Background: an optimization exercise with open tools, aiming at small area and a short achievable clock period. Do not read the settings as production practice.
Where RTL was checked, it was by simulation tests only, not by an equivalence proof against the original.
The series may have gaps, and a smaller design here may also do less where the tests do not look.
The RTL of runs 4 and 5 was laid out without a check of its function.
Power figures rest on the tool's default switching activity, not on a simulated workload.

==> design/flow/design.v <==
module cmul(input clk, input [22:0] xm, input [4:0] xe, input xs, input [22:0] wm, input [7:0] we, input ws,
            output reg [31:0] p);
  reg t1_213;
  reg t1_214;
  reg t1_215;
  reg t1_216;
  reg t1_217;
  reg t1_218;
  reg t1_219;
  reg t1_220;
  reg t1_221;
  reg t1_222;
  reg t1_223;
  reg t1_224;
  reg t1_225;
  reg t1_226;
  reg t1_227;
  reg t1_228;
  reg t1_229;
  reg t1_230;
  reg t1_231;
  reg t1_232;
  reg t1_233;
  reg t1_234;
  reg t1_235;
  reg t1_236;
  reg t1_237;
  reg t1_238;
  reg t1_239;
  reg t1_240;
  reg t1_241;
  reg t1_242;
  reg t1_243;
  reg t1_244;
  reg t1_245;
  reg t1_246;
  reg t1_247;
  reg t1_248;
  reg t1_249;
  reg t1_250;
  reg t1_251;
  reg t1_252;
  reg t1_253;
  reg t1_254;
  reg t1_255;
  reg t1_256;
  reg t1_257;
  reg t1_258;
  reg t1_259;
  reg t1_260;
  reg t1_261;
  reg t1_262;
  reg t1_263;
  reg t1_264;
  reg t1_265;
  reg t1_266;
  reg t1_267;
  reg t1_268;
  reg t1_269;
  reg t1_270;
  reg t1_271;
  reg t1_272;
  reg t1_273;
  reg t1_274;
  reg t1_275;
  reg t1_276;
  reg t1_277;
  reg t1_278;
  reg t1_279;
  reg t1_280;
  reg t1_281;
  reg t1_282;
  reg t1_283;
  reg t1_284;
  reg t1_285;
  reg t1_286;
  reg t1_287;
  reg t1_288;
  reg t1_289;
  reg t1_290;
  reg t1_291;
  reg t1_292;
  reg t1_293;
  reg t1_294;
  reg t1_295;
  reg t1_296;
  reg t1_297;
  reg t1_298;
  reg t1_299;
  reg t1_300;
  reg t1_301;
  reg t1_302;
  reg t1_303;
  reg t1_304;
  reg t1_305;
  reg t1_306;
  reg t1_307;
  reg t1_308;
  reg t1_309;
  reg t1_310;
  reg t1_311;
  reg t1_312;
  reg t1_313;
  reg t1_314;
  reg t1_315;
  reg t1_316;
  reg t1_317;
  reg t1_318;
  reg t1_319;
  reg t1_320;
  reg t1_321;
  reg t1_322;
  reg t1_323;
  reg t1_324;
  reg t1_325;
  reg t1_326;
  reg t1_327;
  reg t1_328;
  reg t1_329;
  reg t1_330;
  reg t1_331;
  reg t1_332;
  reg t1_333;
  reg t1_334;
  reg t1_335;
  reg t1_336;
  reg t1_337;
  reg t1_338;
  reg t1_339;
  reg t1_340;
  reg t1_341;
  reg t1_342;
  reg t1_343;
  reg t1_344;
  reg t1_345;
  reg t1_346;
  reg t1_347;
  reg t1_348;
  reg t1_349;
  reg t1_350;
  reg t1_351;
  reg t1_352;
  reg t1_353;
  reg [22:0] t2_la;
  reg [22:0] t2_lb;
  reg [24:0] t2_ha;
  reg [24:0] t2_hb;
  reg [22:0] xh;
  reg pz1, ps1, pz2, ps2; reg [7:0] pe1, pe2;
  wire [7:0] esum = {3'b0, xe} + we - 8'd16;    
  wire one0 = wm[0] ^ 1'b0;
  wire two0 = (wm[1] & ~wm[0] & ~1'b0) | (~wm[1] & wm[0] & 1'b0);
  wire neg0 = wm[1] & ~(wm[0] & 1'b0);
  wire pp0_0 = neg0 ^ ((one0 & xm[0]));
  wire pp0_1 = neg0 ^ ((one0 & xm[1]) | (two0 & xm[0]));
  wire pp0_2 = neg0 ^ ((one0 & xm[2]) | (two0 & xm[1]));
  wire pp0_3 = neg0 ^ ((one0 & xm[3]) | (two0 & xm[2]));
  wire pp0_4 = neg0 ^ ((one0 & xm[4]) | (two0 & xm[3]));
  wire pp0_5 = neg0 ^ ((one0 & xm[5]) | (two0 & xm[4]));
  wire pp0_6 = neg0 ^ ((one0 & xm[6]) | (two0 & xm[5]));
  wire pp0_7 = neg0 ^ ((one0 & xm[7]) | (two0 & xm[6]));
  wire pp0_8 = neg0 ^ ((one0 & xm[8]) | (two0 & xm[7]));
  wire pp0_9 = neg0 ^ ((one0 & xm[9]) | (two0 & xm[8]));
  wire pp0_10 = neg0 ^ ((one0 & xm[10]) | (two0 & xm[9]));
  wire pp0_11 = neg0 ^ ((one0 & xm[11]) | (two0 & xm[10]));
  wire pp0_12 = neg0 ^ ((one0 & xm[12]) | (two0 & xm[11]));
  wire pp0_13 = neg0 ^ ((one0 & xm[13]) | (two0 & xm[12]));
  wire pp0_14 = neg0 ^ ((one0 & xm[14]) | (two0 & xm[13]));
  wire pp0_15 = neg0 ^ ((one0 & xm[15]) | (two0 & xm[14]));
  wire pp0_16 = neg0 ^ ((one0 & xm[16]) | (two0 & xm[15]));
  wire pp0_17 = neg0 ^ ((one0 & xm[17]) | (two0 & xm[16]));
  wire pp0_18 = neg0 ^ ((one0 & xm[18]) | (two0 & xm[17]));
  wire pp0_19 = neg0 ^ ((one0 & xm[19]) | (two0 & xm[18]));
  wire pp0_20 = neg0 ^ ((one0 & xm[20]) | (two0 & xm[19]));
  wire pp0_21 = neg0 ^ ((one0 & xm[21]) | (two0 & xm[20]));
  wire pp0_22 = neg0 ^ ((one0 & xm[22]) | (two0 & xm[21]));
  wire pp0_23 = neg0 ^ ((one0 & 1'b1) | (two0 & xm[22]));
  wire pp0_24 = neg0 ^ ((two0 & 1'b1));
  wire one1 = wm[2] ^ wm[1];
  wire two1 = (wm[3] & ~wm[2] & ~wm[1]) | (~wm[3] & wm[2] & wm[1]);
  wire neg1 = wm[3] & ~(wm[2] & wm[1]);
  wire pp1_0 = neg1 ^ ((one1 & xm[0]));
  wire pp1_1 = neg1 ^ ((one1 & xm[1]) | (two1 & xm[0]));
  wire pp1_2 = neg1 ^ ((one1 & xm[2]) | (two1 & xm[1]));
  wire pp1_3 = neg1 ^ ((one1 & xm[3]) | (two1 & xm[2]));
  wire pp1_4 = neg1 ^ ((one1 & xm[4]) | (two1 & xm[3]));
  wire pp1_5 = neg1 ^ ((one1 & xm[5]) | (two1 & xm[4]));
  wire pp1_6 = neg1 ^ ((one1 & xm[6]) | (two1 & xm[5]));
  wire pp1_7 = neg1 ^ ((one1 & xm[7]) | (two1 & xm[6]));
  wire pp1_8 = neg1 ^ ((one1 & xm[8]) | (two1 & xm[7]));
  wire pp1_9 = neg1 ^ ((one1 & xm[9]) | (two1 & xm[8]));
  wire pp1_10 = neg1 ^ ((one1 & xm[10]) | (two1 & xm[9]));
  wire pp1_11 = neg1 ^ ((one1 & xm[11]) | (two1 & xm[10]));
  wire pp1_12 = neg1 ^ ((one1 & xm[12]) | (two1 & xm[11]));
  wire pp1_13 = neg1 ^ ((one1 & xm[13]) | (two1 & xm[12]));
  wire pp1_14 = neg1 ^ ((one1 & xm[14]) | (two1 & xm[13]));
  wire pp1_15 = neg1 ^ ((one1 & xm[15]) | (two1 & xm[14]));
  wire pp1_16 = neg1 ^ ((one1 & xm[16]) | (two1 & xm[15]));
  wire pp1_17 = neg1 ^ ((one1 & xm[17]) | (two1 & xm[16]));
  wire pp1_18 = neg1 ^ ((one1 & xm[18]) | (two1 & xm[17]));
  wire pp1_19 = neg1 ^ ((one1 & xm[19]) | (two1 & xm[18]));
  wire pp1_20 = neg1 ^ ((one1 & xm[20]) | (two1 & xm[19]));
  wire pp1_21 = neg1 ^ ((one1 & xm[21]) | (two1 & xm[20]));
  wire pp1_22 = neg1 ^ ((one1 & xm[22]) | (two1 & xm[21]));
  wire pp1_23 = neg1 ^ ((one1 & 1'b1) | (two1 & xm[22]));
  wire pp1_24 = neg1 ^ ((two1 & 1'b1));
  wire one2 = wm[4] ^ wm[3];
  wire two2 = (wm[5] & ~wm[4] & ~wm[3]) | (~wm[5] & wm[4] & wm[3]);
  wire neg2 = wm[5] & ~(wm[4] & wm[3]);
  wire pp2_0 = neg2 ^ ((one2 & xm[0]));
  wire pp2_1 = neg2 ^ ((one2 & xm[1]) | (two2 & xm[0]));
  wire pp2_2 = neg2 ^ ((one2 & xm[2]) | (two2 & xm[1]));
  wire pp2_3 = neg2 ^ ((one2 & xm[3]) | (two2 & xm[2]));
  wire pp2_4 = neg2 ^ ((one2 & xm[4]) | (two2 & xm[3]));
  wire pp2_5 = neg2 ^ ((one2 & xm[5]) | (two2 & xm[4]));
  wire pp2_6 = neg2 ^ ((one2 & xm[6]) | (two2 & xm[5]));
  wire pp2_7 = neg2 ^ ((one2 & xm[7]) | (two2 & xm[6]));
  wire pp2_8 = neg2 ^ ((one2 & xm[8]) | (two2 & xm[7]));
  wire pp2_9 = neg2 ^ ((one2 & xm[9]) | (two2 & xm[8]));
  wire pp2_10 = neg2 ^ ((one2 & xm[10]) | (two2 & xm[9]));
  wire pp2_11 = neg2 ^ ((one2 & xm[11]) | (two2 & xm[10]));
  wire pp2_12 = neg2 ^ ((one2 & xm[12]) | (two2 & xm[11]));
  wire pp2_13 = neg2 ^ ((one2 & xm[13]) | (two2 & xm[12]));
  wire pp2_14 = neg2 ^ ((one2 & xm[14]) | (two2 & xm[13]));
  wire pp2_15 = neg2 ^ ((one2 & xm[15]) | (two2 & xm[14]));
  wire pp2_16 = neg2 ^ ((one2 & xm[16]) | (two2 & xm[15]));
  wire pp2_17 = neg2 ^ ((one2 & xm[17]) | (two2 & xm[16]));
  wire pp2_18 = neg2 ^ ((one2 & xm[18]) | (two2 & xm[17]));
  wire pp2_19 = neg2 ^ ((one2 & xm[19]) | (two2 & xm[18]));
  wire pp2_20 = neg2 ^ ((one2 & xm[20]) | (two2 & xm[19]));
  wire pp2_21 = neg2 ^ ((one2 & xm[21]) | (two2 & xm[20]));
  wire pp2_22 = neg2 ^ ((one2 & xm[22]) | (two2 & xm[21]));
  wire pp2_23 = neg2 ^ ((one2 & 1'b1) | (two2 & xm[22]));
  wire pp2_24 = neg2 ^ ((two2 & 1'b1));
  wire one3 = wm[6] ^ wm[5];
  wire two3 = (wm[7] & ~wm[6] & ~wm[5]) | (~wm[7] & wm[6] & wm[5]);
  wire neg3 = wm[7] & ~(wm[6] & wm[5]);
  wire pp3_0 = neg3 ^ ((one3 & xm[0]));
  wire pp3_1 = neg3 ^ ((one3 & xm[1]) | (two3 & xm[0]));
  wire pp3_2 = neg3 ^ ((one3 & xm[2]) | (two3 & xm[1]));
  wire pp3_3 = neg3 ^ ((one3 & xm[3]) | (two3 & xm[2]));
  wire pp3_4 = neg3 ^ ((one3 & xm[4]) | (two3 & xm[3]));
  wire pp3_5 = neg3 ^ ((one3 & xm[5]) | (two3 & xm[4]));
  wire pp3_6 = neg3 ^ ((one3 & xm[6]) | (two3 & xm[5]));
  wire pp3_7 = neg3 ^ ((one3 & xm[7]) | (two3 & xm[6]));
  wire pp3_8 = neg3 ^ ((one3 & xm[8]) | (two3 & xm[7]));
  wire pp3_9 = neg3 ^ ((one3 & xm[9]) | (two3 & xm[8]));
  wire pp3_10 = neg3 ^ ((one3 & xm[10]) | (two3 & xm[9]));
  wire pp3_11 = neg3 ^ ((one3 & xm[11]) | (two3 & xm[10]));
  wire pp3_12 = neg3 ^ ((one3 & xm[12]) | (two3 & xm[11]));
  wire pp3_13 = neg3 ^ ((one3 & xm[13]) | (two3 & xm[12]));
  wire pp3_14 = neg3 ^ ((one3 & xm[14]) | (two3 & xm[13]));
  wire pp3_15 = neg3 ^ ((one3 & xm[15]) | (two3 & xm[14]));
  wire pp3_16 = neg3 ^ ((one3 & xm[16]) | (two3 & xm[15]));
  wire pp3_17 = neg3 ^ ((one3 & xm[17]) | (two3 & xm[16]));
  wire pp3_18 = neg3 ^ ((one3 & xm[18]) | (two3 & xm[17]));
  wire pp3_19 = neg3 ^ ((one3 & xm[19]) | (two3 & xm[18]));
  wire pp3_20 = neg3 ^ ((one3 & xm[20]) | (two3 & xm[19]));
  wire pp3_21 = neg3 ^ ((one3 & xm[21]) | (two3 & xm[20]));
  wire pp3_22 = neg3 ^ ((one3 & xm[22]) | (two3 & xm[21]));
  wire pp3_23 = neg3 ^ ((one3 & 1'b1) | (two3 & xm[22]));
  wire pp3_24 = neg3 ^ ((two3 & 1'b1));
  wire one4 = wm[8] ^ wm[7];
  wire two4 = (wm[9] & ~wm[8] & ~wm[7]) | (~wm[9] & wm[8] & wm[7]);
  wire neg4 = wm[9] & ~(wm[8] & wm[7]);
  wire pp4_0 = neg4 ^ ((one4 & xm[0]));
  wire pp4_1 = neg4 ^ ((one4 & xm[1]) | (two4 & xm[0]));
  wire pp4_2 = neg4 ^ ((one4 & xm[2]) | (two4 & xm[1]));
  wire pp4_3 = neg4 ^ ((one4 & xm[3]) | (two4 & xm[2]));
  wire pp4_4 = neg4 ^ ((one4 & xm[4]) | (two4 & xm[3]));
  wire pp4_5 = neg4 ^ ((one4 & xm[5]) | (two4 & xm[4]));
  wire pp4_6 = neg4 ^ ((one4 & xm[6]) | (two4 & xm[5]));
  wire pp4_7 = neg4 ^ ((one4 & xm[7]) | (two4 & xm[6]));
  wire pp4_8 = neg4 ^ ((one4 & xm[8]) | (two4 & xm[7]));
  wire pp4_9 = neg4 ^ ((one4 & xm[9]) | (two4 & xm[8]));
  wire pp4_10 = neg4 ^ ((one4 & xm[10]) | (two4 & xm[9]));
  wire pp4_11 = neg4 ^ ((one4 & xm[11]) | (two4 & xm[10]));
  wire pp4_12 = neg4 ^ ((one4 & xm[12]) | (two4 & xm[11]));
  wire pp4_13 = neg4 ^ ((one4 & xm[13]) | (two4 & xm[12]));
  wire pp4_14 = neg4 ^ ((one4 & xm[14]) | (two4 & xm[13]));
  wire pp4_15 = neg4 ^ ((one4 & xm[15]) | (two4 & xm[14]));
  wire pp4_16 = neg4 ^ ((one4 & xm[16]) | (two4 & xm[15]));
  wire pp4_17 = neg4 ^ ((one4 & xm[17]) | (two4 & xm[16]));
  wire pp4_18 = neg4 ^ ((one4 & xm[18]) | (two4 & xm[17]));
  wire pp4_19 = neg4 ^ ((one4 & xm[19]) | (two4 & xm[18]));
  wire pp4_20 = neg4 ^ ((one4 & xm[20]) | (two4 & xm[19]));
  wire pp4_21 = neg4 ^ ((one4 & xm[21]) | (two4 & xm[20]));
  wire pp4_22 = neg4 ^ ((one4 & xm[22]) | (two4 & xm[21]));
  wire pp4_23 = neg4 ^ ((one4 & 1'b1) | (two4 & xm[22]));
  wire pp4_24 = neg4 ^ ((two4 & 1'b1));
  wire one5 = wm[10] ^ wm[9];
  wire two5 = (wm[11] & ~wm[10] & ~wm[9]) | (~wm[11] & wm[10] & wm[9]);
  wire neg5 = wm[11] & ~(wm[10] & wm[9]);
  wire pp5_0 = neg5 ^ ((one5 & xm[0]));
  wire pp5_1 = neg5 ^ ((one5 & xm[1]) | (two5 & xm[0]));
  wire pp5_2 = neg5 ^ ((one5 & xm[2]) | (two5 & xm[1]));
  wire pp5_3 = neg5 ^ ((one5 & xm[3]) | (two5 & xm[2]));
  wire pp5_4 = neg5 ^ ((one5 & xm[4]) | (two5 & xm[3]));
  wire pp5_5 = neg5 ^ ((one5 & xm[5]) | (two5 & xm[4]));
  wire pp5_6 = neg5 ^ ((one5 & xm[6]) | (two5 & xm[5]));
  wire pp5_7 = neg5 ^ ((one5 & xm[7]) | (two5 & xm[6]));
  wire pp5_8 = neg5 ^ ((one5 & xm[8]) | (two5 & xm[7]));
  wire pp5_9 = neg5 ^ ((one5 & xm[9]) | (two5 & xm[8]));
  wire pp5_10 = neg5 ^ ((one5 & xm[10]) | (two5 & xm[9]));
  wire pp5_11 = neg5 ^ ((one5 & xm[11]) | (two5 & xm[10]));
  wire pp5_12 = neg5 ^ ((one5 & xm[12]) | (two5 & xm[11]));
  wire pp5_13 = neg5 ^ ((one5 & xm[13]) | (two5 & xm[12]));
  wire pp5_14 = neg5 ^ ((one5 & xm[14]) | (two5 & xm[13]));
  wire pp5_15 = neg5 ^ ((one5 & xm[15]) | (two5 & xm[14]));
  wire pp5_16 = neg5 ^ ((one5 & xm[16]) | (two5 & xm[15]));
  wire pp5_17 = neg5 ^ ((one5 & xm[17]) | (two5 & xm[16]));
  wire pp5_18 = neg5 ^ ((one5 & xm[18]) | (two5 & xm[17]));
  wire pp5_19 = neg5 ^ ((one5 & xm[19]) | (two5 & xm[18]));
  wire pp5_20 = neg5 ^ ((one5 & xm[20]) | (two5 & xm[19]));
  wire pp5_21 = neg5 ^ ((one5 & xm[21]) | (two5 & xm[20]));
  wire pp5_22 = neg5 ^ ((one5 & xm[22]) | (two5 & xm[21]));
  wire pp5_23 = neg5 ^ ((one5 & 1'b1) | (two5 & xm[22]));
  wire pp5_24 = neg5 ^ ((two5 & 1'b1));
  wire one6 = wm[12] ^ wm[11];
  wire two6 = (wm[13] & ~wm[12] & ~wm[11]) | (~wm[13] & wm[12] & wm[11]);
  wire neg6 = wm[13] & ~(wm[12] & wm[11]);
  wire pp6_0 = neg6 ^ ((one6 & xm[0]));
  wire pp6_1 = neg6 ^ ((one6 & xm[1]) | (two6 & xm[0]));
  wire pp6_2 = neg6 ^ ((one6 & xm[2]) | (two6 & xm[1]));
  wire pp6_3 = neg6 ^ ((one6 & xm[3]) | (two6 & xm[2]));
  wire pp6_4 = neg6 ^ ((one6 & xm[4]) | (two6 & xm[3]));
  wire pp6_5 = neg6 ^ ((one6 & xm[5]) | (two6 & xm[4]));
  wire pp6_6 = neg6 ^ ((one6 & xm[6]) | (two6 & xm[5]));
  wire pp6_7 = neg6 ^ ((one6 & xm[7]) | (two6 & xm[6]));
  wire pp6_8 = neg6 ^ ((one6 & xm[8]) | (two6 & xm[7]));
  wire pp6_9 = neg6 ^ ((one6 & xm[9]) | (two6 & xm[8]));
  wire pp6_10 = neg6 ^ ((one6 & xm[10]) | (two6 & xm[9]));
  wire pp6_11 = neg6 ^ ((one6 & xm[11]) | (two6 & xm[10]));
  wire pp6_12 = neg6 ^ ((one6 & xm[12]) | (two6 & xm[11]));
  wire pp6_13 = neg6 ^ ((one6 & xm[13]) | (two6 & xm[12]));
  wire pp6_14 = neg6 ^ ((one6 & xm[14]) | (two6 & xm[13]));
  wire pp6_15 = neg6 ^ ((one6 & xm[15]) | (two6 & xm[14]));
  wire pp6_16 = neg6 ^ ((one6 & xm[16]) | (two6 & xm[15]));
  wire pp6_17 = neg6 ^ ((one6 & xm[17]) | (two6 & xm[16]));
  wire pp6_18 = neg6 ^ ((one6 & xm[18]) | (two6 & xm[17]));
  wire pp6_19 = neg6 ^ ((one6 & xm[19]) | (two6 & xm[18]));
  wire pp6_20 = neg6 ^ ((one6 & xm[20]) | (two6 & xm[19]));
  wire pp6_21 = neg6 ^ ((one6 & xm[21]) | (two6 & xm[20]));
  wire pp6_22 = neg6 ^ ((one6 & xm[22]) | (two6 & xm[21]));
  wire pp6_23 = neg6 ^ ((one6 & 1'b1) | (two6 & xm[22]));
  wire pp6_24 = neg6 ^ ((two6 & 1'b1));
  wire one7 = wm[14] ^ wm[13];
  wire two7 = (wm[15] & ~wm[14] & ~wm[13]) | (~wm[15] & wm[14] & wm[13]);
  wire neg7 = wm[15] & ~(wm[14] & wm[13]);
  wire pp7_0 = neg7 ^ ((one7 & xm[0]));
  wire pp7_1 = neg7 ^ ((one7 & xm[1]) | (two7 & xm[0]));
  wire pp7_2 = neg7 ^ ((one7 & xm[2]) | (two7 & xm[1]));
  wire pp7_3 = neg7 ^ ((one7 & xm[3]) | (two7 & xm[2]));
  wire pp7_4 = neg7 ^ ((one7 & xm[4]) | (two7 & xm[3]));
  wire pp7_5 = neg7 ^ ((one7 & xm[5]) | (two7 & xm[4]));
  wire pp7_6 = neg7 ^ ((one7 & xm[6]) | (two7 & xm[5]));
  wire pp7_7 = neg7 ^ ((one7 & xm[7]) | (two7 & xm[6]));
  wire pp7_8 = neg7 ^ ((one7 & xm[8]) | (two7 & xm[7]));
  wire pp7_9 = neg7 ^ ((one7 & xm[9]) | (two7 & xm[8]));
  wire pp7_10 = neg7 ^ ((one7 & xm[10]) | (two7 & xm[9]));
  wire pp7_11 = neg7 ^ ((one7 & xm[11]) | (two7 & xm[10]));
  wire pp7_12 = neg7 ^ ((one7 & xm[12]) | (two7 & xm[11]));
  wire pp7_13 = neg7 ^ ((one7 & xm[13]) | (two7 & xm[12]));
  wire pp7_14 = neg7 ^ ((one7 & xm[14]) | (two7 & xm[13]));
  wire pp7_15 = neg7 ^ ((one7 & xm[15]) | (two7 & xm[14]));
  wire pp7_16 = neg7 ^ ((one7 & xm[16]) | (two7 & xm[15]));
  wire pp7_17 = neg7 ^ ((one7 & xm[17]) | (two7 & xm[16]));
  wire pp7_18 = neg7 ^ ((one7 & xm[18]) | (two7 & xm[17]));
  wire pp7_19 = neg7 ^ ((one7 & xm[19]) | (two7 & xm[18]));
  wire pp7_20 = neg7 ^ ((one7 & xm[20]) | (two7 & xm[19]));
  wire pp7_21 = neg7 ^ ((one7 & xm[21]) | (two7 & xm[20]));
  wire pp7_22 = neg7 ^ ((one7 & xm[22]) | (two7 & xm[21]));
  wire pp7_23 = neg7 ^ ((one7 & 1'b1) | (two7 & xm[22]));
  wire pp7_24 = neg7 ^ ((two7 & 1'b1));
  wire s1 = pp0_10 ^ pp1_8;
  wire c2 = pp0_10 & pp1_8;
  wire s3 = pp0_11 ^ pp1_9;
  wire c4 = pp0_11 & pp1_9;
  wire s5 = pp0_12 ^ pp1_10 ^ pp2_8;
  wire c6 = (pp0_12 & pp1_10) | (pp0_12 & pp2_8) | (pp1_10 & pp2_8);
  wire s7 = pp3_6 ^ pp4_4;
  wire c8 = pp3_6 & pp4_4;
  wire s9 = pp0_13 ^ pp1_11 ^ pp2_9;
  wire c10 = (pp0_13 & pp1_11) | (pp0_13 & pp2_9) | (pp1_11 & pp2_9);
  wire s11 = pp3_7 ^ pp4_5;
  wire c12 = pp3_7 & pp4_5;
  wire s13 = pp0_14 ^ pp1_12 ^ pp2_10;
  wire c14 = (pp0_14 & pp1_12) | (pp0_14 & pp2_10) | (pp1_12 & pp2_10);
  wire s15 = pp3_8 ^ pp4_6 ^ pp5_4;
  wire c16 = (pp3_8 & pp4_6) | (pp3_8 & pp5_4) | (pp4_6 & pp5_4);
  wire s17 = pp6_2 ^ pp7_0;
  wire c18 = pp6_2 & pp7_0;
  wire s19 = pp0_15 ^ pp1_13 ^ pp2_11;
  wire c20 = (pp0_15 & pp1_13) | (pp0_15 & pp2_11) | (pp1_13 & pp2_11);
  wire s21 = pp3_9 ^ pp4_7 ^ pp5_5;
  wire c22 = (pp3_9 & pp4_7) | (pp3_9 & pp5_5) | (pp4_7 & pp5_5);
  wire s23 = pp6_3 ^ pp7_1;
  wire c24 = pp6_3 & pp7_1;
  wire s25 = pp0_16 ^ pp1_14 ^ pp2_12;
  wire c26 = (pp0_16 & pp1_14) | (pp0_16 & pp2_12) | (pp1_14 & pp2_12);
  wire s27 = pp3_10 ^ pp4_8 ^ pp5_6;
  wire c28 = (pp3_10 & pp4_8) | (pp3_10 & pp5_6) | (pp4_8 & pp5_6);
  wire s29 = pp6_4 ^ pp7_2;
  wire c30 = pp6_4 & pp7_2;
  wire s31 = pp0_17 ^ pp1_15 ^ pp2_13;
  wire c32 = (pp0_17 & pp1_15) | (pp0_17 & pp2_13) | (pp1_15 & pp2_13);
  wire s33 = pp3_11 ^ pp4_9 ^ pp5_7;
  wire c34 = (pp3_11 & pp4_9) | (pp3_11 & pp5_7) | (pp4_9 & pp5_7);
  wire s35 = pp6_5 ^ pp7_3;
  wire c36 = pp6_5 & pp7_3;
  wire s37 = pp0_18 ^ pp1_16 ^ pp2_14;
  wire c38 = (pp0_18 & pp1_16) | (pp0_18 & pp2_14) | (pp1_16 & pp2_14);
  wire s39 = pp3_12 ^ pp4_10 ^ pp5_8;
  wire c40 = (pp3_12 & pp4_10) | (pp3_12 & pp5_8) | (pp4_10 & pp5_8);
  wire s41 = pp6_6 ^ pp7_4;
  wire c42 = pp6_6 & pp7_4;
  wire s43 = pp0_19 ^ pp1_17 ^ pp2_15;
  wire c44 = (pp0_19 & pp1_17) | (pp0_19 & pp2_15) | (pp1_17 & pp2_15);
  wire s45 = pp3_13 ^ pp4_11 ^ pp5_9;
  wire c46 = (pp3_13 & pp4_11) | (pp3_13 & pp5_9) | (pp4_11 & pp5_9);
  wire s47 = pp6_7 ^ pp7_5;
  wire c48 = pp6_7 & pp7_5;
  wire s49 = pp0_20 ^ pp1_18 ^ pp2_16;
  wire c50 = (pp0_20 & pp1_18) | (pp0_20 & pp2_16) | (pp1_18 & pp2_16);
  wire s51 = pp3_14 ^ pp4_12 ^ pp5_10;
  wire c52 = (pp3_14 & pp4_12) | (pp3_14 & pp5_10) | (pp4_12 & pp5_10);
  wire s53 = pp6_8 ^ pp7_6;
  wire c54 = pp6_8 & pp7_6;
  wire s55 = pp0_21 ^ pp1_19 ^ pp2_17;
  wire c56 = (pp0_21 & pp1_19) | (pp0_21 & pp2_17) | (pp1_19 & pp2_17);
  wire s57 = pp3_15 ^ pp4_13 ^ pp5_11;
  wire c58 = (pp3_15 & pp4_13) | (pp3_15 & pp5_11) | (pp4_13 & pp5_11);
  wire s59 = pp6_9 ^ pp7_7;
  wire c60 = pp6_9 & pp7_7;
  wire s61 = pp0_22 ^ pp1_20 ^ pp2_18;
  wire c62 = (pp0_22 & pp1_20) | (pp0_22 & pp2_18) | (pp1_20 & pp2_18);
  wire s63 = pp3_16 ^ pp4_14 ^ pp5_12;
  wire c64 = (pp3_16 & pp4_14) | (pp3_16 & pp5_12) | (pp4_14 & pp5_12);
  wire s65 = pp6_10 ^ pp7_8;
  wire c66 = pp6_10 & pp7_8;
  wire s67 = pp0_23 ^ pp1_21 ^ pp2_19;
  wire c68 = (pp0_23 & pp1_21) | (pp0_23 & pp2_19) | (pp1_21 & pp2_19);
  wire s69 = pp3_17 ^ pp4_15 ^ pp5_13;
  wire c70 = (pp3_17 & pp4_15) | (pp3_17 & pp5_13) | (pp4_15 & pp5_13);
  wire s71 = pp6_11 ^ pp7_9;
  wire c72 = pp6_11 & pp7_9;
  wire s73 = pp0_24 ^ pp1_22 ^ pp2_20;
  wire c74 = (pp0_24 & pp1_22) | (pp0_24 & pp2_20) | (pp1_22 & pp2_20);
  wire s75 = pp3_18 ^ pp4_16 ^ pp5_14;
  wire c76 = (pp3_18 & pp4_16) | (pp3_18 & pp5_14) | (pp4_16 & pp5_14);
  wire s77 = pp6_12 ^ pp7_10;
  wire c78 = pp6_12 & pp7_10;
  wire s79 = neg0 ^ pp1_23 ^ pp2_21;
  wire c80 = (neg0 & pp1_23) | (neg0 & pp2_21) | (pp1_23 & pp2_21);
  wire s81 = pp3_19 ^ pp4_17 ^ pp5_15;
  wire c82 = (pp3_19 & pp4_17) | (pp3_19 & pp5_15) | (pp4_17 & pp5_15);
  wire s83 = pp6_13 ^ pp7_11;
  wire c84 = pp6_13 & pp7_11;
  wire s85 = neg0 ^ pp1_24 ^ pp2_22;
  wire c86 = (neg0 & pp1_24) | (neg0 & pp2_22) | (pp1_24 & pp2_22);
  wire s87 = pp3_20 ^ pp4_18 ^ pp5_16;
  wire c88 = (pp3_20 & pp4_18) | (pp3_20 & pp5_16) | (pp4_18 & pp5_16);
  wire s89 = pp6_14 ^ pp7_12;
  wire c90 = pp6_14 & pp7_12;
  wire s91 = ~neg0 ^ ~neg1 ^ pp2_23;
  wire c92 = (~neg0 & ~neg1) | (~neg0 & pp2_23) | (~neg1 & pp2_23);
  wire s93 = pp3_21 ^ pp4_19 ^ pp5_17;
  wire c94 = (pp3_21 & pp4_19) | (pp3_21 & pp5_17) | (pp4_19 & pp5_17);
  wire s95 = pp6_15 ^ pp7_13;
  wire c96 = pp6_15 & pp7_13;
  wire s97 = 1'b1 ^ pp2_24 ^ pp3_22;
  wire c98 = (1'b1 & pp2_24) | (1'b1 & pp3_22) | (pp2_24 & pp3_22);
  wire s99 = pp4_20 ^ pp5_18 ^ pp6_16;
  wire c100 = (pp4_20 & pp5_18) | (pp4_20 & pp6_16) | (pp5_18 & pp6_16);
  wire s101 = ~neg2 ^ pp3_23 ^ pp4_21;
  wire c102 = (~neg2 & pp3_23) | (~neg2 & pp4_21) | (pp3_23 & pp4_21);
  wire s103 = 1'b1 ^ pp3_24;
  wire c104 = 1'b1 & pp3_24;
  wire s105 = pp0_6 ^ pp1_4;
  wire c106 = pp0_6 & pp1_4;
  wire s107 = pp0_7 ^ pp1_5;
  wire c108 = pp0_7 & pp1_5;
  wire s109 = pp0_8 ^ pp1_6 ^ pp2_4;
  wire c110 = (pp0_8 & pp1_6) | (pp0_8 & pp2_4) | (pp1_6 & pp2_4);
  wire s111 = pp3_2 ^ pp4_0;
  wire c112 = pp3_2 & pp4_0;
  wire s113 = pp0_9 ^ pp1_7 ^ pp2_5;
  wire c114 = (pp0_9 & pp1_7) | (pp0_9 & pp2_5) | (pp1_7 & pp2_5);
  wire s115 = pp3_3 ^ pp4_1;
  wire c116 = pp3_3 & pp4_1;
  wire s117 = pp2_6 ^ pp3_4 ^ pp4_2;
  wire c118 = (pp2_6 & pp3_4) | (pp2_6 & pp4_2) | (pp3_4 & pp4_2);
  wire s119 = pp5_0 ^ neg5 ^ s1;
  wire c120 = (pp5_0 & neg5) | (pp5_0 & s1) | (neg5 & s1);
  wire s121 = pp2_7 ^ pp3_5 ^ pp4_3;
  wire c122 = (pp2_7 & pp3_5) | (pp2_7 & pp4_3) | (pp3_5 & pp4_3);
  wire s123 = pp5_1 ^ c2 ^ s3;
  wire c124 = (pp5_1 & c2) | (pp5_1 & s3) | (c2 & s3);
  wire s125 = pp5_2 ^ pp6_0 ^ neg6;
  wire c126 = (pp5_2 & pp6_0) | (pp5_2 & neg6) | (pp6_0 & neg6);
  wire s127 = c4 ^ s5 ^ s7;
  wire c128 = (c4 & s5) | (c4 & s7) | (s5 & s7);
  wire s129 = pp5_3 ^ pp6_1 ^ c6;
  wire c130 = (pp5_3 & pp6_1) | (pp5_3 & c6) | (pp6_1 & c6);
  wire s131 = c8 ^ s9 ^ s11;
  wire c132 = (c8 & s9) | (c8 & s11) | (s9 & s11);
  wire s133 = neg7 ^ c10 ^ c12;
  wire c134 = (neg7 & c10) | (neg7 & c12) | (c10 & c12);
  wire s135 = s13 ^ s15 ^ s17;
  wire c136 = (s13 & s15) | (s13 & s17) | (s15 & s17);
  wire s137 = c14 ^ c16 ^ c18;
  wire c138 = (c14 & c16) | (c14 & c18) | (c16 & c18);
  wire s139 = s19 ^ s21 ^ s23;
  wire c140 = (s19 & s21) | (s19 & s23) | (s21 & s23);
  wire s141 = c20 ^ c22 ^ c24;
  wire c142 = (c20 & c22) | (c20 & c24) | (c22 & c24);
  wire s143 = s25 ^ s27 ^ s29;
  wire c144 = (s25 & s27) | (s25 & s29) | (s27 & s29);
  wire s145 = c26 ^ c28 ^ c30;
  wire c146 = (c26 & c28) | (c26 & c30) | (c28 & c30);
  wire s147 = s31 ^ s33 ^ s35;
  wire c148 = (s31 & s33) | (s31 & s35) | (s33 & s35);
  wire s149 = c32 ^ c34 ^ c36;
  wire c150 = (c32 & c34) | (c32 & c36) | (c34 & c36);
  wire s151 = s37 ^ s39 ^ s41;
  wire c152 = (s37 & s39) | (s37 & s41) | (s39 & s41);
  wire s153 = c38 ^ c40 ^ c42;
  wire c154 = (c38 & c40) | (c38 & c42) | (c40 & c42);
  wire s155 = s43 ^ s45 ^ s47;
  wire c156 = (s43 & s45) | (s43 & s47) | (s45 & s47);
  wire s157 = c44 ^ c46 ^ c48;
  wire c158 = (c44 & c46) | (c44 & c48) | (c46 & c48);
  wire s159 = s49 ^ s51 ^ s53;
  wire c160 = (s49 & s51) | (s49 & s53) | (s51 & s53);
  wire s161 = c50 ^ c52 ^ c54;
  wire c162 = (c50 & c52) | (c50 & c54) | (c52 & c54);
  wire s163 = s55 ^ s57 ^ s59;
  wire c164 = (s55 & s57) | (s55 & s59) | (s57 & s59);
  wire s165 = c56 ^ c58 ^ c60;
  wire c166 = (c56 & c58) | (c56 & c60) | (c58 & c60);
  wire s167 = s61 ^ s63 ^ s65;
  wire c168 = (s61 & s63) | (s61 & s65) | (s63 & s65);
  wire s169 = c62 ^ c64 ^ c66;
  wire c170 = (c62 & c64) | (c62 & c66) | (c64 & c66);
  wire s171 = s67 ^ s69 ^ s71;
  wire c172 = (s67 & s69) | (s67 & s71) | (s69 & s71);
  wire s173 = c68 ^ c70 ^ c72;
  wire c174 = (c68 & c70) | (c68 & c72) | (c70 & c72);
  wire s175 = s73 ^ s75 ^ s77;
  wire c176 = (s73 & s75) | (s73 & s77) | (s75 & s77);
  wire s177 = c74 ^ c76 ^ c78;
  wire c178 = (c74 & c76) | (c74 & c78) | (c76 & c78);
  wire s179 = s79 ^ s81 ^ s83;
  wire c180 = (s79 & s81) | (s79 & s83) | (s81 & s83);
  wire s181 = c80 ^ c82 ^ c84;
  wire c182 = (c80 & c82) | (c80 & c84) | (c82 & c84);
  wire s183 = s85 ^ s87 ^ s89;
  wire c184 = (s85 & s87) | (s85 & s89) | (s87 & s89);
  wire s185 = c86 ^ c88 ^ c90;
  wire c186 = (c86 & c88) | (c86 & c90) | (c88 & c90);
  wire s187 = s91 ^ s93 ^ s95;
  wire c188 = (s91 & s93) | (s91 & s95) | (s93 & s95);
  wire s189 = pp7_14 ^ c92 ^ c94;
  wire c190 = (pp7_14 & c92) | (pp7_14 & c94) | (c92 & c94);
  wire s191 = c96 ^ s97 ^ s99;
  wire c192 = (c96 & s97) | (c96 & s99) | (s97 & s99);
  wire s193 = pp5_19 ^ pp6_17 ^ pp7_15;
  wire c194 = (pp5_19 & pp6_17) | (pp5_19 & pp7_15) | (pp6_17 & pp7_15);
  wire s195 = c98 ^ c100 ^ s101;
  wire c196 = (c98 & c100) | (c98 & s101) | (c100 & s101);
  wire s197 = pp4_22 ^ pp5_20 ^ pp6_18;
  wire c198 = (pp4_22 & pp5_20) | (pp4_22 & pp6_18) | (pp5_20 & pp6_18);
  wire s199 = pp7_16 ^ c102 ^ s103;
  wire c200 = (pp7_16 & c102) | (pp7_16 & s103) | (c102 & s103);
  wire s201 = ~neg3 ^ pp4_23 ^ pp5_21;
  wire c202 = (~neg3 & pp4_23) | (~neg3 & pp5_21) | (pp4_23 & pp5_21);
  wire s203 = pp6_19 ^ pp7_17 ^ c104;
  wire c204 = (pp6_19 & pp7_17) | (pp6_19 & c104) | (pp7_17 & c104);
  wire s205 = 1'b1 ^ pp4_24 ^ pp5_22;
  wire c206 = (1'b1 & pp4_24) | (1'b1 & pp5_22) | (pp4_24 & pp5_22);
  wire s207 = pp6_20 ^ pp7_18;
  wire c208 = pp6_20 & pp7_18;
  wire s209 = ~neg4 ^ pp5_23 ^ pp6_21;
  wire c210 = (~neg4 & pp5_23) | (~neg4 & pp6_21) | (pp5_23 & pp6_21);
  wire s211 = 1'b1 ^ pp5_24;
  wire c212 = 1'b1 & pp5_24;
  wire one8 = wm[16] ^ wm[15];
  wire two8 = (wm[17] & ~wm[16] & ~wm[15]) | (~wm[17] & wm[16] & wm[15]);
  wire neg8 = wm[17] & ~(wm[16] & wm[15]);
  wire pp8_0 = neg8 ^ ((one8 & xh[0]));
  wire pp8_1 = neg8 ^ ((one8 & xh[1]) | (two8 & xh[0]));
  wire pp8_2 = neg8 ^ ((one8 & xh[2]) | (two8 & xh[1]));
  wire pp8_3 = neg8 ^ ((one8 & xh[3]) | (two8 & xh[2]));
  wire pp8_4 = neg8 ^ ((one8 & xh[4]) | (two8 & xh[3]));
  wire pp8_5 = neg8 ^ ((one8 & xh[5]) | (two8 & xh[4]));
  wire pp8_6 = neg8 ^ ((one8 & xh[6]) | (two8 & xh[5]));
  wire pp8_7 = neg8 ^ ((one8 & xh[7]) | (two8 & xh[6]));
  wire pp8_8 = neg8 ^ ((one8 & xh[8]) | (two8 & xh[7]));
  wire pp8_9 = neg8 ^ ((one8 & xh[9]) | (two8 & xh[8]));
  wire pp8_10 = neg8 ^ ((one8 & xh[10]) | (two8 & xh[9]));
  wire pp8_11 = neg8 ^ ((one8 & xh[11]) | (two8 & xh[10]));
  wire pp8_12 = neg8 ^ ((one8 & xh[12]) | (two8 & xh[11]));
  wire pp8_13 = neg8 ^ ((one8 & xh[13]) | (two8 & xh[12]));
  wire pp8_14 = neg8 ^ ((one8 & xh[14]) | (two8 & xh[13]));
  wire pp8_15 = neg8 ^ ((one8 & xh[15]) | (two8 & xh[14]));
  wire pp8_16 = neg8 ^ ((one8 & xh[16]) | (two8 & xh[15]));
  wire pp8_17 = neg8 ^ ((one8 & xh[17]) | (two8 & xh[16]));
  wire pp8_18 = neg8 ^ ((one8 & xh[18]) | (two8 & xh[17]));
  wire pp8_19 = neg8 ^ ((one8 & xh[19]) | (two8 & xh[18]));
  wire pp8_20 = neg8 ^ ((one8 & xh[20]) | (two8 & xh[19]));
  wire pp8_21 = neg8 ^ ((one8 & xh[21]) | (two8 & xh[20]));
  wire pp8_22 = neg8 ^ ((one8 & xh[22]) | (two8 & xh[21]));
  wire pp8_23 = neg8 ^ ((one8 & 1'b1) | (two8 & xh[22]));
  wire pp8_24 = neg8 ^ ((two8 & 1'b1));
  wire one9 = wm[18] ^ wm[17];
  wire two9 = (wm[19] & ~wm[18] & ~wm[17]) | (~wm[19] & wm[18] & wm[17]);
  wire neg9 = wm[19] & ~(wm[18] & wm[17]);
  wire pp9_0 = neg9 ^ ((one9 & xh[0]));
  wire pp9_1 = neg9 ^ ((one9 & xh[1]) | (two9 & xh[0]));
  wire pp9_2 = neg9 ^ ((one9 & xh[2]) | (two9 & xh[1]));
  wire pp9_3 = neg9 ^ ((one9 & xh[3]) | (two9 & xh[2]));
  wire pp9_4 = neg9 ^ ((one9 & xh[4]) | (two9 & xh[3]));
  wire pp9_5 = neg9 ^ ((one9 & xh[5]) | (two9 & xh[4]));
  wire pp9_6 = neg9 ^ ((one9 & xh[6]) | (two9 & xh[5]));
  wire pp9_7 = neg9 ^ ((one9 & xh[7]) | (two9 & xh[6]));
  wire pp9_8 = neg9 ^ ((one9 & xh[8]) | (two9 & xh[7]));
  wire pp9_9 = neg9 ^ ((one9 & xh[9]) | (two9 & xh[8]));
  wire pp9_10 = neg9 ^ ((one9 & xh[10]) | (two9 & xh[9]));
  wire pp9_11 = neg9 ^ ((one9 & xh[11]) | (two9 & xh[10]));
  wire pp9_12 = neg9 ^ ((one9 & xh[12]) | (two9 & xh[11]));
  wire pp9_13 = neg9 ^ ((one9 & xh[13]) | (two9 & xh[12]));
  wire pp9_14 = neg9 ^ ((one9 & xh[14]) | (two9 & xh[13]));
  wire pp9_15 = neg9 ^ ((one9 & xh[15]) | (two9 & xh[14]));
  wire pp9_16 = neg9 ^ ((one9 & xh[16]) | (two9 & xh[15]));
  wire pp9_17 = neg9 ^ ((one9 & xh[17]) | (two9 & xh[16]));
  wire pp9_18 = neg9 ^ ((one9 & xh[18]) | (two9 & xh[17]));
  wire pp9_19 = neg9 ^ ((one9 & xh[19]) | (two9 & xh[18]));
  wire pp9_20 = neg9 ^ ((one9 & xh[20]) | (two9 & xh[19]));
  wire pp9_21 = neg9 ^ ((one9 & xh[21]) | (two9 & xh[20]));
  wire pp9_22 = neg9 ^ ((one9 & xh[22]) | (two9 & xh[21]));
  wire pp9_23 = neg9 ^ ((one9 & 1'b1) | (two9 & xh[22]));
  wire pp9_24 = neg9 ^ ((two9 & 1'b1));
  wire one10 = wm[20] ^ wm[19];
  wire two10 = (wm[21] & ~wm[20] & ~wm[19]) | (~wm[21] & wm[20] & wm[19]);
  wire neg10 = wm[21] & ~(wm[20] & wm[19]);
  wire pp10_0 = neg10 ^ ((one10 & xh[0]));
  wire pp10_1 = neg10 ^ ((one10 & xh[1]) | (two10 & xh[0]));
  wire pp10_2 = neg10 ^ ((one10 & xh[2]) | (two10 & xh[1]));
  wire pp10_3 = neg10 ^ ((one10 & xh[3]) | (two10 & xh[2]));
  wire pp10_4 = neg10 ^ ((one10 & xh[4]) | (two10 & xh[3]));
  wire pp10_5 = neg10 ^ ((one10 & xh[5]) | (two10 & xh[4]));
  wire pp10_6 = neg10 ^ ((one10 & xh[6]) | (two10 & xh[5]));
  wire pp10_7 = neg10 ^ ((one10 & xh[7]) | (two10 & xh[6]));
  wire pp10_8 = neg10 ^ ((one10 & xh[8]) | (two10 & xh[7]));
  wire pp10_9 = neg10 ^ ((one10 & xh[9]) | (two10 & xh[8]));
  wire pp10_10 = neg10 ^ ((one10 & xh[10]) | (two10 & xh[9]));
  wire pp10_11 = neg10 ^ ((one10 & xh[11]) | (two10 & xh[10]));
  wire pp10_12 = neg10 ^ ((one10 & xh[12]) | (two10 & xh[11]));
  wire pp10_13 = neg10 ^ ((one10 & xh[13]) | (two10 & xh[12]));
  wire pp10_14 = neg10 ^ ((one10 & xh[14]) | (two10 & xh[13]));
  wire pp10_15 = neg10 ^ ((one10 & xh[15]) | (two10 & xh[14]));
  wire pp10_16 = neg10 ^ ((one10 & xh[16]) | (two10 & xh[15]));
  wire pp10_17 = neg10 ^ ((one10 & xh[17]) | (two10 & xh[16]));
  wire pp10_18 = neg10 ^ ((one10 & xh[18]) | (two10 & xh[17]));
  wire pp10_19 = neg10 ^ ((one10 & xh[19]) | (two10 & xh[18]));
  wire pp10_20 = neg10 ^ ((one10 & xh[20]) | (two10 & xh[19]));
  wire pp10_21 = neg10 ^ ((one10 & xh[21]) | (two10 & xh[20]));
  wire pp10_22 = neg10 ^ ((one10 & xh[22]) | (two10 & xh[21]));
  wire pp10_23 = neg10 ^ ((one10 & 1'b1) | (two10 & xh[22]));
  wire pp10_24 = neg10 ^ ((two10 & 1'b1));
  wire one11 = wm[22] ^ wm[21];
  wire two11 = (1'b1 & ~wm[22] & ~wm[21]) | (~1'b1 & wm[22] & wm[21]);
  wire neg11 = 1'b1 & ~(wm[22] & wm[21]);
  wire pp11_0 = neg11 ^ ((one11 & xh[0]));
  wire pp11_1 = neg11 ^ ((one11 & xh[1]) | (two11 & xh[0]));
  wire pp11_2 = neg11 ^ ((one11 & xh[2]) | (two11 & xh[1]));
  wire pp11_3 = neg11 ^ ((one11 & xh[3]) | (two11 & xh[2]));
  wire pp11_4 = neg11 ^ ((one11 & xh[4]) | (two11 & xh[3]));
  wire pp11_5 = neg11 ^ ((one11 & xh[5]) | (two11 & xh[4]));
  wire pp11_6 = neg11 ^ ((one11 & xh[6]) | (two11 & xh[5]));
  wire pp11_7 = neg11 ^ ((one11 & xh[7]) | (two11 & xh[6]));
  wire pp11_8 = neg11 ^ ((one11 & xh[8]) | (two11 & xh[7]));
  wire pp11_9 = neg11 ^ ((one11 & xh[9]) | (two11 & xh[8]));
  wire pp11_10 = neg11 ^ ((one11 & xh[10]) | (two11 & xh[9]));
  wire pp11_11 = neg11 ^ ((one11 & xh[11]) | (two11 & xh[10]));
  wire pp11_12 = neg11 ^ ((one11 & xh[12]) | (two11 & xh[11]));
  wire pp11_13 = neg11 ^ ((one11 & xh[13]) | (two11 & xh[12]));
  wire pp11_14 = neg11 ^ ((one11 & xh[14]) | (two11 & xh[13]));
  wire pp11_15 = neg11 ^ ((one11 & xh[15]) | (two11 & xh[14]));
  wire pp11_16 = neg11 ^ ((one11 & xh[16]) | (two11 & xh[15]));
  wire pp11_17 = neg11 ^ ((one11 & xh[17]) | (two11 & xh[16]));
  wire pp11_18 = neg11 ^ ((one11 & xh[18]) | (two11 & xh[17]));
  wire pp11_19 = neg11 ^ ((one11 & xh[19]) | (two11 & xh[18]));
  wire pp11_20 = neg11 ^ ((one11 & xh[20]) | (two11 & xh[19]));
  wire pp11_21 = neg11 ^ ((one11 & xh[21]) | (two11 & xh[20]));
  wire pp11_22 = neg11 ^ ((one11 & xh[22]) | (two11 & xh[21]));
  wire pp11_23 = neg11 ^ ((one11 & 1'b1) | (two11 & xh[22]));
  wire pp11_24 = neg11 ^ ((two11 & 1'b1));
  wire s354 = t1_276 ^ t1_277;
  wire c355 = t1_276 & t1_277;
  wire s356 = t1_280 ^ t1_281;
  wire c357 = t1_280 & t1_281;
  wire s358 = t1_284 ^ t1_285 ^ t1_286;
  wire c359 = (t1_284 & t1_285) | (t1_284 & t1_286) | (t1_285 & t1_286);
  wire s360 = t1_287 ^ pp8_4;
  wire c361 = t1_287 & pp8_4;
  wire s362 = t1_288 ^ t1_289 ^ t1_290;
  wire c363 = (t1_288 & t1_289) | (t1_288 & t1_290) | (t1_289 & t1_290);
  wire s364 = t1_291 ^ pp8_5;
  wire c365 = t1_291 & pp8_5;
  wire s366 = t1_292 ^ t1_293 ^ t1_294;
  wire c367 = (t1_292 & t1_293) | (t1_292 & t1_294) | (t1_293 & t1_294);
  wire s368 = t1_295 ^ pp8_6 ^ pp9_4;
  wire c369 = (t1_295 & pp8_6) | (t1_295 & pp9_4) | (pp8_6 & pp9_4);
  wire s370 = pp10_2 ^ pp11_0;
  wire c371 = pp10_2 & pp11_0;
  wire s372 = t1_296 ^ t1_297 ^ t1_298;
  wire c373 = (t1_296 & t1_297) | (t1_296 & t1_298) | (t1_297 & t1_298);
  wire s374 = t1_299 ^ pp8_7 ^ pp9_5;
  wire c375 = (t1_299 & pp8_7) | (t1_299 & pp9_5) | (pp8_7 & pp9_5);
  wire s376 = pp10_3 ^ pp11_1;
  wire c377 = pp10_3 & pp11_1;
  wire s378 = t1_300 ^ t1_301 ^ t1_302;
  wire c379 = (t1_300 & t1_301) | (t1_300 & t1_302) | (t1_301 & t1_302);
  wire s380 = t1_303 ^ pp8_8 ^ pp9_6;
  wire c381 = (t1_303 & pp8_8) | (t1_303 & pp9_6) | (pp8_8 & pp9_6);
  wire s382 = pp10_4 ^ pp11_2 ^ xh[0];
  wire c383 = (pp10_4 & pp11_2) | (pp10_4 & xh[0]) | (pp11_2 & xh[0]);
  wire s384 = t1_304 ^ t1_305 ^ t1_306;
  wire c385 = (t1_304 & t1_305) | (t1_304 & t1_306) | (t1_305 & t1_306);
  wire s386 = t1_307 ^ pp8_9 ^ pp9_7;
  wire c387 = (t1_307 & pp8_9) | (t1_307 & pp9_7) | (pp8_9 & pp9_7);
  wire s388 = pp10_5 ^ pp11_3 ^ xh[1];
  wire c389 = (pp10_5 & pp11_3) | (pp10_5 & xh[1]) | (pp11_3 & xh[1]);
  wire s390 = t1_308 ^ t1_309 ^ t1_310;
  wire c391 = (t1_308 & t1_309) | (t1_308 & t1_310) | (t1_309 & t1_310);
  wire s392 = t1_311 ^ pp8_10 ^ pp9_8;
  wire c393 = (t1_311 & pp8_10) | (t1_311 & pp9_8) | (pp8_10 & pp9_8);
  wire s394 = pp10_6 ^ pp11_4 ^ xh[2];
  wire c395 = (pp10_6 & pp11_4) | (pp10_6 & xh[2]) | (pp11_4 & xh[2]);
  wire s396 = t1_312 ^ t1_313 ^ t1_314;
  wire c397 = (t1_312 & t1_313) | (t1_312 & t1_314) | (t1_313 & t1_314);
  wire s398 = t1_315 ^ pp8_11 ^ pp9_9;
  wire c399 = (t1_315 & pp8_11) | (t1_315 & pp9_9) | (pp8_11 & pp9_9);
  wire s400 = pp10_7 ^ pp11_5 ^ xh[3];
  wire c401 = (pp10_7 & pp11_5) | (pp10_7 & xh[3]) | (pp11_5 & xh[3]);
  wire s402 = t1_316 ^ t1_317 ^ t1_318;
  wire c403 = (t1_316 & t1_317) | (t1_316 & t1_318) | (t1_317 & t1_318);
  wire s404 = t1_319 ^ pp8_12 ^ pp9_10;
  wire c405 = (t1_319 & pp8_12) | (t1_319 & pp9_10) | (pp8_12 & pp9_10);
  wire s406 = pp10_8 ^ pp11_6 ^ xh[4];
  wire c407 = (pp10_8 & pp11_6) | (pp10_8 & xh[4]) | (pp11_6 & xh[4]);
  wire s408 = t1_320 ^ t1_321 ^ t1_322;
  wire c409 = (t1_320 & t1_321) | (t1_320 & t1_322) | (t1_321 & t1_322);
  wire s410 = t1_323 ^ pp8_13 ^ pp9_11;
  wire c411 = (t1_323 & pp8_13) | (t1_323 & pp9_11) | (pp8_13 & pp9_11);
  wire s412 = pp10_9 ^ pp11_7 ^ xh[5];
  wire c413 = (pp10_9 & pp11_7) | (pp10_9 & xh[5]) | (pp11_7 & xh[5]);
  wire s414 = t1_324 ^ t1_325 ^ t1_326;
  wire c415 = (t1_324 & t1_325) | (t1_324 & t1_326) | (t1_325 & t1_326);
  wire s416 = t1_327 ^ pp8_14 ^ pp9_12;
  wire c417 = (t1_327 & pp8_14) | (t1_327 & pp9_12) | (pp8_14 & pp9_12);
  wire s418 = pp10_10 ^ pp11_8 ^ xh[6];
  wire c419 = (pp10_10 & pp11_8) | (pp10_10 & xh[6]) | (pp11_8 & xh[6]);
  wire s420 = t1_328 ^ t1_329 ^ t1_330;
  wire c421 = (t1_328 & t1_329) | (t1_328 & t1_330) | (t1_329 & t1_330);
  wire s422 = t1_331 ^ pp8_15 ^ pp9_13;
  wire c423 = (t1_331 & pp8_15) | (t1_331 & pp9_13) | (pp8_15 & pp9_13);
  wire s424 = pp10_11 ^ pp11_9 ^ xh[7];
  wire c425 = (pp10_11 & pp11_9) | (pp10_11 & xh[7]) | (pp11_9 & xh[7]);
  wire s426 = t1_332 ^ t1_333 ^ t1_334;
  wire c427 = (t1_332 & t1_333) | (t1_332 & t1_334) | (t1_333 & t1_334);
  wire s428 = t1_335 ^ pp8_16 ^ pp9_14;
  wire c429 = (t1_335 & pp8_16) | (t1_335 & pp9_14) | (pp8_16 & pp9_14);
  wire s430 = pp10_12 ^ pp11_10 ^ xh[8];
  wire c431 = (pp10_12 & pp11_10) | (pp10_12 & xh[8]) | (pp11_10 & xh[8]);
  wire s432 = t1_336 ^ t1_337 ^ t1_338;
  wire c433 = (t1_336 & t1_337) | (t1_336 & t1_338) | (t1_337 & t1_338);
  wire s434 = t1_339 ^ pp8_17 ^ pp9_15;
  wire c435 = (t1_339 & pp8_17) | (t1_339 & pp9_15) | (pp8_17 & pp9_15);
  wire s436 = pp10_13 ^ pp11_11 ^ xh[9];
  wire c437 = (pp10_13 & pp11_11) | (pp10_13 & xh[9]) | (pp11_11 & xh[9]);
  wire s438 = t1_340 ^ t1_341 ^ t1_342;
  wire c439 = (t1_340 & t1_341) | (t1_340 & t1_342) | (t1_341 & t1_342);
  wire s440 = t1_343 ^ pp8_18 ^ pp9_16;
  wire c441 = (t1_343 & pp8_18) | (t1_343 & pp9_16) | (pp8_18 & pp9_16);
  wire s442 = pp10_14 ^ pp11_12 ^ xh[10];
  wire c443 = (pp10_14 & pp11_12) | (pp10_14 & xh[10]) | (pp11_12 & xh[10]);
  wire s444 = t1_344 ^ t1_345 ^ t1_346;
  wire c445 = (t1_344 & t1_345) | (t1_344 & t1_346) | (t1_345 & t1_346);
  wire s446 = t1_347 ^ pp8_19 ^ pp9_17;
  wire c447 = (t1_347 & pp8_19) | (t1_347 & pp9_17) | (pp8_19 & pp9_17);
  wire s448 = pp10_15 ^ pp11_13 ^ xh[11];
  wire c449 = (pp10_15 & pp11_13) | (pp10_15 & xh[11]) | (pp11_13 & xh[11]);
  wire s450 = 1'b1 ^ t1_348 ^ t1_349;
  wire c451 = (1'b1 & t1_348) | (1'b1 & t1_349) | (t1_348 & t1_349);
  wire s452 = pp8_20 ^ pp9_18 ^ pp10_16;
  wire c453 = (pp8_20 & pp9_18) | (pp8_20 & pp10_16) | (pp9_18 & pp10_16);
  wire s454 = pp11_14 ^ xh[12];
  wire c455 = pp11_14 & xh[12];
  wire s456 = t1_350 ^ t1_351 ^ pp8_21;
  wire c457 = (t1_350 & t1_351) | (t1_350 & pp8_21) | (t1_351 & pp8_21);
  wire s458 = pp9_19 ^ pp10_17 ^ pp11_15;
  wire c459 = (pp9_19 & pp10_17) | (pp9_19 & pp11_15) | (pp10_17 & pp11_15);
  wire s460 = 1'b1 ^ t1_352 ^ pp8_22;
  wire c461 = (1'b1 & t1_352) | (1'b1 & pp8_22) | (t1_352 & pp8_22);
  wire s462 = pp9_20 ^ pp10_18;
  wire c463 = pp9_20 & pp10_18;
  wire s464 = t1_353 ^ pp8_23 ^ pp9_21;
  wire c465 = (t1_353 & pp8_23) | (t1_353 & pp9_21) | (pp8_23 & pp9_21);
  wire s466 = 1'b1 ^ pp8_24;
  wire c467 = 1'b1 & pp8_24;
  wire s468 = t1_268 ^ t1_269 ^ t1_270;
  wire c469 = (t1_268 & t1_269) | (t1_268 & t1_270) | (t1_269 & t1_270);
  wire s470 = t1_272 ^ t1_273 ^ t1_274;
  wire c471 = (t1_272 & t1_273) | (t1_272 & t1_274) | (t1_273 & t1_274);
  wire s472 = t1_278 ^ t1_279 ^ pp8_2;
  wire c473 = (t1_278 & t1_279) | (t1_278 & pp8_2) | (t1_279 & pp8_2);
  wire s474 = pp9_0 ^ neg9;
  wire c475 = pp9_0 & neg9;
  wire s476 = t1_282 ^ t1_283 ^ pp8_3;
  wire c477 = (t1_282 & t1_283) | (t1_282 & pp8_3) | (t1_283 & pp8_3);
  wire s478 = pp9_1 ^ c355 ^ s356;
  wire c479 = (pp9_1 & c355) | (pp9_1 & s356) | (c355 & s356);
  wire s480 = pp9_2 ^ pp10_0 ^ neg10;
  wire c481 = (pp9_2 & pp10_0) | (pp9_2 & neg10) | (pp10_0 & neg10);
  wire s482 = c357 ^ s358 ^ s360;
  wire c483 = (c357 & s358) | (c357 & s360) | (s358 & s360);
  wire s484 = pp9_3 ^ pp10_1 ^ c359;
  wire c485 = (pp9_3 & pp10_1) | (pp9_3 & c359) | (pp10_1 & c359);
  wire s486 = c361 ^ s362 ^ s364;
  wire c487 = (c361 & s362) | (c361 & s364) | (s362 & s364);
  wire s488 = neg11 ^ c363 ^ c365;
  wire c489 = (neg11 & c363) | (neg11 & c365) | (c363 & c365);
  wire s490 = s366 ^ s368 ^ s370;
  wire c491 = (s366 & s368) | (s366 & s370) | (s368 & s370);
  wire s492 = c367 ^ c369 ^ c371;
  wire c493 = (c367 & c369) | (c367 & c371) | (c369 & c371);
  wire s494 = s372 ^ s374 ^ s376;
  wire c495 = (s372 & s374) | (s372 & s376) | (s374 & s376);
  wire s496 = c373 ^ c375 ^ c377;
  wire c497 = (c373 & c375) | (c373 & c377) | (c375 & c377);
  wire s498 = s378 ^ s380 ^ s382;
  wire c499 = (s378 & s380) | (s378 & s382) | (s380 & s382);
  wire s500 = c379 ^ c381 ^ c383;
  wire c501 = (c379 & c381) | (c379 & c383) | (c381 & c383);
  wire s502 = s384 ^ s386 ^ s388;
  wire c503 = (s384 & s386) | (s384 & s388) | (s386 & s388);
  wire s504 = c385 ^ c387 ^ c389;
  wire c505 = (c385 & c387) | (c385 & c389) | (c387 & c389);
  wire s506 = s390 ^ s392 ^ s394;
  wire c507 = (s390 & s392) | (s390 & s394) | (s392 & s394);
  wire s508 = c391 ^ c393 ^ c395;
  wire c509 = (c391 & c393) | (c391 & c395) | (c393 & c395);
  wire s510 = s396 ^ s398 ^ s400;
  wire c511 = (s396 & s398) | (s396 & s400) | (s398 & s400);
  wire s512 = c397 ^ c399 ^ c401;
  wire c513 = (c397 & c399) | (c397 & c401) | (c399 & c401);
  wire s514 = s402 ^ s404 ^ s406;
  wire c515 = (s402 & s404) | (s402 & s406) | (s404 & s406);
  wire s516 = c403 ^ c405 ^ c407;
  wire c517 = (c403 & c405) | (c403 & c407) | (c405 & c407);
  wire s518 = s408 ^ s410 ^ s412;
  wire c519 = (s408 & s410) | (s408 & s412) | (s410 & s412);
  wire s520 = c409 ^ c411 ^ c413;
  wire c521 = (c409 & c411) | (c409 & c413) | (c411 & c413);
  wire s522 = s414 ^ s416 ^ s418;
  wire c523 = (s414 & s416) | (s414 & s418) | (s416 & s418);
  wire s524 = c415 ^ c417 ^ c419;
  wire c525 = (c415 & c417) | (c415 & c419) | (c417 & c419);
  wire s526 = s420 ^ s422 ^ s424;
  wire c527 = (s420 & s422) | (s420 & s424) | (s422 & s424);
  wire s528 = c421 ^ c423 ^ c425;
  wire c529 = (c421 & c423) | (c421 & c425) | (c423 & c425);
  wire s530 = s426 ^ s428 ^ s430;
  wire c531 = (s426 & s428) | (s426 & s430) | (s428 & s430);
  wire s532 = c427 ^ c429 ^ c431;
  wire c533 = (c427 & c429) | (c427 & c431) | (c429 & c431);
  wire s534 = s432 ^ s434 ^ s436;
  wire c535 = (s432 & s434) | (s432 & s436) | (s434 & s436);
  wire s536 = c433 ^ c435 ^ c437;
  wire c537 = (c433 & c435) | (c433 & c437) | (c435 & c437);
  wire s538 = s438 ^ s440 ^ s442;
  wire c539 = (s438 & s440) | (s438 & s442) | (s440 & s442);
  wire s540 = c439 ^ c441 ^ c443;
  wire c541 = (c439 & c441) | (c439 & c443) | (c441 & c443);
  wire s542 = s444 ^ s446 ^ s448;
  wire c543 = (s444 & s446) | (s444 & s448) | (s446 & s448);
  wire s544 = c445 ^ c447 ^ c449;
  wire c545 = (c445 & c447) | (c445 & c449) | (c447 & c449);
  wire s546 = s450 ^ s452 ^ s454;
  wire c547 = (s450 & s452) | (s450 & s454) | (s452 & s454);
  wire s548 = xh[13] ^ c451 ^ c453;
  wire c549 = (xh[13] & c451) | (xh[13] & c453) | (c451 & c453);
  wire s550 = c455 ^ s456 ^ s458;
  wire c551 = (c455 & s456) | (c455 & s458) | (s456 & s458);
  wire s552 = pp11_16 ^ xh[14] ^ c457;
  wire c553 = (pp11_16 & xh[14]) | (pp11_16 & c457) | (xh[14] & c457);
  wire s554 = c459 ^ s460 ^ s462;
  wire c555 = (c459 & s460) | (c459 & s462) | (s460 & s462);
  wire s556 = pp10_19 ^ pp11_17 ^ xh[15];
  wire c557 = (pp10_19 & pp11_17) | (pp10_19 & xh[15]) | (pp11_17 & xh[15]);
  wire s558 = c461 ^ c463 ^ s464;
  wire c559 = (c461 & c463) | (c461 & s464) | (c463 & s464);
  wire s560 = pp9_22 ^ pp10_20 ^ pp11_18;
  wire c561 = (pp9_22 & pp10_20) | (pp9_22 & pp11_18) | (pp10_20 & pp11_18);
  wire s562 = xh[16] ^ c465 ^ s466;
  wire c563 = (xh[16] & c465) | (xh[16] & s466) | (c465 & s466);
  wire s564 = ~neg8 ^ pp9_23 ^ pp10_21;
  wire c565 = (~neg8 & pp9_23) | (~neg8 & pp10_21) | (pp9_23 & pp10_21);
  wire s566 = pp11_19 ^ xh[17] ^ c467;
  wire c567 = (pp11_19 & xh[17]) | (pp11_19 & c467) | (xh[17] & c467);
  wire s568 = 1'b1 ^ pp9_24 ^ pp10_22;
  wire c569 = (1'b1 & pp9_24) | (1'b1 & pp10_22) | (pp9_24 & pp10_22);
  wire s570 = pp11_20 ^ xh[18];
  wire c571 = pp11_20 & xh[18];
  wire s572 = ~neg9 ^ pp10_23 ^ pp11_21;
  wire c573 = (~neg9 & pp10_23) | (~neg9 & pp11_21) | (pp10_23 & pp11_21);
  wire s574 = 1'b1 ^ pp10_24;
  wire c575 = 1'b1 & pp10_24;
  wire s576 = t1_221 ^ t1_222;
  wire c577 = t1_221 & t1_222;
  wire s578 = t1_225 ^ t1_226;
  wire c579 = t1_225 & t1_226;
  wire s580 = t1_228 ^ t1_229 ^ t1_230;
  wire c581 = (t1_228 & t1_229) | (t1_228 & t1_230) | (t1_229 & t1_230);
  wire s582 = t1_232 ^ t1_233 ^ t1_234;
  wire c583 = (t1_232 & t1_233) | (t1_232 & t1_234) | (t1_233 & t1_234);
  wire s584 = t1_236 ^ t1_237 ^ t1_238;
  wire c585 = (t1_236 & t1_237) | (t1_236 & t1_238) | (t1_237 & t1_238);
  wire s586 = t1_240 ^ t1_241 ^ t1_242;
  wire c587 = (t1_240 & t1_241) | (t1_240 & t1_242) | (t1_241 & t1_242);
  wire s588 = t1_244 ^ t1_245 ^ t1_246;
  wire c589 = (t1_244 & t1_245) | (t1_244 & t1_246) | (t1_245 & t1_246);
  wire s590 = t1_248 ^ t1_249 ^ t1_250;
  wire c591 = (t1_248 & t1_249) | (t1_248 & t1_250) | (t1_249 & t1_250);
  wire s592 = t1_252 ^ t1_253 ^ t1_254;
  wire c593 = (t1_252 & t1_253) | (t1_252 & t1_254) | (t1_253 & t1_254);
  wire s594 = t1_256 ^ t1_257 ^ t1_258;
  wire c595 = (t1_256 & t1_257) | (t1_256 & t1_258) | (t1_257 & t1_258);
  wire s596 = t1_260 ^ t1_261 ^ t1_262;
  wire c597 = (t1_260 & t1_261) | (t1_260 & t1_262) | (t1_261 & t1_262);
  wire s598 = t1_264 ^ t1_265 ^ t1_266;
  wire c599 = (t1_264 & t1_265) | (t1_264 & t1_266) | (t1_265 & t1_266);
  wire s600 = t1_271 ^ pp8_0 ^ neg8;
  wire c601 = (t1_271 & pp8_0) | (t1_271 & neg8) | (pp8_0 & neg8);
  wire s602 = t1_275 ^ pp8_1 ^ c469;
  wire c603 = (t1_275 & pp8_1) | (t1_275 & c469) | (pp8_1 & c469);
  wire s604 = s354 ^ c471 ^ s472;
  wire c605 = (s354 & c471) | (s354 & s472) | (c471 & s472);
  wire s606 = c473 ^ c475 ^ s476;
  wire c607 = (c473 & c475) | (c473 & s476) | (c475 & s476);
  wire s608 = c477 ^ c479 ^ s480;
  wire c609 = (c477 & c479) | (c477 & s480) | (c479 & s480);
  wire s610 = c481 ^ c483 ^ s484;
  wire c611 = (c481 & c483) | (c481 & s484) | (c483 & s484);
  wire s612 = c485 ^ c487 ^ s488;
  wire c613 = (c485 & c487) | (c485 & s488) | (c487 & s488);
  wire s614 = c489 ^ c491 ^ s492;
  wire c615 = (c489 & c491) | (c489 & s492) | (c491 & s492);
  wire s616 = c493 ^ c495 ^ s496;
  wire c617 = (c493 & c495) | (c493 & s496) | (c495 & s496);
  wire s618 = c497 ^ c499 ^ s500;
  wire c619 = (c497 & c499) | (c497 & s500) | (c499 & s500);
  wire s620 = c501 ^ c503 ^ s504;
  wire c621 = (c501 & c503) | (c501 & s504) | (c503 & s504);
  wire s622 = c505 ^ c507 ^ s508;
  wire c623 = (c505 & c507) | (c505 & s508) | (c507 & s508);
  wire s624 = c509 ^ c511 ^ s512;
  wire c625 = (c509 & c511) | (c509 & s512) | (c511 & s512);
  wire s626 = c513 ^ c515 ^ s516;
  wire c627 = (c513 & c515) | (c513 & s516) | (c515 & s516);
  wire s628 = c517 ^ c519 ^ s520;
  wire c629 = (c517 & c519) | (c517 & s520) | (c519 & s520);
  wire s630 = c521 ^ c523 ^ s524;
  wire c631 = (c521 & c523) | (c521 & s524) | (c523 & s524);
  wire s632 = c525 ^ c527 ^ s528;
  wire c633 = (c525 & c527) | (c525 & s528) | (c527 & s528);
  wire s634 = c529 ^ c531 ^ s532;
  wire c635 = (c529 & c531) | (c529 & s532) | (c531 & s532);
  wire s636 = c533 ^ c535 ^ s536;
  wire c637 = (c533 & c535) | (c533 & s536) | (c535 & s536);
  wire s638 = c537 ^ c539 ^ s540;
  wire c639 = (c537 & c539) | (c537 & s540) | (c539 & s540);
  wire s640 = c541 ^ c543 ^ s544;
  wire c641 = (c541 & c543) | (c541 & s544) | (c543 & s544);
  wire s642 = c545 ^ c547 ^ s548;
  wire c643 = (c545 & c547) | (c545 & s548) | (c547 & s548);
  wire s644 = c549 ^ c551 ^ s552;
  wire c645 = (c549 & c551) | (c549 & s552) | (c551 & s552);
  wire s646 = c553 ^ c555 ^ s556;
  wire c647 = (c553 & c555) | (c553 & s556) | (c555 & s556);
  wire s648 = c557 ^ c559 ^ s560;
  wire c649 = (c557 & c559) | (c557 & s560) | (c559 & s560);
  wire s650 = c561 ^ c563 ^ s564;
  wire c651 = (c561 & c563) | (c561 & s564) | (c563 & s564);
  wire s652 = c565 ^ c567 ^ s568;
  wire c653 = (c565 & c567) | (c565 & s568) | (c567 & s568);
  wire s654 = xh[19] ^ c569 ^ c571;
  wire c655 = (xh[19] & c569) | (xh[19] & c571) | (c569 & c571);
  wire s656 = pp11_22 ^ xh[20] ^ c573;
  wire c657 = (pp11_22 & xh[20]) | (pp11_22 & c573) | (xh[20] & c573);
  wire s658 = ~neg10 ^ pp11_23 ^ xh[21];
  wire c659 = (~neg10 & pp11_23) | (~neg10 & xh[21]) | (pp11_23 & xh[21]);
  wire s660 = 1'b1 ^ pp11_24;
  wire c661 = 1'b1 & pp11_24;
  wire s662 = t1_216 ^ t1_217;
  wire c663 = t1_216 & t1_217;
  wire s664 = t1_219 ^ t1_220;
  wire c665 = t1_219 & t1_220;
  wire s666 = t1_223 ^ t1_224 ^ s576;
  wire c667 = (t1_223 & t1_224) | (t1_223 & s576) | (t1_224 & s576);
  wire s668 = t1_227 ^ c577 ^ s578;
  wire c669 = (t1_227 & c577) | (t1_227 & s578) | (c577 & s578);
  wire s670 = t1_231 ^ c579 ^ s580;
  wire c671 = (t1_231 & c579) | (t1_231 & s580) | (c579 & s580);
  wire s672 = t1_235 ^ c581 ^ s582;
  wire c673 = (t1_235 & c581) | (t1_235 & s582) | (c581 & s582);
  wire s674 = t1_239 ^ c583 ^ s584;
  wire c675 = (t1_239 & c583) | (t1_239 & s584) | (c583 & s584);
  wire s676 = t1_243 ^ c585 ^ s586;
  wire c677 = (t1_243 & c585) | (t1_243 & s586) | (c585 & s586);
  wire s678 = t1_247 ^ c587 ^ s588;
  wire c679 = (t1_247 & c587) | (t1_247 & s588) | (c587 & s588);
  wire s680 = t1_251 ^ c589 ^ s590;
  wire c681 = (t1_251 & c589) | (t1_251 & s590) | (c589 & s590);
  wire s682 = t1_255 ^ c591 ^ s592;
  wire c683 = (t1_255 & c591) | (t1_255 & s592) | (c591 & s592);
  wire s684 = t1_259 ^ c593 ^ s594;
  wire c685 = (t1_259 & c593) | (t1_259 & s594) | (c593 & s594);
  wire s686 = t1_263 ^ c595 ^ s596;
  wire c687 = (t1_263 & c595) | (t1_263 & s596) | (c595 & s596);
  wire s688 = t1_267 ^ c597 ^ s598;
  wire c689 = (t1_267 & c597) | (t1_267 & s598) | (c597 & s598);
  wire s690 = s468 ^ c599 ^ s600;
  wire c691 = (s468 & c599) | (s468 & s600) | (c599 & s600);
  wire s692 = s470 ^ c601 ^ s602;
  wire c693 = (s470 & c601) | (s470 & s602) | (c601 & s602);
  wire s694 = s474 ^ c603 ^ s604;
  wire c695 = (s474 & c603) | (s474 & s604) | (c603 & s604);
  wire s696 = s478 ^ c605 ^ s606;
  wire c697 = (s478 & c605) | (s478 & s606) | (c605 & s606);
  wire s698 = s482 ^ c607 ^ s608;
  wire c699 = (s482 & c607) | (s482 & s608) | (c607 & s608);
  wire s700 = s486 ^ c609 ^ s610;
  wire c701 = (s486 & c609) | (s486 & s610) | (c609 & s610);
  wire s702 = s490 ^ c611 ^ s612;
  wire c703 = (s490 & c611) | (s490 & s612) | (c611 & s612);
  wire s704 = s494 ^ c613 ^ s614;
  wire c705 = (s494 & c613) | (s494 & s614) | (c613 & s614);
  wire s706 = s498 ^ c615 ^ s616;
  wire c707 = (s498 & c615) | (s498 & s616) | (c615 & s616);
  wire s708 = s502 ^ c617 ^ s618;
  wire c709 = (s502 & c617) | (s502 & s618) | (c617 & s618);
  wire s710 = s506 ^ c619 ^ s620;
  wire c711 = (s506 & c619) | (s506 & s620) | (c619 & s620);
  wire s712 = s510 ^ c621 ^ s622;
  wire c713 = (s510 & c621) | (s510 & s622) | (c621 & s622);
  wire s714 = s514 ^ c623 ^ s624;
  wire c715 = (s514 & c623) | (s514 & s624) | (c623 & s624);
  wire s716 = s518 ^ c625 ^ s626;
  wire c717 = (s518 & c625) | (s518 & s626) | (c625 & s626);
  wire s718 = s522 ^ c627 ^ s628;
  wire c719 = (s522 & c627) | (s522 & s628) | (c627 & s628);
  wire s720 = s526 ^ c629 ^ s630;
  wire c721 = (s526 & c629) | (s526 & s630) | (c629 & s630);
  wire s722 = s530 ^ c631 ^ s632;
  wire c723 = (s530 & c631) | (s530 & s632) | (c631 & s632);
  wire s724 = s534 ^ c633 ^ s634;
  wire c725 = (s534 & c633) | (s534 & s634) | (c633 & s634);
  wire s726 = s538 ^ c635 ^ s636;
  wire c727 = (s538 & c635) | (s538 & s636) | (c635 & s636);
  wire s728 = s542 ^ c637 ^ s638;
  wire c729 = (s542 & c637) | (s542 & s638) | (c637 & s638);
  wire s730 = s546 ^ c639 ^ s640;
  wire c731 = (s546 & c639) | (s546 & s640) | (c639 & s640);
  wire s732 = s550 ^ c641 ^ s642;
  wire c733 = (s550 & c641) | (s550 & s642) | (c641 & s642);
  wire s734 = s554 ^ c643 ^ s644;
  wire c735 = (s554 & c643) | (s554 & s644) | (c643 & s644);
  wire s736 = s558 ^ c645 ^ s646;
  wire c737 = (s558 & c645) | (s558 & s646) | (c645 & s646);
  wire s738 = s562 ^ c647 ^ s648;
  wire c739 = (s562 & c647) | (s562 & s648) | (c647 & s648);
  wire s740 = s566 ^ c649 ^ s650;
  wire c741 = (s566 & c649) | (s566 & s650) | (c649 & s650);
  wire s742 = s570 ^ c651 ^ s652;
  wire c743 = (s570 & c651) | (s570 & s652) | (c651 & s652);
  wire s744 = s572 ^ c653 ^ s654;
  wire c745 = (s572 & c653) | (s572 & s654) | (c653 & s654);
  wire s746 = s574 ^ c655 ^ s656;
  wire c747 = (s574 & c655) | (s574 & s656) | (c655 & s656);
  wire s748 = c575 ^ c657 ^ s658;
  wire c749 = (c575 & c657) | (c575 & s658) | (c657 & s658);
  wire s750 = xh[22] ^ c659 ^ s660;
  wire c751 = (xh[22] & c659) | (xh[22] & s660) | (c659 & s660);
  wire s752 = ~neg11 ^ 1'b1 ^ c661;
  wire c753 = (~neg11 & 1'b1) | (~neg11 & c661) | (1'b1 & c661);
  wire [22:0] la = {c701, c699, c697, c695, c693, c691, c689, c687, c685, c683, c681, c679, c677, c675, c673, c671, c669, c667, c665, c663, t1_218, t1_215, t1_213};
  wire [22:0] lb_ = {s702, s700, s698, s696, s694, s692, s690, s688, s686, s684, s682, s680, s678, s676, s674, s672, s670, s668, s666, s664, s662, 1'b0, t1_214};
  wire [24:0] ha = {c751, c749, c747, c745, c743, c741, c739, c737, c735, c733, c731, c729, c727, c725, c723, c721, c719, c717, c715, c713, c711, c709, c707, c705, c703};
  wire [24:0] hb = {s752, s750, s748, s746, s744, s742, s740, s738, s736, s734, s732, s730, s728, s726, s724, s722, s720, s718, s716, s714, s712, s710, s708, s706, s704};
  always @(posedge clk) begin
    t1_213 <= pp0_0;
    t1_214 <= neg0;
    t1_215 <= pp0_1;
    t1_216 <= pp0_2;
    t1_217 <= pp1_0;
    t1_218 <= neg1;
    t1_219 <= pp0_3;
    t1_220 <= pp1_1;
    t1_221 <= pp0_4;
    t1_222 <= pp1_2;
    t1_223 <= pp2_0;
    t1_224 <= neg2;
    t1_225 <= pp0_5;
    t1_226 <= pp1_3;
    t1_227 <= pp2_1;
    t1_228 <= pp2_2;
    t1_229 <= pp3_0;
    t1_230 <= neg3;
    t1_231 <= s105;
    t1_232 <= pp2_3;
    t1_233 <= pp3_1;
    t1_234 <= c106;
    t1_235 <= s107;
    t1_236 <= neg4;
    t1_237 <= c108;
    t1_238 <= s109;
    t1_239 <= s111;
    t1_240 <= c110;
    t1_241 <= c112;
    t1_242 <= s113;
    t1_243 <= s115;
    t1_244 <= c114;
    t1_245 <= c116;
    t1_246 <= s117;
    t1_247 <= s119;
    t1_248 <= c118;
    t1_249 <= c120;
    t1_250 <= s121;
    t1_251 <= s123;
    t1_252 <= c122;
    t1_253 <= c124;
    t1_254 <= s125;
    t1_255 <= s127;
    t1_256 <= c126;
    t1_257 <= c128;
    t1_258 <= s129;
    t1_259 <= s131;
    t1_260 <= c130;
    t1_261 <= c132;
    t1_262 <= s133;
    t1_263 <= s135;
    t1_264 <= c134;
    t1_265 <= c136;
    t1_266 <= s137;
    t1_267 <= s139;
    t1_268 <= c138;
    t1_269 <= c140;
    t1_270 <= s141;
    t1_271 <= s143;
    t1_272 <= c142;
    t1_273 <= c144;
    t1_274 <= s145;
    t1_275 <= s147;
    t1_276 <= c146;
    t1_277 <= c148;
    t1_278 <= s149;
    t1_279 <= s151;
    t1_280 <= c150;
    t1_281 <= c152;
    t1_282 <= s153;
    t1_283 <= s155;
    t1_284 <= c154;
    t1_285 <= c156;
    t1_286 <= s157;
    t1_287 <= s159;
    t1_288 <= c158;
    t1_289 <= c160;
    t1_290 <= s161;
    t1_291 <= s163;
    t1_292 <= c162;
    t1_293 <= c164;
    t1_294 <= s165;
    t1_295 <= s167;
    t1_296 <= c166;
    t1_297 <= c168;
    t1_298 <= s169;
    t1_299 <= s171;
    t1_300 <= c170;
    t1_301 <= c172;
    t1_302 <= s173;
    t1_303 <= s175;
    t1_304 <= c174;
    t1_305 <= c176;
    t1_306 <= s177;
    t1_307 <= s179;
    t1_308 <= c178;
    t1_309 <= c180;
    t1_310 <= s181;
    t1_311 <= s183;
    t1_312 <= c182;
    t1_313 <= c184;
    t1_314 <= s185;
    t1_315 <= s187;
    t1_316 <= c186;
    t1_317 <= c188;
    t1_318 <= s189;
    t1_319 <= s191;
    t1_320 <= c190;
    t1_321 <= c192;
    t1_322 <= s193;
    t1_323 <= s195;
    t1_324 <= c194;
    t1_325 <= c196;
    t1_326 <= s197;
    t1_327 <= s199;
    t1_328 <= c198;
    t1_329 <= c200;
    t1_330 <= s201;
    t1_331 <= s203;
    t1_332 <= c202;
    t1_333 <= c204;
    t1_334 <= s205;
    t1_335 <= s207;
    t1_336 <= pp7_19;
    t1_337 <= c206;
    t1_338 <= c208;
    t1_339 <= s209;
    t1_340 <= pp6_22;
    t1_341 <= pp7_20;
    t1_342 <= c210;
    t1_343 <= s211;
    t1_344 <= ~neg5;
    t1_345 <= pp6_23;
    t1_346 <= pp7_21;
    t1_347 <= c212;
    t1_348 <= pp6_24;
    t1_349 <= pp7_22;
    t1_350 <= ~neg6;
    t1_351 <= pp7_23;
    t1_352 <= pp7_24;
    t1_353 <= ~neg7;
    xh <= xm[22:0];
    pz1 <= (xe == 5'd0) | (we == 8'd0); ps1 <= xs ^ ws; pe1 <= esum;
    t2_la <= la;
    t2_lb <= lb_;
    t2_ha <= ha;
    t2_hb <= hb;
    pz2 <= pz1; ps2 <= ps1; pe2 <= pe1;
  end
  wire lc_g0_0 = t2_la[0] & t2_lb[0];
  wire lc_p0_0 = t2_la[0] ^ t2_lb[0];
  wire lc_g0_1 = t2_la[1] & t2_lb[1];
  wire lc_p0_1 = t2_la[1] ^ t2_lb[1];
  wire lc_g0_2 = t2_la[2] & t2_lb[2];
  wire lc_p0_2 = t2_la[2] ^ t2_lb[2];
  wire lc_g0_3 = t2_la[3] & t2_lb[3];
  wire lc_p0_3 = t2_la[3] ^ t2_lb[3];
  wire lc_g0_4 = t2_la[4] & t2_lb[4];
  wire lc_p0_4 = t2_la[4] ^ t2_lb[4];
  wire lc_g0_5 = t2_la[5] & t2_lb[5];
  wire lc_p0_5 = t2_la[5] ^ t2_lb[5];
  wire lc_g0_6 = t2_la[6] & t2_lb[6];
  wire lc_p0_6 = t2_la[6] ^ t2_lb[6];
  wire lc_g0_7 = t2_la[7] & t2_lb[7];
  wire lc_p0_7 = t2_la[7] ^ t2_lb[7];
  wire lc_g0_8 = t2_la[8] & t2_lb[8];
  wire lc_p0_8 = t2_la[8] ^ t2_lb[8];
  wire lc_g0_9 = t2_la[9] & t2_lb[9];
  wire lc_p0_9 = t2_la[9] ^ t2_lb[9];
  wire lc_g0_10 = t2_la[10] & t2_lb[10];
  wire lc_p0_10 = t2_la[10] ^ t2_lb[10];
  wire lc_g0_11 = t2_la[11] & t2_lb[11];
  wire lc_p0_11 = t2_la[11] ^ t2_lb[11];
  wire lc_g0_12 = t2_la[12] & t2_lb[12];
  wire lc_p0_12 = t2_la[12] ^ t2_lb[12];
  wire lc_g0_13 = t2_la[13] & t2_lb[13];
  wire lc_p0_13 = t2_la[13] ^ t2_lb[13];
  wire lc_g0_14 = t2_la[14] & t2_lb[14];
  wire lc_p0_14 = t2_la[14] ^ t2_lb[14];
  wire lc_g0_15 = t2_la[15] & t2_lb[15];
  wire lc_p0_15 = t2_la[15] ^ t2_lb[15];
  wire lc_g0_16 = t2_la[16] & t2_lb[16];
  wire lc_p0_16 = t2_la[16] ^ t2_lb[16];
  wire lc_g0_17 = t2_la[17] & t2_lb[17];
  wire lc_p0_17 = t2_la[17] ^ t2_lb[17];
  wire lc_g0_18 = t2_la[18] & t2_lb[18];
  wire lc_p0_18 = t2_la[18] ^ t2_lb[18];
  wire lc_g0_19 = t2_la[19] & t2_lb[19];
  wire lc_p0_19 = t2_la[19] ^ t2_lb[19];
  wire lc_g0_20 = t2_la[20] & t2_lb[20];
  wire lc_p0_20 = t2_la[20] ^ t2_lb[20];
  wire lc_g0_21 = t2_la[21] & t2_lb[21];
  wire lc_p0_21 = t2_la[21] ^ t2_lb[21];
  wire lc_g0_22 = t2_la[22] & t2_lb[22];
  wire lc_p0_22 = t2_la[22] ^ t2_lb[22];
  wire lc_g1_1 = lc_g0_1 | (lc_p0_1 & lc_g0_0);
  wire lc_p1_1 = lc_p0_1 & lc_p0_0;
  wire lc_g1_3 = lc_g0_3 | (lc_p0_3 & lc_g0_2);
  wire lc_p1_3 = lc_p0_3 & lc_p0_2;
  wire lc_g1_5 = lc_g0_5 | (lc_p0_5 & lc_g0_4);
  wire lc_p1_5 = lc_p0_5 & lc_p0_4;
  wire lc_g1_7 = lc_g0_7 | (lc_p0_7 & lc_g0_6);
  wire lc_p1_7 = lc_p0_7 & lc_p0_6;
  wire lc_g1_9 = lc_g0_9 | (lc_p0_9 & lc_g0_8);
  wire lc_p1_9 = lc_p0_9 & lc_p0_8;
  wire lc_g1_11 = lc_g0_11 | (lc_p0_11 & lc_g0_10);
  wire lc_p1_11 = lc_p0_11 & lc_p0_10;
  wire lc_g1_13 = lc_g0_13 | (lc_p0_13 & lc_g0_12);
  wire lc_p1_13 = lc_p0_13 & lc_p0_12;
  wire lc_g1_15 = lc_g0_15 | (lc_p0_15 & lc_g0_14);
  wire lc_p1_15 = lc_p0_15 & lc_p0_14;
  wire lc_g1_17 = lc_g0_17 | (lc_p0_17 & lc_g0_16);
  wire lc_p1_17 = lc_p0_17 & lc_p0_16;
  wire lc_g1_19 = lc_g0_19 | (lc_p0_19 & lc_g0_18);
  wire lc_p1_19 = lc_p0_19 & lc_p0_18;
  wire lc_g1_21 = lc_g0_21 | (lc_p0_21 & lc_g0_20);
  wire lc_p1_21 = lc_p0_21 & lc_p0_20;
  wire lc_g2_2 = lc_g0_2 | (lc_p0_2 & lc_g1_1);
  wire lc_p2_2 = lc_p0_2 & lc_p1_1;
  wire lc_g2_3 = lc_g1_3 | (lc_p1_3 & lc_g1_1);
  wire lc_p2_3 = lc_p1_3 & lc_p1_1;
  wire lc_g2_6 = lc_g0_6 | (lc_p0_6 & lc_g1_5);
  wire lc_p2_6 = lc_p0_6 & lc_p1_5;
  wire lc_g2_7 = lc_g1_7 | (lc_p1_7 & lc_g1_5);
  wire lc_p2_7 = lc_p1_7 & lc_p1_5;
  wire lc_g2_10 = lc_g0_10 | (lc_p0_10 & lc_g1_9);
  wire lc_p2_10 = lc_p0_10 & lc_p1_9;
  wire lc_g2_11 = lc_g1_11 | (lc_p1_11 & lc_g1_9);
  wire lc_p2_11 = lc_p1_11 & lc_p1_9;
  wire lc_g2_14 = lc_g0_14 | (lc_p0_14 & lc_g1_13);
  wire lc_p2_14 = lc_p0_14 & lc_p1_13;
  wire lc_g2_15 = lc_g1_15 | (lc_p1_15 & lc_g1_13);
  wire lc_p2_15 = lc_p1_15 & lc_p1_13;
  wire lc_g2_18 = lc_g0_18 | (lc_p0_18 & lc_g1_17);
  wire lc_p2_18 = lc_p0_18 & lc_p1_17;
  wire lc_g2_19 = lc_g1_19 | (lc_p1_19 & lc_g1_17);
  wire lc_p2_19 = lc_p1_19 & lc_p1_17;
  wire lc_g2_22 = lc_g0_22 | (lc_p0_22 & lc_g1_21);
  wire lc_p2_22 = lc_p0_22 & lc_p1_21;
  wire lc_g3_4 = lc_g0_4 | (lc_p0_4 & lc_g2_3);
  wire lc_p3_4 = lc_p0_4 & lc_p2_3;
  wire lc_g3_5 = lc_g1_5 | (lc_p1_5 & lc_g2_3);
  wire lc_p3_5 = lc_p1_5 & lc_p2_3;
  wire lc_g3_6 = lc_g2_6 | (lc_p2_6 & lc_g2_3);
  wire lc_p3_6 = lc_p2_6 & lc_p2_3;
  wire lc_g3_7 = lc_g2_7 | (lc_p2_7 & lc_g2_3);
  wire lc_p3_7 = lc_p2_7 & lc_p2_3;
  wire lc_g3_12 = lc_g0_12 | (lc_p0_12 & lc_g2_11);
  wire lc_p3_12 = lc_p0_12 & lc_p2_11;
  wire lc_g3_13 = lc_g1_13 | (lc_p1_13 & lc_g2_11);
  wire lc_p3_13 = lc_p1_13 & lc_p2_11;
  wire lc_g3_14 = lc_g2_14 | (lc_p2_14 & lc_g2_11);
  wire lc_p3_14 = lc_p2_14 & lc_p2_11;
  wire lc_g3_15 = lc_g2_15 | (lc_p2_15 & lc_g2_11);
  wire lc_p3_15 = lc_p2_15 & lc_p2_11;
  wire lc_g3_20 = lc_g0_20 | (lc_p0_20 & lc_g2_19);
  wire lc_p3_20 = lc_p0_20 & lc_p2_19;
  wire lc_g3_21 = lc_g1_21 | (lc_p1_21 & lc_g2_19);
  wire lc_p3_21 = lc_p1_21 & lc_p2_19;
  wire lc_g3_22 = lc_g2_22 | (lc_p2_22 & lc_g2_19);
  wire lc_p3_22 = lc_p2_22 & lc_p2_19;
  wire lc_g4_8 = lc_g0_8 | (lc_p0_8 & lc_g3_7);
  wire lc_p4_8 = lc_p0_8 & lc_p3_7;
  wire lc_g4_9 = lc_g1_9 | (lc_p1_9 & lc_g3_7);
  wire lc_p4_9 = lc_p1_9 & lc_p3_7;
  wire lc_g4_10 = lc_g2_10 | (lc_p2_10 & lc_g3_7);
  wire lc_p4_10 = lc_p2_10 & lc_p3_7;
  wire lc_g4_11 = lc_g2_11 | (lc_p2_11 & lc_g3_7);
  wire lc_p4_11 = lc_p2_11 & lc_p3_7;
  wire lc_g4_12 = lc_g3_12 | (lc_p3_12 & lc_g3_7);
  wire lc_p4_12 = lc_p3_12 & lc_p3_7;
  wire lc_g4_13 = lc_g3_13 | (lc_p3_13 & lc_g3_7);
  wire lc_p4_13 = lc_p3_13 & lc_p3_7;
  wire lc_g4_14 = lc_g3_14 | (lc_p3_14 & lc_g3_7);
  wire lc_p4_14 = lc_p3_14 & lc_p3_7;
  wire lc_g4_15 = lc_g3_15 | (lc_p3_15 & lc_g3_7);
  wire lc_p4_15 = lc_p3_15 & lc_p3_7;
  wire lc_g5_16 = lc_g0_16 | (lc_p0_16 & lc_g4_15);
  wire lc_p5_16 = lc_p0_16 & lc_p4_15;
  wire lc_g5_17 = lc_g1_17 | (lc_p1_17 & lc_g4_15);
  wire lc_p5_17 = lc_p1_17 & lc_p4_15;
  wire lc_g5_18 = lc_g2_18 | (lc_p2_18 & lc_g4_15);
  wire lc_p5_18 = lc_p2_18 & lc_p4_15;
  wire lc_g5_19 = lc_g2_19 | (lc_p2_19 & lc_g4_15);
  wire lc_p5_19 = lc_p2_19 & lc_p4_15;
  wire lc_g5_20 = lc_g3_20 | (lc_p3_20 & lc_g4_15);
  wire lc_p5_20 = lc_p3_20 & lc_p4_15;
  wire lc_g5_21 = lc_g3_21 | (lc_p3_21 & lc_g4_15);
  wire lc_p5_21 = lc_p3_21 & lc_p4_15;
  wire lc_g5_22 = lc_g3_22 | (lc_p3_22 & lc_g4_15);
  wire lc_p5_22 = lc_p3_22 & lc_p4_15;
  wire t2_lc = lc_g5_22;
  wire hs_g0_0 = t2_ha[0] & t2_hb[0];
  wire hs_p0_0 = t2_ha[0] ^ t2_hb[0];
  wire hs_g0_1 = t2_ha[1] & t2_hb[1];
  wire hs_p0_1 = t2_ha[1] ^ t2_hb[1];
  wire hs_g0_2 = t2_ha[2] & t2_hb[2];
  wire hs_p0_2 = t2_ha[2] ^ t2_hb[2];
  wire hs_g0_3 = t2_ha[3] & t2_hb[3];
  wire hs_p0_3 = t2_ha[3] ^ t2_hb[3];
  wire hs_g0_4 = t2_ha[4] & t2_hb[4];
  wire hs_p0_4 = t2_ha[4] ^ t2_hb[4];
  wire hs_g0_5 = t2_ha[5] & t2_hb[5];
  wire hs_p0_5 = t2_ha[5] ^ t2_hb[5];
  wire hs_g0_6 = t2_ha[6] & t2_hb[6];
  wire hs_p0_6 = t2_ha[6] ^ t2_hb[6];
  wire hs_g0_7 = t2_ha[7] & t2_hb[7];
  wire hs_p0_7 = t2_ha[7] ^ t2_hb[7];
  wire hs_g0_8 = t2_ha[8] & t2_hb[8];
  wire hs_p0_8 = t2_ha[8] ^ t2_hb[8];
  wire hs_g0_9 = t2_ha[9] & t2_hb[9];
  wire hs_p0_9 = t2_ha[9] ^ t2_hb[9];
  wire hs_g0_10 = t2_ha[10] & t2_hb[10];
  wire hs_p0_10 = t2_ha[10] ^ t2_hb[10];
  wire hs_g0_11 = t2_ha[11] & t2_hb[11];
  wire hs_p0_11 = t2_ha[11] ^ t2_hb[11];
  wire hs_g0_12 = t2_ha[12] & t2_hb[12];
  wire hs_p0_12 = t2_ha[12] ^ t2_hb[12];
  wire hs_g0_13 = t2_ha[13] & t2_hb[13];
  wire hs_p0_13 = t2_ha[13] ^ t2_hb[13];
  wire hs_g0_14 = t2_ha[14] & t2_hb[14];
  wire hs_p0_14 = t2_ha[14] ^ t2_hb[14];
  wire hs_g0_15 = t2_ha[15] & t2_hb[15];
  wire hs_p0_15 = t2_ha[15] ^ t2_hb[15];
  wire hs_g0_16 = t2_ha[16] & t2_hb[16];
  wire hs_p0_16 = t2_ha[16] ^ t2_hb[16];
  wire hs_g0_17 = t2_ha[17] & t2_hb[17];
  wire hs_p0_17 = t2_ha[17] ^ t2_hb[17];
  wire hs_g0_18 = t2_ha[18] & t2_hb[18];
  wire hs_p0_18 = t2_ha[18] ^ t2_hb[18];
  wire hs_g0_19 = t2_ha[19] & t2_hb[19];
  wire hs_p0_19 = t2_ha[19] ^ t2_hb[19];
  wire hs_g0_20 = t2_ha[20] & t2_hb[20];
  wire hs_p0_20 = t2_ha[20] ^ t2_hb[20];
  wire hs_g0_21 = t2_ha[21] & t2_hb[21];
  wire hs_p0_21 = t2_ha[21] ^ t2_hb[21];
  wire hs_g0_22 = t2_ha[22] & t2_hb[22];
  wire hs_p0_22 = t2_ha[22] ^ t2_hb[22];
  wire hs_g0_23 = t2_ha[23] & t2_hb[23];
  wire hs_p0_23 = t2_ha[23] ^ t2_hb[23];
  wire hs_g0_24 = t2_ha[24] & t2_hb[24];
  wire hs_p0_24 = t2_ha[24] ^ t2_hb[24];
  wire hs_g1_1 = hs_g0_1 | (hs_p0_1 & hs_g0_0);
  wire hs_p1_1 = hs_p0_1 & hs_p0_0;
  wire hs_g1_3 = hs_g0_3 | (hs_p0_3 & hs_g0_2);
  wire hs_p1_3 = hs_p0_3 & hs_p0_2;
  wire hs_g1_5 = hs_g0_5 | (hs_p0_5 & hs_g0_4);
  wire hs_p1_5 = hs_p0_5 & hs_p0_4;
  wire hs_g1_7 = hs_g0_7 | (hs_p0_7 & hs_g0_6);
  wire hs_p1_7 = hs_p0_7 & hs_p0_6;
  wire hs_g1_9 = hs_g0_9 | (hs_p0_9 & hs_g0_8);
  wire hs_p1_9 = hs_p0_9 & hs_p0_8;
  wire hs_g1_11 = hs_g0_11 | (hs_p0_11 & hs_g0_10);
  wire hs_p1_11 = hs_p0_11 & hs_p0_10;
  wire hs_g1_13 = hs_g0_13 | (hs_p0_13 & hs_g0_12);
  wire hs_p1_13 = hs_p0_13 & hs_p0_12;
  wire hs_g1_15 = hs_g0_15 | (hs_p0_15 & hs_g0_14);
  wire hs_p1_15 = hs_p0_15 & hs_p0_14;
  wire hs_g1_17 = hs_g0_17 | (hs_p0_17 & hs_g0_16);
  wire hs_p1_17 = hs_p0_17 & hs_p0_16;
  wire hs_g1_19 = hs_g0_19 | (hs_p0_19 & hs_g0_18);
  wire hs_p1_19 = hs_p0_19 & hs_p0_18;
  wire hs_g1_21 = hs_g0_21 | (hs_p0_21 & hs_g0_20);
  wire hs_p1_21 = hs_p0_21 & hs_p0_20;
  wire hs_g1_23 = hs_g0_23 | (hs_p0_23 & hs_g0_22);
  wire hs_p1_23 = hs_p0_23 & hs_p0_22;
  wire hs_g2_2 = hs_g0_2 | (hs_p0_2 & hs_g1_1);
  wire hs_p2_2 = hs_p0_2 & hs_p1_1;
  wire hs_g2_3 = hs_g1_3 | (hs_p1_3 & hs_g1_1);
  wire hs_p2_3 = hs_p1_3 & hs_p1_1;
  wire hs_g2_6 = hs_g0_6 | (hs_p0_6 & hs_g1_5);
  wire hs_p2_6 = hs_p0_6 & hs_p1_5;
  wire hs_g2_7 = hs_g1_7 | (hs_p1_7 & hs_g1_5);
  wire hs_p2_7 = hs_p1_7 & hs_p1_5;
  wire hs_g2_10 = hs_g0_10 | (hs_p0_10 & hs_g1_9);
  wire hs_p2_10 = hs_p0_10 & hs_p1_9;
  wire hs_g2_11 = hs_g1_11 | (hs_p1_11 & hs_g1_9);
  wire hs_p2_11 = hs_p1_11 & hs_p1_9;
  wire hs_g2_14 = hs_g0_14 | (hs_p0_14 & hs_g1_13);
  wire hs_p2_14 = hs_p0_14 & hs_p1_13;
  wire hs_g2_15 = hs_g1_15 | (hs_p1_15 & hs_g1_13);
  wire hs_p2_15 = hs_p1_15 & hs_p1_13;
  wire hs_g2_18 = hs_g0_18 | (hs_p0_18 & hs_g1_17);
  wire hs_p2_18 = hs_p0_18 & hs_p1_17;
  wire hs_g2_19 = hs_g1_19 | (hs_p1_19 & hs_g1_17);
  wire hs_p2_19 = hs_p1_19 & hs_p1_17;
  wire hs_g2_22 = hs_g0_22 | (hs_p0_22 & hs_g1_21);
  wire hs_p2_22 = hs_p0_22 & hs_p1_21;
  wire hs_g2_23 = hs_g1_23 | (hs_p1_23 & hs_g1_21);
  wire hs_p2_23 = hs_p1_23 & hs_p1_21;
  wire hs_g3_4 = hs_g0_4 | (hs_p0_4 & hs_g2_3);
  wire hs_p3_4 = hs_p0_4 & hs_p2_3;
  wire hs_g3_5 = hs_g1_5 | (hs_p1_5 & hs_g2_3);
  wire hs_p3_5 = hs_p1_5 & hs_p2_3;
  wire hs_g3_6 = hs_g2_6 | (hs_p2_6 & hs_g2_3);
  wire hs_p3_6 = hs_p2_6 & hs_p2_3;
  wire hs_g3_7 = hs_g2_7 | (hs_p2_7 & hs_g2_3);
  wire hs_p3_7 = hs_p2_7 & hs_p2_3;
  wire hs_g3_12 = hs_g0_12 | (hs_p0_12 & hs_g2_11);
  wire hs_p3_12 = hs_p0_12 & hs_p2_11;
  wire hs_g3_13 = hs_g1_13 | (hs_p1_13 & hs_g2_11);
  wire hs_p3_13 = hs_p1_13 & hs_p2_11;
  wire hs_g3_14 = hs_g2_14 | (hs_p2_14 & hs_g2_11);
  wire hs_p3_14 = hs_p2_14 & hs_p2_11;
  wire hs_g3_15 = hs_g2_15 | (hs_p2_15 & hs_g2_11);
  wire hs_p3_15 = hs_p2_15 & hs_p2_11;
  wire hs_g3_20 = hs_g0_20 | (hs_p0_20 & hs_g2_19);
  wire hs_p3_20 = hs_p0_20 & hs_p2_19;
  wire hs_g3_21 = hs_g1_21 | (hs_p1_21 & hs_g2_19);
  wire hs_p3_21 = hs_p1_21 & hs_p2_19;
  wire hs_g3_22 = hs_g2_22 | (hs_p2_22 & hs_g2_19);
  wire hs_p3_22 = hs_p2_22 & hs_p2_19;
  wire hs_g3_23 = hs_g2_23 | (hs_p2_23 & hs_g2_19);
  wire hs_p3_23 = hs_p2_23 & hs_p2_19;
  wire hs_g4_8 = hs_g0_8 | (hs_p0_8 & hs_g3_7);
  wire hs_p4_8 = hs_p0_8 & hs_p3_7;
  wire hs_g4_9 = hs_g1_9 | (hs_p1_9 & hs_g3_7);
  wire hs_p4_9 = hs_p1_9 & hs_p3_7;
  wire hs_g4_10 = hs_g2_10 | (hs_p2_10 & hs_g3_7);
  wire hs_p4_10 = hs_p2_10 & hs_p3_7;
  wire hs_g4_11 = hs_g2_11 | (hs_p2_11 & hs_g3_7);
  wire hs_p4_11 = hs_p2_11 & hs_p3_7;
  wire hs_g4_12 = hs_g3_12 | (hs_p3_12 & hs_g3_7);
  wire hs_p4_12 = hs_p3_12 & hs_p3_7;
  wire hs_g4_13 = hs_g3_13 | (hs_p3_13 & hs_g3_7);
  wire hs_p4_13 = hs_p3_13 & hs_p3_7;
  wire hs_g4_14 = hs_g3_14 | (hs_p3_14 & hs_g3_7);
  wire hs_p4_14 = hs_p3_14 & hs_p3_7;
  wire hs_g4_15 = hs_g3_15 | (hs_p3_15 & hs_g3_7);
  wire hs_p4_15 = hs_p3_15 & hs_p3_7;
  wire hs_g4_24 = hs_g0_24 | (hs_p0_24 & hs_g3_23);
  wire hs_p4_24 = hs_p0_24 & hs_p3_23;
  wire hs_g5_16 = hs_g0_16 | (hs_p0_16 & hs_g4_15);
  wire hs_p5_16 = hs_p0_16 & hs_p4_15;
  wire hs_g5_17 = hs_g1_17 | (hs_p1_17 & hs_g4_15);
  wire hs_p5_17 = hs_p1_17 & hs_p4_15;
  wire hs_g5_18 = hs_g2_18 | (hs_p2_18 & hs_g4_15);
  wire hs_p5_18 = hs_p2_18 & hs_p4_15;
  wire hs_g5_19 = hs_g2_19 | (hs_p2_19 & hs_g4_15);
  wire hs_p5_19 = hs_p2_19 & hs_p4_15;
  wire hs_g5_20 = hs_g3_20 | (hs_p3_20 & hs_g4_15);
  wire hs_p5_20 = hs_p3_20 & hs_p4_15;
  wire hs_g5_21 = hs_g3_21 | (hs_p3_21 & hs_g4_15);
  wire hs_p5_21 = hs_p3_21 & hs_p4_15;
  wire hs_g5_22 = hs_g3_22 | (hs_p3_22 & hs_g4_15);
  wire hs_p5_22 = hs_p3_22 & hs_p4_15;
  wire hs_g5_23 = hs_g3_23 | (hs_p3_23 & hs_g4_15);
  wire hs_p5_23 = hs_p3_23 & hs_p4_15;
  wire hs_g5_24 = hs_g4_24 | (hs_p4_24 & hs_g4_15);
  wire hs_p5_24 = hs_p4_24 & hs_p4_15;
  wire hs_s0 = hs_p0_0 ^ t2_lc;
  wire hs_s1 = hs_p0_1 ^ (hs_g0_0 | (hs_p0_0 & t2_lc));
  wire hs_s2 = hs_p0_2 ^ (hs_g1_1 | (hs_p1_1 & t2_lc));
  wire hs_s3 = hs_p0_3 ^ (hs_g2_2 | (hs_p2_2 & t2_lc));
  wire hs_s4 = hs_p0_4 ^ (hs_g2_3 | (hs_p2_3 & t2_lc));
  wire hs_s5 = hs_p0_5 ^ (hs_g3_4 | (hs_p3_4 & t2_lc));
  wire hs_s6 = hs_p0_6 ^ (hs_g3_5 | (hs_p3_5 & t2_lc));
  wire hs_s7 = hs_p0_7 ^ (hs_g3_6 | (hs_p3_6 & t2_lc));
  wire hs_s8 = hs_p0_8 ^ (hs_g3_7 | (hs_p3_7 & t2_lc));
  wire hs_s9 = hs_p0_9 ^ (hs_g4_8 | (hs_p4_8 & t2_lc));
  wire hs_s10 = hs_p0_10 ^ (hs_g4_9 | (hs_p4_9 & t2_lc));
  wire hs_s11 = hs_p0_11 ^ (hs_g4_10 | (hs_p4_10 & t2_lc));
  wire hs_s12 = hs_p0_12 ^ (hs_g4_11 | (hs_p4_11 & t2_lc));
  wire hs_s13 = hs_p0_13 ^ (hs_g4_12 | (hs_p4_12 & t2_lc));
  wire hs_s14 = hs_p0_14 ^ (hs_g4_13 | (hs_p4_13 & t2_lc));
  wire hs_s15 = hs_p0_15 ^ (hs_g4_14 | (hs_p4_14 & t2_lc));
  wire hs_s16 = hs_p0_16 ^ (hs_g4_15 | (hs_p4_15 & t2_lc));
  wire hs_s17 = hs_p0_17 ^ (hs_g5_16 | (hs_p5_16 & t2_lc));
  wire hs_s18 = hs_p0_18 ^ (hs_g5_17 | (hs_p5_17 & t2_lc));
  wire hs_s19 = hs_p0_19 ^ (hs_g5_18 | (hs_p5_18 & t2_lc));
  wire hs_s20 = hs_p0_20 ^ (hs_g5_19 | (hs_p5_19 & t2_lc));
  wire hs_s21 = hs_p0_21 ^ (hs_g5_20 | (hs_p5_20 & t2_lc));
  wire hs_s22 = hs_p0_22 ^ (hs_g5_21 | (hs_p5_21 & t2_lc));
  wire hs_s23 = hs_p0_23 ^ (hs_g5_22 | (hs_p5_22 & t2_lc));
  wire hs_s24 = hs_p0_24 ^ (hs_g5_23 | (hs_p5_23 & t2_lc));
  wire [24:0] hs = {hs_s24, hs_s23, hs_s22, hs_s21, hs_s20, hs_s19, hs_s18, hs_s17, hs_s16, hs_s15, hs_s14, hs_s13, hs_s12, hs_s11, hs_s10, hs_s9, hs_s8, hs_s7, hs_s6, hs_s5, hs_s4, hs_s3, hs_s2, hs_s1, hs_s0};
  reg [24:0] hq; reg pz3, ps3; reg [7:0] pe3;
  always @(posedge clk) begin hq <= hs; pz3 <= pz2; ps3 <= ps2; pe3 <= pe2; end
  wire [31:0] pn = pz3 ? 32'd0 : hq[24] ? {ps3, pe3 + 8'd1, hq[23:1]} : {ps3, pe3, hq[22:0]};
  always @(posedge clk) p <= pn;
endmodule
module fadd(input clk, input [31:0] a, input [31:0] b, output reg [31:0] y);
  wire [7:0] ea = a[30:23], eb = b[30:23];
  wire cmp_g0_0 = a[0] & ~b[0];
  wire cmp_p0_0 = a[0] ^ ~b[0];
  wire cmp_g0_1 = a[1] & ~b[1];
  wire cmp_p0_1 = a[1] ^ ~b[1];
  wire cmp_g0_2 = a[2] & ~b[2];
  wire cmp_p0_2 = a[2] ^ ~b[2];
  wire cmp_g0_3 = a[3] & ~b[3];
  wire cmp_p0_3 = a[3] ^ ~b[3];
  wire cmp_g0_4 = a[4] & ~b[4];
  wire cmp_p0_4 = a[4] ^ ~b[4];
  wire cmp_g0_5 = a[5] & ~b[5];
  wire cmp_p0_5 = a[5] ^ ~b[5];
  wire cmp_g0_6 = a[6] & ~b[6];
  wire cmp_p0_6 = a[6] ^ ~b[6];
  wire cmp_g0_7 = a[7] & ~b[7];
  wire cmp_p0_7 = a[7] ^ ~b[7];
  wire cmp_g0_8 = a[8] & ~b[8];
  wire cmp_p0_8 = a[8] ^ ~b[8];
  wire cmp_g0_9 = a[9] & ~b[9];
  wire cmp_p0_9 = a[9] ^ ~b[9];
  wire cmp_g0_10 = a[10] & ~b[10];
  wire cmp_p0_10 = a[10] ^ ~b[10];
  wire cmp_g0_11 = a[11] & ~b[11];
  wire cmp_p0_11 = a[11] ^ ~b[11];
  wire cmp_g0_12 = a[12] & ~b[12];
  wire cmp_p0_12 = a[12] ^ ~b[12];
  wire cmp_g0_13 = a[13] & ~b[13];
  wire cmp_p0_13 = a[13] ^ ~b[13];
  wire cmp_g0_14 = a[14] & ~b[14];
  wire cmp_p0_14 = a[14] ^ ~b[14];
  wire cmp_g0_15 = a[15] & ~b[15];
  wire cmp_p0_15 = a[15] ^ ~b[15];
  wire cmp_g0_16 = a[16] & ~b[16];
  wire cmp_p0_16 = a[16] ^ ~b[16];
  wire cmp_g0_17 = a[17] & ~b[17];
  wire cmp_p0_17 = a[17] ^ ~b[17];
  wire cmp_g0_18 = a[18] & ~b[18];
  wire cmp_p0_18 = a[18] ^ ~b[18];
  wire cmp_g0_19 = a[19] & ~b[19];
  wire cmp_p0_19 = a[19] ^ ~b[19];
  wire cmp_g0_20 = a[20] & ~b[20];
  wire cmp_p0_20 = a[20] ^ ~b[20];
  wire cmp_g0_21 = a[21] & ~b[21];
  wire cmp_p0_21 = a[21] ^ ~b[21];
  wire cmp_g0_22 = a[22] & ~b[22];
  wire cmp_p0_22 = a[22] ^ ~b[22];
  wire cmp_g0_23 = a[23] & ~b[23];
  wire cmp_p0_23 = a[23] ^ ~b[23];
  wire cmp_g0_24 = a[24] & ~b[24];
  wire cmp_p0_24 = a[24] ^ ~b[24];
  wire cmp_g0_25 = a[25] & ~b[25];
  wire cmp_p0_25 = a[25] ^ ~b[25];
  wire cmp_g0_26 = a[26] & ~b[26];
  wire cmp_p0_26 = a[26] ^ ~b[26];
  wire cmp_g0_27 = a[27] & ~b[27];
  wire cmp_p0_27 = a[27] ^ ~b[27];
  wire cmp_g0_28 = a[28] & ~b[28];
  wire cmp_p0_28 = a[28] ^ ~b[28];
  wire cmp_g0_29 = a[29] & ~b[29];
  wire cmp_p0_29 = a[29] ^ ~b[29];
  wire cmp_g0_30 = a[30] & ~b[30];
  wire cmp_p0_30 = a[30] ^ ~b[30];
  wire cmp_gc = cmp_g0_0 | (cmp_p0_0 & 1'b1);
  wire cmp_g1_1 = cmp_g0_1 | (cmp_p0_1 & cmp_gc);
  wire cmp_p1_1 = cmp_p0_1 & cmp_p0_0;
  wire cmp_g1_3 = cmp_g0_3 | (cmp_p0_3 & cmp_g0_2);
  wire cmp_p1_3 = cmp_p0_3 & cmp_p0_2;
  wire cmp_g1_5 = cmp_g0_5 | (cmp_p0_5 & cmp_g0_4);
  wire cmp_p1_5 = cmp_p0_5 & cmp_p0_4;
  wire cmp_g1_7 = cmp_g0_7 | (cmp_p0_7 & cmp_g0_6);
  wire cmp_p1_7 = cmp_p0_7 & cmp_p0_6;
  wire cmp_g1_9 = cmp_g0_9 | (cmp_p0_9 & cmp_g0_8);
  wire cmp_p1_9 = cmp_p0_9 & cmp_p0_8;
  wire cmp_g1_11 = cmp_g0_11 | (cmp_p0_11 & cmp_g0_10);
  wire cmp_p1_11 = cmp_p0_11 & cmp_p0_10;
  wire cmp_g1_13 = cmp_g0_13 | (cmp_p0_13 & cmp_g0_12);
  wire cmp_p1_13 = cmp_p0_13 & cmp_p0_12;
  wire cmp_g1_15 = cmp_g0_15 | (cmp_p0_15 & cmp_g0_14);
  wire cmp_p1_15 = cmp_p0_15 & cmp_p0_14;
  wire cmp_g1_17 = cmp_g0_17 | (cmp_p0_17 & cmp_g0_16);
  wire cmp_p1_17 = cmp_p0_17 & cmp_p0_16;
  wire cmp_g1_19 = cmp_g0_19 | (cmp_p0_19 & cmp_g0_18);
  wire cmp_p1_19 = cmp_p0_19 & cmp_p0_18;
  wire cmp_g1_21 = cmp_g0_21 | (cmp_p0_21 & cmp_g0_20);
  wire cmp_p1_21 = cmp_p0_21 & cmp_p0_20;
  wire cmp_g1_23 = cmp_g0_23 | (cmp_p0_23 & cmp_g0_22);
  wire cmp_p1_23 = cmp_p0_23 & cmp_p0_22;
  wire cmp_g1_25 = cmp_g0_25 | (cmp_p0_25 & cmp_g0_24);
  wire cmp_p1_25 = cmp_p0_25 & cmp_p0_24;
  wire cmp_g1_27 = cmp_g0_27 | (cmp_p0_27 & cmp_g0_26);
  wire cmp_p1_27 = cmp_p0_27 & cmp_p0_26;
  wire cmp_g1_29 = cmp_g0_29 | (cmp_p0_29 & cmp_g0_28);
  wire cmp_p1_29 = cmp_p0_29 & cmp_p0_28;
  wire cmp_g2_2 = cmp_g0_2 | (cmp_p0_2 & cmp_g1_1);
  wire cmp_p2_2 = cmp_p0_2 & cmp_p1_1;
  wire cmp_g2_3 = cmp_g1_3 | (cmp_p1_3 & cmp_g1_1);
  wire cmp_p2_3 = cmp_p1_3 & cmp_p1_1;
  wire cmp_g2_6 = cmp_g0_6 | (cmp_p0_6 & cmp_g1_5);
  wire cmp_p2_6 = cmp_p0_6 & cmp_p1_5;
  wire cmp_g2_7 = cmp_g1_7 | (cmp_p1_7 & cmp_g1_5);
  wire cmp_p2_7 = cmp_p1_7 & cmp_p1_5;
  wire cmp_g2_10 = cmp_g0_10 | (cmp_p0_10 & cmp_g1_9);
  wire cmp_p2_10 = cmp_p0_10 & cmp_p1_9;
  wire cmp_g2_11 = cmp_g1_11 | (cmp_p1_11 & cmp_g1_9);
  wire cmp_p2_11 = cmp_p1_11 & cmp_p1_9;
  wire cmp_g2_14 = cmp_g0_14 | (cmp_p0_14 & cmp_g1_13);
  wire cmp_p2_14 = cmp_p0_14 & cmp_p1_13;
  wire cmp_g2_15 = cmp_g1_15 | (cmp_p1_15 & cmp_g1_13);
  wire cmp_p2_15 = cmp_p1_15 & cmp_p1_13;
  wire cmp_g2_18 = cmp_g0_18 | (cmp_p0_18 & cmp_g1_17);
  wire cmp_p2_18 = cmp_p0_18 & cmp_p1_17;
  wire cmp_g2_19 = cmp_g1_19 | (cmp_p1_19 & cmp_g1_17);
  wire cmp_p2_19 = cmp_p1_19 & cmp_p1_17;
  wire cmp_g2_22 = cmp_g0_22 | (cmp_p0_22 & cmp_g1_21);
  wire cmp_p2_22 = cmp_p0_22 & cmp_p1_21;
  wire cmp_g2_23 = cmp_g1_23 | (cmp_p1_23 & cmp_g1_21);
  wire cmp_p2_23 = cmp_p1_23 & cmp_p1_21;
  wire cmp_g2_26 = cmp_g0_26 | (cmp_p0_26 & cmp_g1_25);
  wire cmp_p2_26 = cmp_p0_26 & cmp_p1_25;
  wire cmp_g2_27 = cmp_g1_27 | (cmp_p1_27 & cmp_g1_25);
  wire cmp_p2_27 = cmp_p1_27 & cmp_p1_25;
  wire cmp_g2_30 = cmp_g0_30 | (cmp_p0_30 & cmp_g1_29);
  wire cmp_p2_30 = cmp_p0_30 & cmp_p1_29;
  wire cmp_g3_4 = cmp_g0_4 | (cmp_p0_4 & cmp_g2_3);
  wire cmp_p3_4 = cmp_p0_4 & cmp_p2_3;
  wire cmp_g3_5 = cmp_g1_5 | (cmp_p1_5 & cmp_g2_3);
  wire cmp_p3_5 = cmp_p1_5 & cmp_p2_3;
  wire cmp_g3_6 = cmp_g2_6 | (cmp_p2_6 & cmp_g2_3);
  wire cmp_p3_6 = cmp_p2_6 & cmp_p2_3;
  wire cmp_g3_7 = cmp_g2_7 | (cmp_p2_7 & cmp_g2_3);
  wire cmp_p3_7 = cmp_p2_7 & cmp_p2_3;
  wire cmp_g3_12 = cmp_g0_12 | (cmp_p0_12 & cmp_g2_11);
  wire cmp_p3_12 = cmp_p0_12 & cmp_p2_11;
  wire cmp_g3_13 = cmp_g1_13 | (cmp_p1_13 & cmp_g2_11);
  wire cmp_p3_13 = cmp_p1_13 & cmp_p2_11;
  wire cmp_g3_14 = cmp_g2_14 | (cmp_p2_14 & cmp_g2_11);
  wire cmp_p3_14 = cmp_p2_14 & cmp_p2_11;
  wire cmp_g3_15 = cmp_g2_15 | (cmp_p2_15 & cmp_g2_11);
  wire cmp_p3_15 = cmp_p2_15 & cmp_p2_11;
  wire cmp_g3_20 = cmp_g0_20 | (cmp_p0_20 & cmp_g2_19);
  wire cmp_p3_20 = cmp_p0_20 & cmp_p2_19;
  wire cmp_g3_21 = cmp_g1_21 | (cmp_p1_21 & cmp_g2_19);
  wire cmp_p3_21 = cmp_p1_21 & cmp_p2_19;
  wire cmp_g3_22 = cmp_g2_22 | (cmp_p2_22 & cmp_g2_19);
  wire cmp_p3_22 = cmp_p2_22 & cmp_p2_19;
  wire cmp_g3_23 = cmp_g2_23 | (cmp_p2_23 & cmp_g2_19);
  wire cmp_p3_23 = cmp_p2_23 & cmp_p2_19;
  wire cmp_g3_28 = cmp_g0_28 | (cmp_p0_28 & cmp_g2_27);
  wire cmp_p3_28 = cmp_p0_28 & cmp_p2_27;
  wire cmp_g3_29 = cmp_g1_29 | (cmp_p1_29 & cmp_g2_27);
  wire cmp_p3_29 = cmp_p1_29 & cmp_p2_27;
  wire cmp_g3_30 = cmp_g2_30 | (cmp_p2_30 & cmp_g2_27);
  wire cmp_p3_30 = cmp_p2_30 & cmp_p2_27;
  wire cmp_g4_8 = cmp_g0_8 | (cmp_p0_8 & cmp_g3_7);
  wire cmp_p4_8 = cmp_p0_8 & cmp_p3_7;
  wire cmp_g4_9 = cmp_g1_9 | (cmp_p1_9 & cmp_g3_7);
  wire cmp_p4_9 = cmp_p1_9 & cmp_p3_7;
  wire cmp_g4_10 = cmp_g2_10 | (cmp_p2_10 & cmp_g3_7);
  wire cmp_p4_10 = cmp_p2_10 & cmp_p3_7;
  wire cmp_g4_11 = cmp_g2_11 | (cmp_p2_11 & cmp_g3_7);
  wire cmp_p4_11 = cmp_p2_11 & cmp_p3_7;
  wire cmp_g4_12 = cmp_g3_12 | (cmp_p3_12 & cmp_g3_7);
  wire cmp_p4_12 = cmp_p3_12 & cmp_p3_7;
  wire cmp_g4_13 = cmp_g3_13 | (cmp_p3_13 & cmp_g3_7);
  wire cmp_p4_13 = cmp_p3_13 & cmp_p3_7;
  wire cmp_g4_14 = cmp_g3_14 | (cmp_p3_14 & cmp_g3_7);
  wire cmp_p4_14 = cmp_p3_14 & cmp_p3_7;
  wire cmp_g4_15 = cmp_g3_15 | (cmp_p3_15 & cmp_g3_7);
  wire cmp_p4_15 = cmp_p3_15 & cmp_p3_7;
  wire cmp_g4_24 = cmp_g0_24 | (cmp_p0_24 & cmp_g3_23);
  wire cmp_p4_24 = cmp_p0_24 & cmp_p3_23;
  wire cmp_g4_25 = cmp_g1_25 | (cmp_p1_25 & cmp_g3_23);
  wire cmp_p4_25 = cmp_p1_25 & cmp_p3_23;
  wire cmp_g4_26 = cmp_g2_26 | (cmp_p2_26 & cmp_g3_23);
  wire cmp_p4_26 = cmp_p2_26 & cmp_p3_23;
  wire cmp_g4_27 = cmp_g2_27 | (cmp_p2_27 & cmp_g3_23);
  wire cmp_p4_27 = cmp_p2_27 & cmp_p3_23;
  wire cmp_g4_28 = cmp_g3_28 | (cmp_p3_28 & cmp_g3_23);
  wire cmp_p4_28 = cmp_p3_28 & cmp_p3_23;
  wire cmp_g4_29 = cmp_g3_29 | (cmp_p3_29 & cmp_g3_23);
  wire cmp_p4_29 = cmp_p3_29 & cmp_p3_23;
  wire cmp_g4_30 = cmp_g3_30 | (cmp_p3_30 & cmp_g3_23);
  wire cmp_p4_30 = cmp_p3_30 & cmp_p3_23;
  wire cmp_g5_16 = cmp_g0_16 | (cmp_p0_16 & cmp_g4_15);
  wire cmp_p5_16 = cmp_p0_16 & cmp_p4_15;
  wire cmp_g5_17 = cmp_g1_17 | (cmp_p1_17 & cmp_g4_15);
  wire cmp_p5_17 = cmp_p1_17 & cmp_p4_15;
  wire cmp_g5_18 = cmp_g2_18 | (cmp_p2_18 & cmp_g4_15);
  wire cmp_p5_18 = cmp_p2_18 & cmp_p4_15;
  wire cmp_g5_19 = cmp_g2_19 | (cmp_p2_19 & cmp_g4_15);
  wire cmp_p5_19 = cmp_p2_19 & cmp_p4_15;
  wire cmp_g5_20 = cmp_g3_20 | (cmp_p3_20 & cmp_g4_15);
  wire cmp_p5_20 = cmp_p3_20 & cmp_p4_15;
  wire cmp_g5_21 = cmp_g3_21 | (cmp_p3_21 & cmp_g4_15);
  wire cmp_p5_21 = cmp_p3_21 & cmp_p4_15;
  wire cmp_g5_22 = cmp_g3_22 | (cmp_p3_22 & cmp_g4_15);
  wire cmp_p5_22 = cmp_p3_22 & cmp_p4_15;
  wire cmp_g5_23 = cmp_g3_23 | (cmp_p3_23 & cmp_g4_15);
  wire cmp_p5_23 = cmp_p3_23 & cmp_p4_15;
  wire cmp_g5_24 = cmp_g4_24 | (cmp_p4_24 & cmp_g4_15);
  wire cmp_p5_24 = cmp_p4_24 & cmp_p4_15;
  wire cmp_g5_25 = cmp_g4_25 | (cmp_p4_25 & cmp_g4_15);
  wire cmp_p5_25 = cmp_p4_25 & cmp_p4_15;
  wire cmp_g5_26 = cmp_g4_26 | (cmp_p4_26 & cmp_g4_15);
  wire cmp_p5_26 = cmp_p4_26 & cmp_p4_15;
  wire cmp_g5_27 = cmp_g4_27 | (cmp_p4_27 & cmp_g4_15);
  wire cmp_p5_27 = cmp_p4_27 & cmp_p4_15;
  wire cmp_g5_28 = cmp_g4_28 | (cmp_p4_28 & cmp_g4_15);
  wire cmp_p5_28 = cmp_p4_28 & cmp_p4_15;
  wire cmp_g5_29 = cmp_g4_29 | (cmp_p4_29 & cmp_g4_15);
  wire cmp_p5_29 = cmp_p4_29 & cmp_p4_15;
  wire cmp_g5_30 = cmp_g4_30 | (cmp_p4_30 & cmp_g4_15);
  wire cmp_p5_30 = cmp_p4_30 & cmp_p4_15;
  wire agb = cmp_g5_30;
  wire [7:0] dab = ea - eb, dba = eb - ea;
  wire [7:0] d0 = agb ? dab : dba;
  wire [30:0] big0 = agb ? a[30:0] : b[30:0];
  wire [22:0] sm0 = agb ? b[22:0] : a[22:0];
  wire [7:0] es0 = agb ? eb : ea;
  wire kab = (dab > 8'd23) | (eb == 8'd0), kba = (dba > 8'd23) | (ea == 8'd0);
  wire kill0 = agb ? kab : kba;
  wire sgn0 = agb ? a[31] : b[31];
  wire sub0 = a[31] ^ b[31];
  wire [23:0] msa0 = {1'b1, sm0};
  reg [22:0] mb1; reg [7:0] eb1; reg [23:0] ms1; reg [4:0] d1; reg kill1, sub1, sgn1;
  always @(posedge clk) begin
    mb1 <= big0[22:0]; eb1 <= big0[30:23]; ms1 <= msa0; d1 <= d0[4:0]; kill1 <= kill0; sub1 <= sub0; sgn1 <= sgn0;
  end
  wire [23:0] sh1 = kill1 ? 24'd0 : (ms1 >> d1);
  wire [24:0] bx1 = {1'b0, sh1} ^ {25{sub1}};
  wire [23:0] mh1 = {eb1 != 8'd0, mb1};
  wire [24:0] gb1 = {1'b0, mh1} & bx1, pb1 = {1'b0, mh1} ^ bx1;
  reg [24:0] gq, pq; reg [7:0] ebq; reg subq, sgnq;
  always @(posedge clk) begin gq <= gb1; pq <= pb1; ebq <= eb1; subq <= sub1; sgnq <= sgn1; end
  wire add_gc = gq[0] | (pq[0] & subq);
  wire add_g1_1 = gq[1] | (pq[1] & add_gc);
  wire add_p1_1 = pq[1] & pq[0];
  wire add_g1_3 = gq[3] | (pq[3] & gq[2]);
  wire add_p1_3 = pq[3] & pq[2];
  wire add_g1_5 = gq[5] | (pq[5] & gq[4]);
  wire add_p1_5 = pq[5] & pq[4];
  wire add_g1_7 = gq[7] | (pq[7] & gq[6]);
  wire add_p1_7 = pq[7] & pq[6];
  wire add_g1_9 = gq[9] | (pq[9] & gq[8]);
  wire add_p1_9 = pq[9] & pq[8];
  wire add_g1_11 = gq[11] | (pq[11] & gq[10]);
  wire add_p1_11 = pq[11] & pq[10];
  wire add_g1_13 = gq[13] | (pq[13] & gq[12]);
  wire add_p1_13 = pq[13] & pq[12];
  wire add_g1_15 = gq[15] | (pq[15] & gq[14]);
  wire add_p1_15 = pq[15] & pq[14];
  wire add_g1_17 = gq[17] | (pq[17] & gq[16]);
  wire add_p1_17 = pq[17] & pq[16];
  wire add_g1_19 = gq[19] | (pq[19] & gq[18]);
  wire add_p1_19 = pq[19] & pq[18];
  wire add_g1_21 = gq[21] | (pq[21] & gq[20]);
  wire add_p1_21 = pq[21] & pq[20];
  wire add_g1_23 = gq[23] | (pq[23] & gq[22]);
  wire add_p1_23 = pq[23] & pq[22];
  wire add_g2_2 = gq[2] | (pq[2] & add_g1_1);
  wire add_p2_2 = pq[2] & add_p1_1;
  wire add_g2_3 = add_g1_3 | (add_p1_3 & add_g1_1);
  wire add_p2_3 = add_p1_3 & add_p1_1;
  wire add_g2_6 = gq[6] | (pq[6] & add_g1_5);
  wire add_p2_6 = pq[6] & add_p1_5;
  wire add_g2_7 = add_g1_7 | (add_p1_7 & add_g1_5);
  wire add_p2_7 = add_p1_7 & add_p1_5;
  wire add_g2_10 = gq[10] | (pq[10] & add_g1_9);
  wire add_p2_10 = pq[10] & add_p1_9;
  wire add_g2_11 = add_g1_11 | (add_p1_11 & add_g1_9);
  wire add_p2_11 = add_p1_11 & add_p1_9;
  wire add_g2_14 = gq[14] | (pq[14] & add_g1_13);
  wire add_p2_14 = pq[14] & add_p1_13;
  wire add_g2_15 = add_g1_15 | (add_p1_15 & add_g1_13);
  wire add_p2_15 = add_p1_15 & add_p1_13;
  wire add_g2_18 = gq[18] | (pq[18] & add_g1_17);
  wire add_p2_18 = pq[18] & add_p1_17;
  wire add_g2_19 = add_g1_19 | (add_p1_19 & add_g1_17);
  wire add_p2_19 = add_p1_19 & add_p1_17;
  wire add_g2_22 = gq[22] | (pq[22] & add_g1_21);
  wire add_p2_22 = pq[22] & add_p1_21;
  wire add_g2_23 = add_g1_23 | (add_p1_23 & add_g1_21);
  wire add_p2_23 = add_p1_23 & add_p1_21;
  wire add_g3_4 = gq[4] | (pq[4] & add_g2_3);
  wire add_p3_4 = pq[4] & add_p2_3;
  wire add_g3_5 = add_g1_5 | (add_p1_5 & add_g2_3);
  wire add_p3_5 = add_p1_5 & add_p2_3;
  wire add_g3_6 = add_g2_6 | (add_p2_6 & add_g2_3);
  wire add_p3_6 = add_p2_6 & add_p2_3;
  wire add_g3_7 = add_g2_7 | (add_p2_7 & add_g2_3);
  wire add_p3_7 = add_p2_7 & add_p2_3;
  wire add_g3_12 = gq[12] | (pq[12] & add_g2_11);
  wire add_p3_12 = pq[12] & add_p2_11;
  wire add_g3_13 = add_g1_13 | (add_p1_13 & add_g2_11);
  wire add_p3_13 = add_p1_13 & add_p2_11;
  wire add_g3_14 = add_g2_14 | (add_p2_14 & add_g2_11);
  wire add_p3_14 = add_p2_14 & add_p2_11;
  wire add_g3_15 = add_g2_15 | (add_p2_15 & add_g2_11);
  wire add_p3_15 = add_p2_15 & add_p2_11;
  wire add_g3_20 = gq[20] | (pq[20] & add_g2_19);
  wire add_p3_20 = pq[20] & add_p2_19;
  wire add_g3_21 = add_g1_21 | (add_p1_21 & add_g2_19);
  wire add_p3_21 = add_p1_21 & add_p2_19;
  wire add_g3_22 = add_g2_22 | (add_p2_22 & add_g2_19);
  wire add_p3_22 = add_p2_22 & add_p2_19;
  wire add_g3_23 = add_g2_23 | (add_p2_23 & add_g2_19);
  wire add_p3_23 = add_p2_23 & add_p2_19;
  wire add_g4_8 = gq[8] | (pq[8] & add_g3_7);
  wire add_p4_8 = pq[8] & add_p3_7;
  wire add_g4_9 = add_g1_9 | (add_p1_9 & add_g3_7);
  wire add_p4_9 = add_p1_9 & add_p3_7;
  wire add_g4_10 = add_g2_10 | (add_p2_10 & add_g3_7);
  wire add_p4_10 = add_p2_10 & add_p3_7;
  wire add_g4_11 = add_g2_11 | (add_p2_11 & add_g3_7);
  wire add_p4_11 = add_p2_11 & add_p3_7;
  wire add_g4_12 = add_g3_12 | (add_p3_12 & add_g3_7);
  wire add_p4_12 = add_p3_12 & add_p3_7;
  wire add_g4_13 = add_g3_13 | (add_p3_13 & add_g3_7);
  wire add_p4_13 = add_p3_13 & add_p3_7;
  wire add_g4_14 = add_g3_14 | (add_p3_14 & add_g3_7);
  wire add_p4_14 = add_p3_14 & add_p3_7;
  wire add_g4_15 = add_g3_15 | (add_p3_15 & add_g3_7);
  wire add_p4_15 = add_p3_15 & add_p3_7;
  wire add_g4_24 = gq[24] | (pq[24] & add_g3_23);
  wire add_p4_24 = pq[24] & add_p3_23;
  wire add_g5_16 = gq[16] | (pq[16] & add_g4_15);
  wire add_p5_16 = pq[16] & add_p4_15;
  wire add_g5_17 = add_g1_17 | (add_p1_17 & add_g4_15);
  wire add_p5_17 = add_p1_17 & add_p4_15;
  wire add_g5_18 = add_g2_18 | (add_p2_18 & add_g4_15);
  wire add_p5_18 = add_p2_18 & add_p4_15;
  wire add_g5_19 = add_g2_19 | (add_p2_19 & add_g4_15);
  wire add_p5_19 = add_p2_19 & add_p4_15;
  wire add_g5_20 = add_g3_20 | (add_p3_20 & add_g4_15);
  wire add_p5_20 = add_p3_20 & add_p4_15;
  wire add_g5_21 = add_g3_21 | (add_p3_21 & add_g4_15);
  wire add_p5_21 = add_p3_21 & add_p4_15;
  wire add_g5_22 = add_g3_22 | (add_p3_22 & add_g4_15);
  wire add_p5_22 = add_p3_22 & add_p4_15;
  wire add_g5_23 = add_g3_23 | (add_p3_23 & add_g4_15);
  wire add_p5_23 = add_p3_23 & add_p4_15;
  wire add_g5_24 = add_g4_24 | (add_p4_24 & add_g4_15);
  wire add_p5_24 = add_p4_24 & add_p4_15;
  wire add_s0 = pq[0] ^ subq;
  wire add_s1 = pq[1] ^ add_gc;
  wire add_s2 = pq[2] ^ add_g1_1;
  wire add_s3 = pq[3] ^ add_g2_2;
  wire add_s4 = pq[4] ^ add_g2_3;
  wire add_s5 = pq[5] ^ add_g3_4;
  wire add_s6 = pq[6] ^ add_g3_5;
  wire add_s7 = pq[7] ^ add_g3_6;
  wire add_s8 = pq[8] ^ add_g3_7;
  wire add_s9 = pq[9] ^ add_g4_8;
  wire add_s10 = pq[10] ^ add_g4_9;
  wire add_s11 = pq[11] ^ add_g4_10;
  wire add_s12 = pq[12] ^ add_g4_11;
  wire add_s13 = pq[13] ^ add_g4_12;
  wire add_s14 = pq[14] ^ add_g4_13;
  wire add_s15 = pq[15] ^ add_g4_14;
  wire add_s16 = pq[16] ^ add_g4_15;
  wire add_s17 = pq[17] ^ add_g5_16;
  wire add_s18 = pq[18] ^ add_g5_17;
  wire add_s19 = pq[19] ^ add_g5_18;
  wire add_s20 = pq[20] ^ add_g5_19;
  wire add_s21 = pq[21] ^ add_g5_20;
  wire add_s22 = pq[22] ^ add_g5_21;
  wire add_s23 = pq[23] ^ add_g5_22;
  wire add_s24 = pq[24] ^ add_g5_23;
  wire [24:0] r1 = {add_s24, add_s23, add_s22, add_s21, add_s20, add_s19, add_s18, add_s17, add_s16, add_s15, add_s14, add_s13, add_s12, add_s11, add_s10, add_s9, add_s8, add_s7, add_s6, add_s5, add_s4, add_s3, add_s2, add_s1, add_s0};
  reg [24:0] r2; reg [7:0] eb2; reg sgn2;
  always @(posedge clk) begin r2 <= r1; eb2 <= ebq; sgn2 <= sgnq; end
  reg [4:0] lz2; integer i;
  always @* begin lz2 = 5'd0; for (i = 0; i < 24; i = i + 1) if (r2[i]) lz2 = 5'd23 - i[4:0]; end
  wire z2 = (r2 == 25'd0);
  wire [23:0] nl = r2[23:0] << lz2;
  wire [31:0] yn = r2[24] ? {sgn2, eb2 + 8'd1, r2[23:1]} : z2 ? 32'd0 : {sgn2, eb2 - {3'b0, lz2}, nl[22:0]};
  always @(posedge clk) y <= yn;
endmodule
module conv3x3_fp32(
    input         clk,
    input         resetn,
    input         valid_in,
    input  [31:0] data,
    input  [31:0] w1, w2, w3, w4, w5, w6, w7, w8, w9,
    output        valid_out,
    output [31:0] data_out
);
  reg [3:0] col, row;
  always @(posedge clk or negedge resetn) begin
    if (!resetn) begin col <= 4'd0; row <= 4'd0; end
    else if (valid_in) begin
      if (col == 4'd13) begin col <= 4'd0; row <= (row == 4'd13) ? 4'd0 : row + 4'd1; end
      else col <= col + 4'd1;
    end
  end
  wire win = valid_in & (row >= 4'd2) & (col >= 4'd2);
  reg [20:0] vp;
  always @(posedge clk or negedge resetn) begin
    if (!resetn) vp <= 21'd0;
    else vp <= {vp[19:0], win};
  end
  assign valid_out = vp[20];
  wire [4:0] de = (data[30:23] == 8'd0) ? 5'd0 : data[27:23] + 5'd17;
  wire [28:0] din = {data[31], de, data[22:0]};
  reg [28:0] lb [1:31];
  integer k;
  always @(posedge clk) if (valid_in) begin
    lb[1] <= din;
    for (k = 2; k <= 31; k = k + 1) lb[k] <= lb[k-1];
  end
  wire [22:0] wm1 = w1[22:0];
  wire [22:0] wm2 = w2[22:0];
  wire [22:0] wm3 = w3[22:0];
  wire [22:0] wm4 = w4[22:0];
  wire [22:0] wm5 = w5[22:0];
  wire [22:0] wm6 = w6[22:0];
  wire [22:0] wm7 = w7[22:0];
  wire [22:0] wm8 = w8[22:0];
  wire [22:0] wm9 = w9[22:0];
  reg [28:0] p1d [1:12];
  always @(posedge clk) begin
    p1d[1] <= lb[31];
    for (k = 2; k <= 12; k = k + 1) p1d[k] <= p1d[k-1];
  end
  wire [31:0] P1;
  cmul u_m1(.clk(clk), .xm(p1d[12][22:0]), .xe(p1d[12][27:23]), .xs(p1d[12][28]), .wm(wm1), .we(w1[30:23]), .ws(w1[31]), .p(P1));
  wire [31:0] P2;
  cmul u_m2(.clk(clk), .xm(lb[30][22:0]), .xe(lb[30][27:23]), .xs(lb[30][28]), .wm(wm2), .we(w2[30:23]), .ws(w2[31]), .p(P2));
  wire [31:0] P3;
  cmul u_m3(.clk(clk), .xm(lb[29][22:0]), .xe(lb[29][27:23]), .xs(lb[29][28]), .wm(wm3), .we(w3[30:23]), .ws(w3[31]), .p(P3));
  wire [31:0] P4;
  cmul u_m4(.clk(clk), .xm(lb[17][22:0]), .xe(lb[17][27:23]), .xs(lb[17][28]), .wm(wm4), .we(w4[30:23]), .ws(w4[31]), .p(P4));
  wire [31:0] P5;
  cmul u_m5(.clk(clk), .xm(lb[16][22:0]), .xe(lb[16][27:23]), .xs(lb[16][28]), .wm(wm5), .we(w5[30:23]), .ws(w5[31]), .p(P5));
  wire [31:0] P6;
  cmul u_m6(.clk(clk), .xm(lb[15][22:0]), .xe(lb[15][27:23]), .xs(lb[15][28]), .wm(wm6), .we(w6[30:23]), .ws(w6[31]), .p(P6));
  wire [31:0] P7;
  cmul u_m7(.clk(clk), .xm(lb[3][22:0]), .xe(lb[3][27:23]), .xs(lb[3][28]), .wm(wm7), .we(w7[30:23]), .ws(w7[31]), .p(P7));
  wire [31:0] P8;
  cmul u_m8(.clk(clk), .xm(lb[2][22:0]), .xe(lb[2][27:23]), .xs(lb[2][28]), .wm(wm8), .we(w8[30:23]), .ws(w8[31]), .p(P8));
  wire [31:0] P9;
  cmul u_m9(.clk(clk), .xm(lb[1][22:0]), .xe(lb[1][27:23]), .xs(lb[1][28]), .wm(wm9), .we(w9[30:23]), .ws(w9[31]), .p(P9));
  wire [31:0] s98, s76, s54, s32, s9876, s5432, s8, y;
  fadd a0(.clk(clk), .a(P9), .b(P8), .y(s98));
  fadd a1(.clk(clk), .a(P7), .b(P6), .y(s76));
  fadd a2(.clk(clk), .a(P5), .b(P4), .y(s54));
  fadd a3(.clk(clk), .a(P3), .b(P2), .y(s32));
  fadd a4(.clk(clk), .a(s98), .b(s76), .y(s9876));
  fadd a5(.clk(clk), .a(s54), .b(s32), .y(s5432));
  fadd a6(.clk(clk), .a(s5432), .b(s9876), .y(s8));
  fadd a7(.clk(clk), .a(s8), .b(P1), .y(y));
  assign data_out = y;
endmodule
==> design/flow/run.sh <==
#!/bin/bash
# synth_recipe.tcl (not shown) runs the flow's synth.tcl, then flattens the netlist and writes it again
# the make line also repeats each setting of config.mk as NAME=value (left out here)
make -C /OpenROAD-flow-scripts/flow DESIGN_CONFIG=/design/flow/config.mk WORK_HOME=/design/flow/orfs CLKGATE_MAP_FILE= SYNTH_SCRIPT=/design/flow/synth_recipe.tcl finish
==> design/flow/config.mk <==
export PLATFORM = sky130hd
export DESIGN_NAME = conv3x3_fp32
export DESIGN_NICKNAME = conv3x3_fp32
export VERILOG_FILES = /design/flow/design.v
export SDC_FILE = /design/flow/constraint.sdc
export NUM_CORES = 8
export LEC_CHECK = 0
export CAP_MARGIN = 30
export CORE_MARGIN = 2
export CORE_UTILIZATION = 55
export CTS_BUF_LIST = sky130_fd_sc_hd__clkbuf_8
export SETUP_SLACK_MARGIN = 4.2
export SLEW_MARGIN = 20
==> design/flow/constraint.sdc <==
create_clock -name core_clock -period 8.0 [get_ports {clk}]
set_input_delay 1.6000 -clock core_clock [delete_from_list [all_inputs] [get_ports {clk}]]
set_output_delay 1.6000 -clock core_clock [all_outputs]
set_load 0.01 [all_outputs]
Fig. 1: run 1, floorplan with the power grid
Scale: 0.5 px per um. Pins as bars on the die edge. Tap cells in gray.
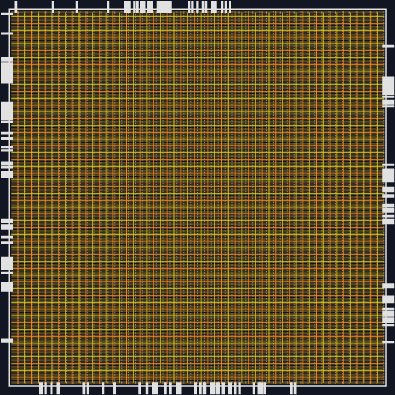
legend:
  yellow:
    net: VDD
  orange:
    net: VSS
met4 straps: 54
rows: 274

Fig. 2: run 1, placement by cell class
Scale: 1 px per um.
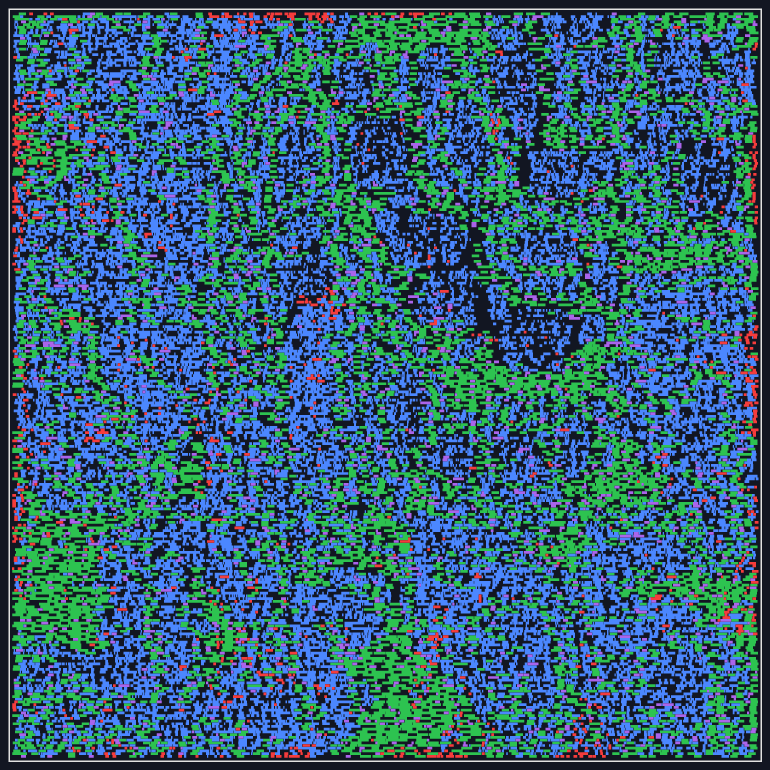
legend:
  red:
    class: other buffers and delay cells
    cells: 1045
    share_of_their_area: 3.1%
  purple:
    class: clock drivers and dummy loads
    cells: 1762
    share_of_their_area: 6.3%
  green:
    class: flops
    cells: 5878
    share_of_their_area: 37%
  blue:
    class: all other logic
    cells: 20247
    share_of_their_area: 53%
core area: 556100 sq um
Final Cell Area: 348100 sq um
Rows: 274
Core Util, Final: 62.60%

Fig. 3: run 1, clock distribution
Scale: 1 px per um.
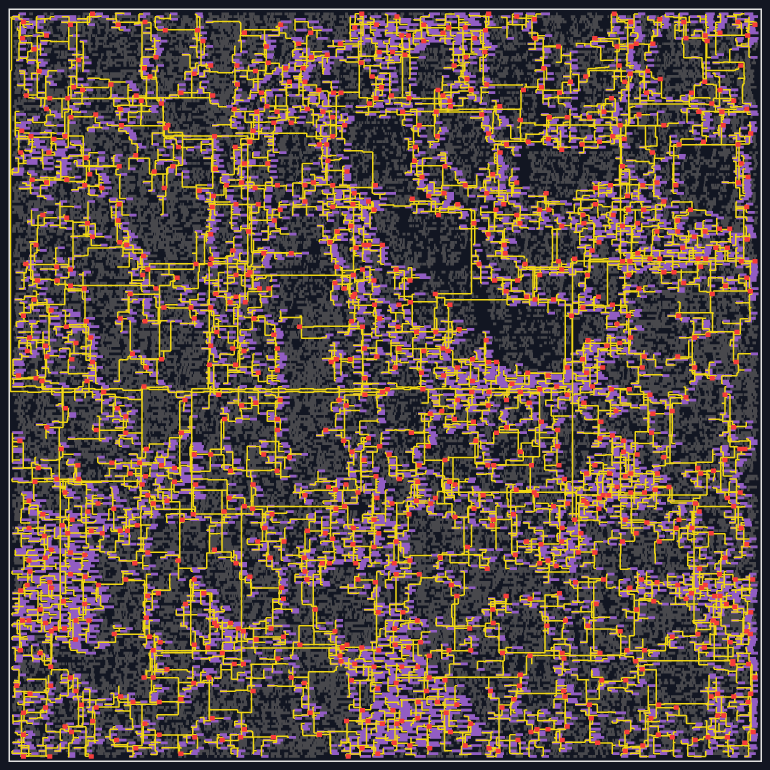
legend:
  yellow:
    item: clock wires
    length: 75.0 mm
  purple:
    item: flip-flops
    count: 5878
  red:
    item: cells driving clock nets
    count: 953
routed clock nets: 954

==> impl_metrics.json, run 1 <==
{
  "register_area_sq_um": 126800,
  "syn_inst": 27933,
  "slew_headroom_pct": 23.46,
  "power_leakage_nw": 148.6,
  "cts_resized": 223,
  "slowest_stage": "fa_2",
  "synthSimpleGateAreaFrac_pct": 5.282,
  "crit_fanout": 13,
  "clock_skew_ns": 0.07116,
  "boundaryPins": 356,
  "switching_share_pct": 40.84,
  "nWellTaps": 7452,
  "critPathBufInv": 3,
  "hold_viol": 0,
  "arrival_ns": 5.06,
  "synth_compound_area_share_pct": 11.44,
  "htree_levels": 6,
  "dominant_cells": "multi-input combinational cells",
  "grt_pass1_vias": 211330,
  "place_area_sq_um": 321900,
  "syn_to_final_growth_pct": 13.59,
  "antenna_found_initial": 50,
  "synthMuxAreaShare_pct": 4.259,
  "final_cell_mix": "dfxtp_1 (4932), inv_1 (2852), xnor2_1 (2151)",
  "max_freq_ghz": 0.2631,
  "diodes": 29,
  "remaining_drc_errors": 0,
  "first_pass_iters": 6,
  "drv_cap": 0,
  "drt_wl_total_mm": 839.8,
  "crit_chain": "clkdlybuf4s50_1 -> ha_4 -> nand2b_2 -> xor2_1 -> fa_2 -> inv_2 -> fa_1 -> fa_1 -> inv_1 -> fa_2",
  "fin_nets": 32386,
  "clock_buffers": 1166,
  "multi_input_area_sq_um": 168300,
  "start_kind": "primary input",
  "setup_tns_ns": 0,
  "bufAreaShareNonClock_pct": 3.015,
  "fillers": 45179,
  "clkCellAreaFrac_pct": 6.155,
  "combPwrFrac_pct": 48.2,
  "start_util_pct": 55.11,
  "buffers_excl_clock": 1045,
  "layout_commonest_cell": "dfxtp_1",
  "seq_share_pct": 36.44,
  "path_delay_family": "adder cells",
  "slowest_delay_ns": 0.50,
  "antenna_left": 0,
  "gr-total-overflow": 0,
  "largest_reg_flops": 899,
  "cts_num_sinks": 5878,
  "synth_area_per_cell_sq_um": 10.97,
  "cts_tree": "built",
  "wire_per_inst_um": 23.06,
  "synth_top_family_by_area": "adder cells",
  "synthXorXnorAreaFrac_pct": 9.880,
  "seqPwrFrac_pct": 33.0,
  "async_flop_share_pct": 0.4934,
  "synthFlopType": "dfxtp_1",
  "cts_root_buffer": "clkbuf_8",
  "cts_buffers": 953,
  "die_area_sq_um": 563200,
  "clk_latency_ns": 1.35,
  "p_int_w": 0.08949,
  "multi_input_area_share_pct": 48.35,
  "ys_seq_elements": 5878,
  "finalCritPeriodShare_pct": 47.51,
  "worst_pin_slew_ns": 1.138,
  "finalMaxSlewViolations": 0,
  "cts_max_path_buffers": 4,
  "regMostFlops": "lb",
  "clk_pin_slew_worst_paths_ns": 0.06,
  "vias": 204264,
  "comb.multi_input.count": 17264,
  "grt_max_degree": 181,
  "grt_pass1_wl_mm": 1277,
  "die_w_um": 750.5,
  "hold_path.class": "register to register",
  "gp_congestion": 0.8834,
  "period_needed_ns": 3.801,
  "synthAdderAreaFrac_pct": 21.76,
  "die_h_um": 750.5,
  "synth_nets": 32194,
  "track_usage_pct": 29.17,
  "inverters": 2983,
  "dp_hpwl_mm": 582.6,
  "setup_viol": 0,
  "required_ns": 9.26,
  "pwr-share-clk_pct": 18.8,
  "rsz0062_at_grt": "yes",
  "worstSetupEndpointType": "register",
  "synth_edf_count": 899,
  "synth_area_sq_um": 306500,
  "post_cts_buffers": 84,
  "status": "finished clean",
  "power_density_nw_per_um2": 434.6,
  "synth_seq_area_share_pct": 41.38,
  "final_layout_size_suffix_gt1_share_pct": 15.47,
  "ctsHoldBuffers": 0,
  "vdd_ir_drop_max_mv": 0.2828,
  "largestRegisters": "lb x899, p1d x348",
  "switchingPower_w": 0.06178,
  "seq_cells": 5878,
  "ys_types": 97,
  "drt_iter0_markers": 16053,
  "ys_warn_count": 7,
  "port_buffers": 355,
  "viasPerCell": 5.610,
  "crit_type": "primary input to register"
}
-- run 1: cell usage after synthesis, types with 639 or more instances --
cell,count,area share (%)
clkbuf_1,1413,1.7
xor2_1,1229,3.5
a21oi_1,802,1.3
dfxtp_1,4950,32
a22oi_1,2196,5.4
o21ai_0,639,1.0
fa_1,2319,15
edfxtp_1,899,8.8
mux2i_1,702,2.3
nand2_1,1202,1.5
xnor2_1,2228,6.4
nor2_1,1086,1.3
inv_1,2905,3.6
ha_1,1619,6.6
-- run 1: kinds of logic after synthesis --
logic type / after synthesis
simple gates: 3547
flops: 5878
mux: 1159
xor+xnor: 3457
compound gates: 5131
fa+ha+maj: 3938
buf+inv: 4823
-- run 1: metrics by stage --
stage / power [W] / worst slack (ns) / hold slack (ns) / instances / util, %
2_1_floorplan: 0.09940 / 3.513 / 0.3096 / 27933 / -
3_3_place_gp: 0.1206 / 2.091 / 0.3095 / 34270 / 57.73
3_5_place_dp: 0.1223 / 2.042 / 0.3121 / 34321 / 57.89
4_1_cts: 0.1518 / 4.186 / 0.2672 / 36191 / 62.04
5_1_grt: 0.1646 / 4.146 / 0.2893 / 36403 / 62.60
6_report: 0.1513 / 4.199 / 0.2868 / 36413 / 62.60
-- run 1: power by group through the flow --
stage	Clock, W	Combinational, W	Sequential [W]
after floorplan	0	0.0529	0.0465
after global placement	0	0.0702	0.0504
after detailed placement	0	0.0718	0.0505
after CTS	0.0292	0.0726	0.0499
after global routing	0.0305	0.0831	0.0510
final	0.0285	0.0729	0.0499
-- run 1: worst paths after layout --
| check | to | start | cells past startpoint | slack (ns) |
|---|---|---|---|---|
| max reg2reg | a1.mb1[6] | u_m6.p[27] | 12 | 4.31 |
| min in group asynchronous | vp[2] | resetn | 2 | 0.70 |
| min reg2reg | u_m9.pe3[1] | u_m9.pe2[1] | 0 | 0.29 |
| max | u_m6.t2_hb[9] | w6[20] | 10 | 4.20 |
| max in group asynchronous | row[3] | resetn | 2 | 6.97 |
| min | u_m9.pe3[1] | u_m9.pe2[1] | 0 | 0.29 |
-- run 1: routing by layer --
| metal | GRT usage [%] | vias up | part of all wire (%) |
|---|---|---|---|
| li1 | - | 94113 | - |
| met1 | 38.74 | 100790 | 42 |
| met2 | 48.04 | 7644 | 47 |
| met3 | 4.925 | 1697 | 6.9 |
| met4 | 10.86 | 20 | 3.7 |
| met5 | 0 | - | 0.016 |
Fig. 4: run 1, routing congestion map
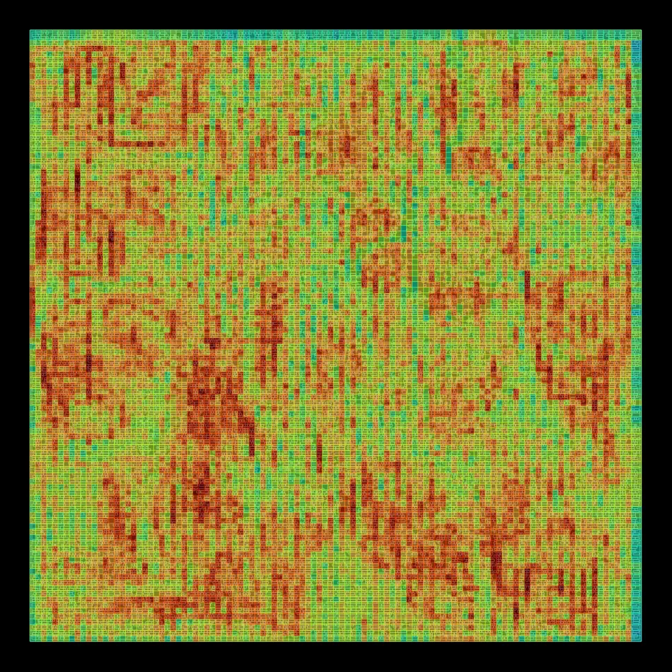

==> run 1 -> run 2 <==
--- a/design/flow/config.mk
+++ b/design/flow/config.mk
@@ -10,3 +10,2 @@
 export CORE_UTILIZATION = 55
-export CTS_BUF_LIST = sky130_fd_sc_hd__clkbuf_8
 export SETUP_SLACK_MARGIN = 4.2
Fig. 5: run 2, routing congestion map
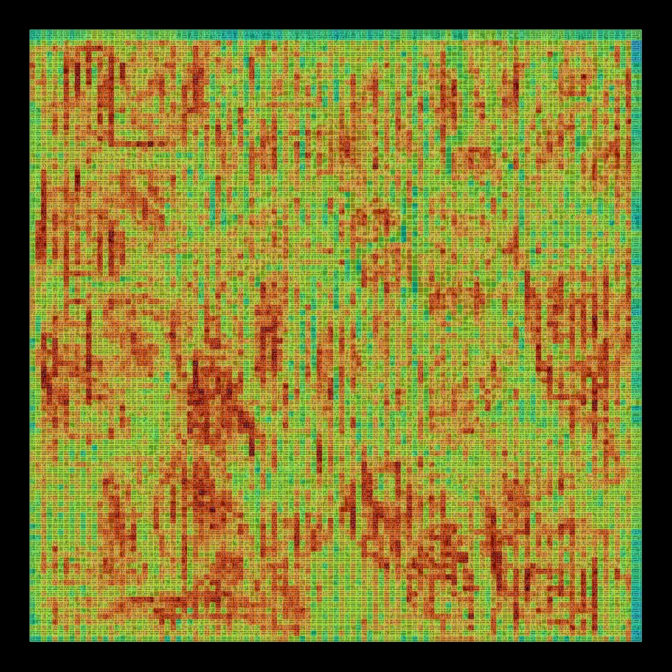
met3 global-route usage: 4.746%
GR met1 Demand/Resource: 39.15%
Core Util, Final: 62.88%
met2 Use GR: 48.50%

Fig. 6: run 2, clock distribution
Scale: 1 px per um.
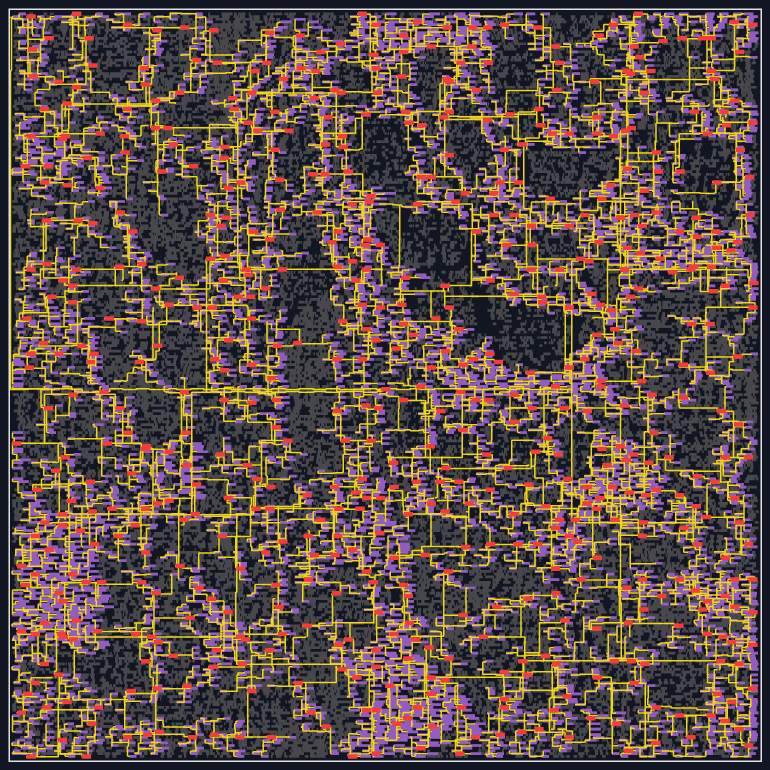
legend:
  yellow:
    item: clock wires
    length: 70.8 mm
  purple:
    item: flip-flops
    count: 5878
  red:
    item: cells driving clock nets
    count: 629
flops lie: spread over the die

Fig. 7: run 2, placement by cell class
Scale: 1 px per um.
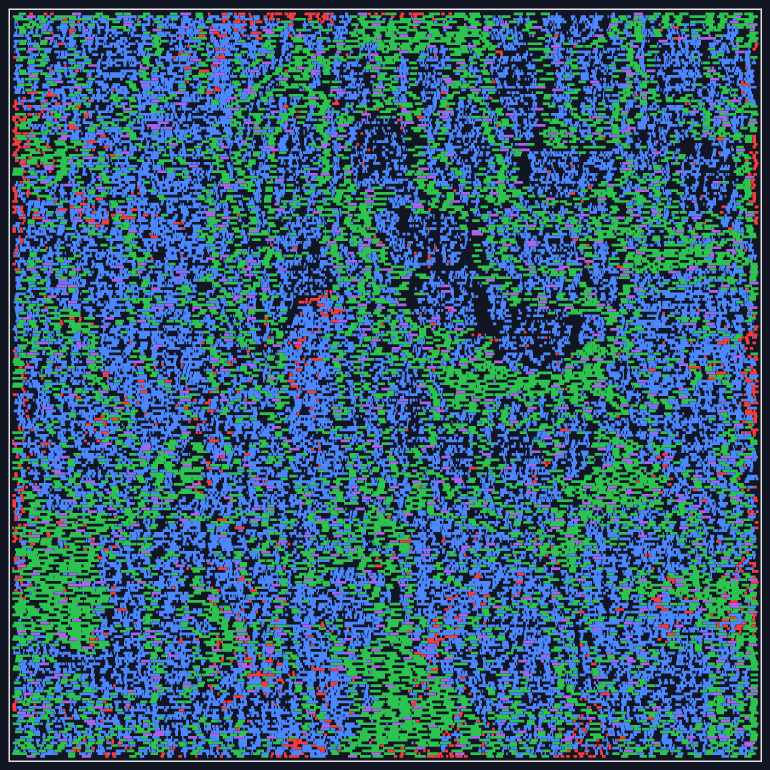
register share of the cell area: 36.27%
Final Cell Area: 349600 sq um

Fig. 8: run 2, wiring by layer
Scale: 1 px per um.
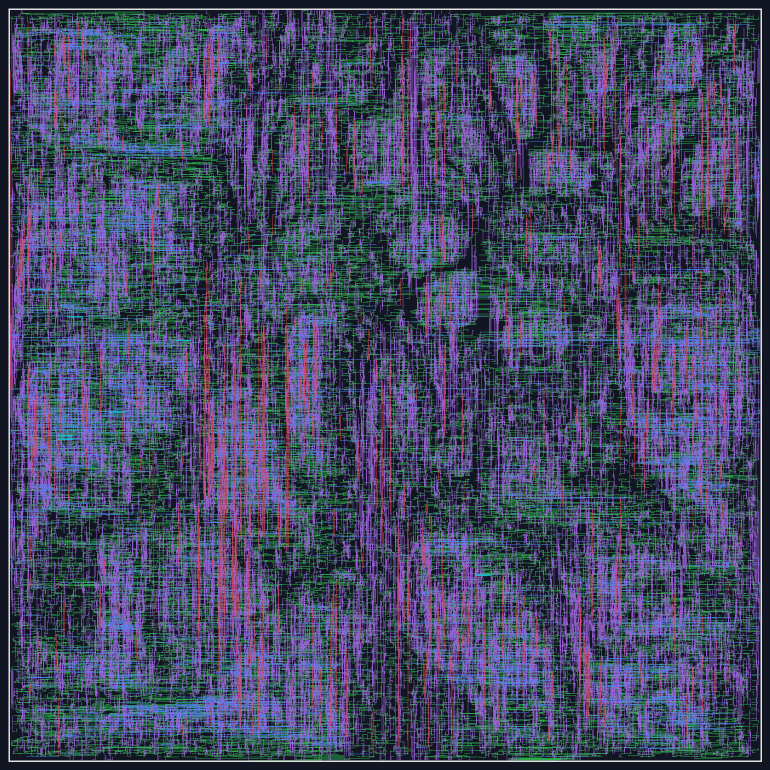
legend:
  blue:
    layer: met3
    wire_length: 57.7 mm
  cyan:
    layer: met5
    wire_length: 94.8 um
  green:
    layer: met1
    wire_length: 355 mm
  purple:
    layer: met2
    wire_length: 396 mm
  red:
    layer: met4
    wire_length: 32.4 mm
DR vias: 202847
Tot GR Track Use: 29.38%
wire length per cell: 23.41 um
WL final: 840.3 mm

==> impl_metrics.json, run 2 <==
{
  "grt_pass1_wl_mm": 1283,
  "synth_compound_area_share_pct": 11.44,
  "die_w_um": 750.5,
  "die_area_sq_um": 563200,
  "hp-start": "a3.sgnq",
  "crit_type": "primary input to register",
  "hold_depth": 0,
  "synth_seq_area_share_pct": 41.38,
  "die_h_um": 750.5,
  "reg2regPathDepth": 12,
  "syn_inst": 27933,
  "dpl.cell_count": 34321,
  "start_kind": "primary input",
  "arrival_ns": 4.82,
  "worst_pin_slew_ns": 1.194,
  "synthAdderAreaFrac_pct": 21.76,
  "setup_viol": 0,
  "synthFlopType": "dfxtp_1",
  "gr-total-overflow": 0,
  "worstSetupEndpointType": "register",
  "dp_hpwl_mm": 582.6,
  "gp_congestion": 0.8834,
  "synth_area_per_cell_sq_um": 10.97,
  "hold_path.class": "register to register",
  "antenna_found_initial": 51,
  "status": "finished clean",
  "synth_nets": 32194,
  "grt_pass1_vias": 209845,
  "fin_nets": 32139,
  "finalCritPeriodShare_pct": 47.22,
  "largest_reg_flops": 899,
  "max_freq_ghz": 0.2647,
  "final_cell_mix": "dfxtp_1 (4937), inv_1 (2626), xnor2_1 (2142)",
  "rows": 274,
  "vdd_ir_drop_max_mv": 0.2859,
  "synth_area_sq_um": 306500,
  "register_area_sq_um": 126800,
  "yosysTopAreaCellShare_pct": 32.33,
  "first_pass_iters": 6,
  "slew_headroom_pct": 19.69,
  "port_buffers": 355,
  "synth_edf_count": 899,
  "layout_commonest_cell": "dfxtp_1",
  "yosysTopAreaCell": "dfxtp_1",
  "instances_no_fill": 35890,
  "viasPerCell": 5.652,
  "fillers": 44608,
  "r2r_start": "u_m6.t2_lb[2]",
  "start_util_pct": 55.11,
  "drt_iter0_markers": 16141,
  "remaining_drc_errors": 0,
  "synthSimpleGateAreaFrac_pct": 5.282,
  "min_to": "a3.sgn2",
  "rsz0062_at_grt": "yes",
  "fp.coreArea_sq_um": 556100,
  "required_ns": 9.04,
  "ys_types": 97,
  "synth_area_leaders": "dfxtp_1 (32%), fa_1 (15%), edfxtp_1 (8.8%), ha_1 (6.6%), xnor2_1 (6.4%)",
  "slowest_delay_ns": 0.55,
  "power_density_nw_per_um2": 437.2,
  "regMostFlops": "lb",
  "power_leakage_nw": 147.7,
  "async_flop_share_pct": 0.4934,
  "cts_num_sinks": 5878,
  "hold_viol": 0,
  "multi_input_area_sq_um": 168500,
  "syn_to_final_growth_pct": 14.09,
  "clock_skew_ns": 0.05676,
  "slowest_stage": "fa_2",
  "crit_chain": "clkbuf_2 -> nand2b_4 -> o21ai_4 -> clkbuf_16 -> clkbuf_8 -> a22oi_2 -> xnor2_1 -> fa_2 -> inv_2 -> fa_2 -> fa_2 -> inv_1 -> fa_2",
  "synth_top_family_by_area": "adder cells",
  "period_needed_ns": 3.777,
  "r2r-end": "u_m6.hq[14]",
  "boundaryPins": 356,
  "finalMaxSlewViolations": 0,
  "clk_pin_slew_worst_paths_ns": 0.06,
  "cts_buffers": 629,
  "htree_levels": 6,
  "synthXorXnorAreaFrac_pct": 9.880,
  "crit_fanout": 8,
  "cts_root_buffer": "clkbuf_16",
  "ys_warn_count": 7
}
[run 2: worst max-delay path by stage]
stage	from	endpoint	cells past startpoint
after floorplan	w5[20]	u_m5.t2_hb[15]	11
after global placement	w1[15]	u_m1.t2_hb[17]	11
after detailed placement	w1[15]	u_m1.t2_hb[13]	11
after CTS	w5[20]	u_m5.t2_hb[2]	12
after global routing	a5.r2[0]	a5.y[29]	18
final	w6[18]	u_m6.t2_hb[17]	13
[run 2: through the flow]
stage          setup WS (ns)  total power, W
2_1_floorplan          3.513         0.09940
3_5_place_dp           2.042          0.1223
6_report               4.223          0.1529
3_3_place_gp           2.091          0.1206
4_1_cts                4.193          0.1534
5_1_grt                4.112          0.1661
[run 2: worst max-delay path: cells and delay by family]
kind            cells  cell delay, ns
compound gates      2            0.27
buf+inv             5            0.65
fa+ha+maj           4            1.94
simple gates        1            0.17
xor+xnor            1            0.18
[run 2: timing repair]
action,4_1_cts,5_1_grt
cloned,41,11
hold buffers,0,0
pin swaps,83,92
setup buffers,208,95
resized for setup,372,309
endpoints found under the setup margin,966,716
[run 2: logic make-up (layout without fill, tap and decap cells)]
logic type,after synthesis,after routing
AO/OA/AOI/OAI,5131,5156
XOR/XNOR,3457,3457
adder cells (fa/ha/maj),3938,3938
buffers and inverters,4823,5268
flip-flops,5878,5878
multiplexers,1159,1159
other,0,29
AND/OR/NAND/NOR,3547,3553
[run 2: area by class of cell]
class,instances,area share [%]
Multi-Input combinational cell,17263,48.19
Sequential cell,5878,36.27
Clock buffer,859,5.127
Inverter,2979,3.343
Timing Repair Buffer,1119,3.289
Tap cell,7452,2.667
Clock inverter,303,1.071
Antenna cell,29,0.02076
Timing Repair inverter,8,0.01789
[run 2: power breakdown]
group	internal (W)	total, W	switching (W)
sequential	0.0419	0.0499	0.00793
clock	0.0174	0.0300	0.0126
combinational	0.0318	0.0730	0.0412
total	0.0912	0.153	0.0617
[run 2: layer usage]
metal / share of wire [%] / GRT usage (%) / vias to the layer above
li1: - / - / 93445
met2: 47 / 48.50 / 7423
met1: 42 / 39.15 / 100245
met5: 0.011 / 0.03398 / -
met3: 6.9 / 4.746 / 1720
met4: 3.9 / 10.75 / 14
Fig. 9: run 2, clock tree branches
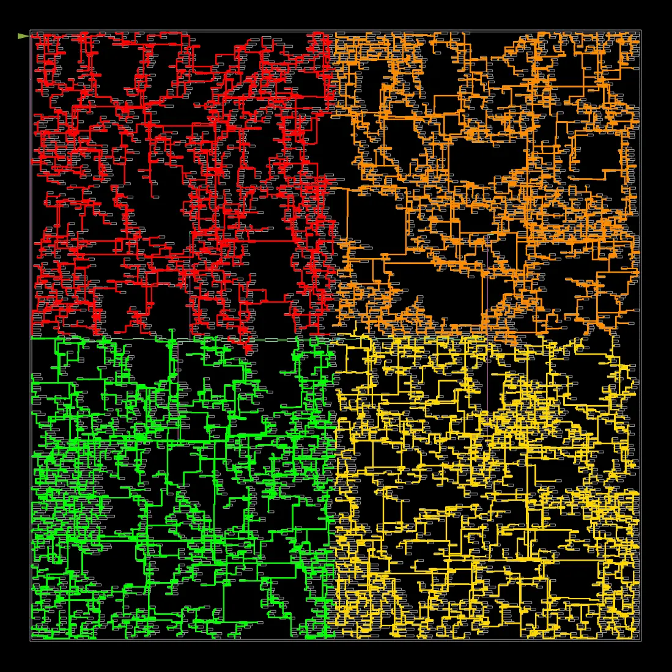

==> run 2 -> run 3 <==
--- a/design/flow/config.mk
+++ b/design/flow/config.mk
@@ -10,2 +10,3 @@
 export CORE_UTILIZATION = 55
+export CTS_BUF_LIST = sky130_fd_sc_hd__clkbuf_4
 export SETUP_SLACK_MARGIN = 4.2
Fig. 10: run 3, clock tree branches
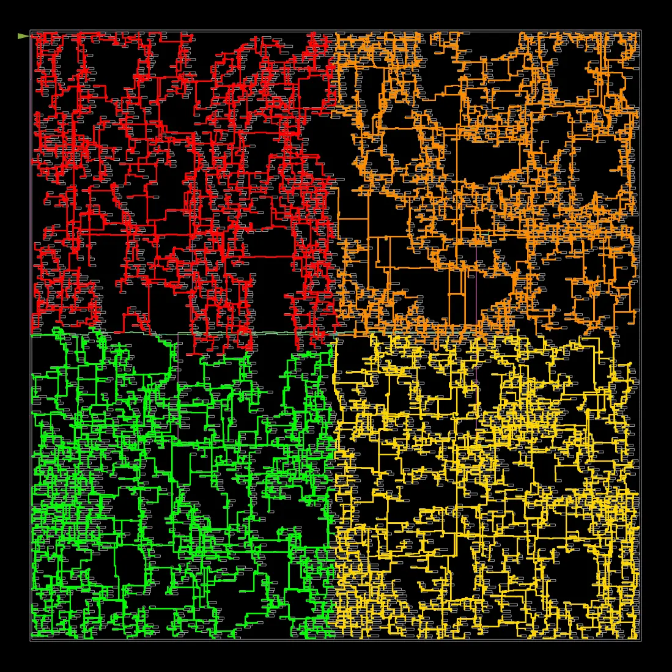
CTS root buffer: clkbuf_4
flip-flop and latch count: 5878
Num CTS Buffers: 1572

Fig. 11: run 3, placement by cell class
Scale: 1 px per um.
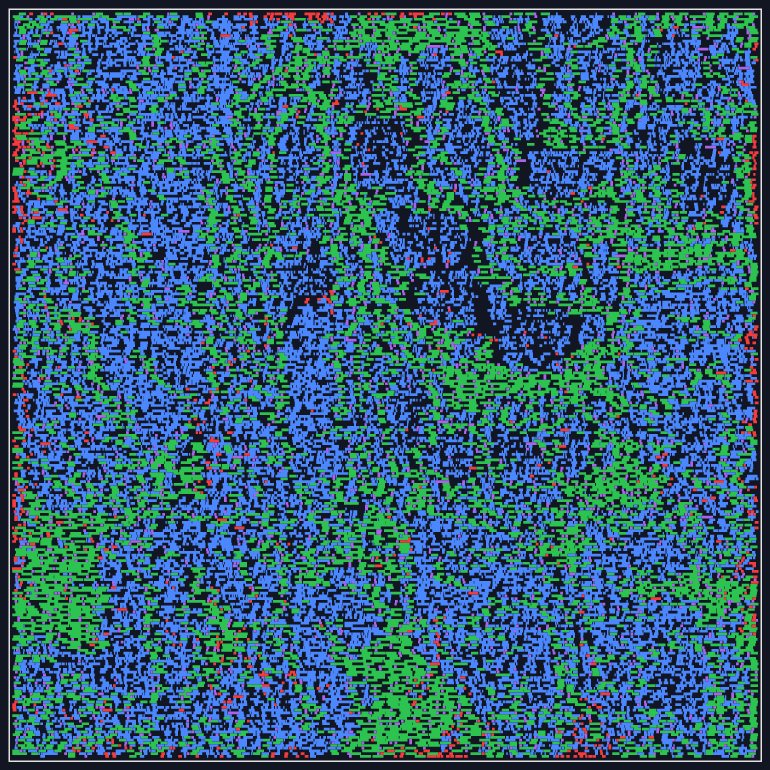
Final Cell Area: 342900 sq um
register share of the cell area: 37.00%
Core Util, Final: 61.66%

Fig. 12: run 3, wiring by layer
Scale: 1 px per um.
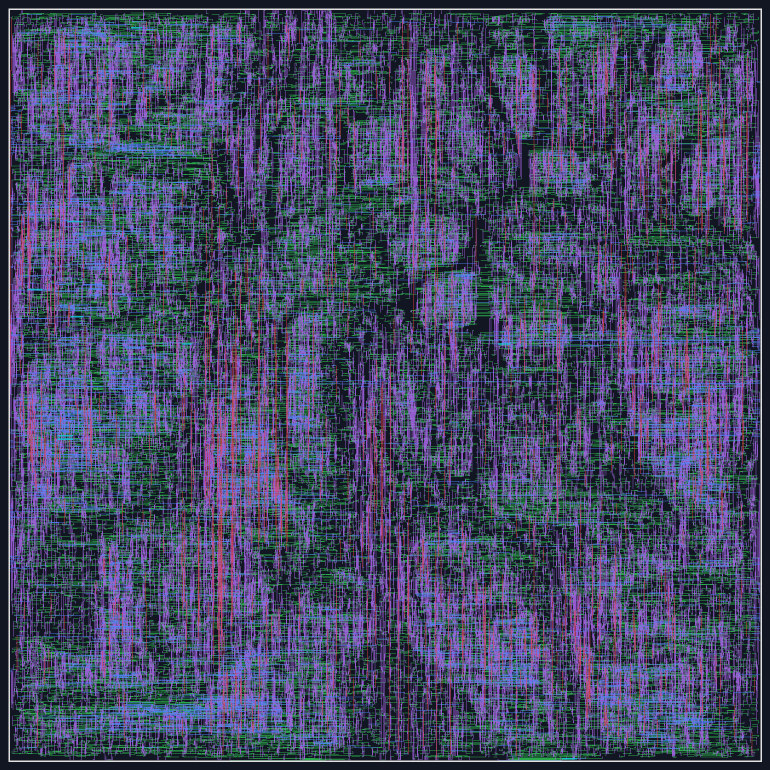
WL final: 831.2 mm
DR vias: 206592
wire length per cell: 22.39 um
Tot GR Track Use: 29.27%

Fig. 13: run 3, routing congestion map
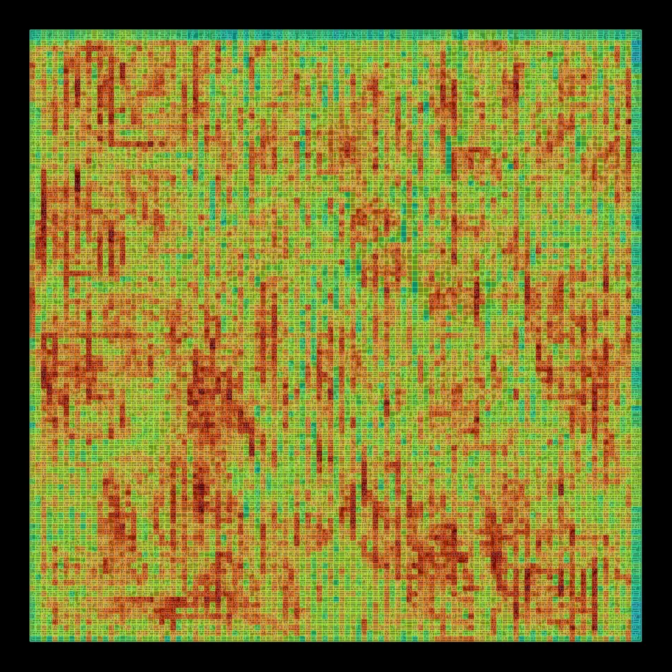
met2 Use GR: 47.80%
GR met1 Demand/Resource: 38.01%
global-route layer with the greatest usage: met2
met3 global-route usage: 5.799%

==> impl_metrics.json, run 3 <==
{
  "grt_pass1_vias": 215763,
  "die_w_um": 750.5,
  "setup_tns_ns": 0,
  "switchingPower_w": 0.06111,
  "required_ns": 9.70,
  "antenna_left": 0,
  "synth_compound_area_share_pct": 11.44,
  "drt_iter0_markers": 15666,
  "grt_max_degree": 181,
  "htree_levels": 7,
  "slowest_delay_ns": 0.88,
  "synth_nets": 32194,
  "period_needed_ns": 3.984,
  "cts_tree": "built",
  "synth_top_family_by_area": "adder cells",
  "largestRegisters": "lb x899, p1d x348",
  "clock_skew_ns": 0.1376,
  "hold_depth": 0,
  "die_h_um": 750.5,
  "critPathBufInv": 3,
  "regMostFlops": "lb",
  "async_flop_share_pct": 0.4934,
  "power_density_nw_per_um2": 431.3,
  "synthFlopType": "dfxtp_1",
  "syn_inst": 27933,
  "switching_share_pct": 41.33,
  "hold_path.class": "register to register",
  "post-synth-top-count-cell": "dfxtp_1",
  "port_buffers": 355,
  "layout_commonest_cell": "dfxtp_1",
  "worst_pin_slew_ns": 1.134,
  "crit_chain": "clkdlybuf4s50_1 -> nand3b_1 -> o21ai_4 -> a22oi_1 -> xnor2_1 -> fa_1 -> inv_1 -> fa_2 -> fa_2 -> inv_1 -> fa_2",
  "hp-start": "u_m9.pe2[0]",
  "yosysTopAreaCellShare_pct": 32.33,
  "max_freq_ghz": 0.2510,
  "ys_seq_elements": 5878,
  "drv_cap": 0,
  "gr-total-overflow": 0,
  "start_util_pct": 55.11,
  "r2r_start": "u_m6.p[27]",
  "fp.coreArea_sq_um": 556100,
  "r2r-end": "a1.mb1[5]",
  "syn_to_final_growth_pct": 11.88,
  "synthSimpleGateAreaFrac_pct": 5.282,
  "clk_pin_slew_worst_paths_ns": 0.07,
  "start_kind": "primary input",
  "dp_hpwl_mm": 582.6,
  "fin_nets": 32783,
  "synthXorXnorAreaFrac_pct": 9.880,
  "arrival_ns": 5.69,
  "finalCritPeriodShare_pct": 49.80,
  "rrSetupSlack_ns": 4.25,
  "cts_num_sinks": 5878,
  "boundaryPins": 356,
  "synth_seq_area_share_pct": 41.38,
  "worstSetupEndpointType": "register",
  "slowest_stage": "clkdlybuf4s50_1",
  "pwr-share-clk_pct": 17.2,
  "total_power_w": 0.1479,
  "path_delay_family": "adder cells",
  "synthAdderAreaFrac_pct": 21.76,
  "synthMuxAreaShare_pct": 4.259,
  "power_leakage_nw": 146.5,
  "reg2regPathDepth": 12,
  "crit_fanout": 12,
  "synth_area_leaders": "dfxtp_1 (32%), fa_1 (15%), edfxtp_1 (8.8%), ha_1 (6.6%), xnor2_1 (6.4%)",
  "hold_viol": 0,
  "ys_warn_count": 7,
  "final_cell_mix": "dfxtp_1 (4916), inv_1 (2631), clkbuf_4 (2228)",
  "synth_area_per_cell_sq_um": 10.97,
  "combPwrFrac_pct": 49.0,
  "rows": 274,
  "setup_viol": 0,
  "antenna_found_initial": 50,
  "status": "finished clean",
  "ys_types": 97,
  "remaining_drc_errors": 0,
  "gp_congestion": 0.8834,
  "slew_headroom_pct": 23.68,
  "crit_type": "primary input to register",
  "synth_area_sq_um": 306500,
  "clk_latency_ns": 1.84,
  "cts_max_path_buffers": 5,
  "first_pass_iters": 9
}
[run 3: per-layer routing]
| layer | wire [um] | vias up | global-route usage, % |
|---|---|---|---|
| met5 | 108 | - | 0 |
| met4 | 31340 | 18 | 12.54 |
| met3 | 56260 | 1802 | 5.799 |
| met2 | 394100 | 7716 | 47.80 |
| met1 | 349400 | 101448 | 38.01 |
| li1 | - | 95608 | - |
[run 3: worst max path at each step]
stage / slack [ns] / start / to / cells after the start
global placement: 2.09 / w1[15] / u_m1.t2_hb[17] / 11
finish: 4.02 / w5[15] / u_m5.t2_hb[10] / 11
detailed placement: 2.04 / w1[15] / u_m1.t2_hb[13] / 11
global route: 3.93 / vp[20] / valid_out / 1
CTS: 3.83 / vp[20] / valid_out / 1
floorplan: 3.51 / w5[20] / u_m5.t2_hb[15] / 11
[run 3: stage by stage]
step | util (%) | cells | worst slack (ns) | hold slack (ns) | instance area [sq um]
global route | 61.65 | 37104 | 3.933 | 0.1202 | 342800
detailed placement | 57.89 | 34321 | 2.042 | 0.3121 | 321900
finish | 61.66 | 37118 | 4.016 | 0.2422 | 342900
CTS | 61.36 | 37001 | 3.833 | 0.003200 | 341200
global placement | 57.73 | 34270 | 2.091 | 0.3095 | 321000
floorplan | - | 27933 | 3.513 | 0.3096 | 314600
[run 3: final cells by class]
| cell class | count | area (sq um) |
|---|---|---|
| inverters | 2979 | 11530 |
| clock buffers | 2228 | 16730 |
| clock inverters | 440 | 2267 |
| repair inverters | 2 | 10.01 |
| fillers | 46336 | 213200 |
| well taps | 7452 | 9324 |
| repair buffers | 842 | 8199 |
| multi-input cells | 17247 | 167800 |
| flip-flops and latches | 5878 | 126900 |
| diodes | 50 | 125.1 |
[run 3: what timing repair did]
action | 4_1_cts | 5_1_grt
cloned | 3 | 18
pin swaps | 7 | 36
setup buffers | 7 | 21
gates resized for setup | 227 | 158
hold endpoints to repair | 24 | 0
hold buffers | 2 | 0
setup endpoints to repair | 333 | 449
[run 3: power by group through the flow]
stage                     clock, W  combinational [W]  sequential (W)
after floorplan                  0             0.0529          0.0465
after global placement           0             0.0702          0.0504
after detailed placement         0             0.0718          0.0505
after CTS                   0.0264             0.0725          0.0499
after global routing        0.0279             0.0828          0.0510
final                       0.0255             0.0725          0.0499
Fig. 14: run 3, clock distribution
Scale: 1 px per um.
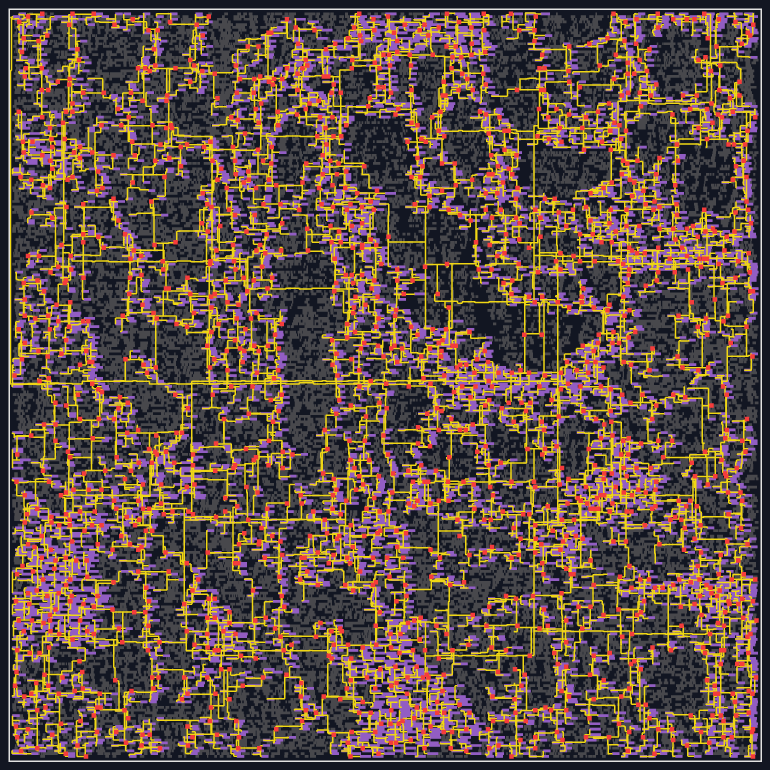

==> run 3 -> run 4 <==
--- a/design/flow/design.v
+++ b/design/flow/design.v
@@ -148,4 +148,3 @@
   reg [22:0] xh;
-  reg pz1, ps1, pz2, ps2; reg [7:0] pe1, pe2;
-  wire [7:0] esum = {3'b0, xe} + we - 8'd16;    
+  reg xs1, xs2; reg [4:0] xe1, xe2;
   wire one0 = wm[0] ^ 1'b0;
@@ -1245,3 +1244,3 @@
     xh <= xm[22:0];
-    pz1 <= (xe == 5'd0) | (we == 8'd0); ps1 <= xs ^ ws; pe1 <= esum;
+    xs1 <= xs; xe1 <= xe;
     t2_la <= la;
@@ -1250,3 +1249,3 @@
     t2_hb <= hb;
-    pz2 <= pz1; ps2 <= ps1; pe2 <= pe1;
+    xs2 <= xs1; xe2 <= xe1;
   end
@@ -1579,5 +1578,7 @@
   wire [24:0] hs = {hs_s24, hs_s23, hs_s22, hs_s21, hs_s20, hs_s19, hs_s18, hs_s17, hs_s16, hs_s15, hs_s14, hs_s13, hs_s12, hs_s11, hs_s10, hs_s9, hs_s8, hs_s7, hs_s6, hs_s5, hs_s4, hs_s3, hs_s2, hs_s1, hs_s0};
-  reg [24:0] hq; reg pz3, ps3; reg [7:0] pe3;
-  always @(posedge clk) begin hq <= hs; pz3 <= pz2; ps3 <= ps2; pe3 <= pe2; end
-  wire [31:0] pn = pz3 ? 32'd0 : hq[24] ? {ps3, pe3 + 8'd1, hq[23:1]} : {ps3, pe3, hq[22:0]};
+  reg [24:0] hq; reg xs3; reg [4:0] xe3;
+  always @(posedge clk) begin hq <= hs; xs3 <= xs2; xe3 <= xe2; end
+  wire pz = (xe3 == 5'd0) | (we == 8'd0), ps = xs3 ^ ws;
+  wire [7:0] pe = {3'b0, xe3} + we - 8'd16;    
+  wire [31:0] pn = pz ? 32'd0 : hq[24] ? {ps, pe + 8'd1, hq[23:1]} : {ps, pe, hq[22:0]};
   always @(posedge clk) p <= pn;
--- a/design/flow/config.mk
+++ b/design/flow/config.mk
@@ -10,3 +10,2 @@
 export CORE_UTILIZATION = 55
-export CTS_BUF_LIST = sky130_fd_sc_hd__clkbuf_4
 export SETUP_SLACK_MARGIN = 4.2
Fig. 15: run 4, clock distribution
Scale: 1 px per um.
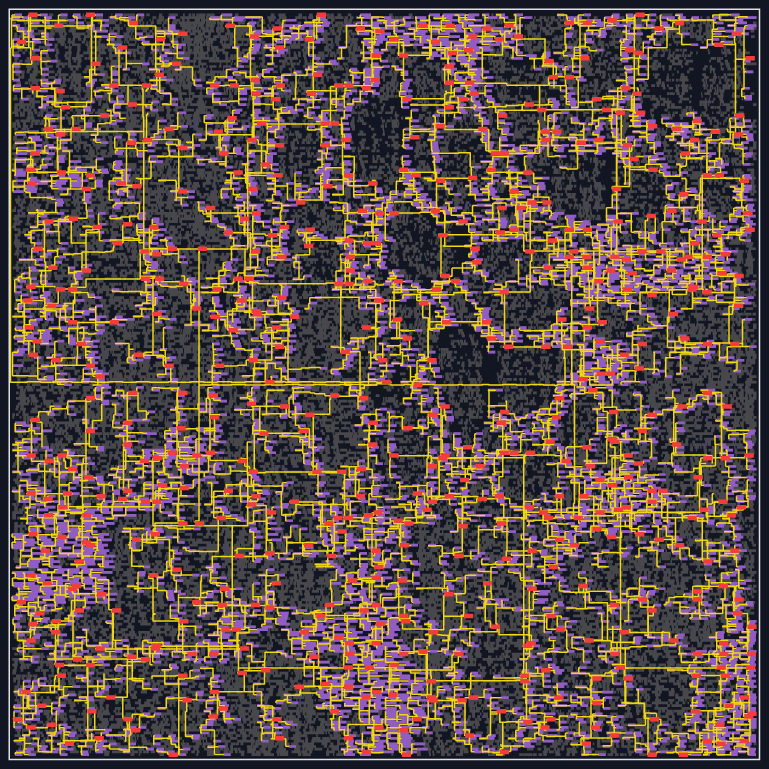
Final Skew: 0.05932 ns
clock network power share: 19.8%
clock group power: 0.0302 W
worst skew pair latency: 1.12 ns

Fig. 16: run 4, wiring by layer
Scale: 1 px per um.
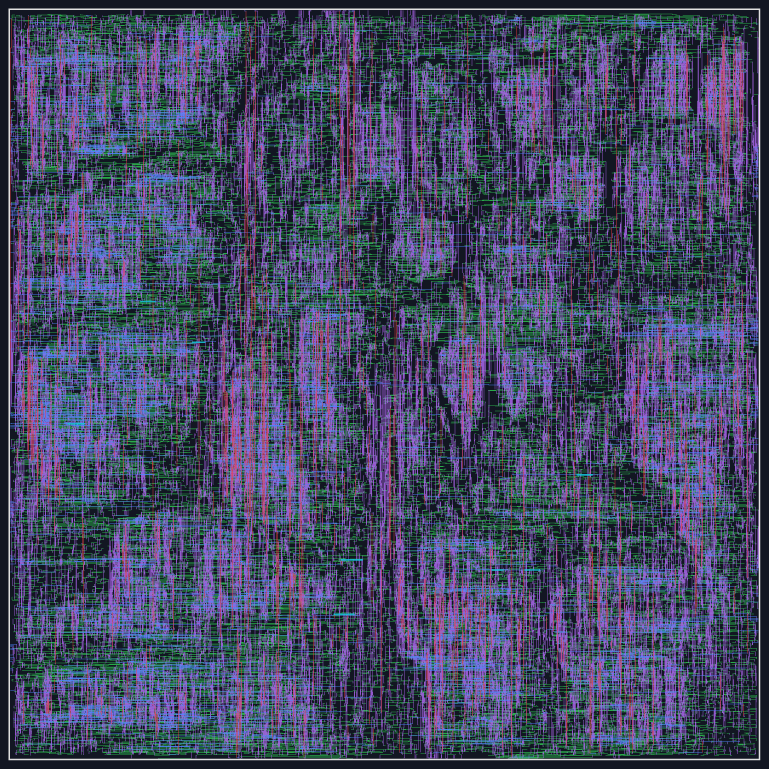
legend:
  blue:
    layer: met3
    wire_length: 60.8 mm
  red:
    layer: met4
    wire_length: 34.1 mm
  purple:
    layer: met2
    wire_length: 392 mm
  cyan:
    layer: met5
    wire_length: 120 um
  green:
    layer: met1
    wire_length: 356 mm

==> impl_metrics.json, run 4 <==
{
  "post_cts_buffers": 202,
  "synth_nets": 32137,
  "hold_path.class": "register to register",
  "start_kind": "primary input",
  "drv_cap": 0,
  "fin_area_sq_um": 347900,
  "vdd_ir_drop_max_mv": 0.2946,
  "cts_buffers": 620,
  "cts_num_sinks": 5770,
  "largestRegisters": "lb x899, p1d x348",
  "register_area_sq_um": 124700,
  "rows": 273,
  "synth_area_per_cell_sq_um": 10.94,
  "largest_reg_flops": 899,
  "rsz0062_at_grt": "yes",
  "grtUsageMet3_pct": 4.812,
  "grt_max_degree": 211,
  "place_area_sq_um": 320400,
  "final_cell_mix": "dfxtp_1 (4825), inv_1 (2641), xnor2_1 (2179)",
  "syn_to_final_growth_pct": 14.06,
  "gr-total-overflow": 0,
  "hold_viol": 0,
  "finalCritPeriodShare_pct": 47.54,
  "syn_inst": 27876,
  "start_util_pct": 55.20,
  "grt-busiest-layer": "met2",
  "die_h_um": 748.7,
  "worst_pin_slew_ns": 1.207,
  "ys_seq_elements": 5770,
  "multi_input_area_sq_um": 169000,
  "instances_no_fill": 35683,
  "remaining_drc_errors": 0,
  "synth_commonest_cells": "dfxtp_1 (4842), inv_1 (2911), fa_1 (2319), xnor2_1 (2280), a22oi_1 (2208)",
  "arrival_ns": 4.82,
  "crit_type": "primary input to register",
  "power_density_nw_per_um2": 438.6,
  "wl_met1_mm": 355.6,
  "cts_root_buffer": "clkbuf_16",
  "setup_slack_ns": 4.197,
  "fin_nets": 32093,
  "dpl.cell_count": 34101,
  "die_w_um": 748.7,
  "cts_tree": "built",
  "post-synth-top-count-cell": "dfxtp_1",
  "synth_seq_area_share_pct": 40.86,
  "clk_pin_slew_worst_paths_ns": 0.06,
  "status": "finished clean",
  "dp_hpwl_mm": 581.5,
  "yosysTopAreaCellShare_pct": 31.78,
  "required_ns": 9.02,
  "first_pass_iters": 9,
  "antenna_found_initial": 65,
  "grt_pass1_wl_mm": 1280,
  "synth_area_sq_um": 305000,
  "cts_max_path_buffers": 4,
  "wire_per_inst_um": 23.61,
  "synth_area_leaders": "dfxtp_1 (32%), fa_1 (15%), edfxtp_1 (8.8%), ha_1 (6.6%), xnor2_1 (6.5%)",
  "setup_viol": 0,
  "period_needed_ns": 3.803,
  "viasPerCell": 5.703,
  "power_leakage_nw": 146.9,
  "top_layer_used": "met5",
  "drt_wl_total_mm": 842.5,
  "worstSetupEndpointType": "register",
  "antenna_left": 0,
  "fp.coreArea_sq_um": 552700,
  "grt.met1_usage_pct": 39.41,
  "synth_edf_count": 899,
  "track_usage_pct": 29.45,
  "crit_fanout": 12,
  "max_freq_ghz": 0.2629,
  "pre_cts_ws_ns": 2.153,
  "grt_use_met2_pct": 48.20,
  "port_buffers": 355,
  "synthFlopType": "dfxtp_1",
  "gp_congestion": 0.8926,
  "dr_wl_met2_mm": 391.8,
  "dr_wl_met3_mm": 60.82,
  "vias": 203497,
  "yosysTopAreaCell": "dfxtp_1",
  "drt_iter0_markers": 16597,
  "regMostFlops": "lb",
  "setup_tns_ns": 0,
  "cts_resized": 306,
  "layout_commonest_cell": "dfxtp_1",
  "ctsHoldBuffers": 0,
  "die_area_sq_um": 560600,
  "ys_types": 108,
  "final_layout_size_suffix_gt1_share_pct": 14.38,
  "finalMaxSlewViolations": 0,
  "slew_headroom_pct": 19.56,
  "boundaryPins": 356,
  "fillers": 44540,
  "async_flop_share_pct": 0.5026,
  "grt_pass1_vias": 209972,
  "ys_warn_count": 7
}
Fig. 17: run 4, clock tree branches
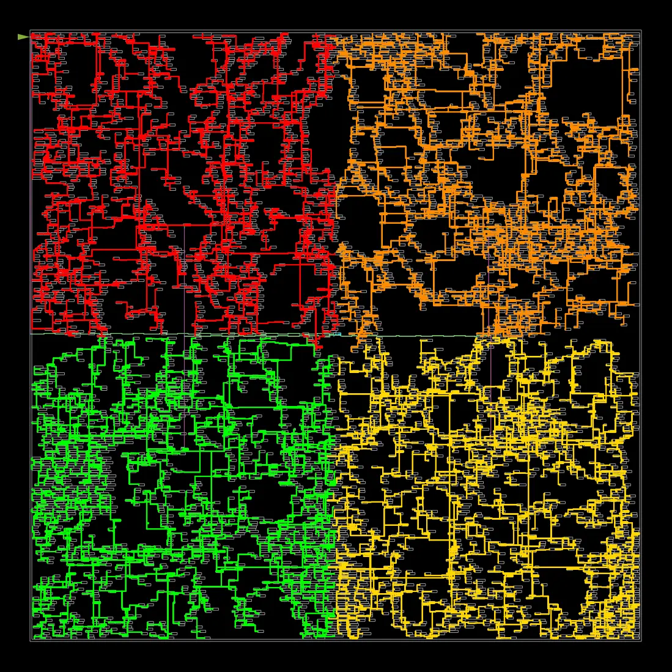
H-tree Lvls: 6
flip-flop and latch count: 5770

Fig. 18: run 4, floorplan with the power grid
Scale: 0.5 px per um. Pins as bars on the die edge. Tap cells in gray.
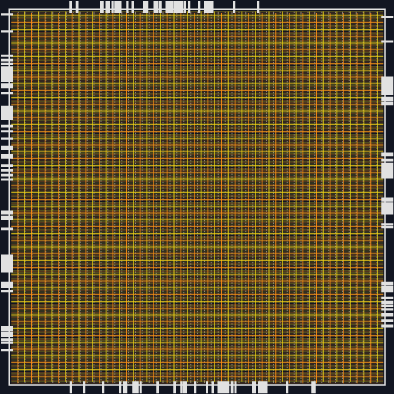
legend:
  yellow:
    net: VDD
  orange:
    net: VSS
tap cells: 7287
signal pins: 356
met4 straps: 54

run 4: cell types whose count changed after synthesis, sizes merged, moves of 18 or more:
cell / before / now
a21o: 263 / 304
dfxtp: 4950 / 4842
a31oi: 53 / 71
and3: 69 / 44
nand4: 100 / 77
xnor2: 2228 / 2280
o21a: 100 / 123
o22a: 20 / 40
nand2: 1202 / 1181
a21oi: 804 / 767
mux2i: 702 / 648
or3: 43 / 21
run 4: worst paths after layout:
check / startpoint / end / slack (ns) / cells past startpoint
max in group asynchronous: resetn / row[1] / 6.74 / 2
min in group asynchronous: resetn / vp[8] / 0.93 / 2
setup reg to reg: u_m2.p[9] / a3.mb1[6] / 4.34 / 12
hold / removal: p1d[7][20] / p1d[8][20] / 0.30 / 0
hold reg to reg: p1d[7][20] / p1d[8][20] / 0.30 / 0
setup / recovery: w7[19] / u_m7.t2_hb[17] / 4.20 / 13
run 4: critical path: stages:
cell,delay [ns]
clkbuf_4,0.30
nand3b_1,0.17
buf_4,0.17
o21ai_4,0.07
buf_12,0.16
a22oi_1,0.17
xnor2_1,0.14
fa_2,0.55
inv_2,0.04
fa_2,0.35
fa_2,0.52
inv_1,0.05
fa_2,0.50
run 4: per-stage QoR:
stage / power [W] / utilization, % / hold WS, ns
6_report: 0.1526 / 62.96 / 0.3001
4_1_cts: 0.1533 / 62.54 / 0.2987
5_1_grt: 0.1655 / 62.95 / 0.3079
2_1_floorplan: 0.09890 / - / 0.3096
3_3_place_gp: 0.1206 / 57.83 / 0.3096
3_5_place_dp: 0.1222 / 57.97 / 0.3121
run 4: logic make-up after synthesis:
group	after synthesis	synth area share, %
multiplexers	1113	4.173
buffers and inverters	4866	6.133
XOR/XNOR	3492	10.03
adder cells (fa/ha/maj)	3938	21.86
AND/OR/NAND/NOR	3495	5.231
flip-flops	5770	40.86
AO/OA/AOI/OAI	5202	11.71
run 4: final cells by class:
cell class	instances	share of cell area, %
Clock inverter	318	1.233
Timing Repair Buffer	1165	3.279
Inverter	2992	3.370
Antenna cell	45	0.03236
Clock buffer	823	5.047
Timing Repair inverter	7	0.01870
Multi-Input combinational cell	17276	48.57
Sequential cell	5770	35.83
Tap cell	7287	2.620
run 4: power by group:
group,leakage [nW],switching (W),internal (W)
combinational,86.4,0.0415,0.0317
sequential,50.0,0.00801,0.0412
clock,10.6,0.0124,0.0178
Fig. 19: run 4, placement by cell class
Scale: 1 px per um.
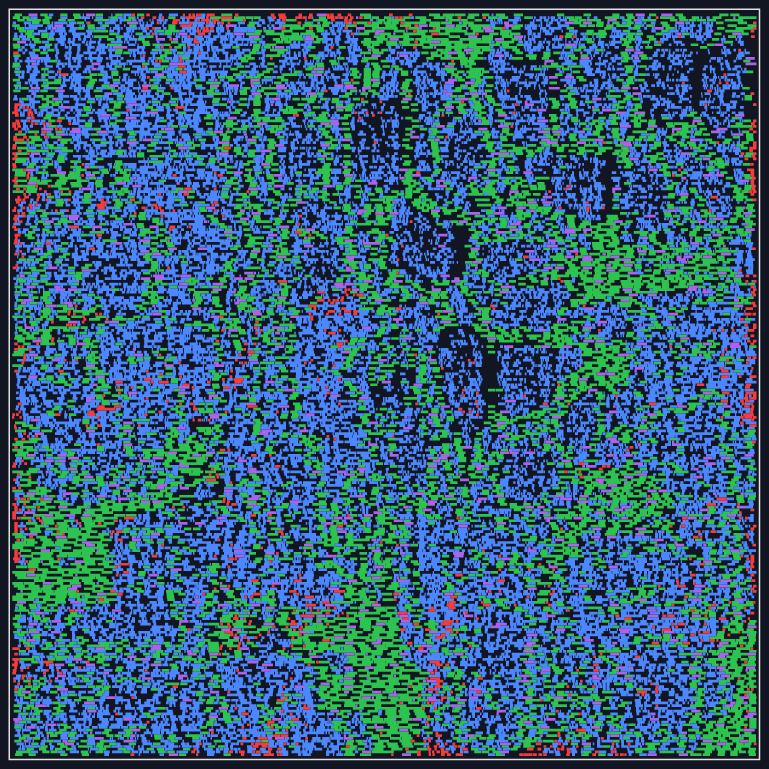

==> run 4 -> run 5 <==
==> design/flow/flow/run.sh (new file) <==
#!/bin/bash
set -euo pipefail
export BUFFER_PORTS_ARGS="-buffer_cell sky130_fd_sc_hd__buf_4"
bash standard.sh > standard_flow.log 2>&1
==> design/flow/standard.sh (new file) <==
#!/bin/bash
# synth_recipe.tcl (not shown) runs the flow's synth.tcl, then flattens the netlist and writes it again
# the make line also repeats each setting of config.mk as NAME=value (left out here)
make -C /OpenROAD-flow-scripts/flow DESIGN_CONFIG=/design/flow/config.mk WORK_HOME=/design/flow/orfs CLKGATE_MAP_FILE= SYNTH_SCRIPT=/design/flow/synth_recipe.tcl "${@:-finish}"
removed: design/flow/run.sh
Fig. 20: run 5, placement by cell class
Scale: 1 px per um.
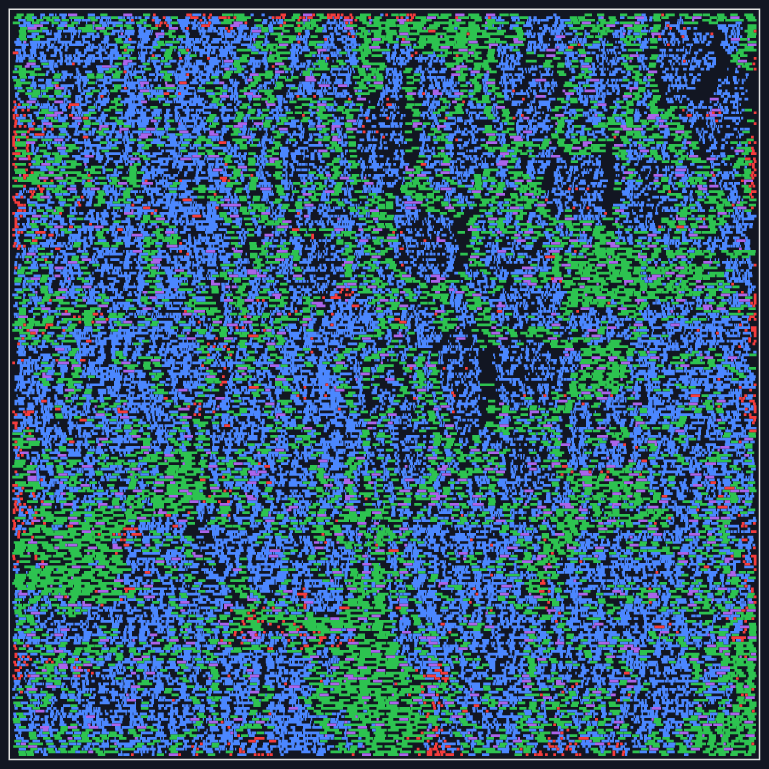
legend:
  green:
    class: flops
    cells: 5770
    share_of_their_area: 37%
  purple:
    class: clock drivers and dummy loads
    cells: 1137
    share_of_their_area: 6.5%
  blue:
    class: all other logic
    cells: 20260
    share_of_their_area: 54%
  red:
    class: other buffers and delay cells
    cells: 908
    share_of_their_area: 2.3%

Fig. 21: run 5, routing congestion map
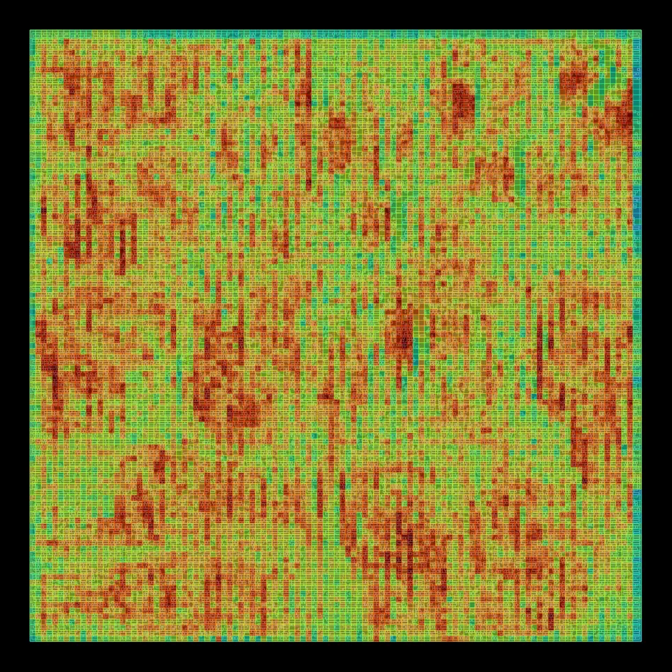
Tot GR Track Use: 29.19%
wire length per cell: 23.50 um

Fig. 22: run 5, clock distribution
Scale: 1 px per um.
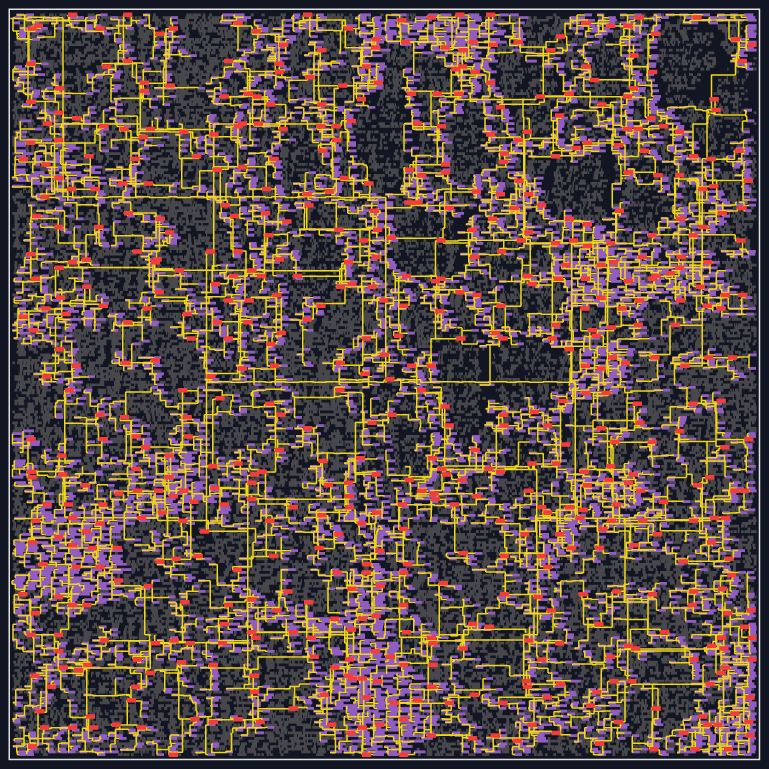
Final Skew: 0.04529 ns
clock group power: 0.0301 W

Fig. 23: run 5, clock tree branches
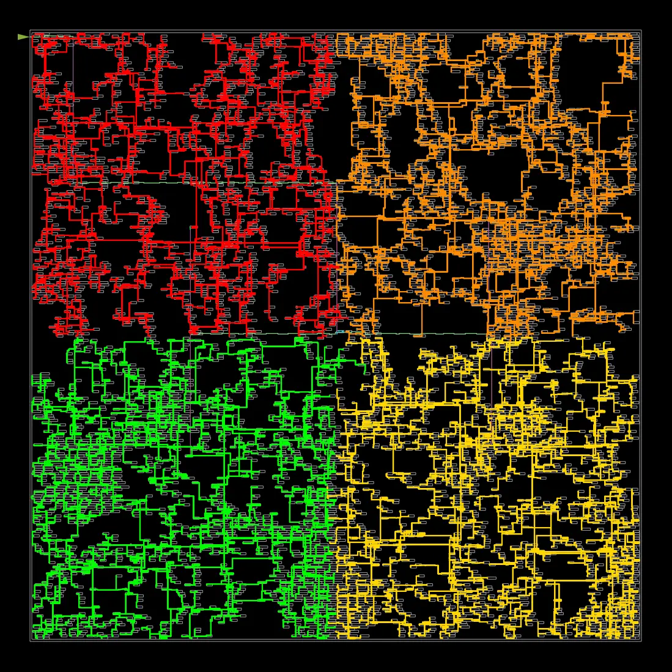
CTS root buffer: clkbuf_16
Num CTS Buffers: 618

==> impl_metrics.json, run 5 <==
{
  "status": "finished clean",
  "antenna_left": 0,
  "grt_pass1_vias": 207577,
  "viasPerCell": 5.678,
  "total_power_w": 0.1522,
  "die_area_sq_um": 560600,
  "drt_iter0_markers": 16165,
  "dp_hpwl_mm": 584.4,
  "setup_slack_ns": 4.172,
  "vias": 200954,
  "period_needed_ns": 3.828,
  "yosysTopAreaCellShare_pct": 31.78,
  "boundaryPins": 356,
  "worstSetupEndpointType": "register",
  "clk_pin_slew_worst_paths_ns": 0.06,
  "largest_reg_flops": 899,
  "die_h_um": 748.7,
  "synth_nets": 32137,
  "synth_area_per_cell_sq_um": 10.94,
  "cts_num_sinks": 5770,
  "pre_cts_ws_ns": 2.739,
  "crit_fanout": 6,
  "first_pass_iters": 7,
  "crit_chain": "buf_12 -> clkinvlp_4 -> or3_4 -> o21ai_4 -> clkbuf_16 -> a22oi_2 -> xor2_1 -> fa_2 -> inv_2 -> fa_1 -> fa_1 -> inv_2 -> fa_1",
  "final_cell_mix": "dfxtp_1 (4827), inv_1 (2644), xnor2_1 (2198)",
  "regMostFlops": "lb",
  "grt_pass1_wl_mm": 1269,
  "die_w_um": 748.7,
  "drv_cap": 0,
  "gr-total-overflow": 0,
  "required_ns": 8.94,
  "remaining_drc_errors": 0,
  "cts_tree": "built",
  "ys_types": 108,
  "synth_commonest_cells": "dfxtp_1 (4842), inv_1 (2911), fa_1 (2319), xnor2_1 (2280), a22oi_1 (2208)",
  "r2r-end": "a7.kill1",
  "layout_commonest_cell": "dfxtp_1",
  "arrival_ns": 4.77,
  "crit_top_cell": "fa_1",
  "slowest_delay_ns": 0.54,
  "rrSetupSlack_ns": 4.36,
  "ys_seq_elements": 5770,
  "synth_edf_count": 899,
  "ys_warn_count": 7,
  "synth_area_leaders": "dfxtp_1 (32%), fa_1 (15%), edfxtp_1 (8.8%), ha_1 (6.6%), xnor2_1 (6.5%)",
  "max_freq_ghz": 0.2612,
  "final_core_util_pct": 62.15,
  "power_density_nw_per_um2": 443.2,
  "synthFlopType": "dfxtp_1",
  "fp.coreArea_sq_um": 552700
}
## run 5: stage by stage
stage | area [sq um] | instances
global placement | 318700 | 34045
finish | 343500 | 35394
CTS | 341600 | 35240
global route | 343400 | 35373
floorplan | 313500 | 27876
detailed placement | 319400 | 34079
## run 5: logic make-up after synthesis
family                   share of synthesized area [%]
flip-flops                                       40.86
AO/OA/AOI/OAI                                    11.71
buffers and inverters                            6.133
adder cells (fa/ha/maj)                          21.86
AND/OR/NAND/NOR                                  5.231
XOR/XNOR                                         10.03
multiplexers                                     4.173
## run 5: worst min path at each step
stage / end / slack [ns] / depth (start not counted)
final: a1.eb2[2] / 0.30 / 0
after CTS: a1.eb2[2] / 0.30 / 0
after detailed placement: u_m6.xe2[3] / 0.31 / 0
after global routing: a1.eb2[3] / 0.31 / 0
after floorplan: a0.eb2[0] / 0.31 / 0
after global placement: p1d[9][0] / 0.31 / 0
## run 5: what timing repair did
action                                  CTS  global route
gates cloned                             19            13
pin swaps                                24            30
hold buffers                              0             0
buffers inserted                          5            86
gates resized for setup                  57           135
endpoints found under the setup margin  569           449
## run 5: report_power, final
group / leakage [nW] / internal (W) / switching, W / total [W]
Clock: 10.6 / 0.0179 / 0.0122 / 0.0301
Combinational: 84.8 / 0.0314 / 0.0416 / 0.0730
Sequential: 50.0 / 0.0412 / 0.00796 / 0.0491
## run 5: final cells by class
cell class	instances	area, sq um
tap	7287	9117
sequential	5770	124700
antenna	32	80.08
clock inverter	289	3649
clock buffer	848	18050
timing repair buffer	908	7850
multi-input combinational	17266	168500
inverter	2992	11620
timing repair inverter	2	13.76
fill	44786	209200
## run 5: critical path: cells and delay by family
kind | cells | cell delay [ns]
buffers and inverters | 5 | 0.53
adders and majority gates | 4 | 1.83
AOI/OAI and AO/OA | 2 | 0.19
and+or+nand+nor | 1 | 0.42
xor gates and xnor gates | 1 | 0.20
## run 5: routing by layer
metal	up-vias	part of all wire (%)	track usage, %
met4	16	4.0	11.02
met5	-	0.013	0
met3	1646	6.6	4.324
met2	6990	47	47.77
li1	92779	-	-
met1	99523	43	39.38
Fig. 24: run 5, wiring by layer
Scale: 1 px per um.
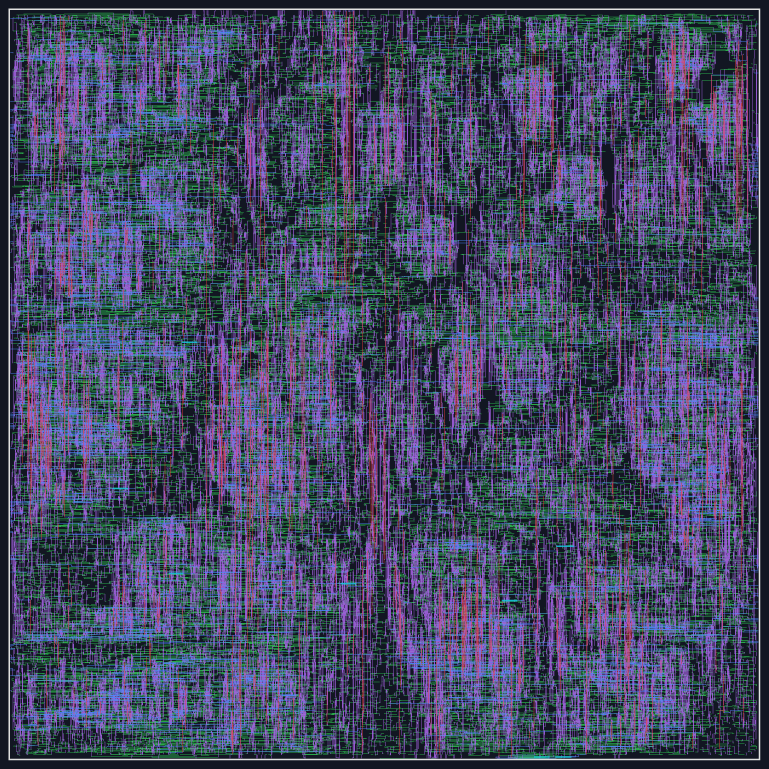

==> run 5 -> run 6 <==
--- a/design/flow/design.v
+++ b/design/flow/design.v
@@ -143,4 +143,5 @@
   reg t1_353;
-  reg [22:0] t2_la;
-  reg [22:0] t2_lb;
+  reg t2_lk;
+  reg [6:0] t2_la;
+  reg [6:0] t2_lb;
   reg [24:0] t2_ha;
@@ -1099,2 +1100,99 @@
   wire [22:0] lb_ = {s702, s700, s698, s696, s694, s692, s690, s688, s686, s684, s682, s680, s678, s676, s674, s672, s670, s668, s666, s664, s662, 1'b0, t1_214};
+  wire lk_g0_0 = la[0] & lb_[0];
+  wire lk_p0_0 = la[0] ^ lb_[0];
+  wire lk_g0_1 = la[1] & lb_[1];
+  wire lk_p0_1 = la[1] ^ lb_[1];
+  wire lk_g0_2 = la[2] & lb_[2];
+  wire lk_p0_2 = la[2] ^ lb_[2];
+  wire lk_g0_3 = la[3] & lb_[3];
+  wire lk_p0_3 = la[3] ^ lb_[3];
+  wire lk_g0_4 = la[4] & lb_[4];
+  wire lk_p0_4 = la[4] ^ lb_[4];
+  wire lk_g0_5 = la[5] & lb_[5];
+  wire lk_p0_5 = la[5] ^ lb_[5];
+  wire lk_g0_6 = la[6] & lb_[6];
+  wire lk_p0_6 = la[6] ^ lb_[6];
+  wire lk_g0_7 = la[7] & lb_[7];
+  wire lk_p0_7 = la[7] ^ lb_[7];
+  wire lk_g0_8 = la[8] & lb_[8];
+  wire lk_p0_8 = la[8] ^ lb_[8];
+  wire lk_g0_9 = la[9] & lb_[9];
+  wire lk_p0_9 = la[9] ^ lb_[9];
+  wire lk_g0_10 = la[10] & lb_[10];
+  wire lk_p0_10 = la[10] ^ lb_[10];
+  wire lk_g0_11 = la[11] & lb_[11];
+  wire lk_p0_11 = la[11] ^ lb_[11];
+  wire lk_g0_12 = la[12] & lb_[12];
+  wire lk_p0_12 = la[12] ^ lb_[12];
+  wire lk_g0_13 = la[13] & lb_[13];
+  wire lk_p0_13 = la[13] ^ lb_[13];
+  wire lk_g0_14 = la[14] & lb_[14];
+  wire lk_p0_14 = la[14] ^ lb_[14];
+  wire lk_g0_15 = la[15] & lb_[15];
+  wire lk_p0_15 = la[15] ^ lb_[15];
+  wire lk_g1_1 = lk_g0_1 | (lk_p0_1 & lk_g0_0);
+  wire lk_p1_1 = lk_p0_1 & lk_p0_0;
+  wire lk_g1_3 = lk_g0_3 | (lk_p0_3 & lk_g0_2);
+  wire lk_p1_3 = lk_p0_3 & lk_p0_2;
+  wire lk_g1_5 = lk_g0_5 | (lk_p0_5 & lk_g0_4);
+  wire lk_p1_5 = lk_p0_5 & lk_p0_4;
+  wire lk_g1_7 = lk_g0_7 | (lk_p0_7 & lk_g0_6);
+  wire lk_p1_7 = lk_p0_7 & lk_p0_6;
+  wire lk_g1_9 = lk_g0_9 | (lk_p0_9 & lk_g0_8);
+  wire lk_p1_9 = lk_p0_9 & lk_p0_8;
+  wire lk_g1_11 = lk_g0_11 | (lk_p0_11 & lk_g0_10);
+  wire lk_p1_11 = lk_p0_11 & lk_p0_10;
+  wire lk_g1_13 = lk_g0_13 | (lk_p0_13 & lk_g0_12);
+  wire lk_p1_13 = lk_p0_13 & lk_p0_12;
+  wire lk_g1_15 = lk_g0_15 | (lk_p0_15 & lk_g0_14);
+  wire lk_p1_15 = lk_p0_15 & lk_p0_14;
+  wire lk_g2_2 = lk_g0_2 | (lk_p0_2 & lk_g1_1);
+  wire lk_p2_2 = lk_p0_2 & lk_p1_1;
+  wire lk_g2_3 = lk_g1_3 | (lk_p1_3 & lk_g1_1);
+  wire lk_p2_3 = lk_p1_3 & lk_p1_1;
+  wire lk_g2_6 = lk_g0_6 | (lk_p0_6 & lk_g1_5);
+  wire lk_p2_6 = lk_p0_6 & lk_p1_5;
+  wire lk_g2_7 = lk_g1_7 | (lk_p1_7 & lk_g1_5);
+  wire lk_p2_7 = lk_p1_7 & lk_p1_5;
+  wire lk_g2_10 = lk_g0_10 | (lk_p0_10 & lk_g1_9);
+  wire lk_p2_10 = lk_p0_10 & lk_p1_9;
+  wire lk_g2_11 = lk_g1_11 | (lk_p1_11 & lk_g1_9);
+  wire lk_p2_11 = lk_p1_11 & lk_p1_9;
+  wire lk_g2_14 = lk_g0_14 | (lk_p0_14 & lk_g1_13);
+  wire lk_p2_14 = lk_p0_14 & lk_p1_13;
+  wire lk_g2_15 = lk_g1_15 | (lk_p1_15 & lk_g1_13);
+  wire lk_p2_15 = lk_p1_15 & lk_p1_13;
+  wire lk_g3_4 = lk_g0_4 | (lk_p0_4 & lk_g2_3);
+  wire lk_p3_4 = lk_p0_4 & lk_p2_3;
+  wire lk_g3_5 = lk_g1_5 | (lk_p1_5 & lk_g2_3);
+  wire lk_p3_5 = lk_p1_5 & lk_p2_3;
+  wire lk_g3_6 = lk_g2_6 | (lk_p2_6 & lk_g2_3);
+  wire lk_p3_6 = lk_p2_6 & lk_p2_3;
+  wire lk_g3_7 = lk_g2_7 | (lk_p2_7 & lk_g2_3);
+  wire lk_p3_7 = lk_p2_7 & lk_p2_3;
+  wire lk_g3_12 = lk_g0_12 | (lk_p0_12 & lk_g2_11);
+  wire lk_p3_12 = lk_p0_12 & lk_p2_11;
+  wire lk_g3_13 = lk_g1_13 | (lk_p1_13 & lk_g2_11);
+  wire lk_p3_13 = lk_p1_13 & lk_p2_11;
+  wire lk_g3_14 = lk_g2_14 | (lk_p2_14 & lk_g2_11);
+  wire lk_p3_14 = lk_p2_14 & lk_p2_11;
+  wire lk_g3_15 = lk_g2_15 | (lk_p2_15 & lk_g2_11);
+  wire lk_p3_15 = lk_p2_15 & lk_p2_11;
+  wire lk_g4_8 = lk_g0_8 | (lk_p0_8 & lk_g3_7);
+  wire lk_p4_8 = lk_p0_8 & lk_p3_7;
+  wire lk_g4_9 = lk_g1_9 | (lk_p1_9 & lk_g3_7);
+  wire lk_p4_9 = lk_p1_9 & lk_p3_7;
+  wire lk_g4_10 = lk_g2_10 | (lk_p2_10 & lk_g3_7);
+  wire lk_p4_10 = lk_p2_10 & lk_p3_7;
+  wire lk_g4_11 = lk_g2_11 | (lk_p2_11 & lk_g3_7);
+  wire lk_p4_11 = lk_p2_11 & lk_p3_7;
+  wire lk_g4_12 = lk_g3_12 | (lk_p3_12 & lk_g3_7);
+  wire lk_p4_12 = lk_p3_12 & lk_p3_7;
+  wire lk_g4_13 = lk_g3_13 | (lk_p3_13 & lk_g3_7);
+  wire lk_p4_13 = lk_p3_13 & lk_p3_7;
+  wire lk_g4_14 = lk_g3_14 | (lk_p3_14 & lk_g3_7);
+  wire lk_p4_14 = lk_p3_14 & lk_p3_7;
+  wire lk_g4_15 = lk_g3_15 | (lk_p3_15 & lk_g3_7);
+  wire lk_p4_15 = lk_p3_15 & lk_p3_7;
+  wire lk = lk_g4_15;
   wire [24:0] ha = {c751, c749, c747, c745, c743, c741, c739, c737, c735, c733, c731, c729, c727, c725, c723, c721, c719, c717, c715, c713, c711, c709, c707, c705, c703};
@@ -1245,4 +1343,5 @@
     xs1 <= xs; xe1 <= xe;
-    t2_la <= la;
-    t2_lb <= lb_;
+    t2_lk <= lk;
+    t2_la <= la[22:16];
+    t2_lb <= lb_[22:16];
     t2_ha <= ha;
@@ -1265,35 +1364,4 @@
   wire lc_p0_6 = t2_la[6] ^ t2_lb[6];
-  wire lc_g0_7 = t2_la[7] & t2_lb[7];
-  wire lc_p0_7 = t2_la[7] ^ t2_lb[7];
-  wire lc_g0_8 = t2_la[8] & t2_lb[8];
-  wire lc_p0_8 = t2_la[8] ^ t2_lb[8];
-  wire lc_g0_9 = t2_la[9] & t2_lb[9];
-  wire lc_p0_9 = t2_la[9] ^ t2_lb[9];
-  wire lc_g0_10 = t2_la[10] & t2_lb[10];
-  wire lc_p0_10 = t2_la[10] ^ t2_lb[10];
-  wire lc_g0_11 = t2_la[11] & t2_lb[11];
-  wire lc_p0_11 = t2_la[11] ^ t2_lb[11];
-  wire lc_g0_12 = t2_la[12] & t2_lb[12];
-  wire lc_p0_12 = t2_la[12] ^ t2_lb[12];
-  wire lc_g0_13 = t2_la[13] & t2_lb[13];
-  wire lc_p0_13 = t2_la[13] ^ t2_lb[13];
-  wire lc_g0_14 = t2_la[14] & t2_lb[14];
-  wire lc_p0_14 = t2_la[14] ^ t2_lb[14];
-  wire lc_g0_15 = t2_la[15] & t2_lb[15];
-  wire lc_p0_15 = t2_la[15] ^ t2_lb[15];
-  wire lc_g0_16 = t2_la[16] & t2_lb[16];
-  wire lc_p0_16 = t2_la[16] ^ t2_lb[16];
-  wire lc_g0_17 = t2_la[17] & t2_lb[17];
-  wire lc_p0_17 = t2_la[17] ^ t2_lb[17];
-  wire lc_g0_18 = t2_la[18] & t2_lb[18];
-  wire lc_p0_18 = t2_la[18] ^ t2_lb[18];
-  wire lc_g0_19 = t2_la[19] & t2_lb[19];
-  wire lc_p0_19 = t2_la[19] ^ t2_lb[19];
-  wire lc_g0_20 = t2_la[20] & t2_lb[20];
-  wire lc_p0_20 = t2_la[20] ^ t2_lb[20];
-  wire lc_g0_21 = t2_la[21] & t2_lb[21];
-  wire lc_p0_21 = t2_la[21] ^ t2_lb[21];
-  wire lc_g0_22 = t2_la[22] & t2_lb[22];
-  wire lc_p0_22 = t2_la[22] ^ t2_lb[22];
-  wire lc_g1_1 = lc_g0_1 | (lc_p0_1 & lc_g0_0);
+  wire lc_gc = lc_g0_0 | (lc_p0_0 & t2_lk);
+  wire lc_g1_1 = lc_g0_1 | (lc_p0_1 & lc_gc);
   wire lc_p1_1 = lc_p0_1 & lc_p0_0;
@@ -1303,18 +1371,2 @@
   wire lc_p1_5 = lc_p0_5 & lc_p0_4;
-  wire lc_g1_7 = lc_g0_7 | (lc_p0_7 & lc_g0_6);
-  wire lc_p1_7 = lc_p0_7 & lc_p0_6;
-  wire lc_g1_9 = lc_g0_9 | (lc_p0_9 & lc_g0_8);
-  wire lc_p1_9 = lc_p0_9 & lc_p0_8;
-  wire lc_g1_11 = lc_g0_11 | (lc_p0_11 & lc_g0_10);
-  wire lc_p1_11 = lc_p0_11 & lc_p0_10;
-  wire lc_g1_13 = lc_g0_13 | (lc_p0_13 & lc_g0_12);
-  wire lc_p1_13 = lc_p0_13 & lc_p0_12;
-  wire lc_g1_15 = lc_g0_15 | (lc_p0_15 & lc_g0_14);
-  wire lc_p1_15 = lc_p0_15 & lc_p0_14;
-  wire lc_g1_17 = lc_g0_17 | (lc_p0_17 & lc_g0_16);
-  wire lc_p1_17 = lc_p0_17 & lc_p0_16;
-  wire lc_g1_19 = lc_g0_19 | (lc_p0_19 & lc_g0_18);
-  wire lc_p1_19 = lc_p0_19 & lc_p0_18;
-  wire lc_g1_21 = lc_g0_21 | (lc_p0_21 & lc_g0_20);
-  wire lc_p1_21 = lc_p0_21 & lc_p0_20;
   wire lc_g2_2 = lc_g0_2 | (lc_p0_2 & lc_g1_1);
@@ -1325,18 +1377,2 @@
   wire lc_p2_6 = lc_p0_6 & lc_p1_5;
-  wire lc_g2_7 = lc_g1_7 | (lc_p1_7 & lc_g1_5);
-  wire lc_p2_7 = lc_p1_7 & lc_p1_5;
-  wire lc_g2_10 = lc_g0_10 | (lc_p0_10 & lc_g1_9);
-  wire lc_p2_10 = lc_p0_10 & lc_p1_9;
-  wire lc_g2_11 = lc_g1_11 | (lc_p1_11 & lc_g1_9);
-  wire lc_p2_11 = lc_p1_11 & lc_p1_9;
-  wire lc_g2_14 = lc_g0_14 | (lc_p0_14 & lc_g1_13);
-  wire lc_p2_14 = lc_p0_14 & lc_p1_13;
-  wire lc_g2_15 = lc_g1_15 | (lc_p1_15 & lc_g1_13);
-  wire lc_p2_15 = lc_p1_15 & lc_p1_13;
-  wire lc_g2_18 = lc_g0_18 | (lc_p0_18 & lc_g1_17);
-  wire lc_p2_18 = lc_p0_18 & lc_p1_17;
-  wire lc_g2_19 = lc_g1_19 | (lc_p1_19 & lc_g1_17);
-  wire lc_p2_19 = lc_p1_19 & lc_p1_17;
-  wire lc_g2_22 = lc_g0_22 | (lc_p0_22 & lc_g1_21);
-  wire lc_p2_22 = lc_p0_22 & lc_p1_21;
   wire lc_g3_4 = lc_g0_4 | (lc_p0_4 & lc_g2_3);
@@ -1347,49 +1383,3 @@
   wire lc_p3_6 = lc_p2_6 & lc_p2_3;
-  wire lc_g3_7 = lc_g2_7 | (lc_p2_7 & lc_g2_3);
-  wire lc_p3_7 = lc_p2_7 & lc_p2_3;
-  wire lc_g3_12 = lc_g0_12 | (lc_p0_12 & lc_g2_11);
-  wire lc_p3_12 = lc_p0_12 & lc_p2_11;
-  wire lc_g3_13 = lc_g1_13 | (lc_p1_13 & lc_g2_11);
-  wire lc_p3_13 = lc_p1_13 & lc_p2_11;
-  wire lc_g3_14 = lc_g2_14 | (lc_p2_14 & lc_g2_11);
-  wire lc_p3_14 = lc_p2_14 & lc_p2_11;
-  wire lc_g3_15 = lc_g2_15 | (lc_p2_15 & lc_g2_11);
-  wire lc_p3_15 = lc_p2_15 & lc_p2_11;
-  wire lc_g3_20 = lc_g0_20 | (lc_p0_20 & lc_g2_19);
-  wire lc_p3_20 = lc_p0_20 & lc_p2_19;
-  wire lc_g3_21 = lc_g1_21 | (lc_p1_21 & lc_g2_19);
-  wire lc_p3_21 = lc_p1_21 & lc_p2_19;
-  wire lc_g3_22 = lc_g2_22 | (lc_p2_22 & lc_g2_19);
-  wire lc_p3_22 = lc_p2_22 & lc_p2_19;
-  wire lc_g4_8 = lc_g0_8 | (lc_p0_8 & lc_g3_7);
-  wire lc_p4_8 = lc_p0_8 & lc_p3_7;
-  wire lc_g4_9 = lc_g1_9 | (lc_p1_9 & lc_g3_7);
-  wire lc_p4_9 = lc_p1_9 & lc_p3_7;
-  wire lc_g4_10 = lc_g2_10 | (lc_p2_10 & lc_g3_7);
-  wire lc_p4_10 = lc_p2_10 & lc_p3_7;
-  wire lc_g4_11 = lc_g2_11 | (lc_p2_11 & lc_g3_7);
-  wire lc_p4_11 = lc_p2_11 & lc_p3_7;
-  wire lc_g4_12 = lc_g3_12 | (lc_p3_12 & lc_g3_7);
-  wire lc_p4_12 = lc_p3_12 & lc_p3_7;
-  wire lc_g4_13 = lc_g3_13 | (lc_p3_13 & lc_g3_7);
-  wire lc_p4_13 = lc_p3_13 & lc_p3_7;
-  wire lc_g4_14 = lc_g3_14 | (lc_p3_14 & lc_g3_7);
-  wire lc_p4_14 = lc_p3_14 & lc_p3_7;
-  wire lc_g4_15 = lc_g3_15 | (lc_p3_15 & lc_g3_7);
-  wire lc_p4_15 = lc_p3_15 & lc_p3_7;
-  wire lc_g5_16 = lc_g0_16 | (lc_p0_16 & lc_g4_15);
-  wire lc_p5_16 = lc_p0_16 & lc_p4_15;
-  wire lc_g5_17 = lc_g1_17 | (lc_p1_17 & lc_g4_15);
-  wire lc_p5_17 = lc_p1_17 & lc_p4_15;
-  wire lc_g5_18 = lc_g2_18 | (lc_p2_18 & lc_g4_15);
-  wire lc_p5_18 = lc_p2_18 & lc_p4_15;
-  wire lc_g5_19 = lc_g2_19 | (lc_p2_19 & lc_g4_15);
-  wire lc_p5_19 = lc_p2_19 & lc_p4_15;
-  wire lc_g5_20 = lc_g3_20 | (lc_p3_20 & lc_g4_15);
-  wire lc_p5_20 = lc_p3_20 & lc_p4_15;
-  wire lc_g5_21 = lc_g3_21 | (lc_p3_21 & lc_g4_15);
-  wire lc_p5_21 = lc_p3_21 & lc_p4_15;
-  wire lc_g5_22 = lc_g3_22 | (lc_p3_22 & lc_g4_15);
-  wire lc_p5_22 = lc_p3_22 & lc_p4_15;
-  wire t2_lc = lc_g5_22;
+  wire t2_lc = lc_g3_6;
   wire hs_g0_0 = t2_ha[0] & t2_hb[0];
==> design/flow/run.sh (new file) <==
#!/bin/bash
# synth_recipe.tcl (not shown) runs the flow's synth.tcl, then flattens the netlist and writes it again
# the make line also repeats each setting of config.mk as NAME=value (left out here)
make -C /OpenROAD-flow-scripts/flow DESIGN_CONFIG=/design/flow/config.mk WORK_HOME=/design/flow/orfs CLKGATE_MAP_FILE= SYNTH_SCRIPT=/design/flow/synth_recipe.tcl finish
removed: design/flow/flow/run.sh
removed: design/flow/standard.sh
Fig. 25: run 6, wiring by layer
Scale: 1 px per um.
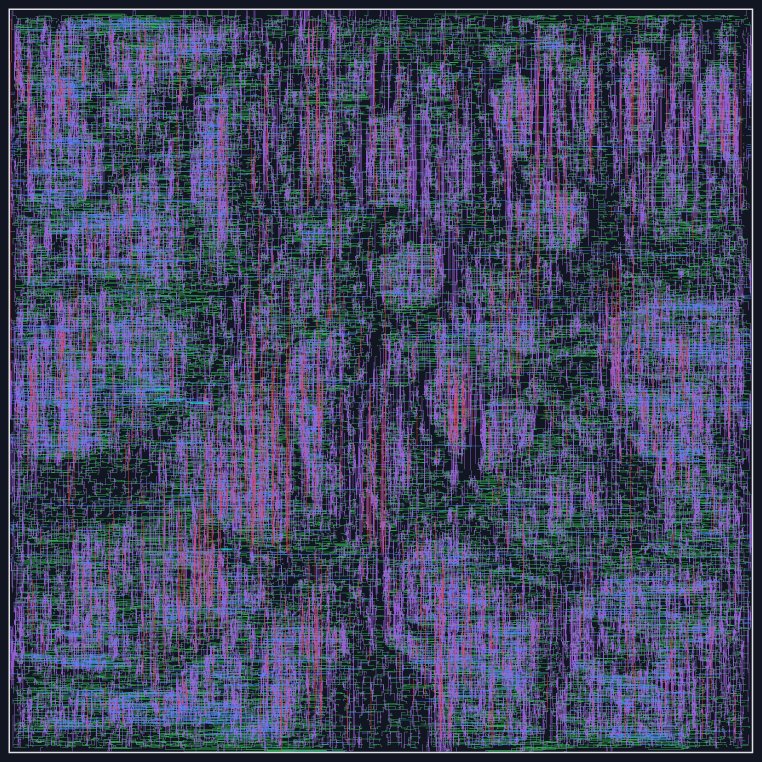
legend:
  red:
    layer: met4
    wire_length: 31.6 mm
  purple:
    layer: met2
    wire_length: 381 mm
  green:
    layer: met1
    wire_length: 344 mm
  cyan:
    layer: met5
    wire_length: 61.6 um
  blue:
    layer: met3
    wire_length: 54.5 mm

Fig. 26: run 6, floorplan with the power grid
Scale: 0.5 px per um. Pins as bars on the die edge. Tap cells in gray.
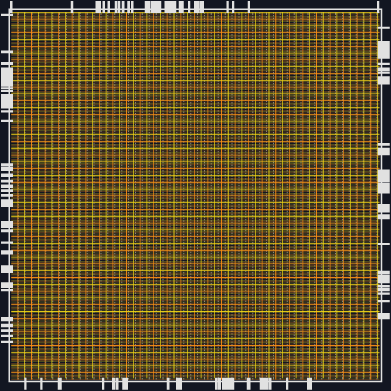
legend:
  yellow:
    net: VDD
  orange:
    net: VSS
met4 straps: 54
tap cells: 7208
met1 rails: 271
rows: 270
signal pins: 356

==> impl_metrics.json, run 6 <==
{
  "cts_max_path_buffers": 4,
  "ys_seq_elements": 5500,
  "gr-total-overflow": 0,
  "cts_num_sinks": 5500,
  "hold_ws_ns": 0.3099,
  "crit_top_cell": "fa_2",
  "worst_pin_slew_ns": 1.172,
  "synth_area_per_cell_sq_um": 10.83,
  "post_cts_buffers": 181,
  "status": "finished clean",
  "die_h_um": 741.7,
  "clk_latency_ns": 1.12,
  "ys_warn_count": 7,
  "hp-start": "a0.ebq[2]",
  "power_leakage_nw": 144.1,
  "htree_levels": 6,
  "cts_root_buffer": "clkbuf_16",
  "gp_congestion": 0.8898,
  "finalCritPeriodShare_pct": 47.49,
  "final_layout_size_suffix_gt1_share_pct": 14.44,
  "yosysTopAreaCellShare_pct": 30.58,
  "largest_reg_flops": 899,
  "layout_commonest_cell": "dfxtp_1",
  "synth_area_leaders": "dfxtp_1 (31%), fa_1 (16%), edfxtp_1 (9.0%), ha_1 (6.8%), xnor2_1 (6.7%)",
  "hold_depth": 0,
  "max_freq_ghz": 0.2632,
  "synthFlopType": "dfxtp_1",
  "setup_viol": 0,
  "r2r_start": "a4.r2[9]",
  "start_util_pct": 55.30,
  "slowest_delay_ns": 0.58,
  "antenna_found_initial": 49,
  "yosysTopAreaCell": "dfxtp_1",
  "total_power_w": 0.1492,
  "grt_pass1_wl_mm": 1245,
  "clock_skew_ns": 0.06441,
  "drt_wl_total_mm": 811.6,
  "synth_edf_count": 899,
  "synth_area_sq_um": 299300,
  "boundaryPins": 356,
  "min_to": "a0.eb2[2]",
  "required_ns": 9.02,
  "die_area_sq_um": 550100,
  "vdd_ir_drop_max_mv": 0.3127,
  "vias": 199059,
  "die_w_um": 741.7,
  "start_kind": "primary input",
  "rsz0062_at_grt": "yes",
  "synth_commonest_cells": "dfxtp_1 (4572), inv_1 (2958), fa_1 (2319), xnor2_1 (2281), a22oi_1 (2215)",
  "hold_viol": 0,
  "r2r-end": "a4.y[30]",
  "cts_resized": 310,
  "grt_pass1_vias": 206340,
  "regMostFlops": "lb",
  "ys_types": 110,
  "crit_fanout": 7,
  "port_buffers": 355,
  "post-synth-top-count-cell": "dfxtp_1"
}
Fig. 27: run 6, clock distribution
Scale: 1 px per um.
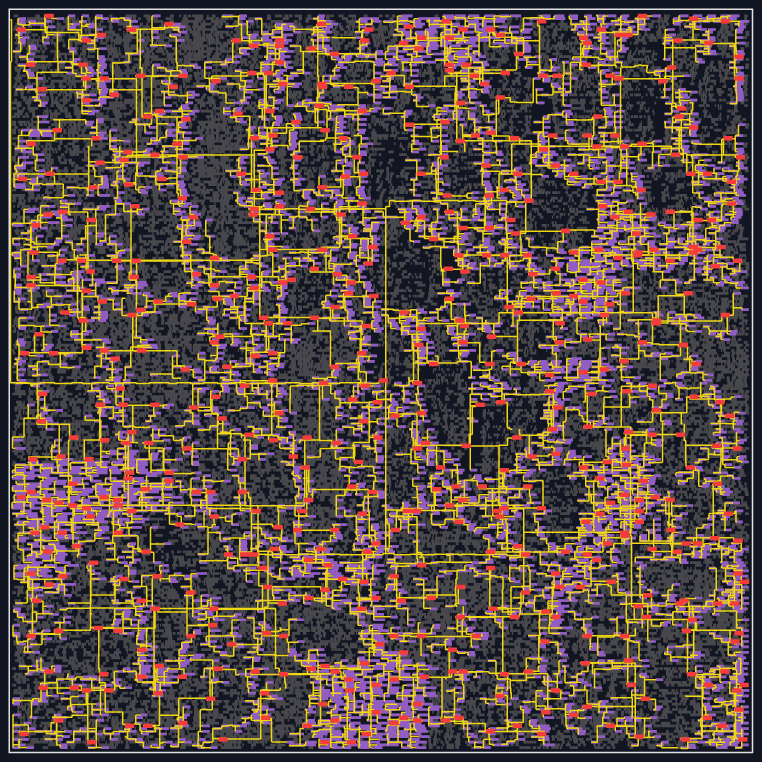
legend:
  red:
    item: cells driving clock nets
    count: 593
  purple:
    item: flip-flops
    count: 5500
  yellow:
    item: clock wires
    length: 67.4 mm
flops lie: spread over the die

Fig. 28: run 6, placement by cell class
Scale: 1 px per um.
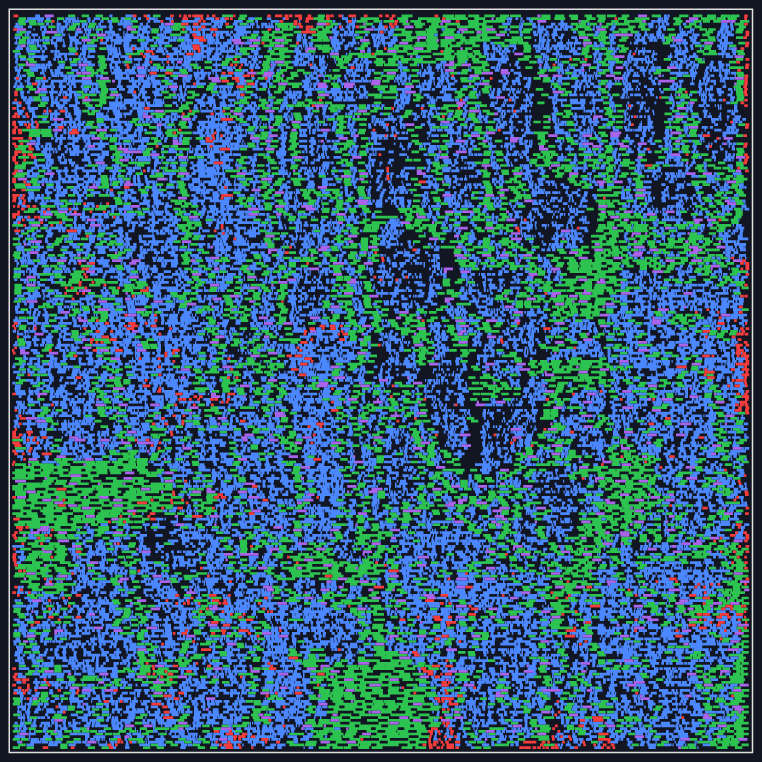
Core Util, Final: 62.99%
register share of the cell area: 34.99%
Rows: 270
core area: 541200 sq um

[run 6: cell type report]
cell class | instances | area (sq um) | share of cell area (%)
antenna | 31 | 77.57 | 0.02275
clock buffer | 815 | 16930 | 4.966
clock inverter | 273 | 3916 | 1.149
inverter | 3038 | 11880 | 3.486
multi-input combinational | 17261 | 168400 | 49.38
sequential | 5500 | 119300 | 34.99
tap | 7208 | 9019 | 2.645
timing repair buffer | 1122 | 11370 | 3.336
timing repair inverter | 9 | 85.08 | 0.02496
[run 6: through the flow]
step                      worst slack, ns  cells  util [%]
after floorplan                     3.511  27637         -
after global placement              2.115  33722     57.97
after detailed placement            2.082  33780     58.15
after CTS                           4.086  35092     62.62
after global routing                4.091  35239     62.98
final                               4.201  35257     62.99
[run 6: worst max-delay path by stage]
stage,to,startpoint,cells past startpoint,slack (ns)
2_1_floorplan,u_m6.t2_hb[15],w6[20],11,3.51
3_3_place_gp,u_m5.t2_hb[15],w5[15],11,2.12
3_5_place_dp,u_m5.t2_hb[15],w5[15],11,2.08
4_1_cts,u_m5.t2_hb[15],w5[17],10,4.09
5_1_grt,a4.y[30],a4.r2[1],16,4.09
6_report,u_m3.t2_lb[3],w3[15],11,4.20
[run 6: worst max-delay path: cells and delay by family]
kind                     cells  cell delay, ns
adder cells (fa/ha/maj)      3            1.61
XOR/XNOR                     1            0.58
buffers and inverters        4            0.69
AND/OR/NAND/NOR              1            0.20
AO/OA/AOI/OAI                2            0.13
[run 6: logic make-up after synthesis]
logic type | count (synthesis) | share of synthesized area [%]
flip-flops | 5500 | 39.84
AO/OA/AOI/OAI | 5189 | 11.95
buffers and inverters | 4909 | 6.272
adder cells (fa/ha/maj) | 3938 | 22.28
AND/OR/NAND/NOR | 3512 | 5.312
XOR/XNOR | 3492 | 10.22
multiplexers | 1097 | 4.120
[run 6: routing by layer]
layer / up-vias / track usage [%] / part of all wire [%]
met2: 7123 / 47.99 / 47
met1: 98040 / 38.68 / 42
met4: 10 / 10.77 / 3.9
met5: - / 0 / 0.0075
met3: 1639 / 4.648 / 6.7
li1: 92247 / - / -
[run 6: power breakdown]
group	leakage (nW)	total, W	switching [W]	internal (W)
Clock	10.1	0.0289	0.0118	0.0171
Combinational	86.3	0.0736	0.0415	0.0321
Sequential	47.7	0.0467	0.00750	0.0392
Total	144	0.149	0.0608	0.0884
Fig. 29: run 6, clock tree branches
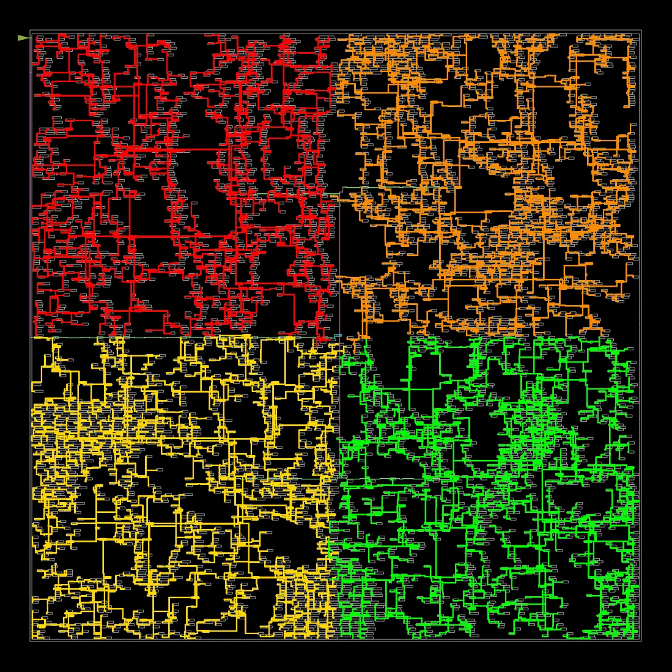

==> run 6 -> run 7 <==
==> design/flow/flow/run.sh (new file) <==
#!/bin/bash
set -euo pipefail
export BUFFER_PORTS_ARGS="-buffer_cell sky130_fd_sc_hd__buf_4"
bash standard.sh > standard_flow.log 2>&1
==> design/flow/standard.sh (new file) <==
#!/bin/bash
# synth_recipe.tcl (not shown) runs the flow's synth.tcl, then flattens the netlist and writes it again
# the make line also repeats each setting of config.mk as NAME=value (left out here)
make -C /OpenROAD-flow-scripts/flow DESIGN_CONFIG=/design/flow/config.mk WORK_HOME=/design/flow/orfs CLKGATE_MAP_FILE= SYNTH_SCRIPT=/design/flow/synth_recipe.tcl "${@:-finish}"
removed: design/flow/run.sh
Fig. 30: run 7, clock tree branches
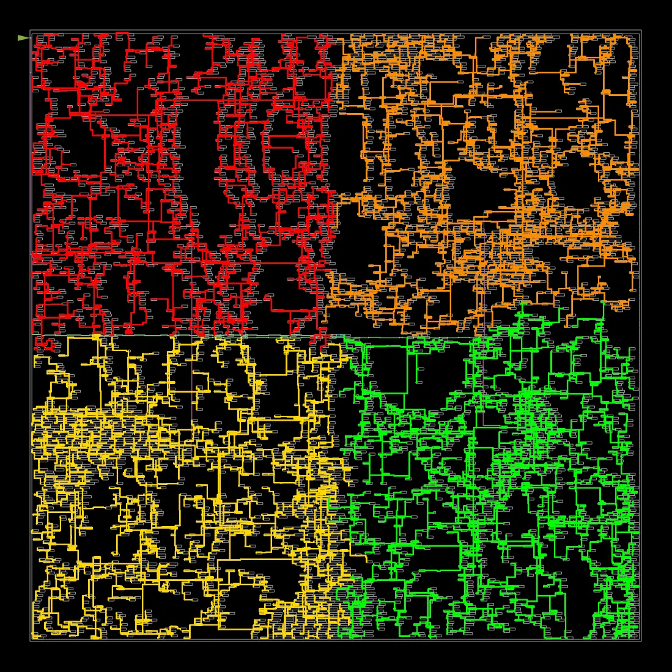
clock net sink count: 5500
Num CTS Buffers: 595
flip-flop and latch count: 5500

Fig. 31: run 7, routing congestion map
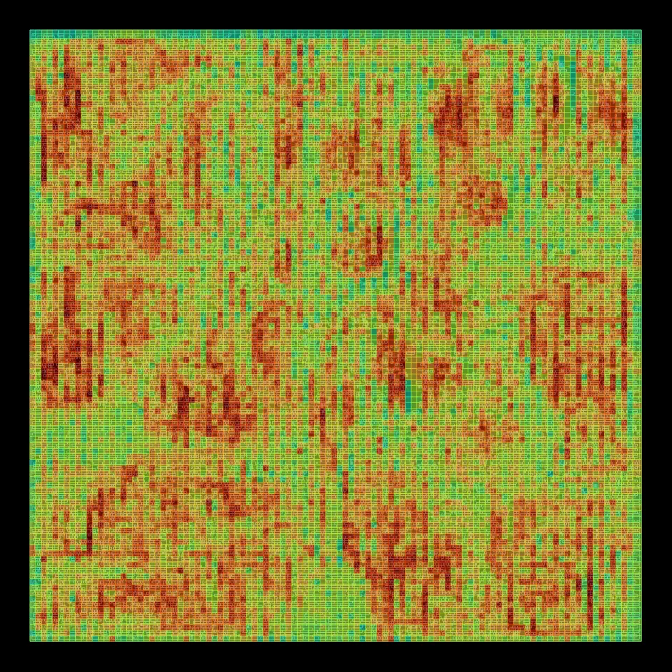
wire length per cell: 23.03 um
Core Util, Final: 62.32%
met2 Use GR: 47.69%
GR met1 Demand/Resource: 38.19%

==> impl_metrics.json, run 7 <==
{
  "hold_ws_ns": 0.3132,
  "cts_root_buffer": "clkbuf_16",
  "hold_path.class": "register to register",
  "rsz0062_at_grt": "yes",
  "ys_seq_elements": 5500,
  "status": "finished clean",
  "first_pass_iters": 8,
  "r2r_start": "a1.r2[0]",
  "synthXorXnorAreaFrac_pct": 10.22,
  "setup_viol": 0,
  "viasPerCell": 5.668,
  "final_cell_mix": "dfxtp_1 (4554), inv_1 (2683), xnor2_1 (2194)",
  "syn_to_final_growth_pct": 12.68,
  "antenna_found_initial": 49,
  "critPathBufInv": 4,
  "hold_viol": 0,
  "ys_warn_count": 7,
  "synth_top_family_by_area": "adder cells",
  "gr-total-overflow": 0,
  "finalCritPeriodShare_pct": 47.75,
  "layout_commonest_cell": "dfxtp_1",
  "drv_cap": 0,
  "synth_nets": 31898,
  "fin_area_sq_um": 337200,
  "synth_edf_count": 899,
  "largestRegisters": "lb x899, p1d x348",
  "cts_tree": "built",
  "fillers": 43867,
  "boundaryPins": 356,
  "slowest_stage": "fa_2",
  "synthMuxAreaShare_pct": 4.120,
  "finalMaxSlewViolations": 0,
  "yosysTopAreaCell": "dfxtp_1",
  "regMostFlops": "lb",
  "synthFlopType": "dfxtp_1",
  "path_delay_family": "adder cells",
  "gp_congestion": 0.9045,
  "r2r-end": "a1.y[8]",
  "grt_max_degree": 202,
  "cts_max_path_buffers": 4,
  "start_kind": "primary input",
  "grt_pass1_vias": 205179,
  "slowest_delay_ns": 0.53,
  "port_buffers": 355,
  "final_layout_size_suffix_gt1_share_pct": 14.63,
  "htree_levels": 6,
  "async_flop_share_pct": 0.5273,
  "synth_commonest_cells": "dfxtp_1 (4572), inv_1 (2958), fa_1 (2319), xnor2_1 (2281), a22oi_1 (2215)",
  "setup_tns_ns": 0,
  "die_area_sq_um": 550100,
  "slew_headroom_pct": 23.10,
  "ctsHoldBuffers": 0
}
Fig. 32: run 7, wiring by layer
Scale: 1 px per um.
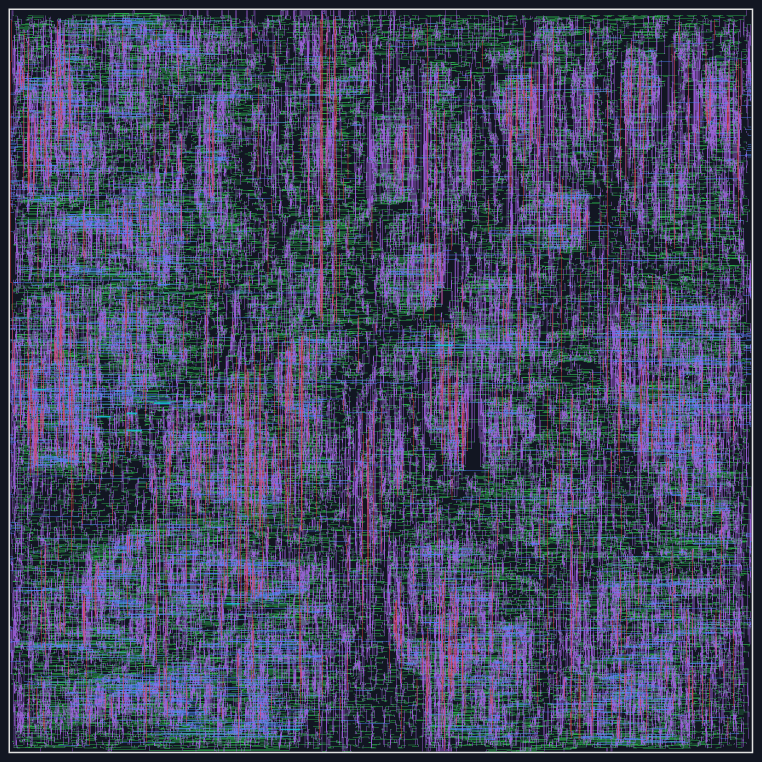
legend:
  purple:
    layer: met2
    wire_length: 379 mm
  green:
    layer: met1
    wire_length: 340 mm
  red:
    layer: met4
    wire_length: 32.2 mm
  blue:
    layer: met3
    wire_length: 55.5 mm
  cyan:
    layer: met5
    wire_length: 108 um
DR vias: 198644
Tot GR Track Use: 28.82%
WL final: 807.2 mm

Fig. 33: run 7, clock distribution
Scale: 1 px per um.
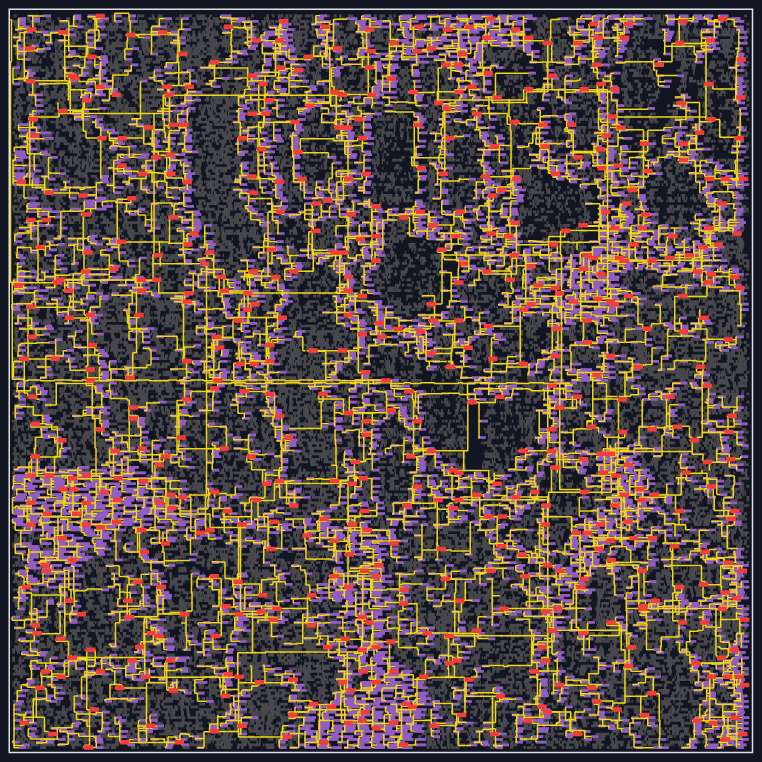
clock network power share: 19.5%
Final Skew: 0.05641 ns

==> run 7: cell counts after synthesis <==
Identical to the previous run, type by type.
==> run 7: where the power goes <==
group	leakage, nW	total [W]	internal, W	switching [W]
Combinational	84.9	0.0734	0.0318	0.0416
Sequential	47.7	0.0467	0.0392	0.00748
Clock	10.2	0.0291	0.0173	0.0118
==> run 7: repair_timing <==
item / 4_1_cts / 5_1_grt
buffers inserted: 13 / 93
resized for setup: 43 / 120
pin swaps: 30 / 27
cloned: 23 / 10
setup endpoints to repair: 467 / 350
==> run 7: how the worst min path moves through the flow <==
stage               startpoint   endpoint  slack (ns)  depth (start not counted)
floorplan            a0.ebq[0]  a0.eb2[0]        0.31                          0
global placement     p1d[1][0]  p1d[2][0]        0.31                          0
detailed placement   a0.ebq[0]  a0.eb2[0]        0.31                          0
CTS                   u_m7.xs2   u_m7.xs3        0.28                          0
global route          u_m7.xs2   u_m7.xs3        0.30                          0
finish                 a3.sgnq    a3.sgn2        0.31                          0
==> run 7: kinds of logic after synthesis <==
kind of cell,after synthesis
flops,5500
compound gates,5189
buf+inv,4909
fa+ha+maj,3938
simple gates,3512
mux,1097
xor+xnor,3492
==> run 7: layout make-up <==
type,count,area [sq um],share of cell area (%)
clock buffer,806,16720,4.958
timing repair inverter,1,6.256,0.001855
sequential,5500,119300,35.37
antenna,25,62.56,0.01855
tap,7208,9019,2.674
timing repair buffer,917,8005,2.374
inverter,3038,11800,3.499
multi-input combinational,17258,168000,49.83
clock inverter,295,4329,1.284
==> run 7: layer usage <==
metal | routed length, um | vias up | GRT usage (%)
met1 | 340300 | 98080 | 38.19
met4 | 32240 | 16 | 10.99
met2 | 379100 | 7090 | 47.69
li1 | - | 91776 | -
met3 | 55470 | 1682 | 4.513
met5 | 107 | - | 0
==> run 7: worst register-to-register path, cell delays in order (launching register included) <==
cell and delay (ns):
dfxtp_2 0.43, nor2b_1 0.16, nor3_1 0.05, o31ai_1 0.33, a311o_1 0.23, buf_4 0.33, nor2_1 0.07, a21oi_1 0.79
o22ai_1 0.23, nor2_1 0.35, a21oi_1 0.12, o21ai_0 0.42
==> run 7: stage by stage <==
step / cells / worst slack, ns
after global routing: 35031 / 4.069
after detailed placement: 33769 / 2.743
after floorplan: 27637 / 3.511
after CTS: 34906 / 4.165
after global placement: 33717 / 2.590
final: 35048 / 4.180
Fig. 34: run 7, placement by cell class
Scale: 1 px per um.
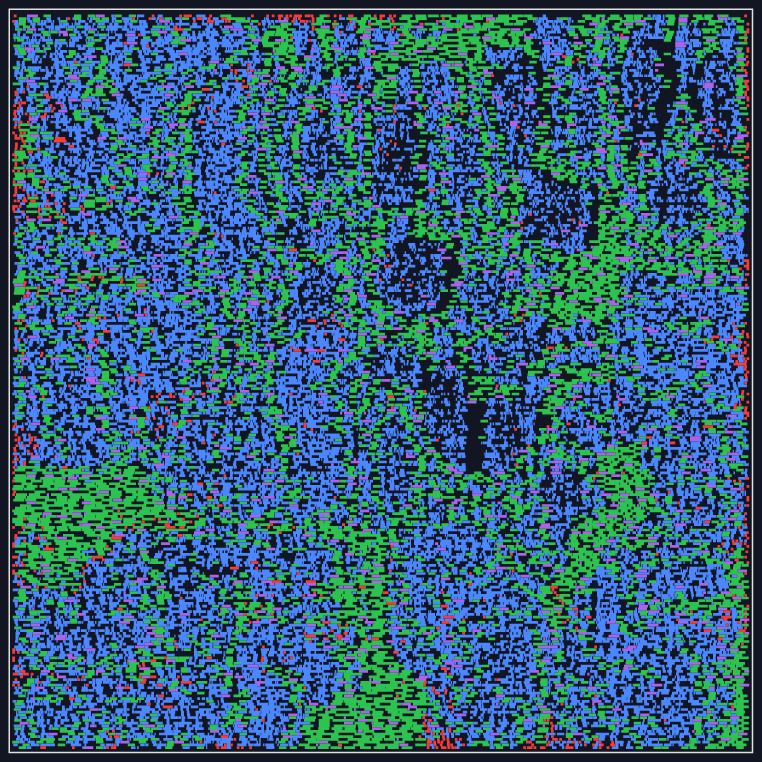

==> run 7 -> run 8 <==
--- a/design/flow/config.mk
+++ b/design/flow/config.mk
@@ -10,3 +10,3 @@
 export CORE_UTILIZATION = 55
-export SETUP_SLACK_MARGIN = 4.2
+export SETUP_SLACK_MARGIN = 4.6
 export SLEW_MARGIN = 20
Fig. 35: run 8, placement by cell class
Scale: 1 px per um.
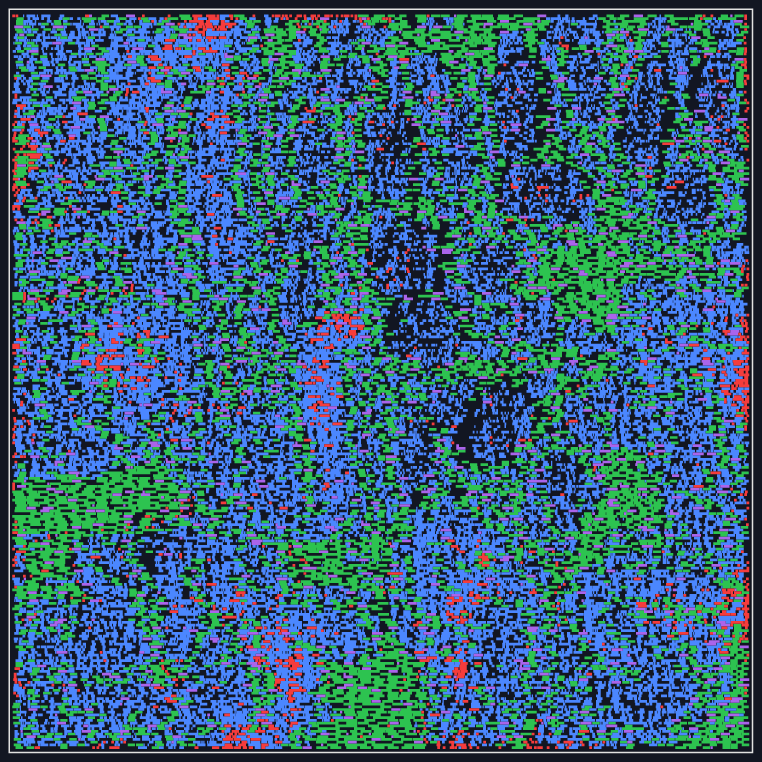
legend:
  blue:
    class: all other logic
    cells: 20308
    share_of_their_area: 55%
  red:
    class: other buffers and delay cells
    cells: 1418
    share_of_their_area: 4.5%
  green:
    class: flops
    cells: 5500
    share_of_their_area: 35%
  purple:
    class: clock drivers and dummy loads
    cells: 1111
    share_of_their_area: 6.2%

Fig. 36: run 8, wiring by layer
Scale: 1 px per um.
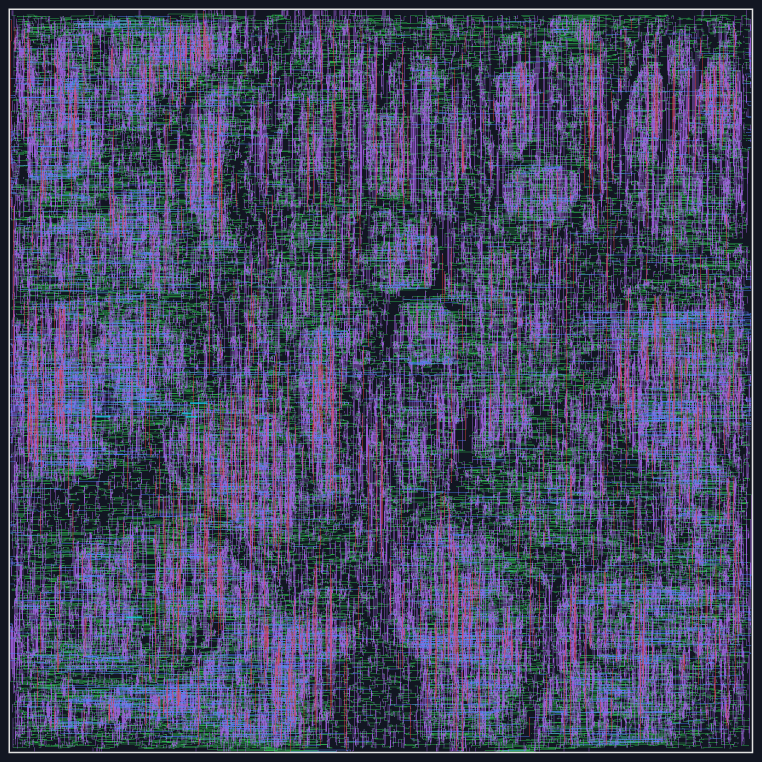
legend:
  red:
    layer: met4
    wire_length: 33.6 mm
  blue:
    layer: met3
    wire_length: 55.2 mm
  green:
    layer: met1
    wire_length: 351 mm
  cyan:
    layer: met5
    wire_length: 70.8 um
  purple:
    layer: met2
    wire_length: 397 mm

Fig. 37: run 8, routing congestion map
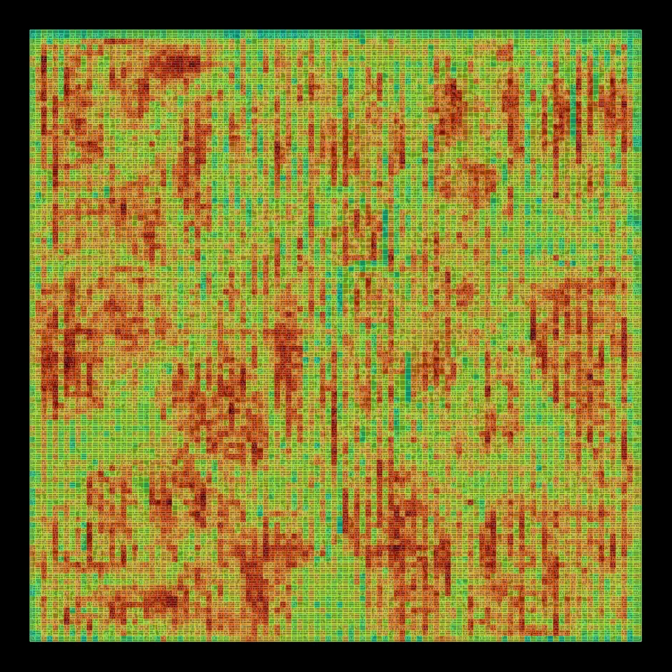
met3 global-route usage: 4.693%
Tot GR Track Use: 29.79%
wire length per cell: 23.53 um
met2 Use GR: 49.51%

Fig. 38: run 8, clock distribution
Scale: 1 px per um.
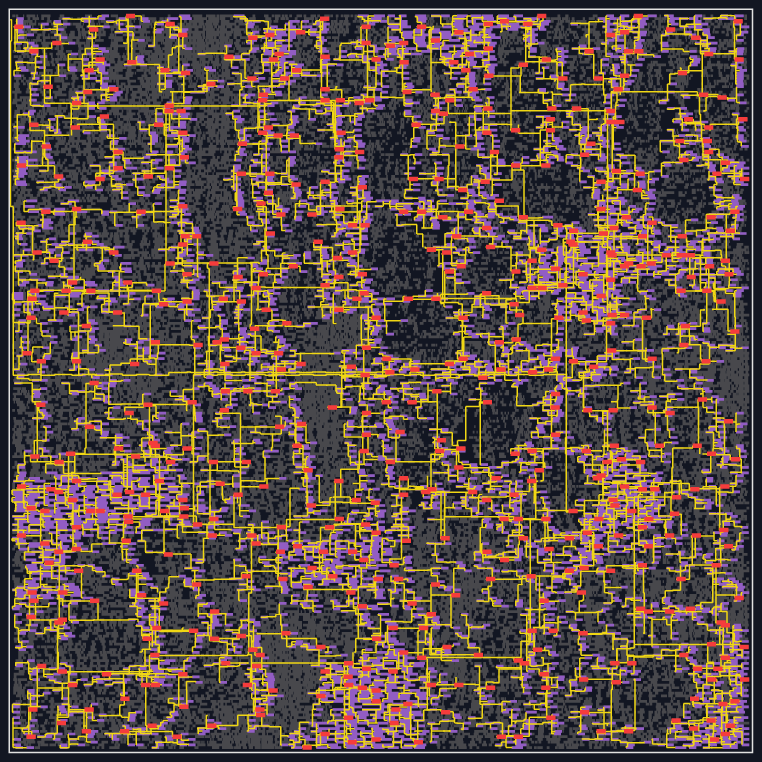
worst skew pair latency: 1.13 ns
Final Skew: 0.05544 ns

==> impl_metrics.json, run 8 <==
{
  "status": "finished clean",
  "setup_slack_ns": 4.122,
  "crit_fanout": 6,
  "grt_pass1_vias": 210311,
  "vias": 202534,
  "cts_num_sinks": 5500,
  "final_core_util_pct": 65.32,
  "rsz0062_at_grt": "yes",
  "regMostFlops": "lb",
  "total_power_w": 0.1540,
  "power_leakage_nw": 148.3,
  "viasPerCell": 5.695,
  "required_ns": 9.03,
  "first_pass_iters": 8,
  "slowest_stage": "fa_2",
  "dpl.cell_count": 33698,
  "dp_hpwl_mm": 568.9,
  "ys_types": 110,
  "fin_nets": 32088,
  "final_layout_size_suffix_gt1_share_pct": 22.31,
  "instances_no_fill": 35565,
  "pwr-share-clk_pct": 19.0,
  "gr-total-overflow": 0,
  "p_int_w": 0.09085,
  "max_freq_ghz": 0.2579,
  "crit_type": "primary input to register",
  "ctsHoldBuffers": 0,
  "gp_congestion": 0.8914,
  "fin_area_sq_um": 353500,
  "cts_buffers": 599,
  "port_buffers": 355,
  "synth_nets": 31898,
  "combPwrFrac_pct": 50.6,
  "start_util_pct": 55.30,
  "drv_cap": 0,
  "antenna_left": 0,
  "synth_seq_area_share_pct": 39.84,
  "layout_commonest_cell": "dfxtp_1",
  "remaining_drc_errors": 0,
  "hold_ws_ns": 0.2801,
  "synth_edf_count": 899,
  "crit_top_cell": "fa_2",
  "largestRegisters": "lb x899, p1d x348",
  "start_kind": "primary input",
  "die_area_sq_um": 550100,
  "cts_tree": "built",
  "switching_share_pct": 41.00,
  "setup_viol": 0,
  "boundaryPins": 356,
  "final_cell_mix": "dfxtp_1 (4499), inv_1 (2375), xnor2_1 (1955)",
  "async_flop_share_pct": 0.5273,
  "drt_wl_total_mm": 836.7,
  "post-synth-top-count-cell": "dfxtp_1",
  "synthFlopType": "dfxtp_1",
  "rows": 270,
  "worstSetupEndpointType": "register",
  "slew_headroom_pct": 25.56,
  "cts_root_buffer": "clkbuf_16",
  "worst_pin_slew_ns": 1.117,
  "die_h_um": 741.7
}
run 8: changes by cell type in the layout (fill, tap and decap cells not counted), sizes merged, moves of 7 or more:
cell,previous run,this run
buf,915,1404
clkbuf,808,792
clkinv,181,210
clkinvlp,37,54
nand2b,216,223
run 8: layout make-up:
class,count,area [sq um]
clock inverters,328,4628
inverters,3038,12210
fillers,41882,187700
diodes,20,50.05
multi-input cells,17260,175900
flip-flops and latches,5500,119400
repair buffers,1418,15540
clock buffers,783,16720
well taps,7208,9019
repair inverters,10,95.09
run 8: kinds of logic (layout without fill, tap and decap cells):
| logic type | after synthesis | in the layout | synth area share, % |
|---|---|---|---|
| compound gates | 5189 | 5213 | 11.95 |
| other cells | 0 | 20 | 0 |
| simple gates | 3512 | 3520 | 5.312 |
| flops | 5500 | 5500 | 39.84 |
| fa+ha+maj | 3938 | 3938 | 22.28 |
| xor+xnor | 3492 | 3492 | 10.22 |
| mux | 1097 | 1097 | 4.120 |
| buf+inv | 4909 | 5577 | 6.272 |
run 8: metal layers:
metal | vias to the layer above | GRT usage [%] | part of all wire, %
met4 | 12 | 11.23 | 4.0
met2 | 7216 | 49.51 | 47
met5 | - | 0 | 0.0084
met3 | 1813 | 4.693 | 6.6
li1 | 92855 | - | -
met1 | 100638 | 39.34 | 42
run 8: power by group through the flow:
stage | registers (W) | clock network, W | logic [W]
global placement | 0.0472 | 0 | 0.0718
floorplan | 0.0436 | 0 | 0.0549
detailed placement | 0.0473 | 0 | 0.0736
finish | 0.0469 | 0.0293 | 0.0779
global route | 0.0479 | 0.0310 | 0.0882
CTS | 0.0468 | 0.0299 | 0.0760
run 8: worst paths after layout:
kind | from | cells after the start | end | slack, ns
worst min-delay path | p1d[3][10] | 0 | p1d[4][10] | 0.28
min in group asynchronous | resetn | 1 | vp[20] | 0.45
worst max-delay path | w5[17] | 13 | u_m5.t2_hb[9] | 4.12
worst min register to register | p1d[3][10] | 0 | p1d[4][10] | 0.28
worst max register to register | u_m6.t2_la[0] | 11 | u_m6.hq[19] | 4.54
max in group asynchronous | resetn | 1 | col[1] | 7.21
run 8: timing repair:
action | in CTS | in global routing
pin swaps | 628 | 756
cloned | 63 | 15
resized for setup | 786 | 798
setup endpoints to repair | 1073 | 811
setup buffers | 422 | 217

what the ideal ports hide:
The results above use ideal ports. As a check the final layouts listed here were re-extracted and re-timed, cells and wires unchanged. Step 1, drivers: a clkbuf_16 drives clk and a buf_2 each remaining input, both assumed. Step 2 moves the port delays by t, midway between the first and last clock arrival at a register: inputs arrive t later, outputs are due t later. That takes back most of the time a late clock gives input paths. Three values: ideal ports, drivers, drivers and shift; two values: the first two.
run | t (ns) | slack for setup (ns) | hold WS [ns] | worst data-port slew with drivers (ns)
run 1 | 1.457 | 4.199 / 4.145 / 2.688 | 0.287 / 0.287 / 0.287 | 0.31
run 2 | 1.215 | 4.223 / 4.170 / 2.955 | 0.301 / 0.301 / 0.301 | 0.32
run 3 | 1.906 | 4.016 / 3.935 / 2.029 | 0.242 / 0.150 / 0.242 | 0.31
run 4 | 1.212 | 4.197 / 4.140 / 2.929 | 0.300 / 0.300 / 0.300 | 0.34
run 5 | 1.227 | 4.172 / 4.168 / 2.941 | 0.302 / 0.302 / 0.302 | 0.32
run 6 | 1.219 | 4.201 / 4.136 / 2.917 | 0.310 / 0.310 / 0.310 | 0.28
run 7 | 1.208 | 4.180 / 4.138 / 2.929 | 0.313 / 0.313 / 0.313 | 0.33
run 8 | 1.223 | 4.122 / 4.112 / 2.889 | 0.280 / 0.280 / 0.280 | 0.28
After both steps every run listed still meets setup and hold. For run 3, which loses most, drivers alone change the setup slack by -0.081 ns; drivers and shift together by -1.987 ns.
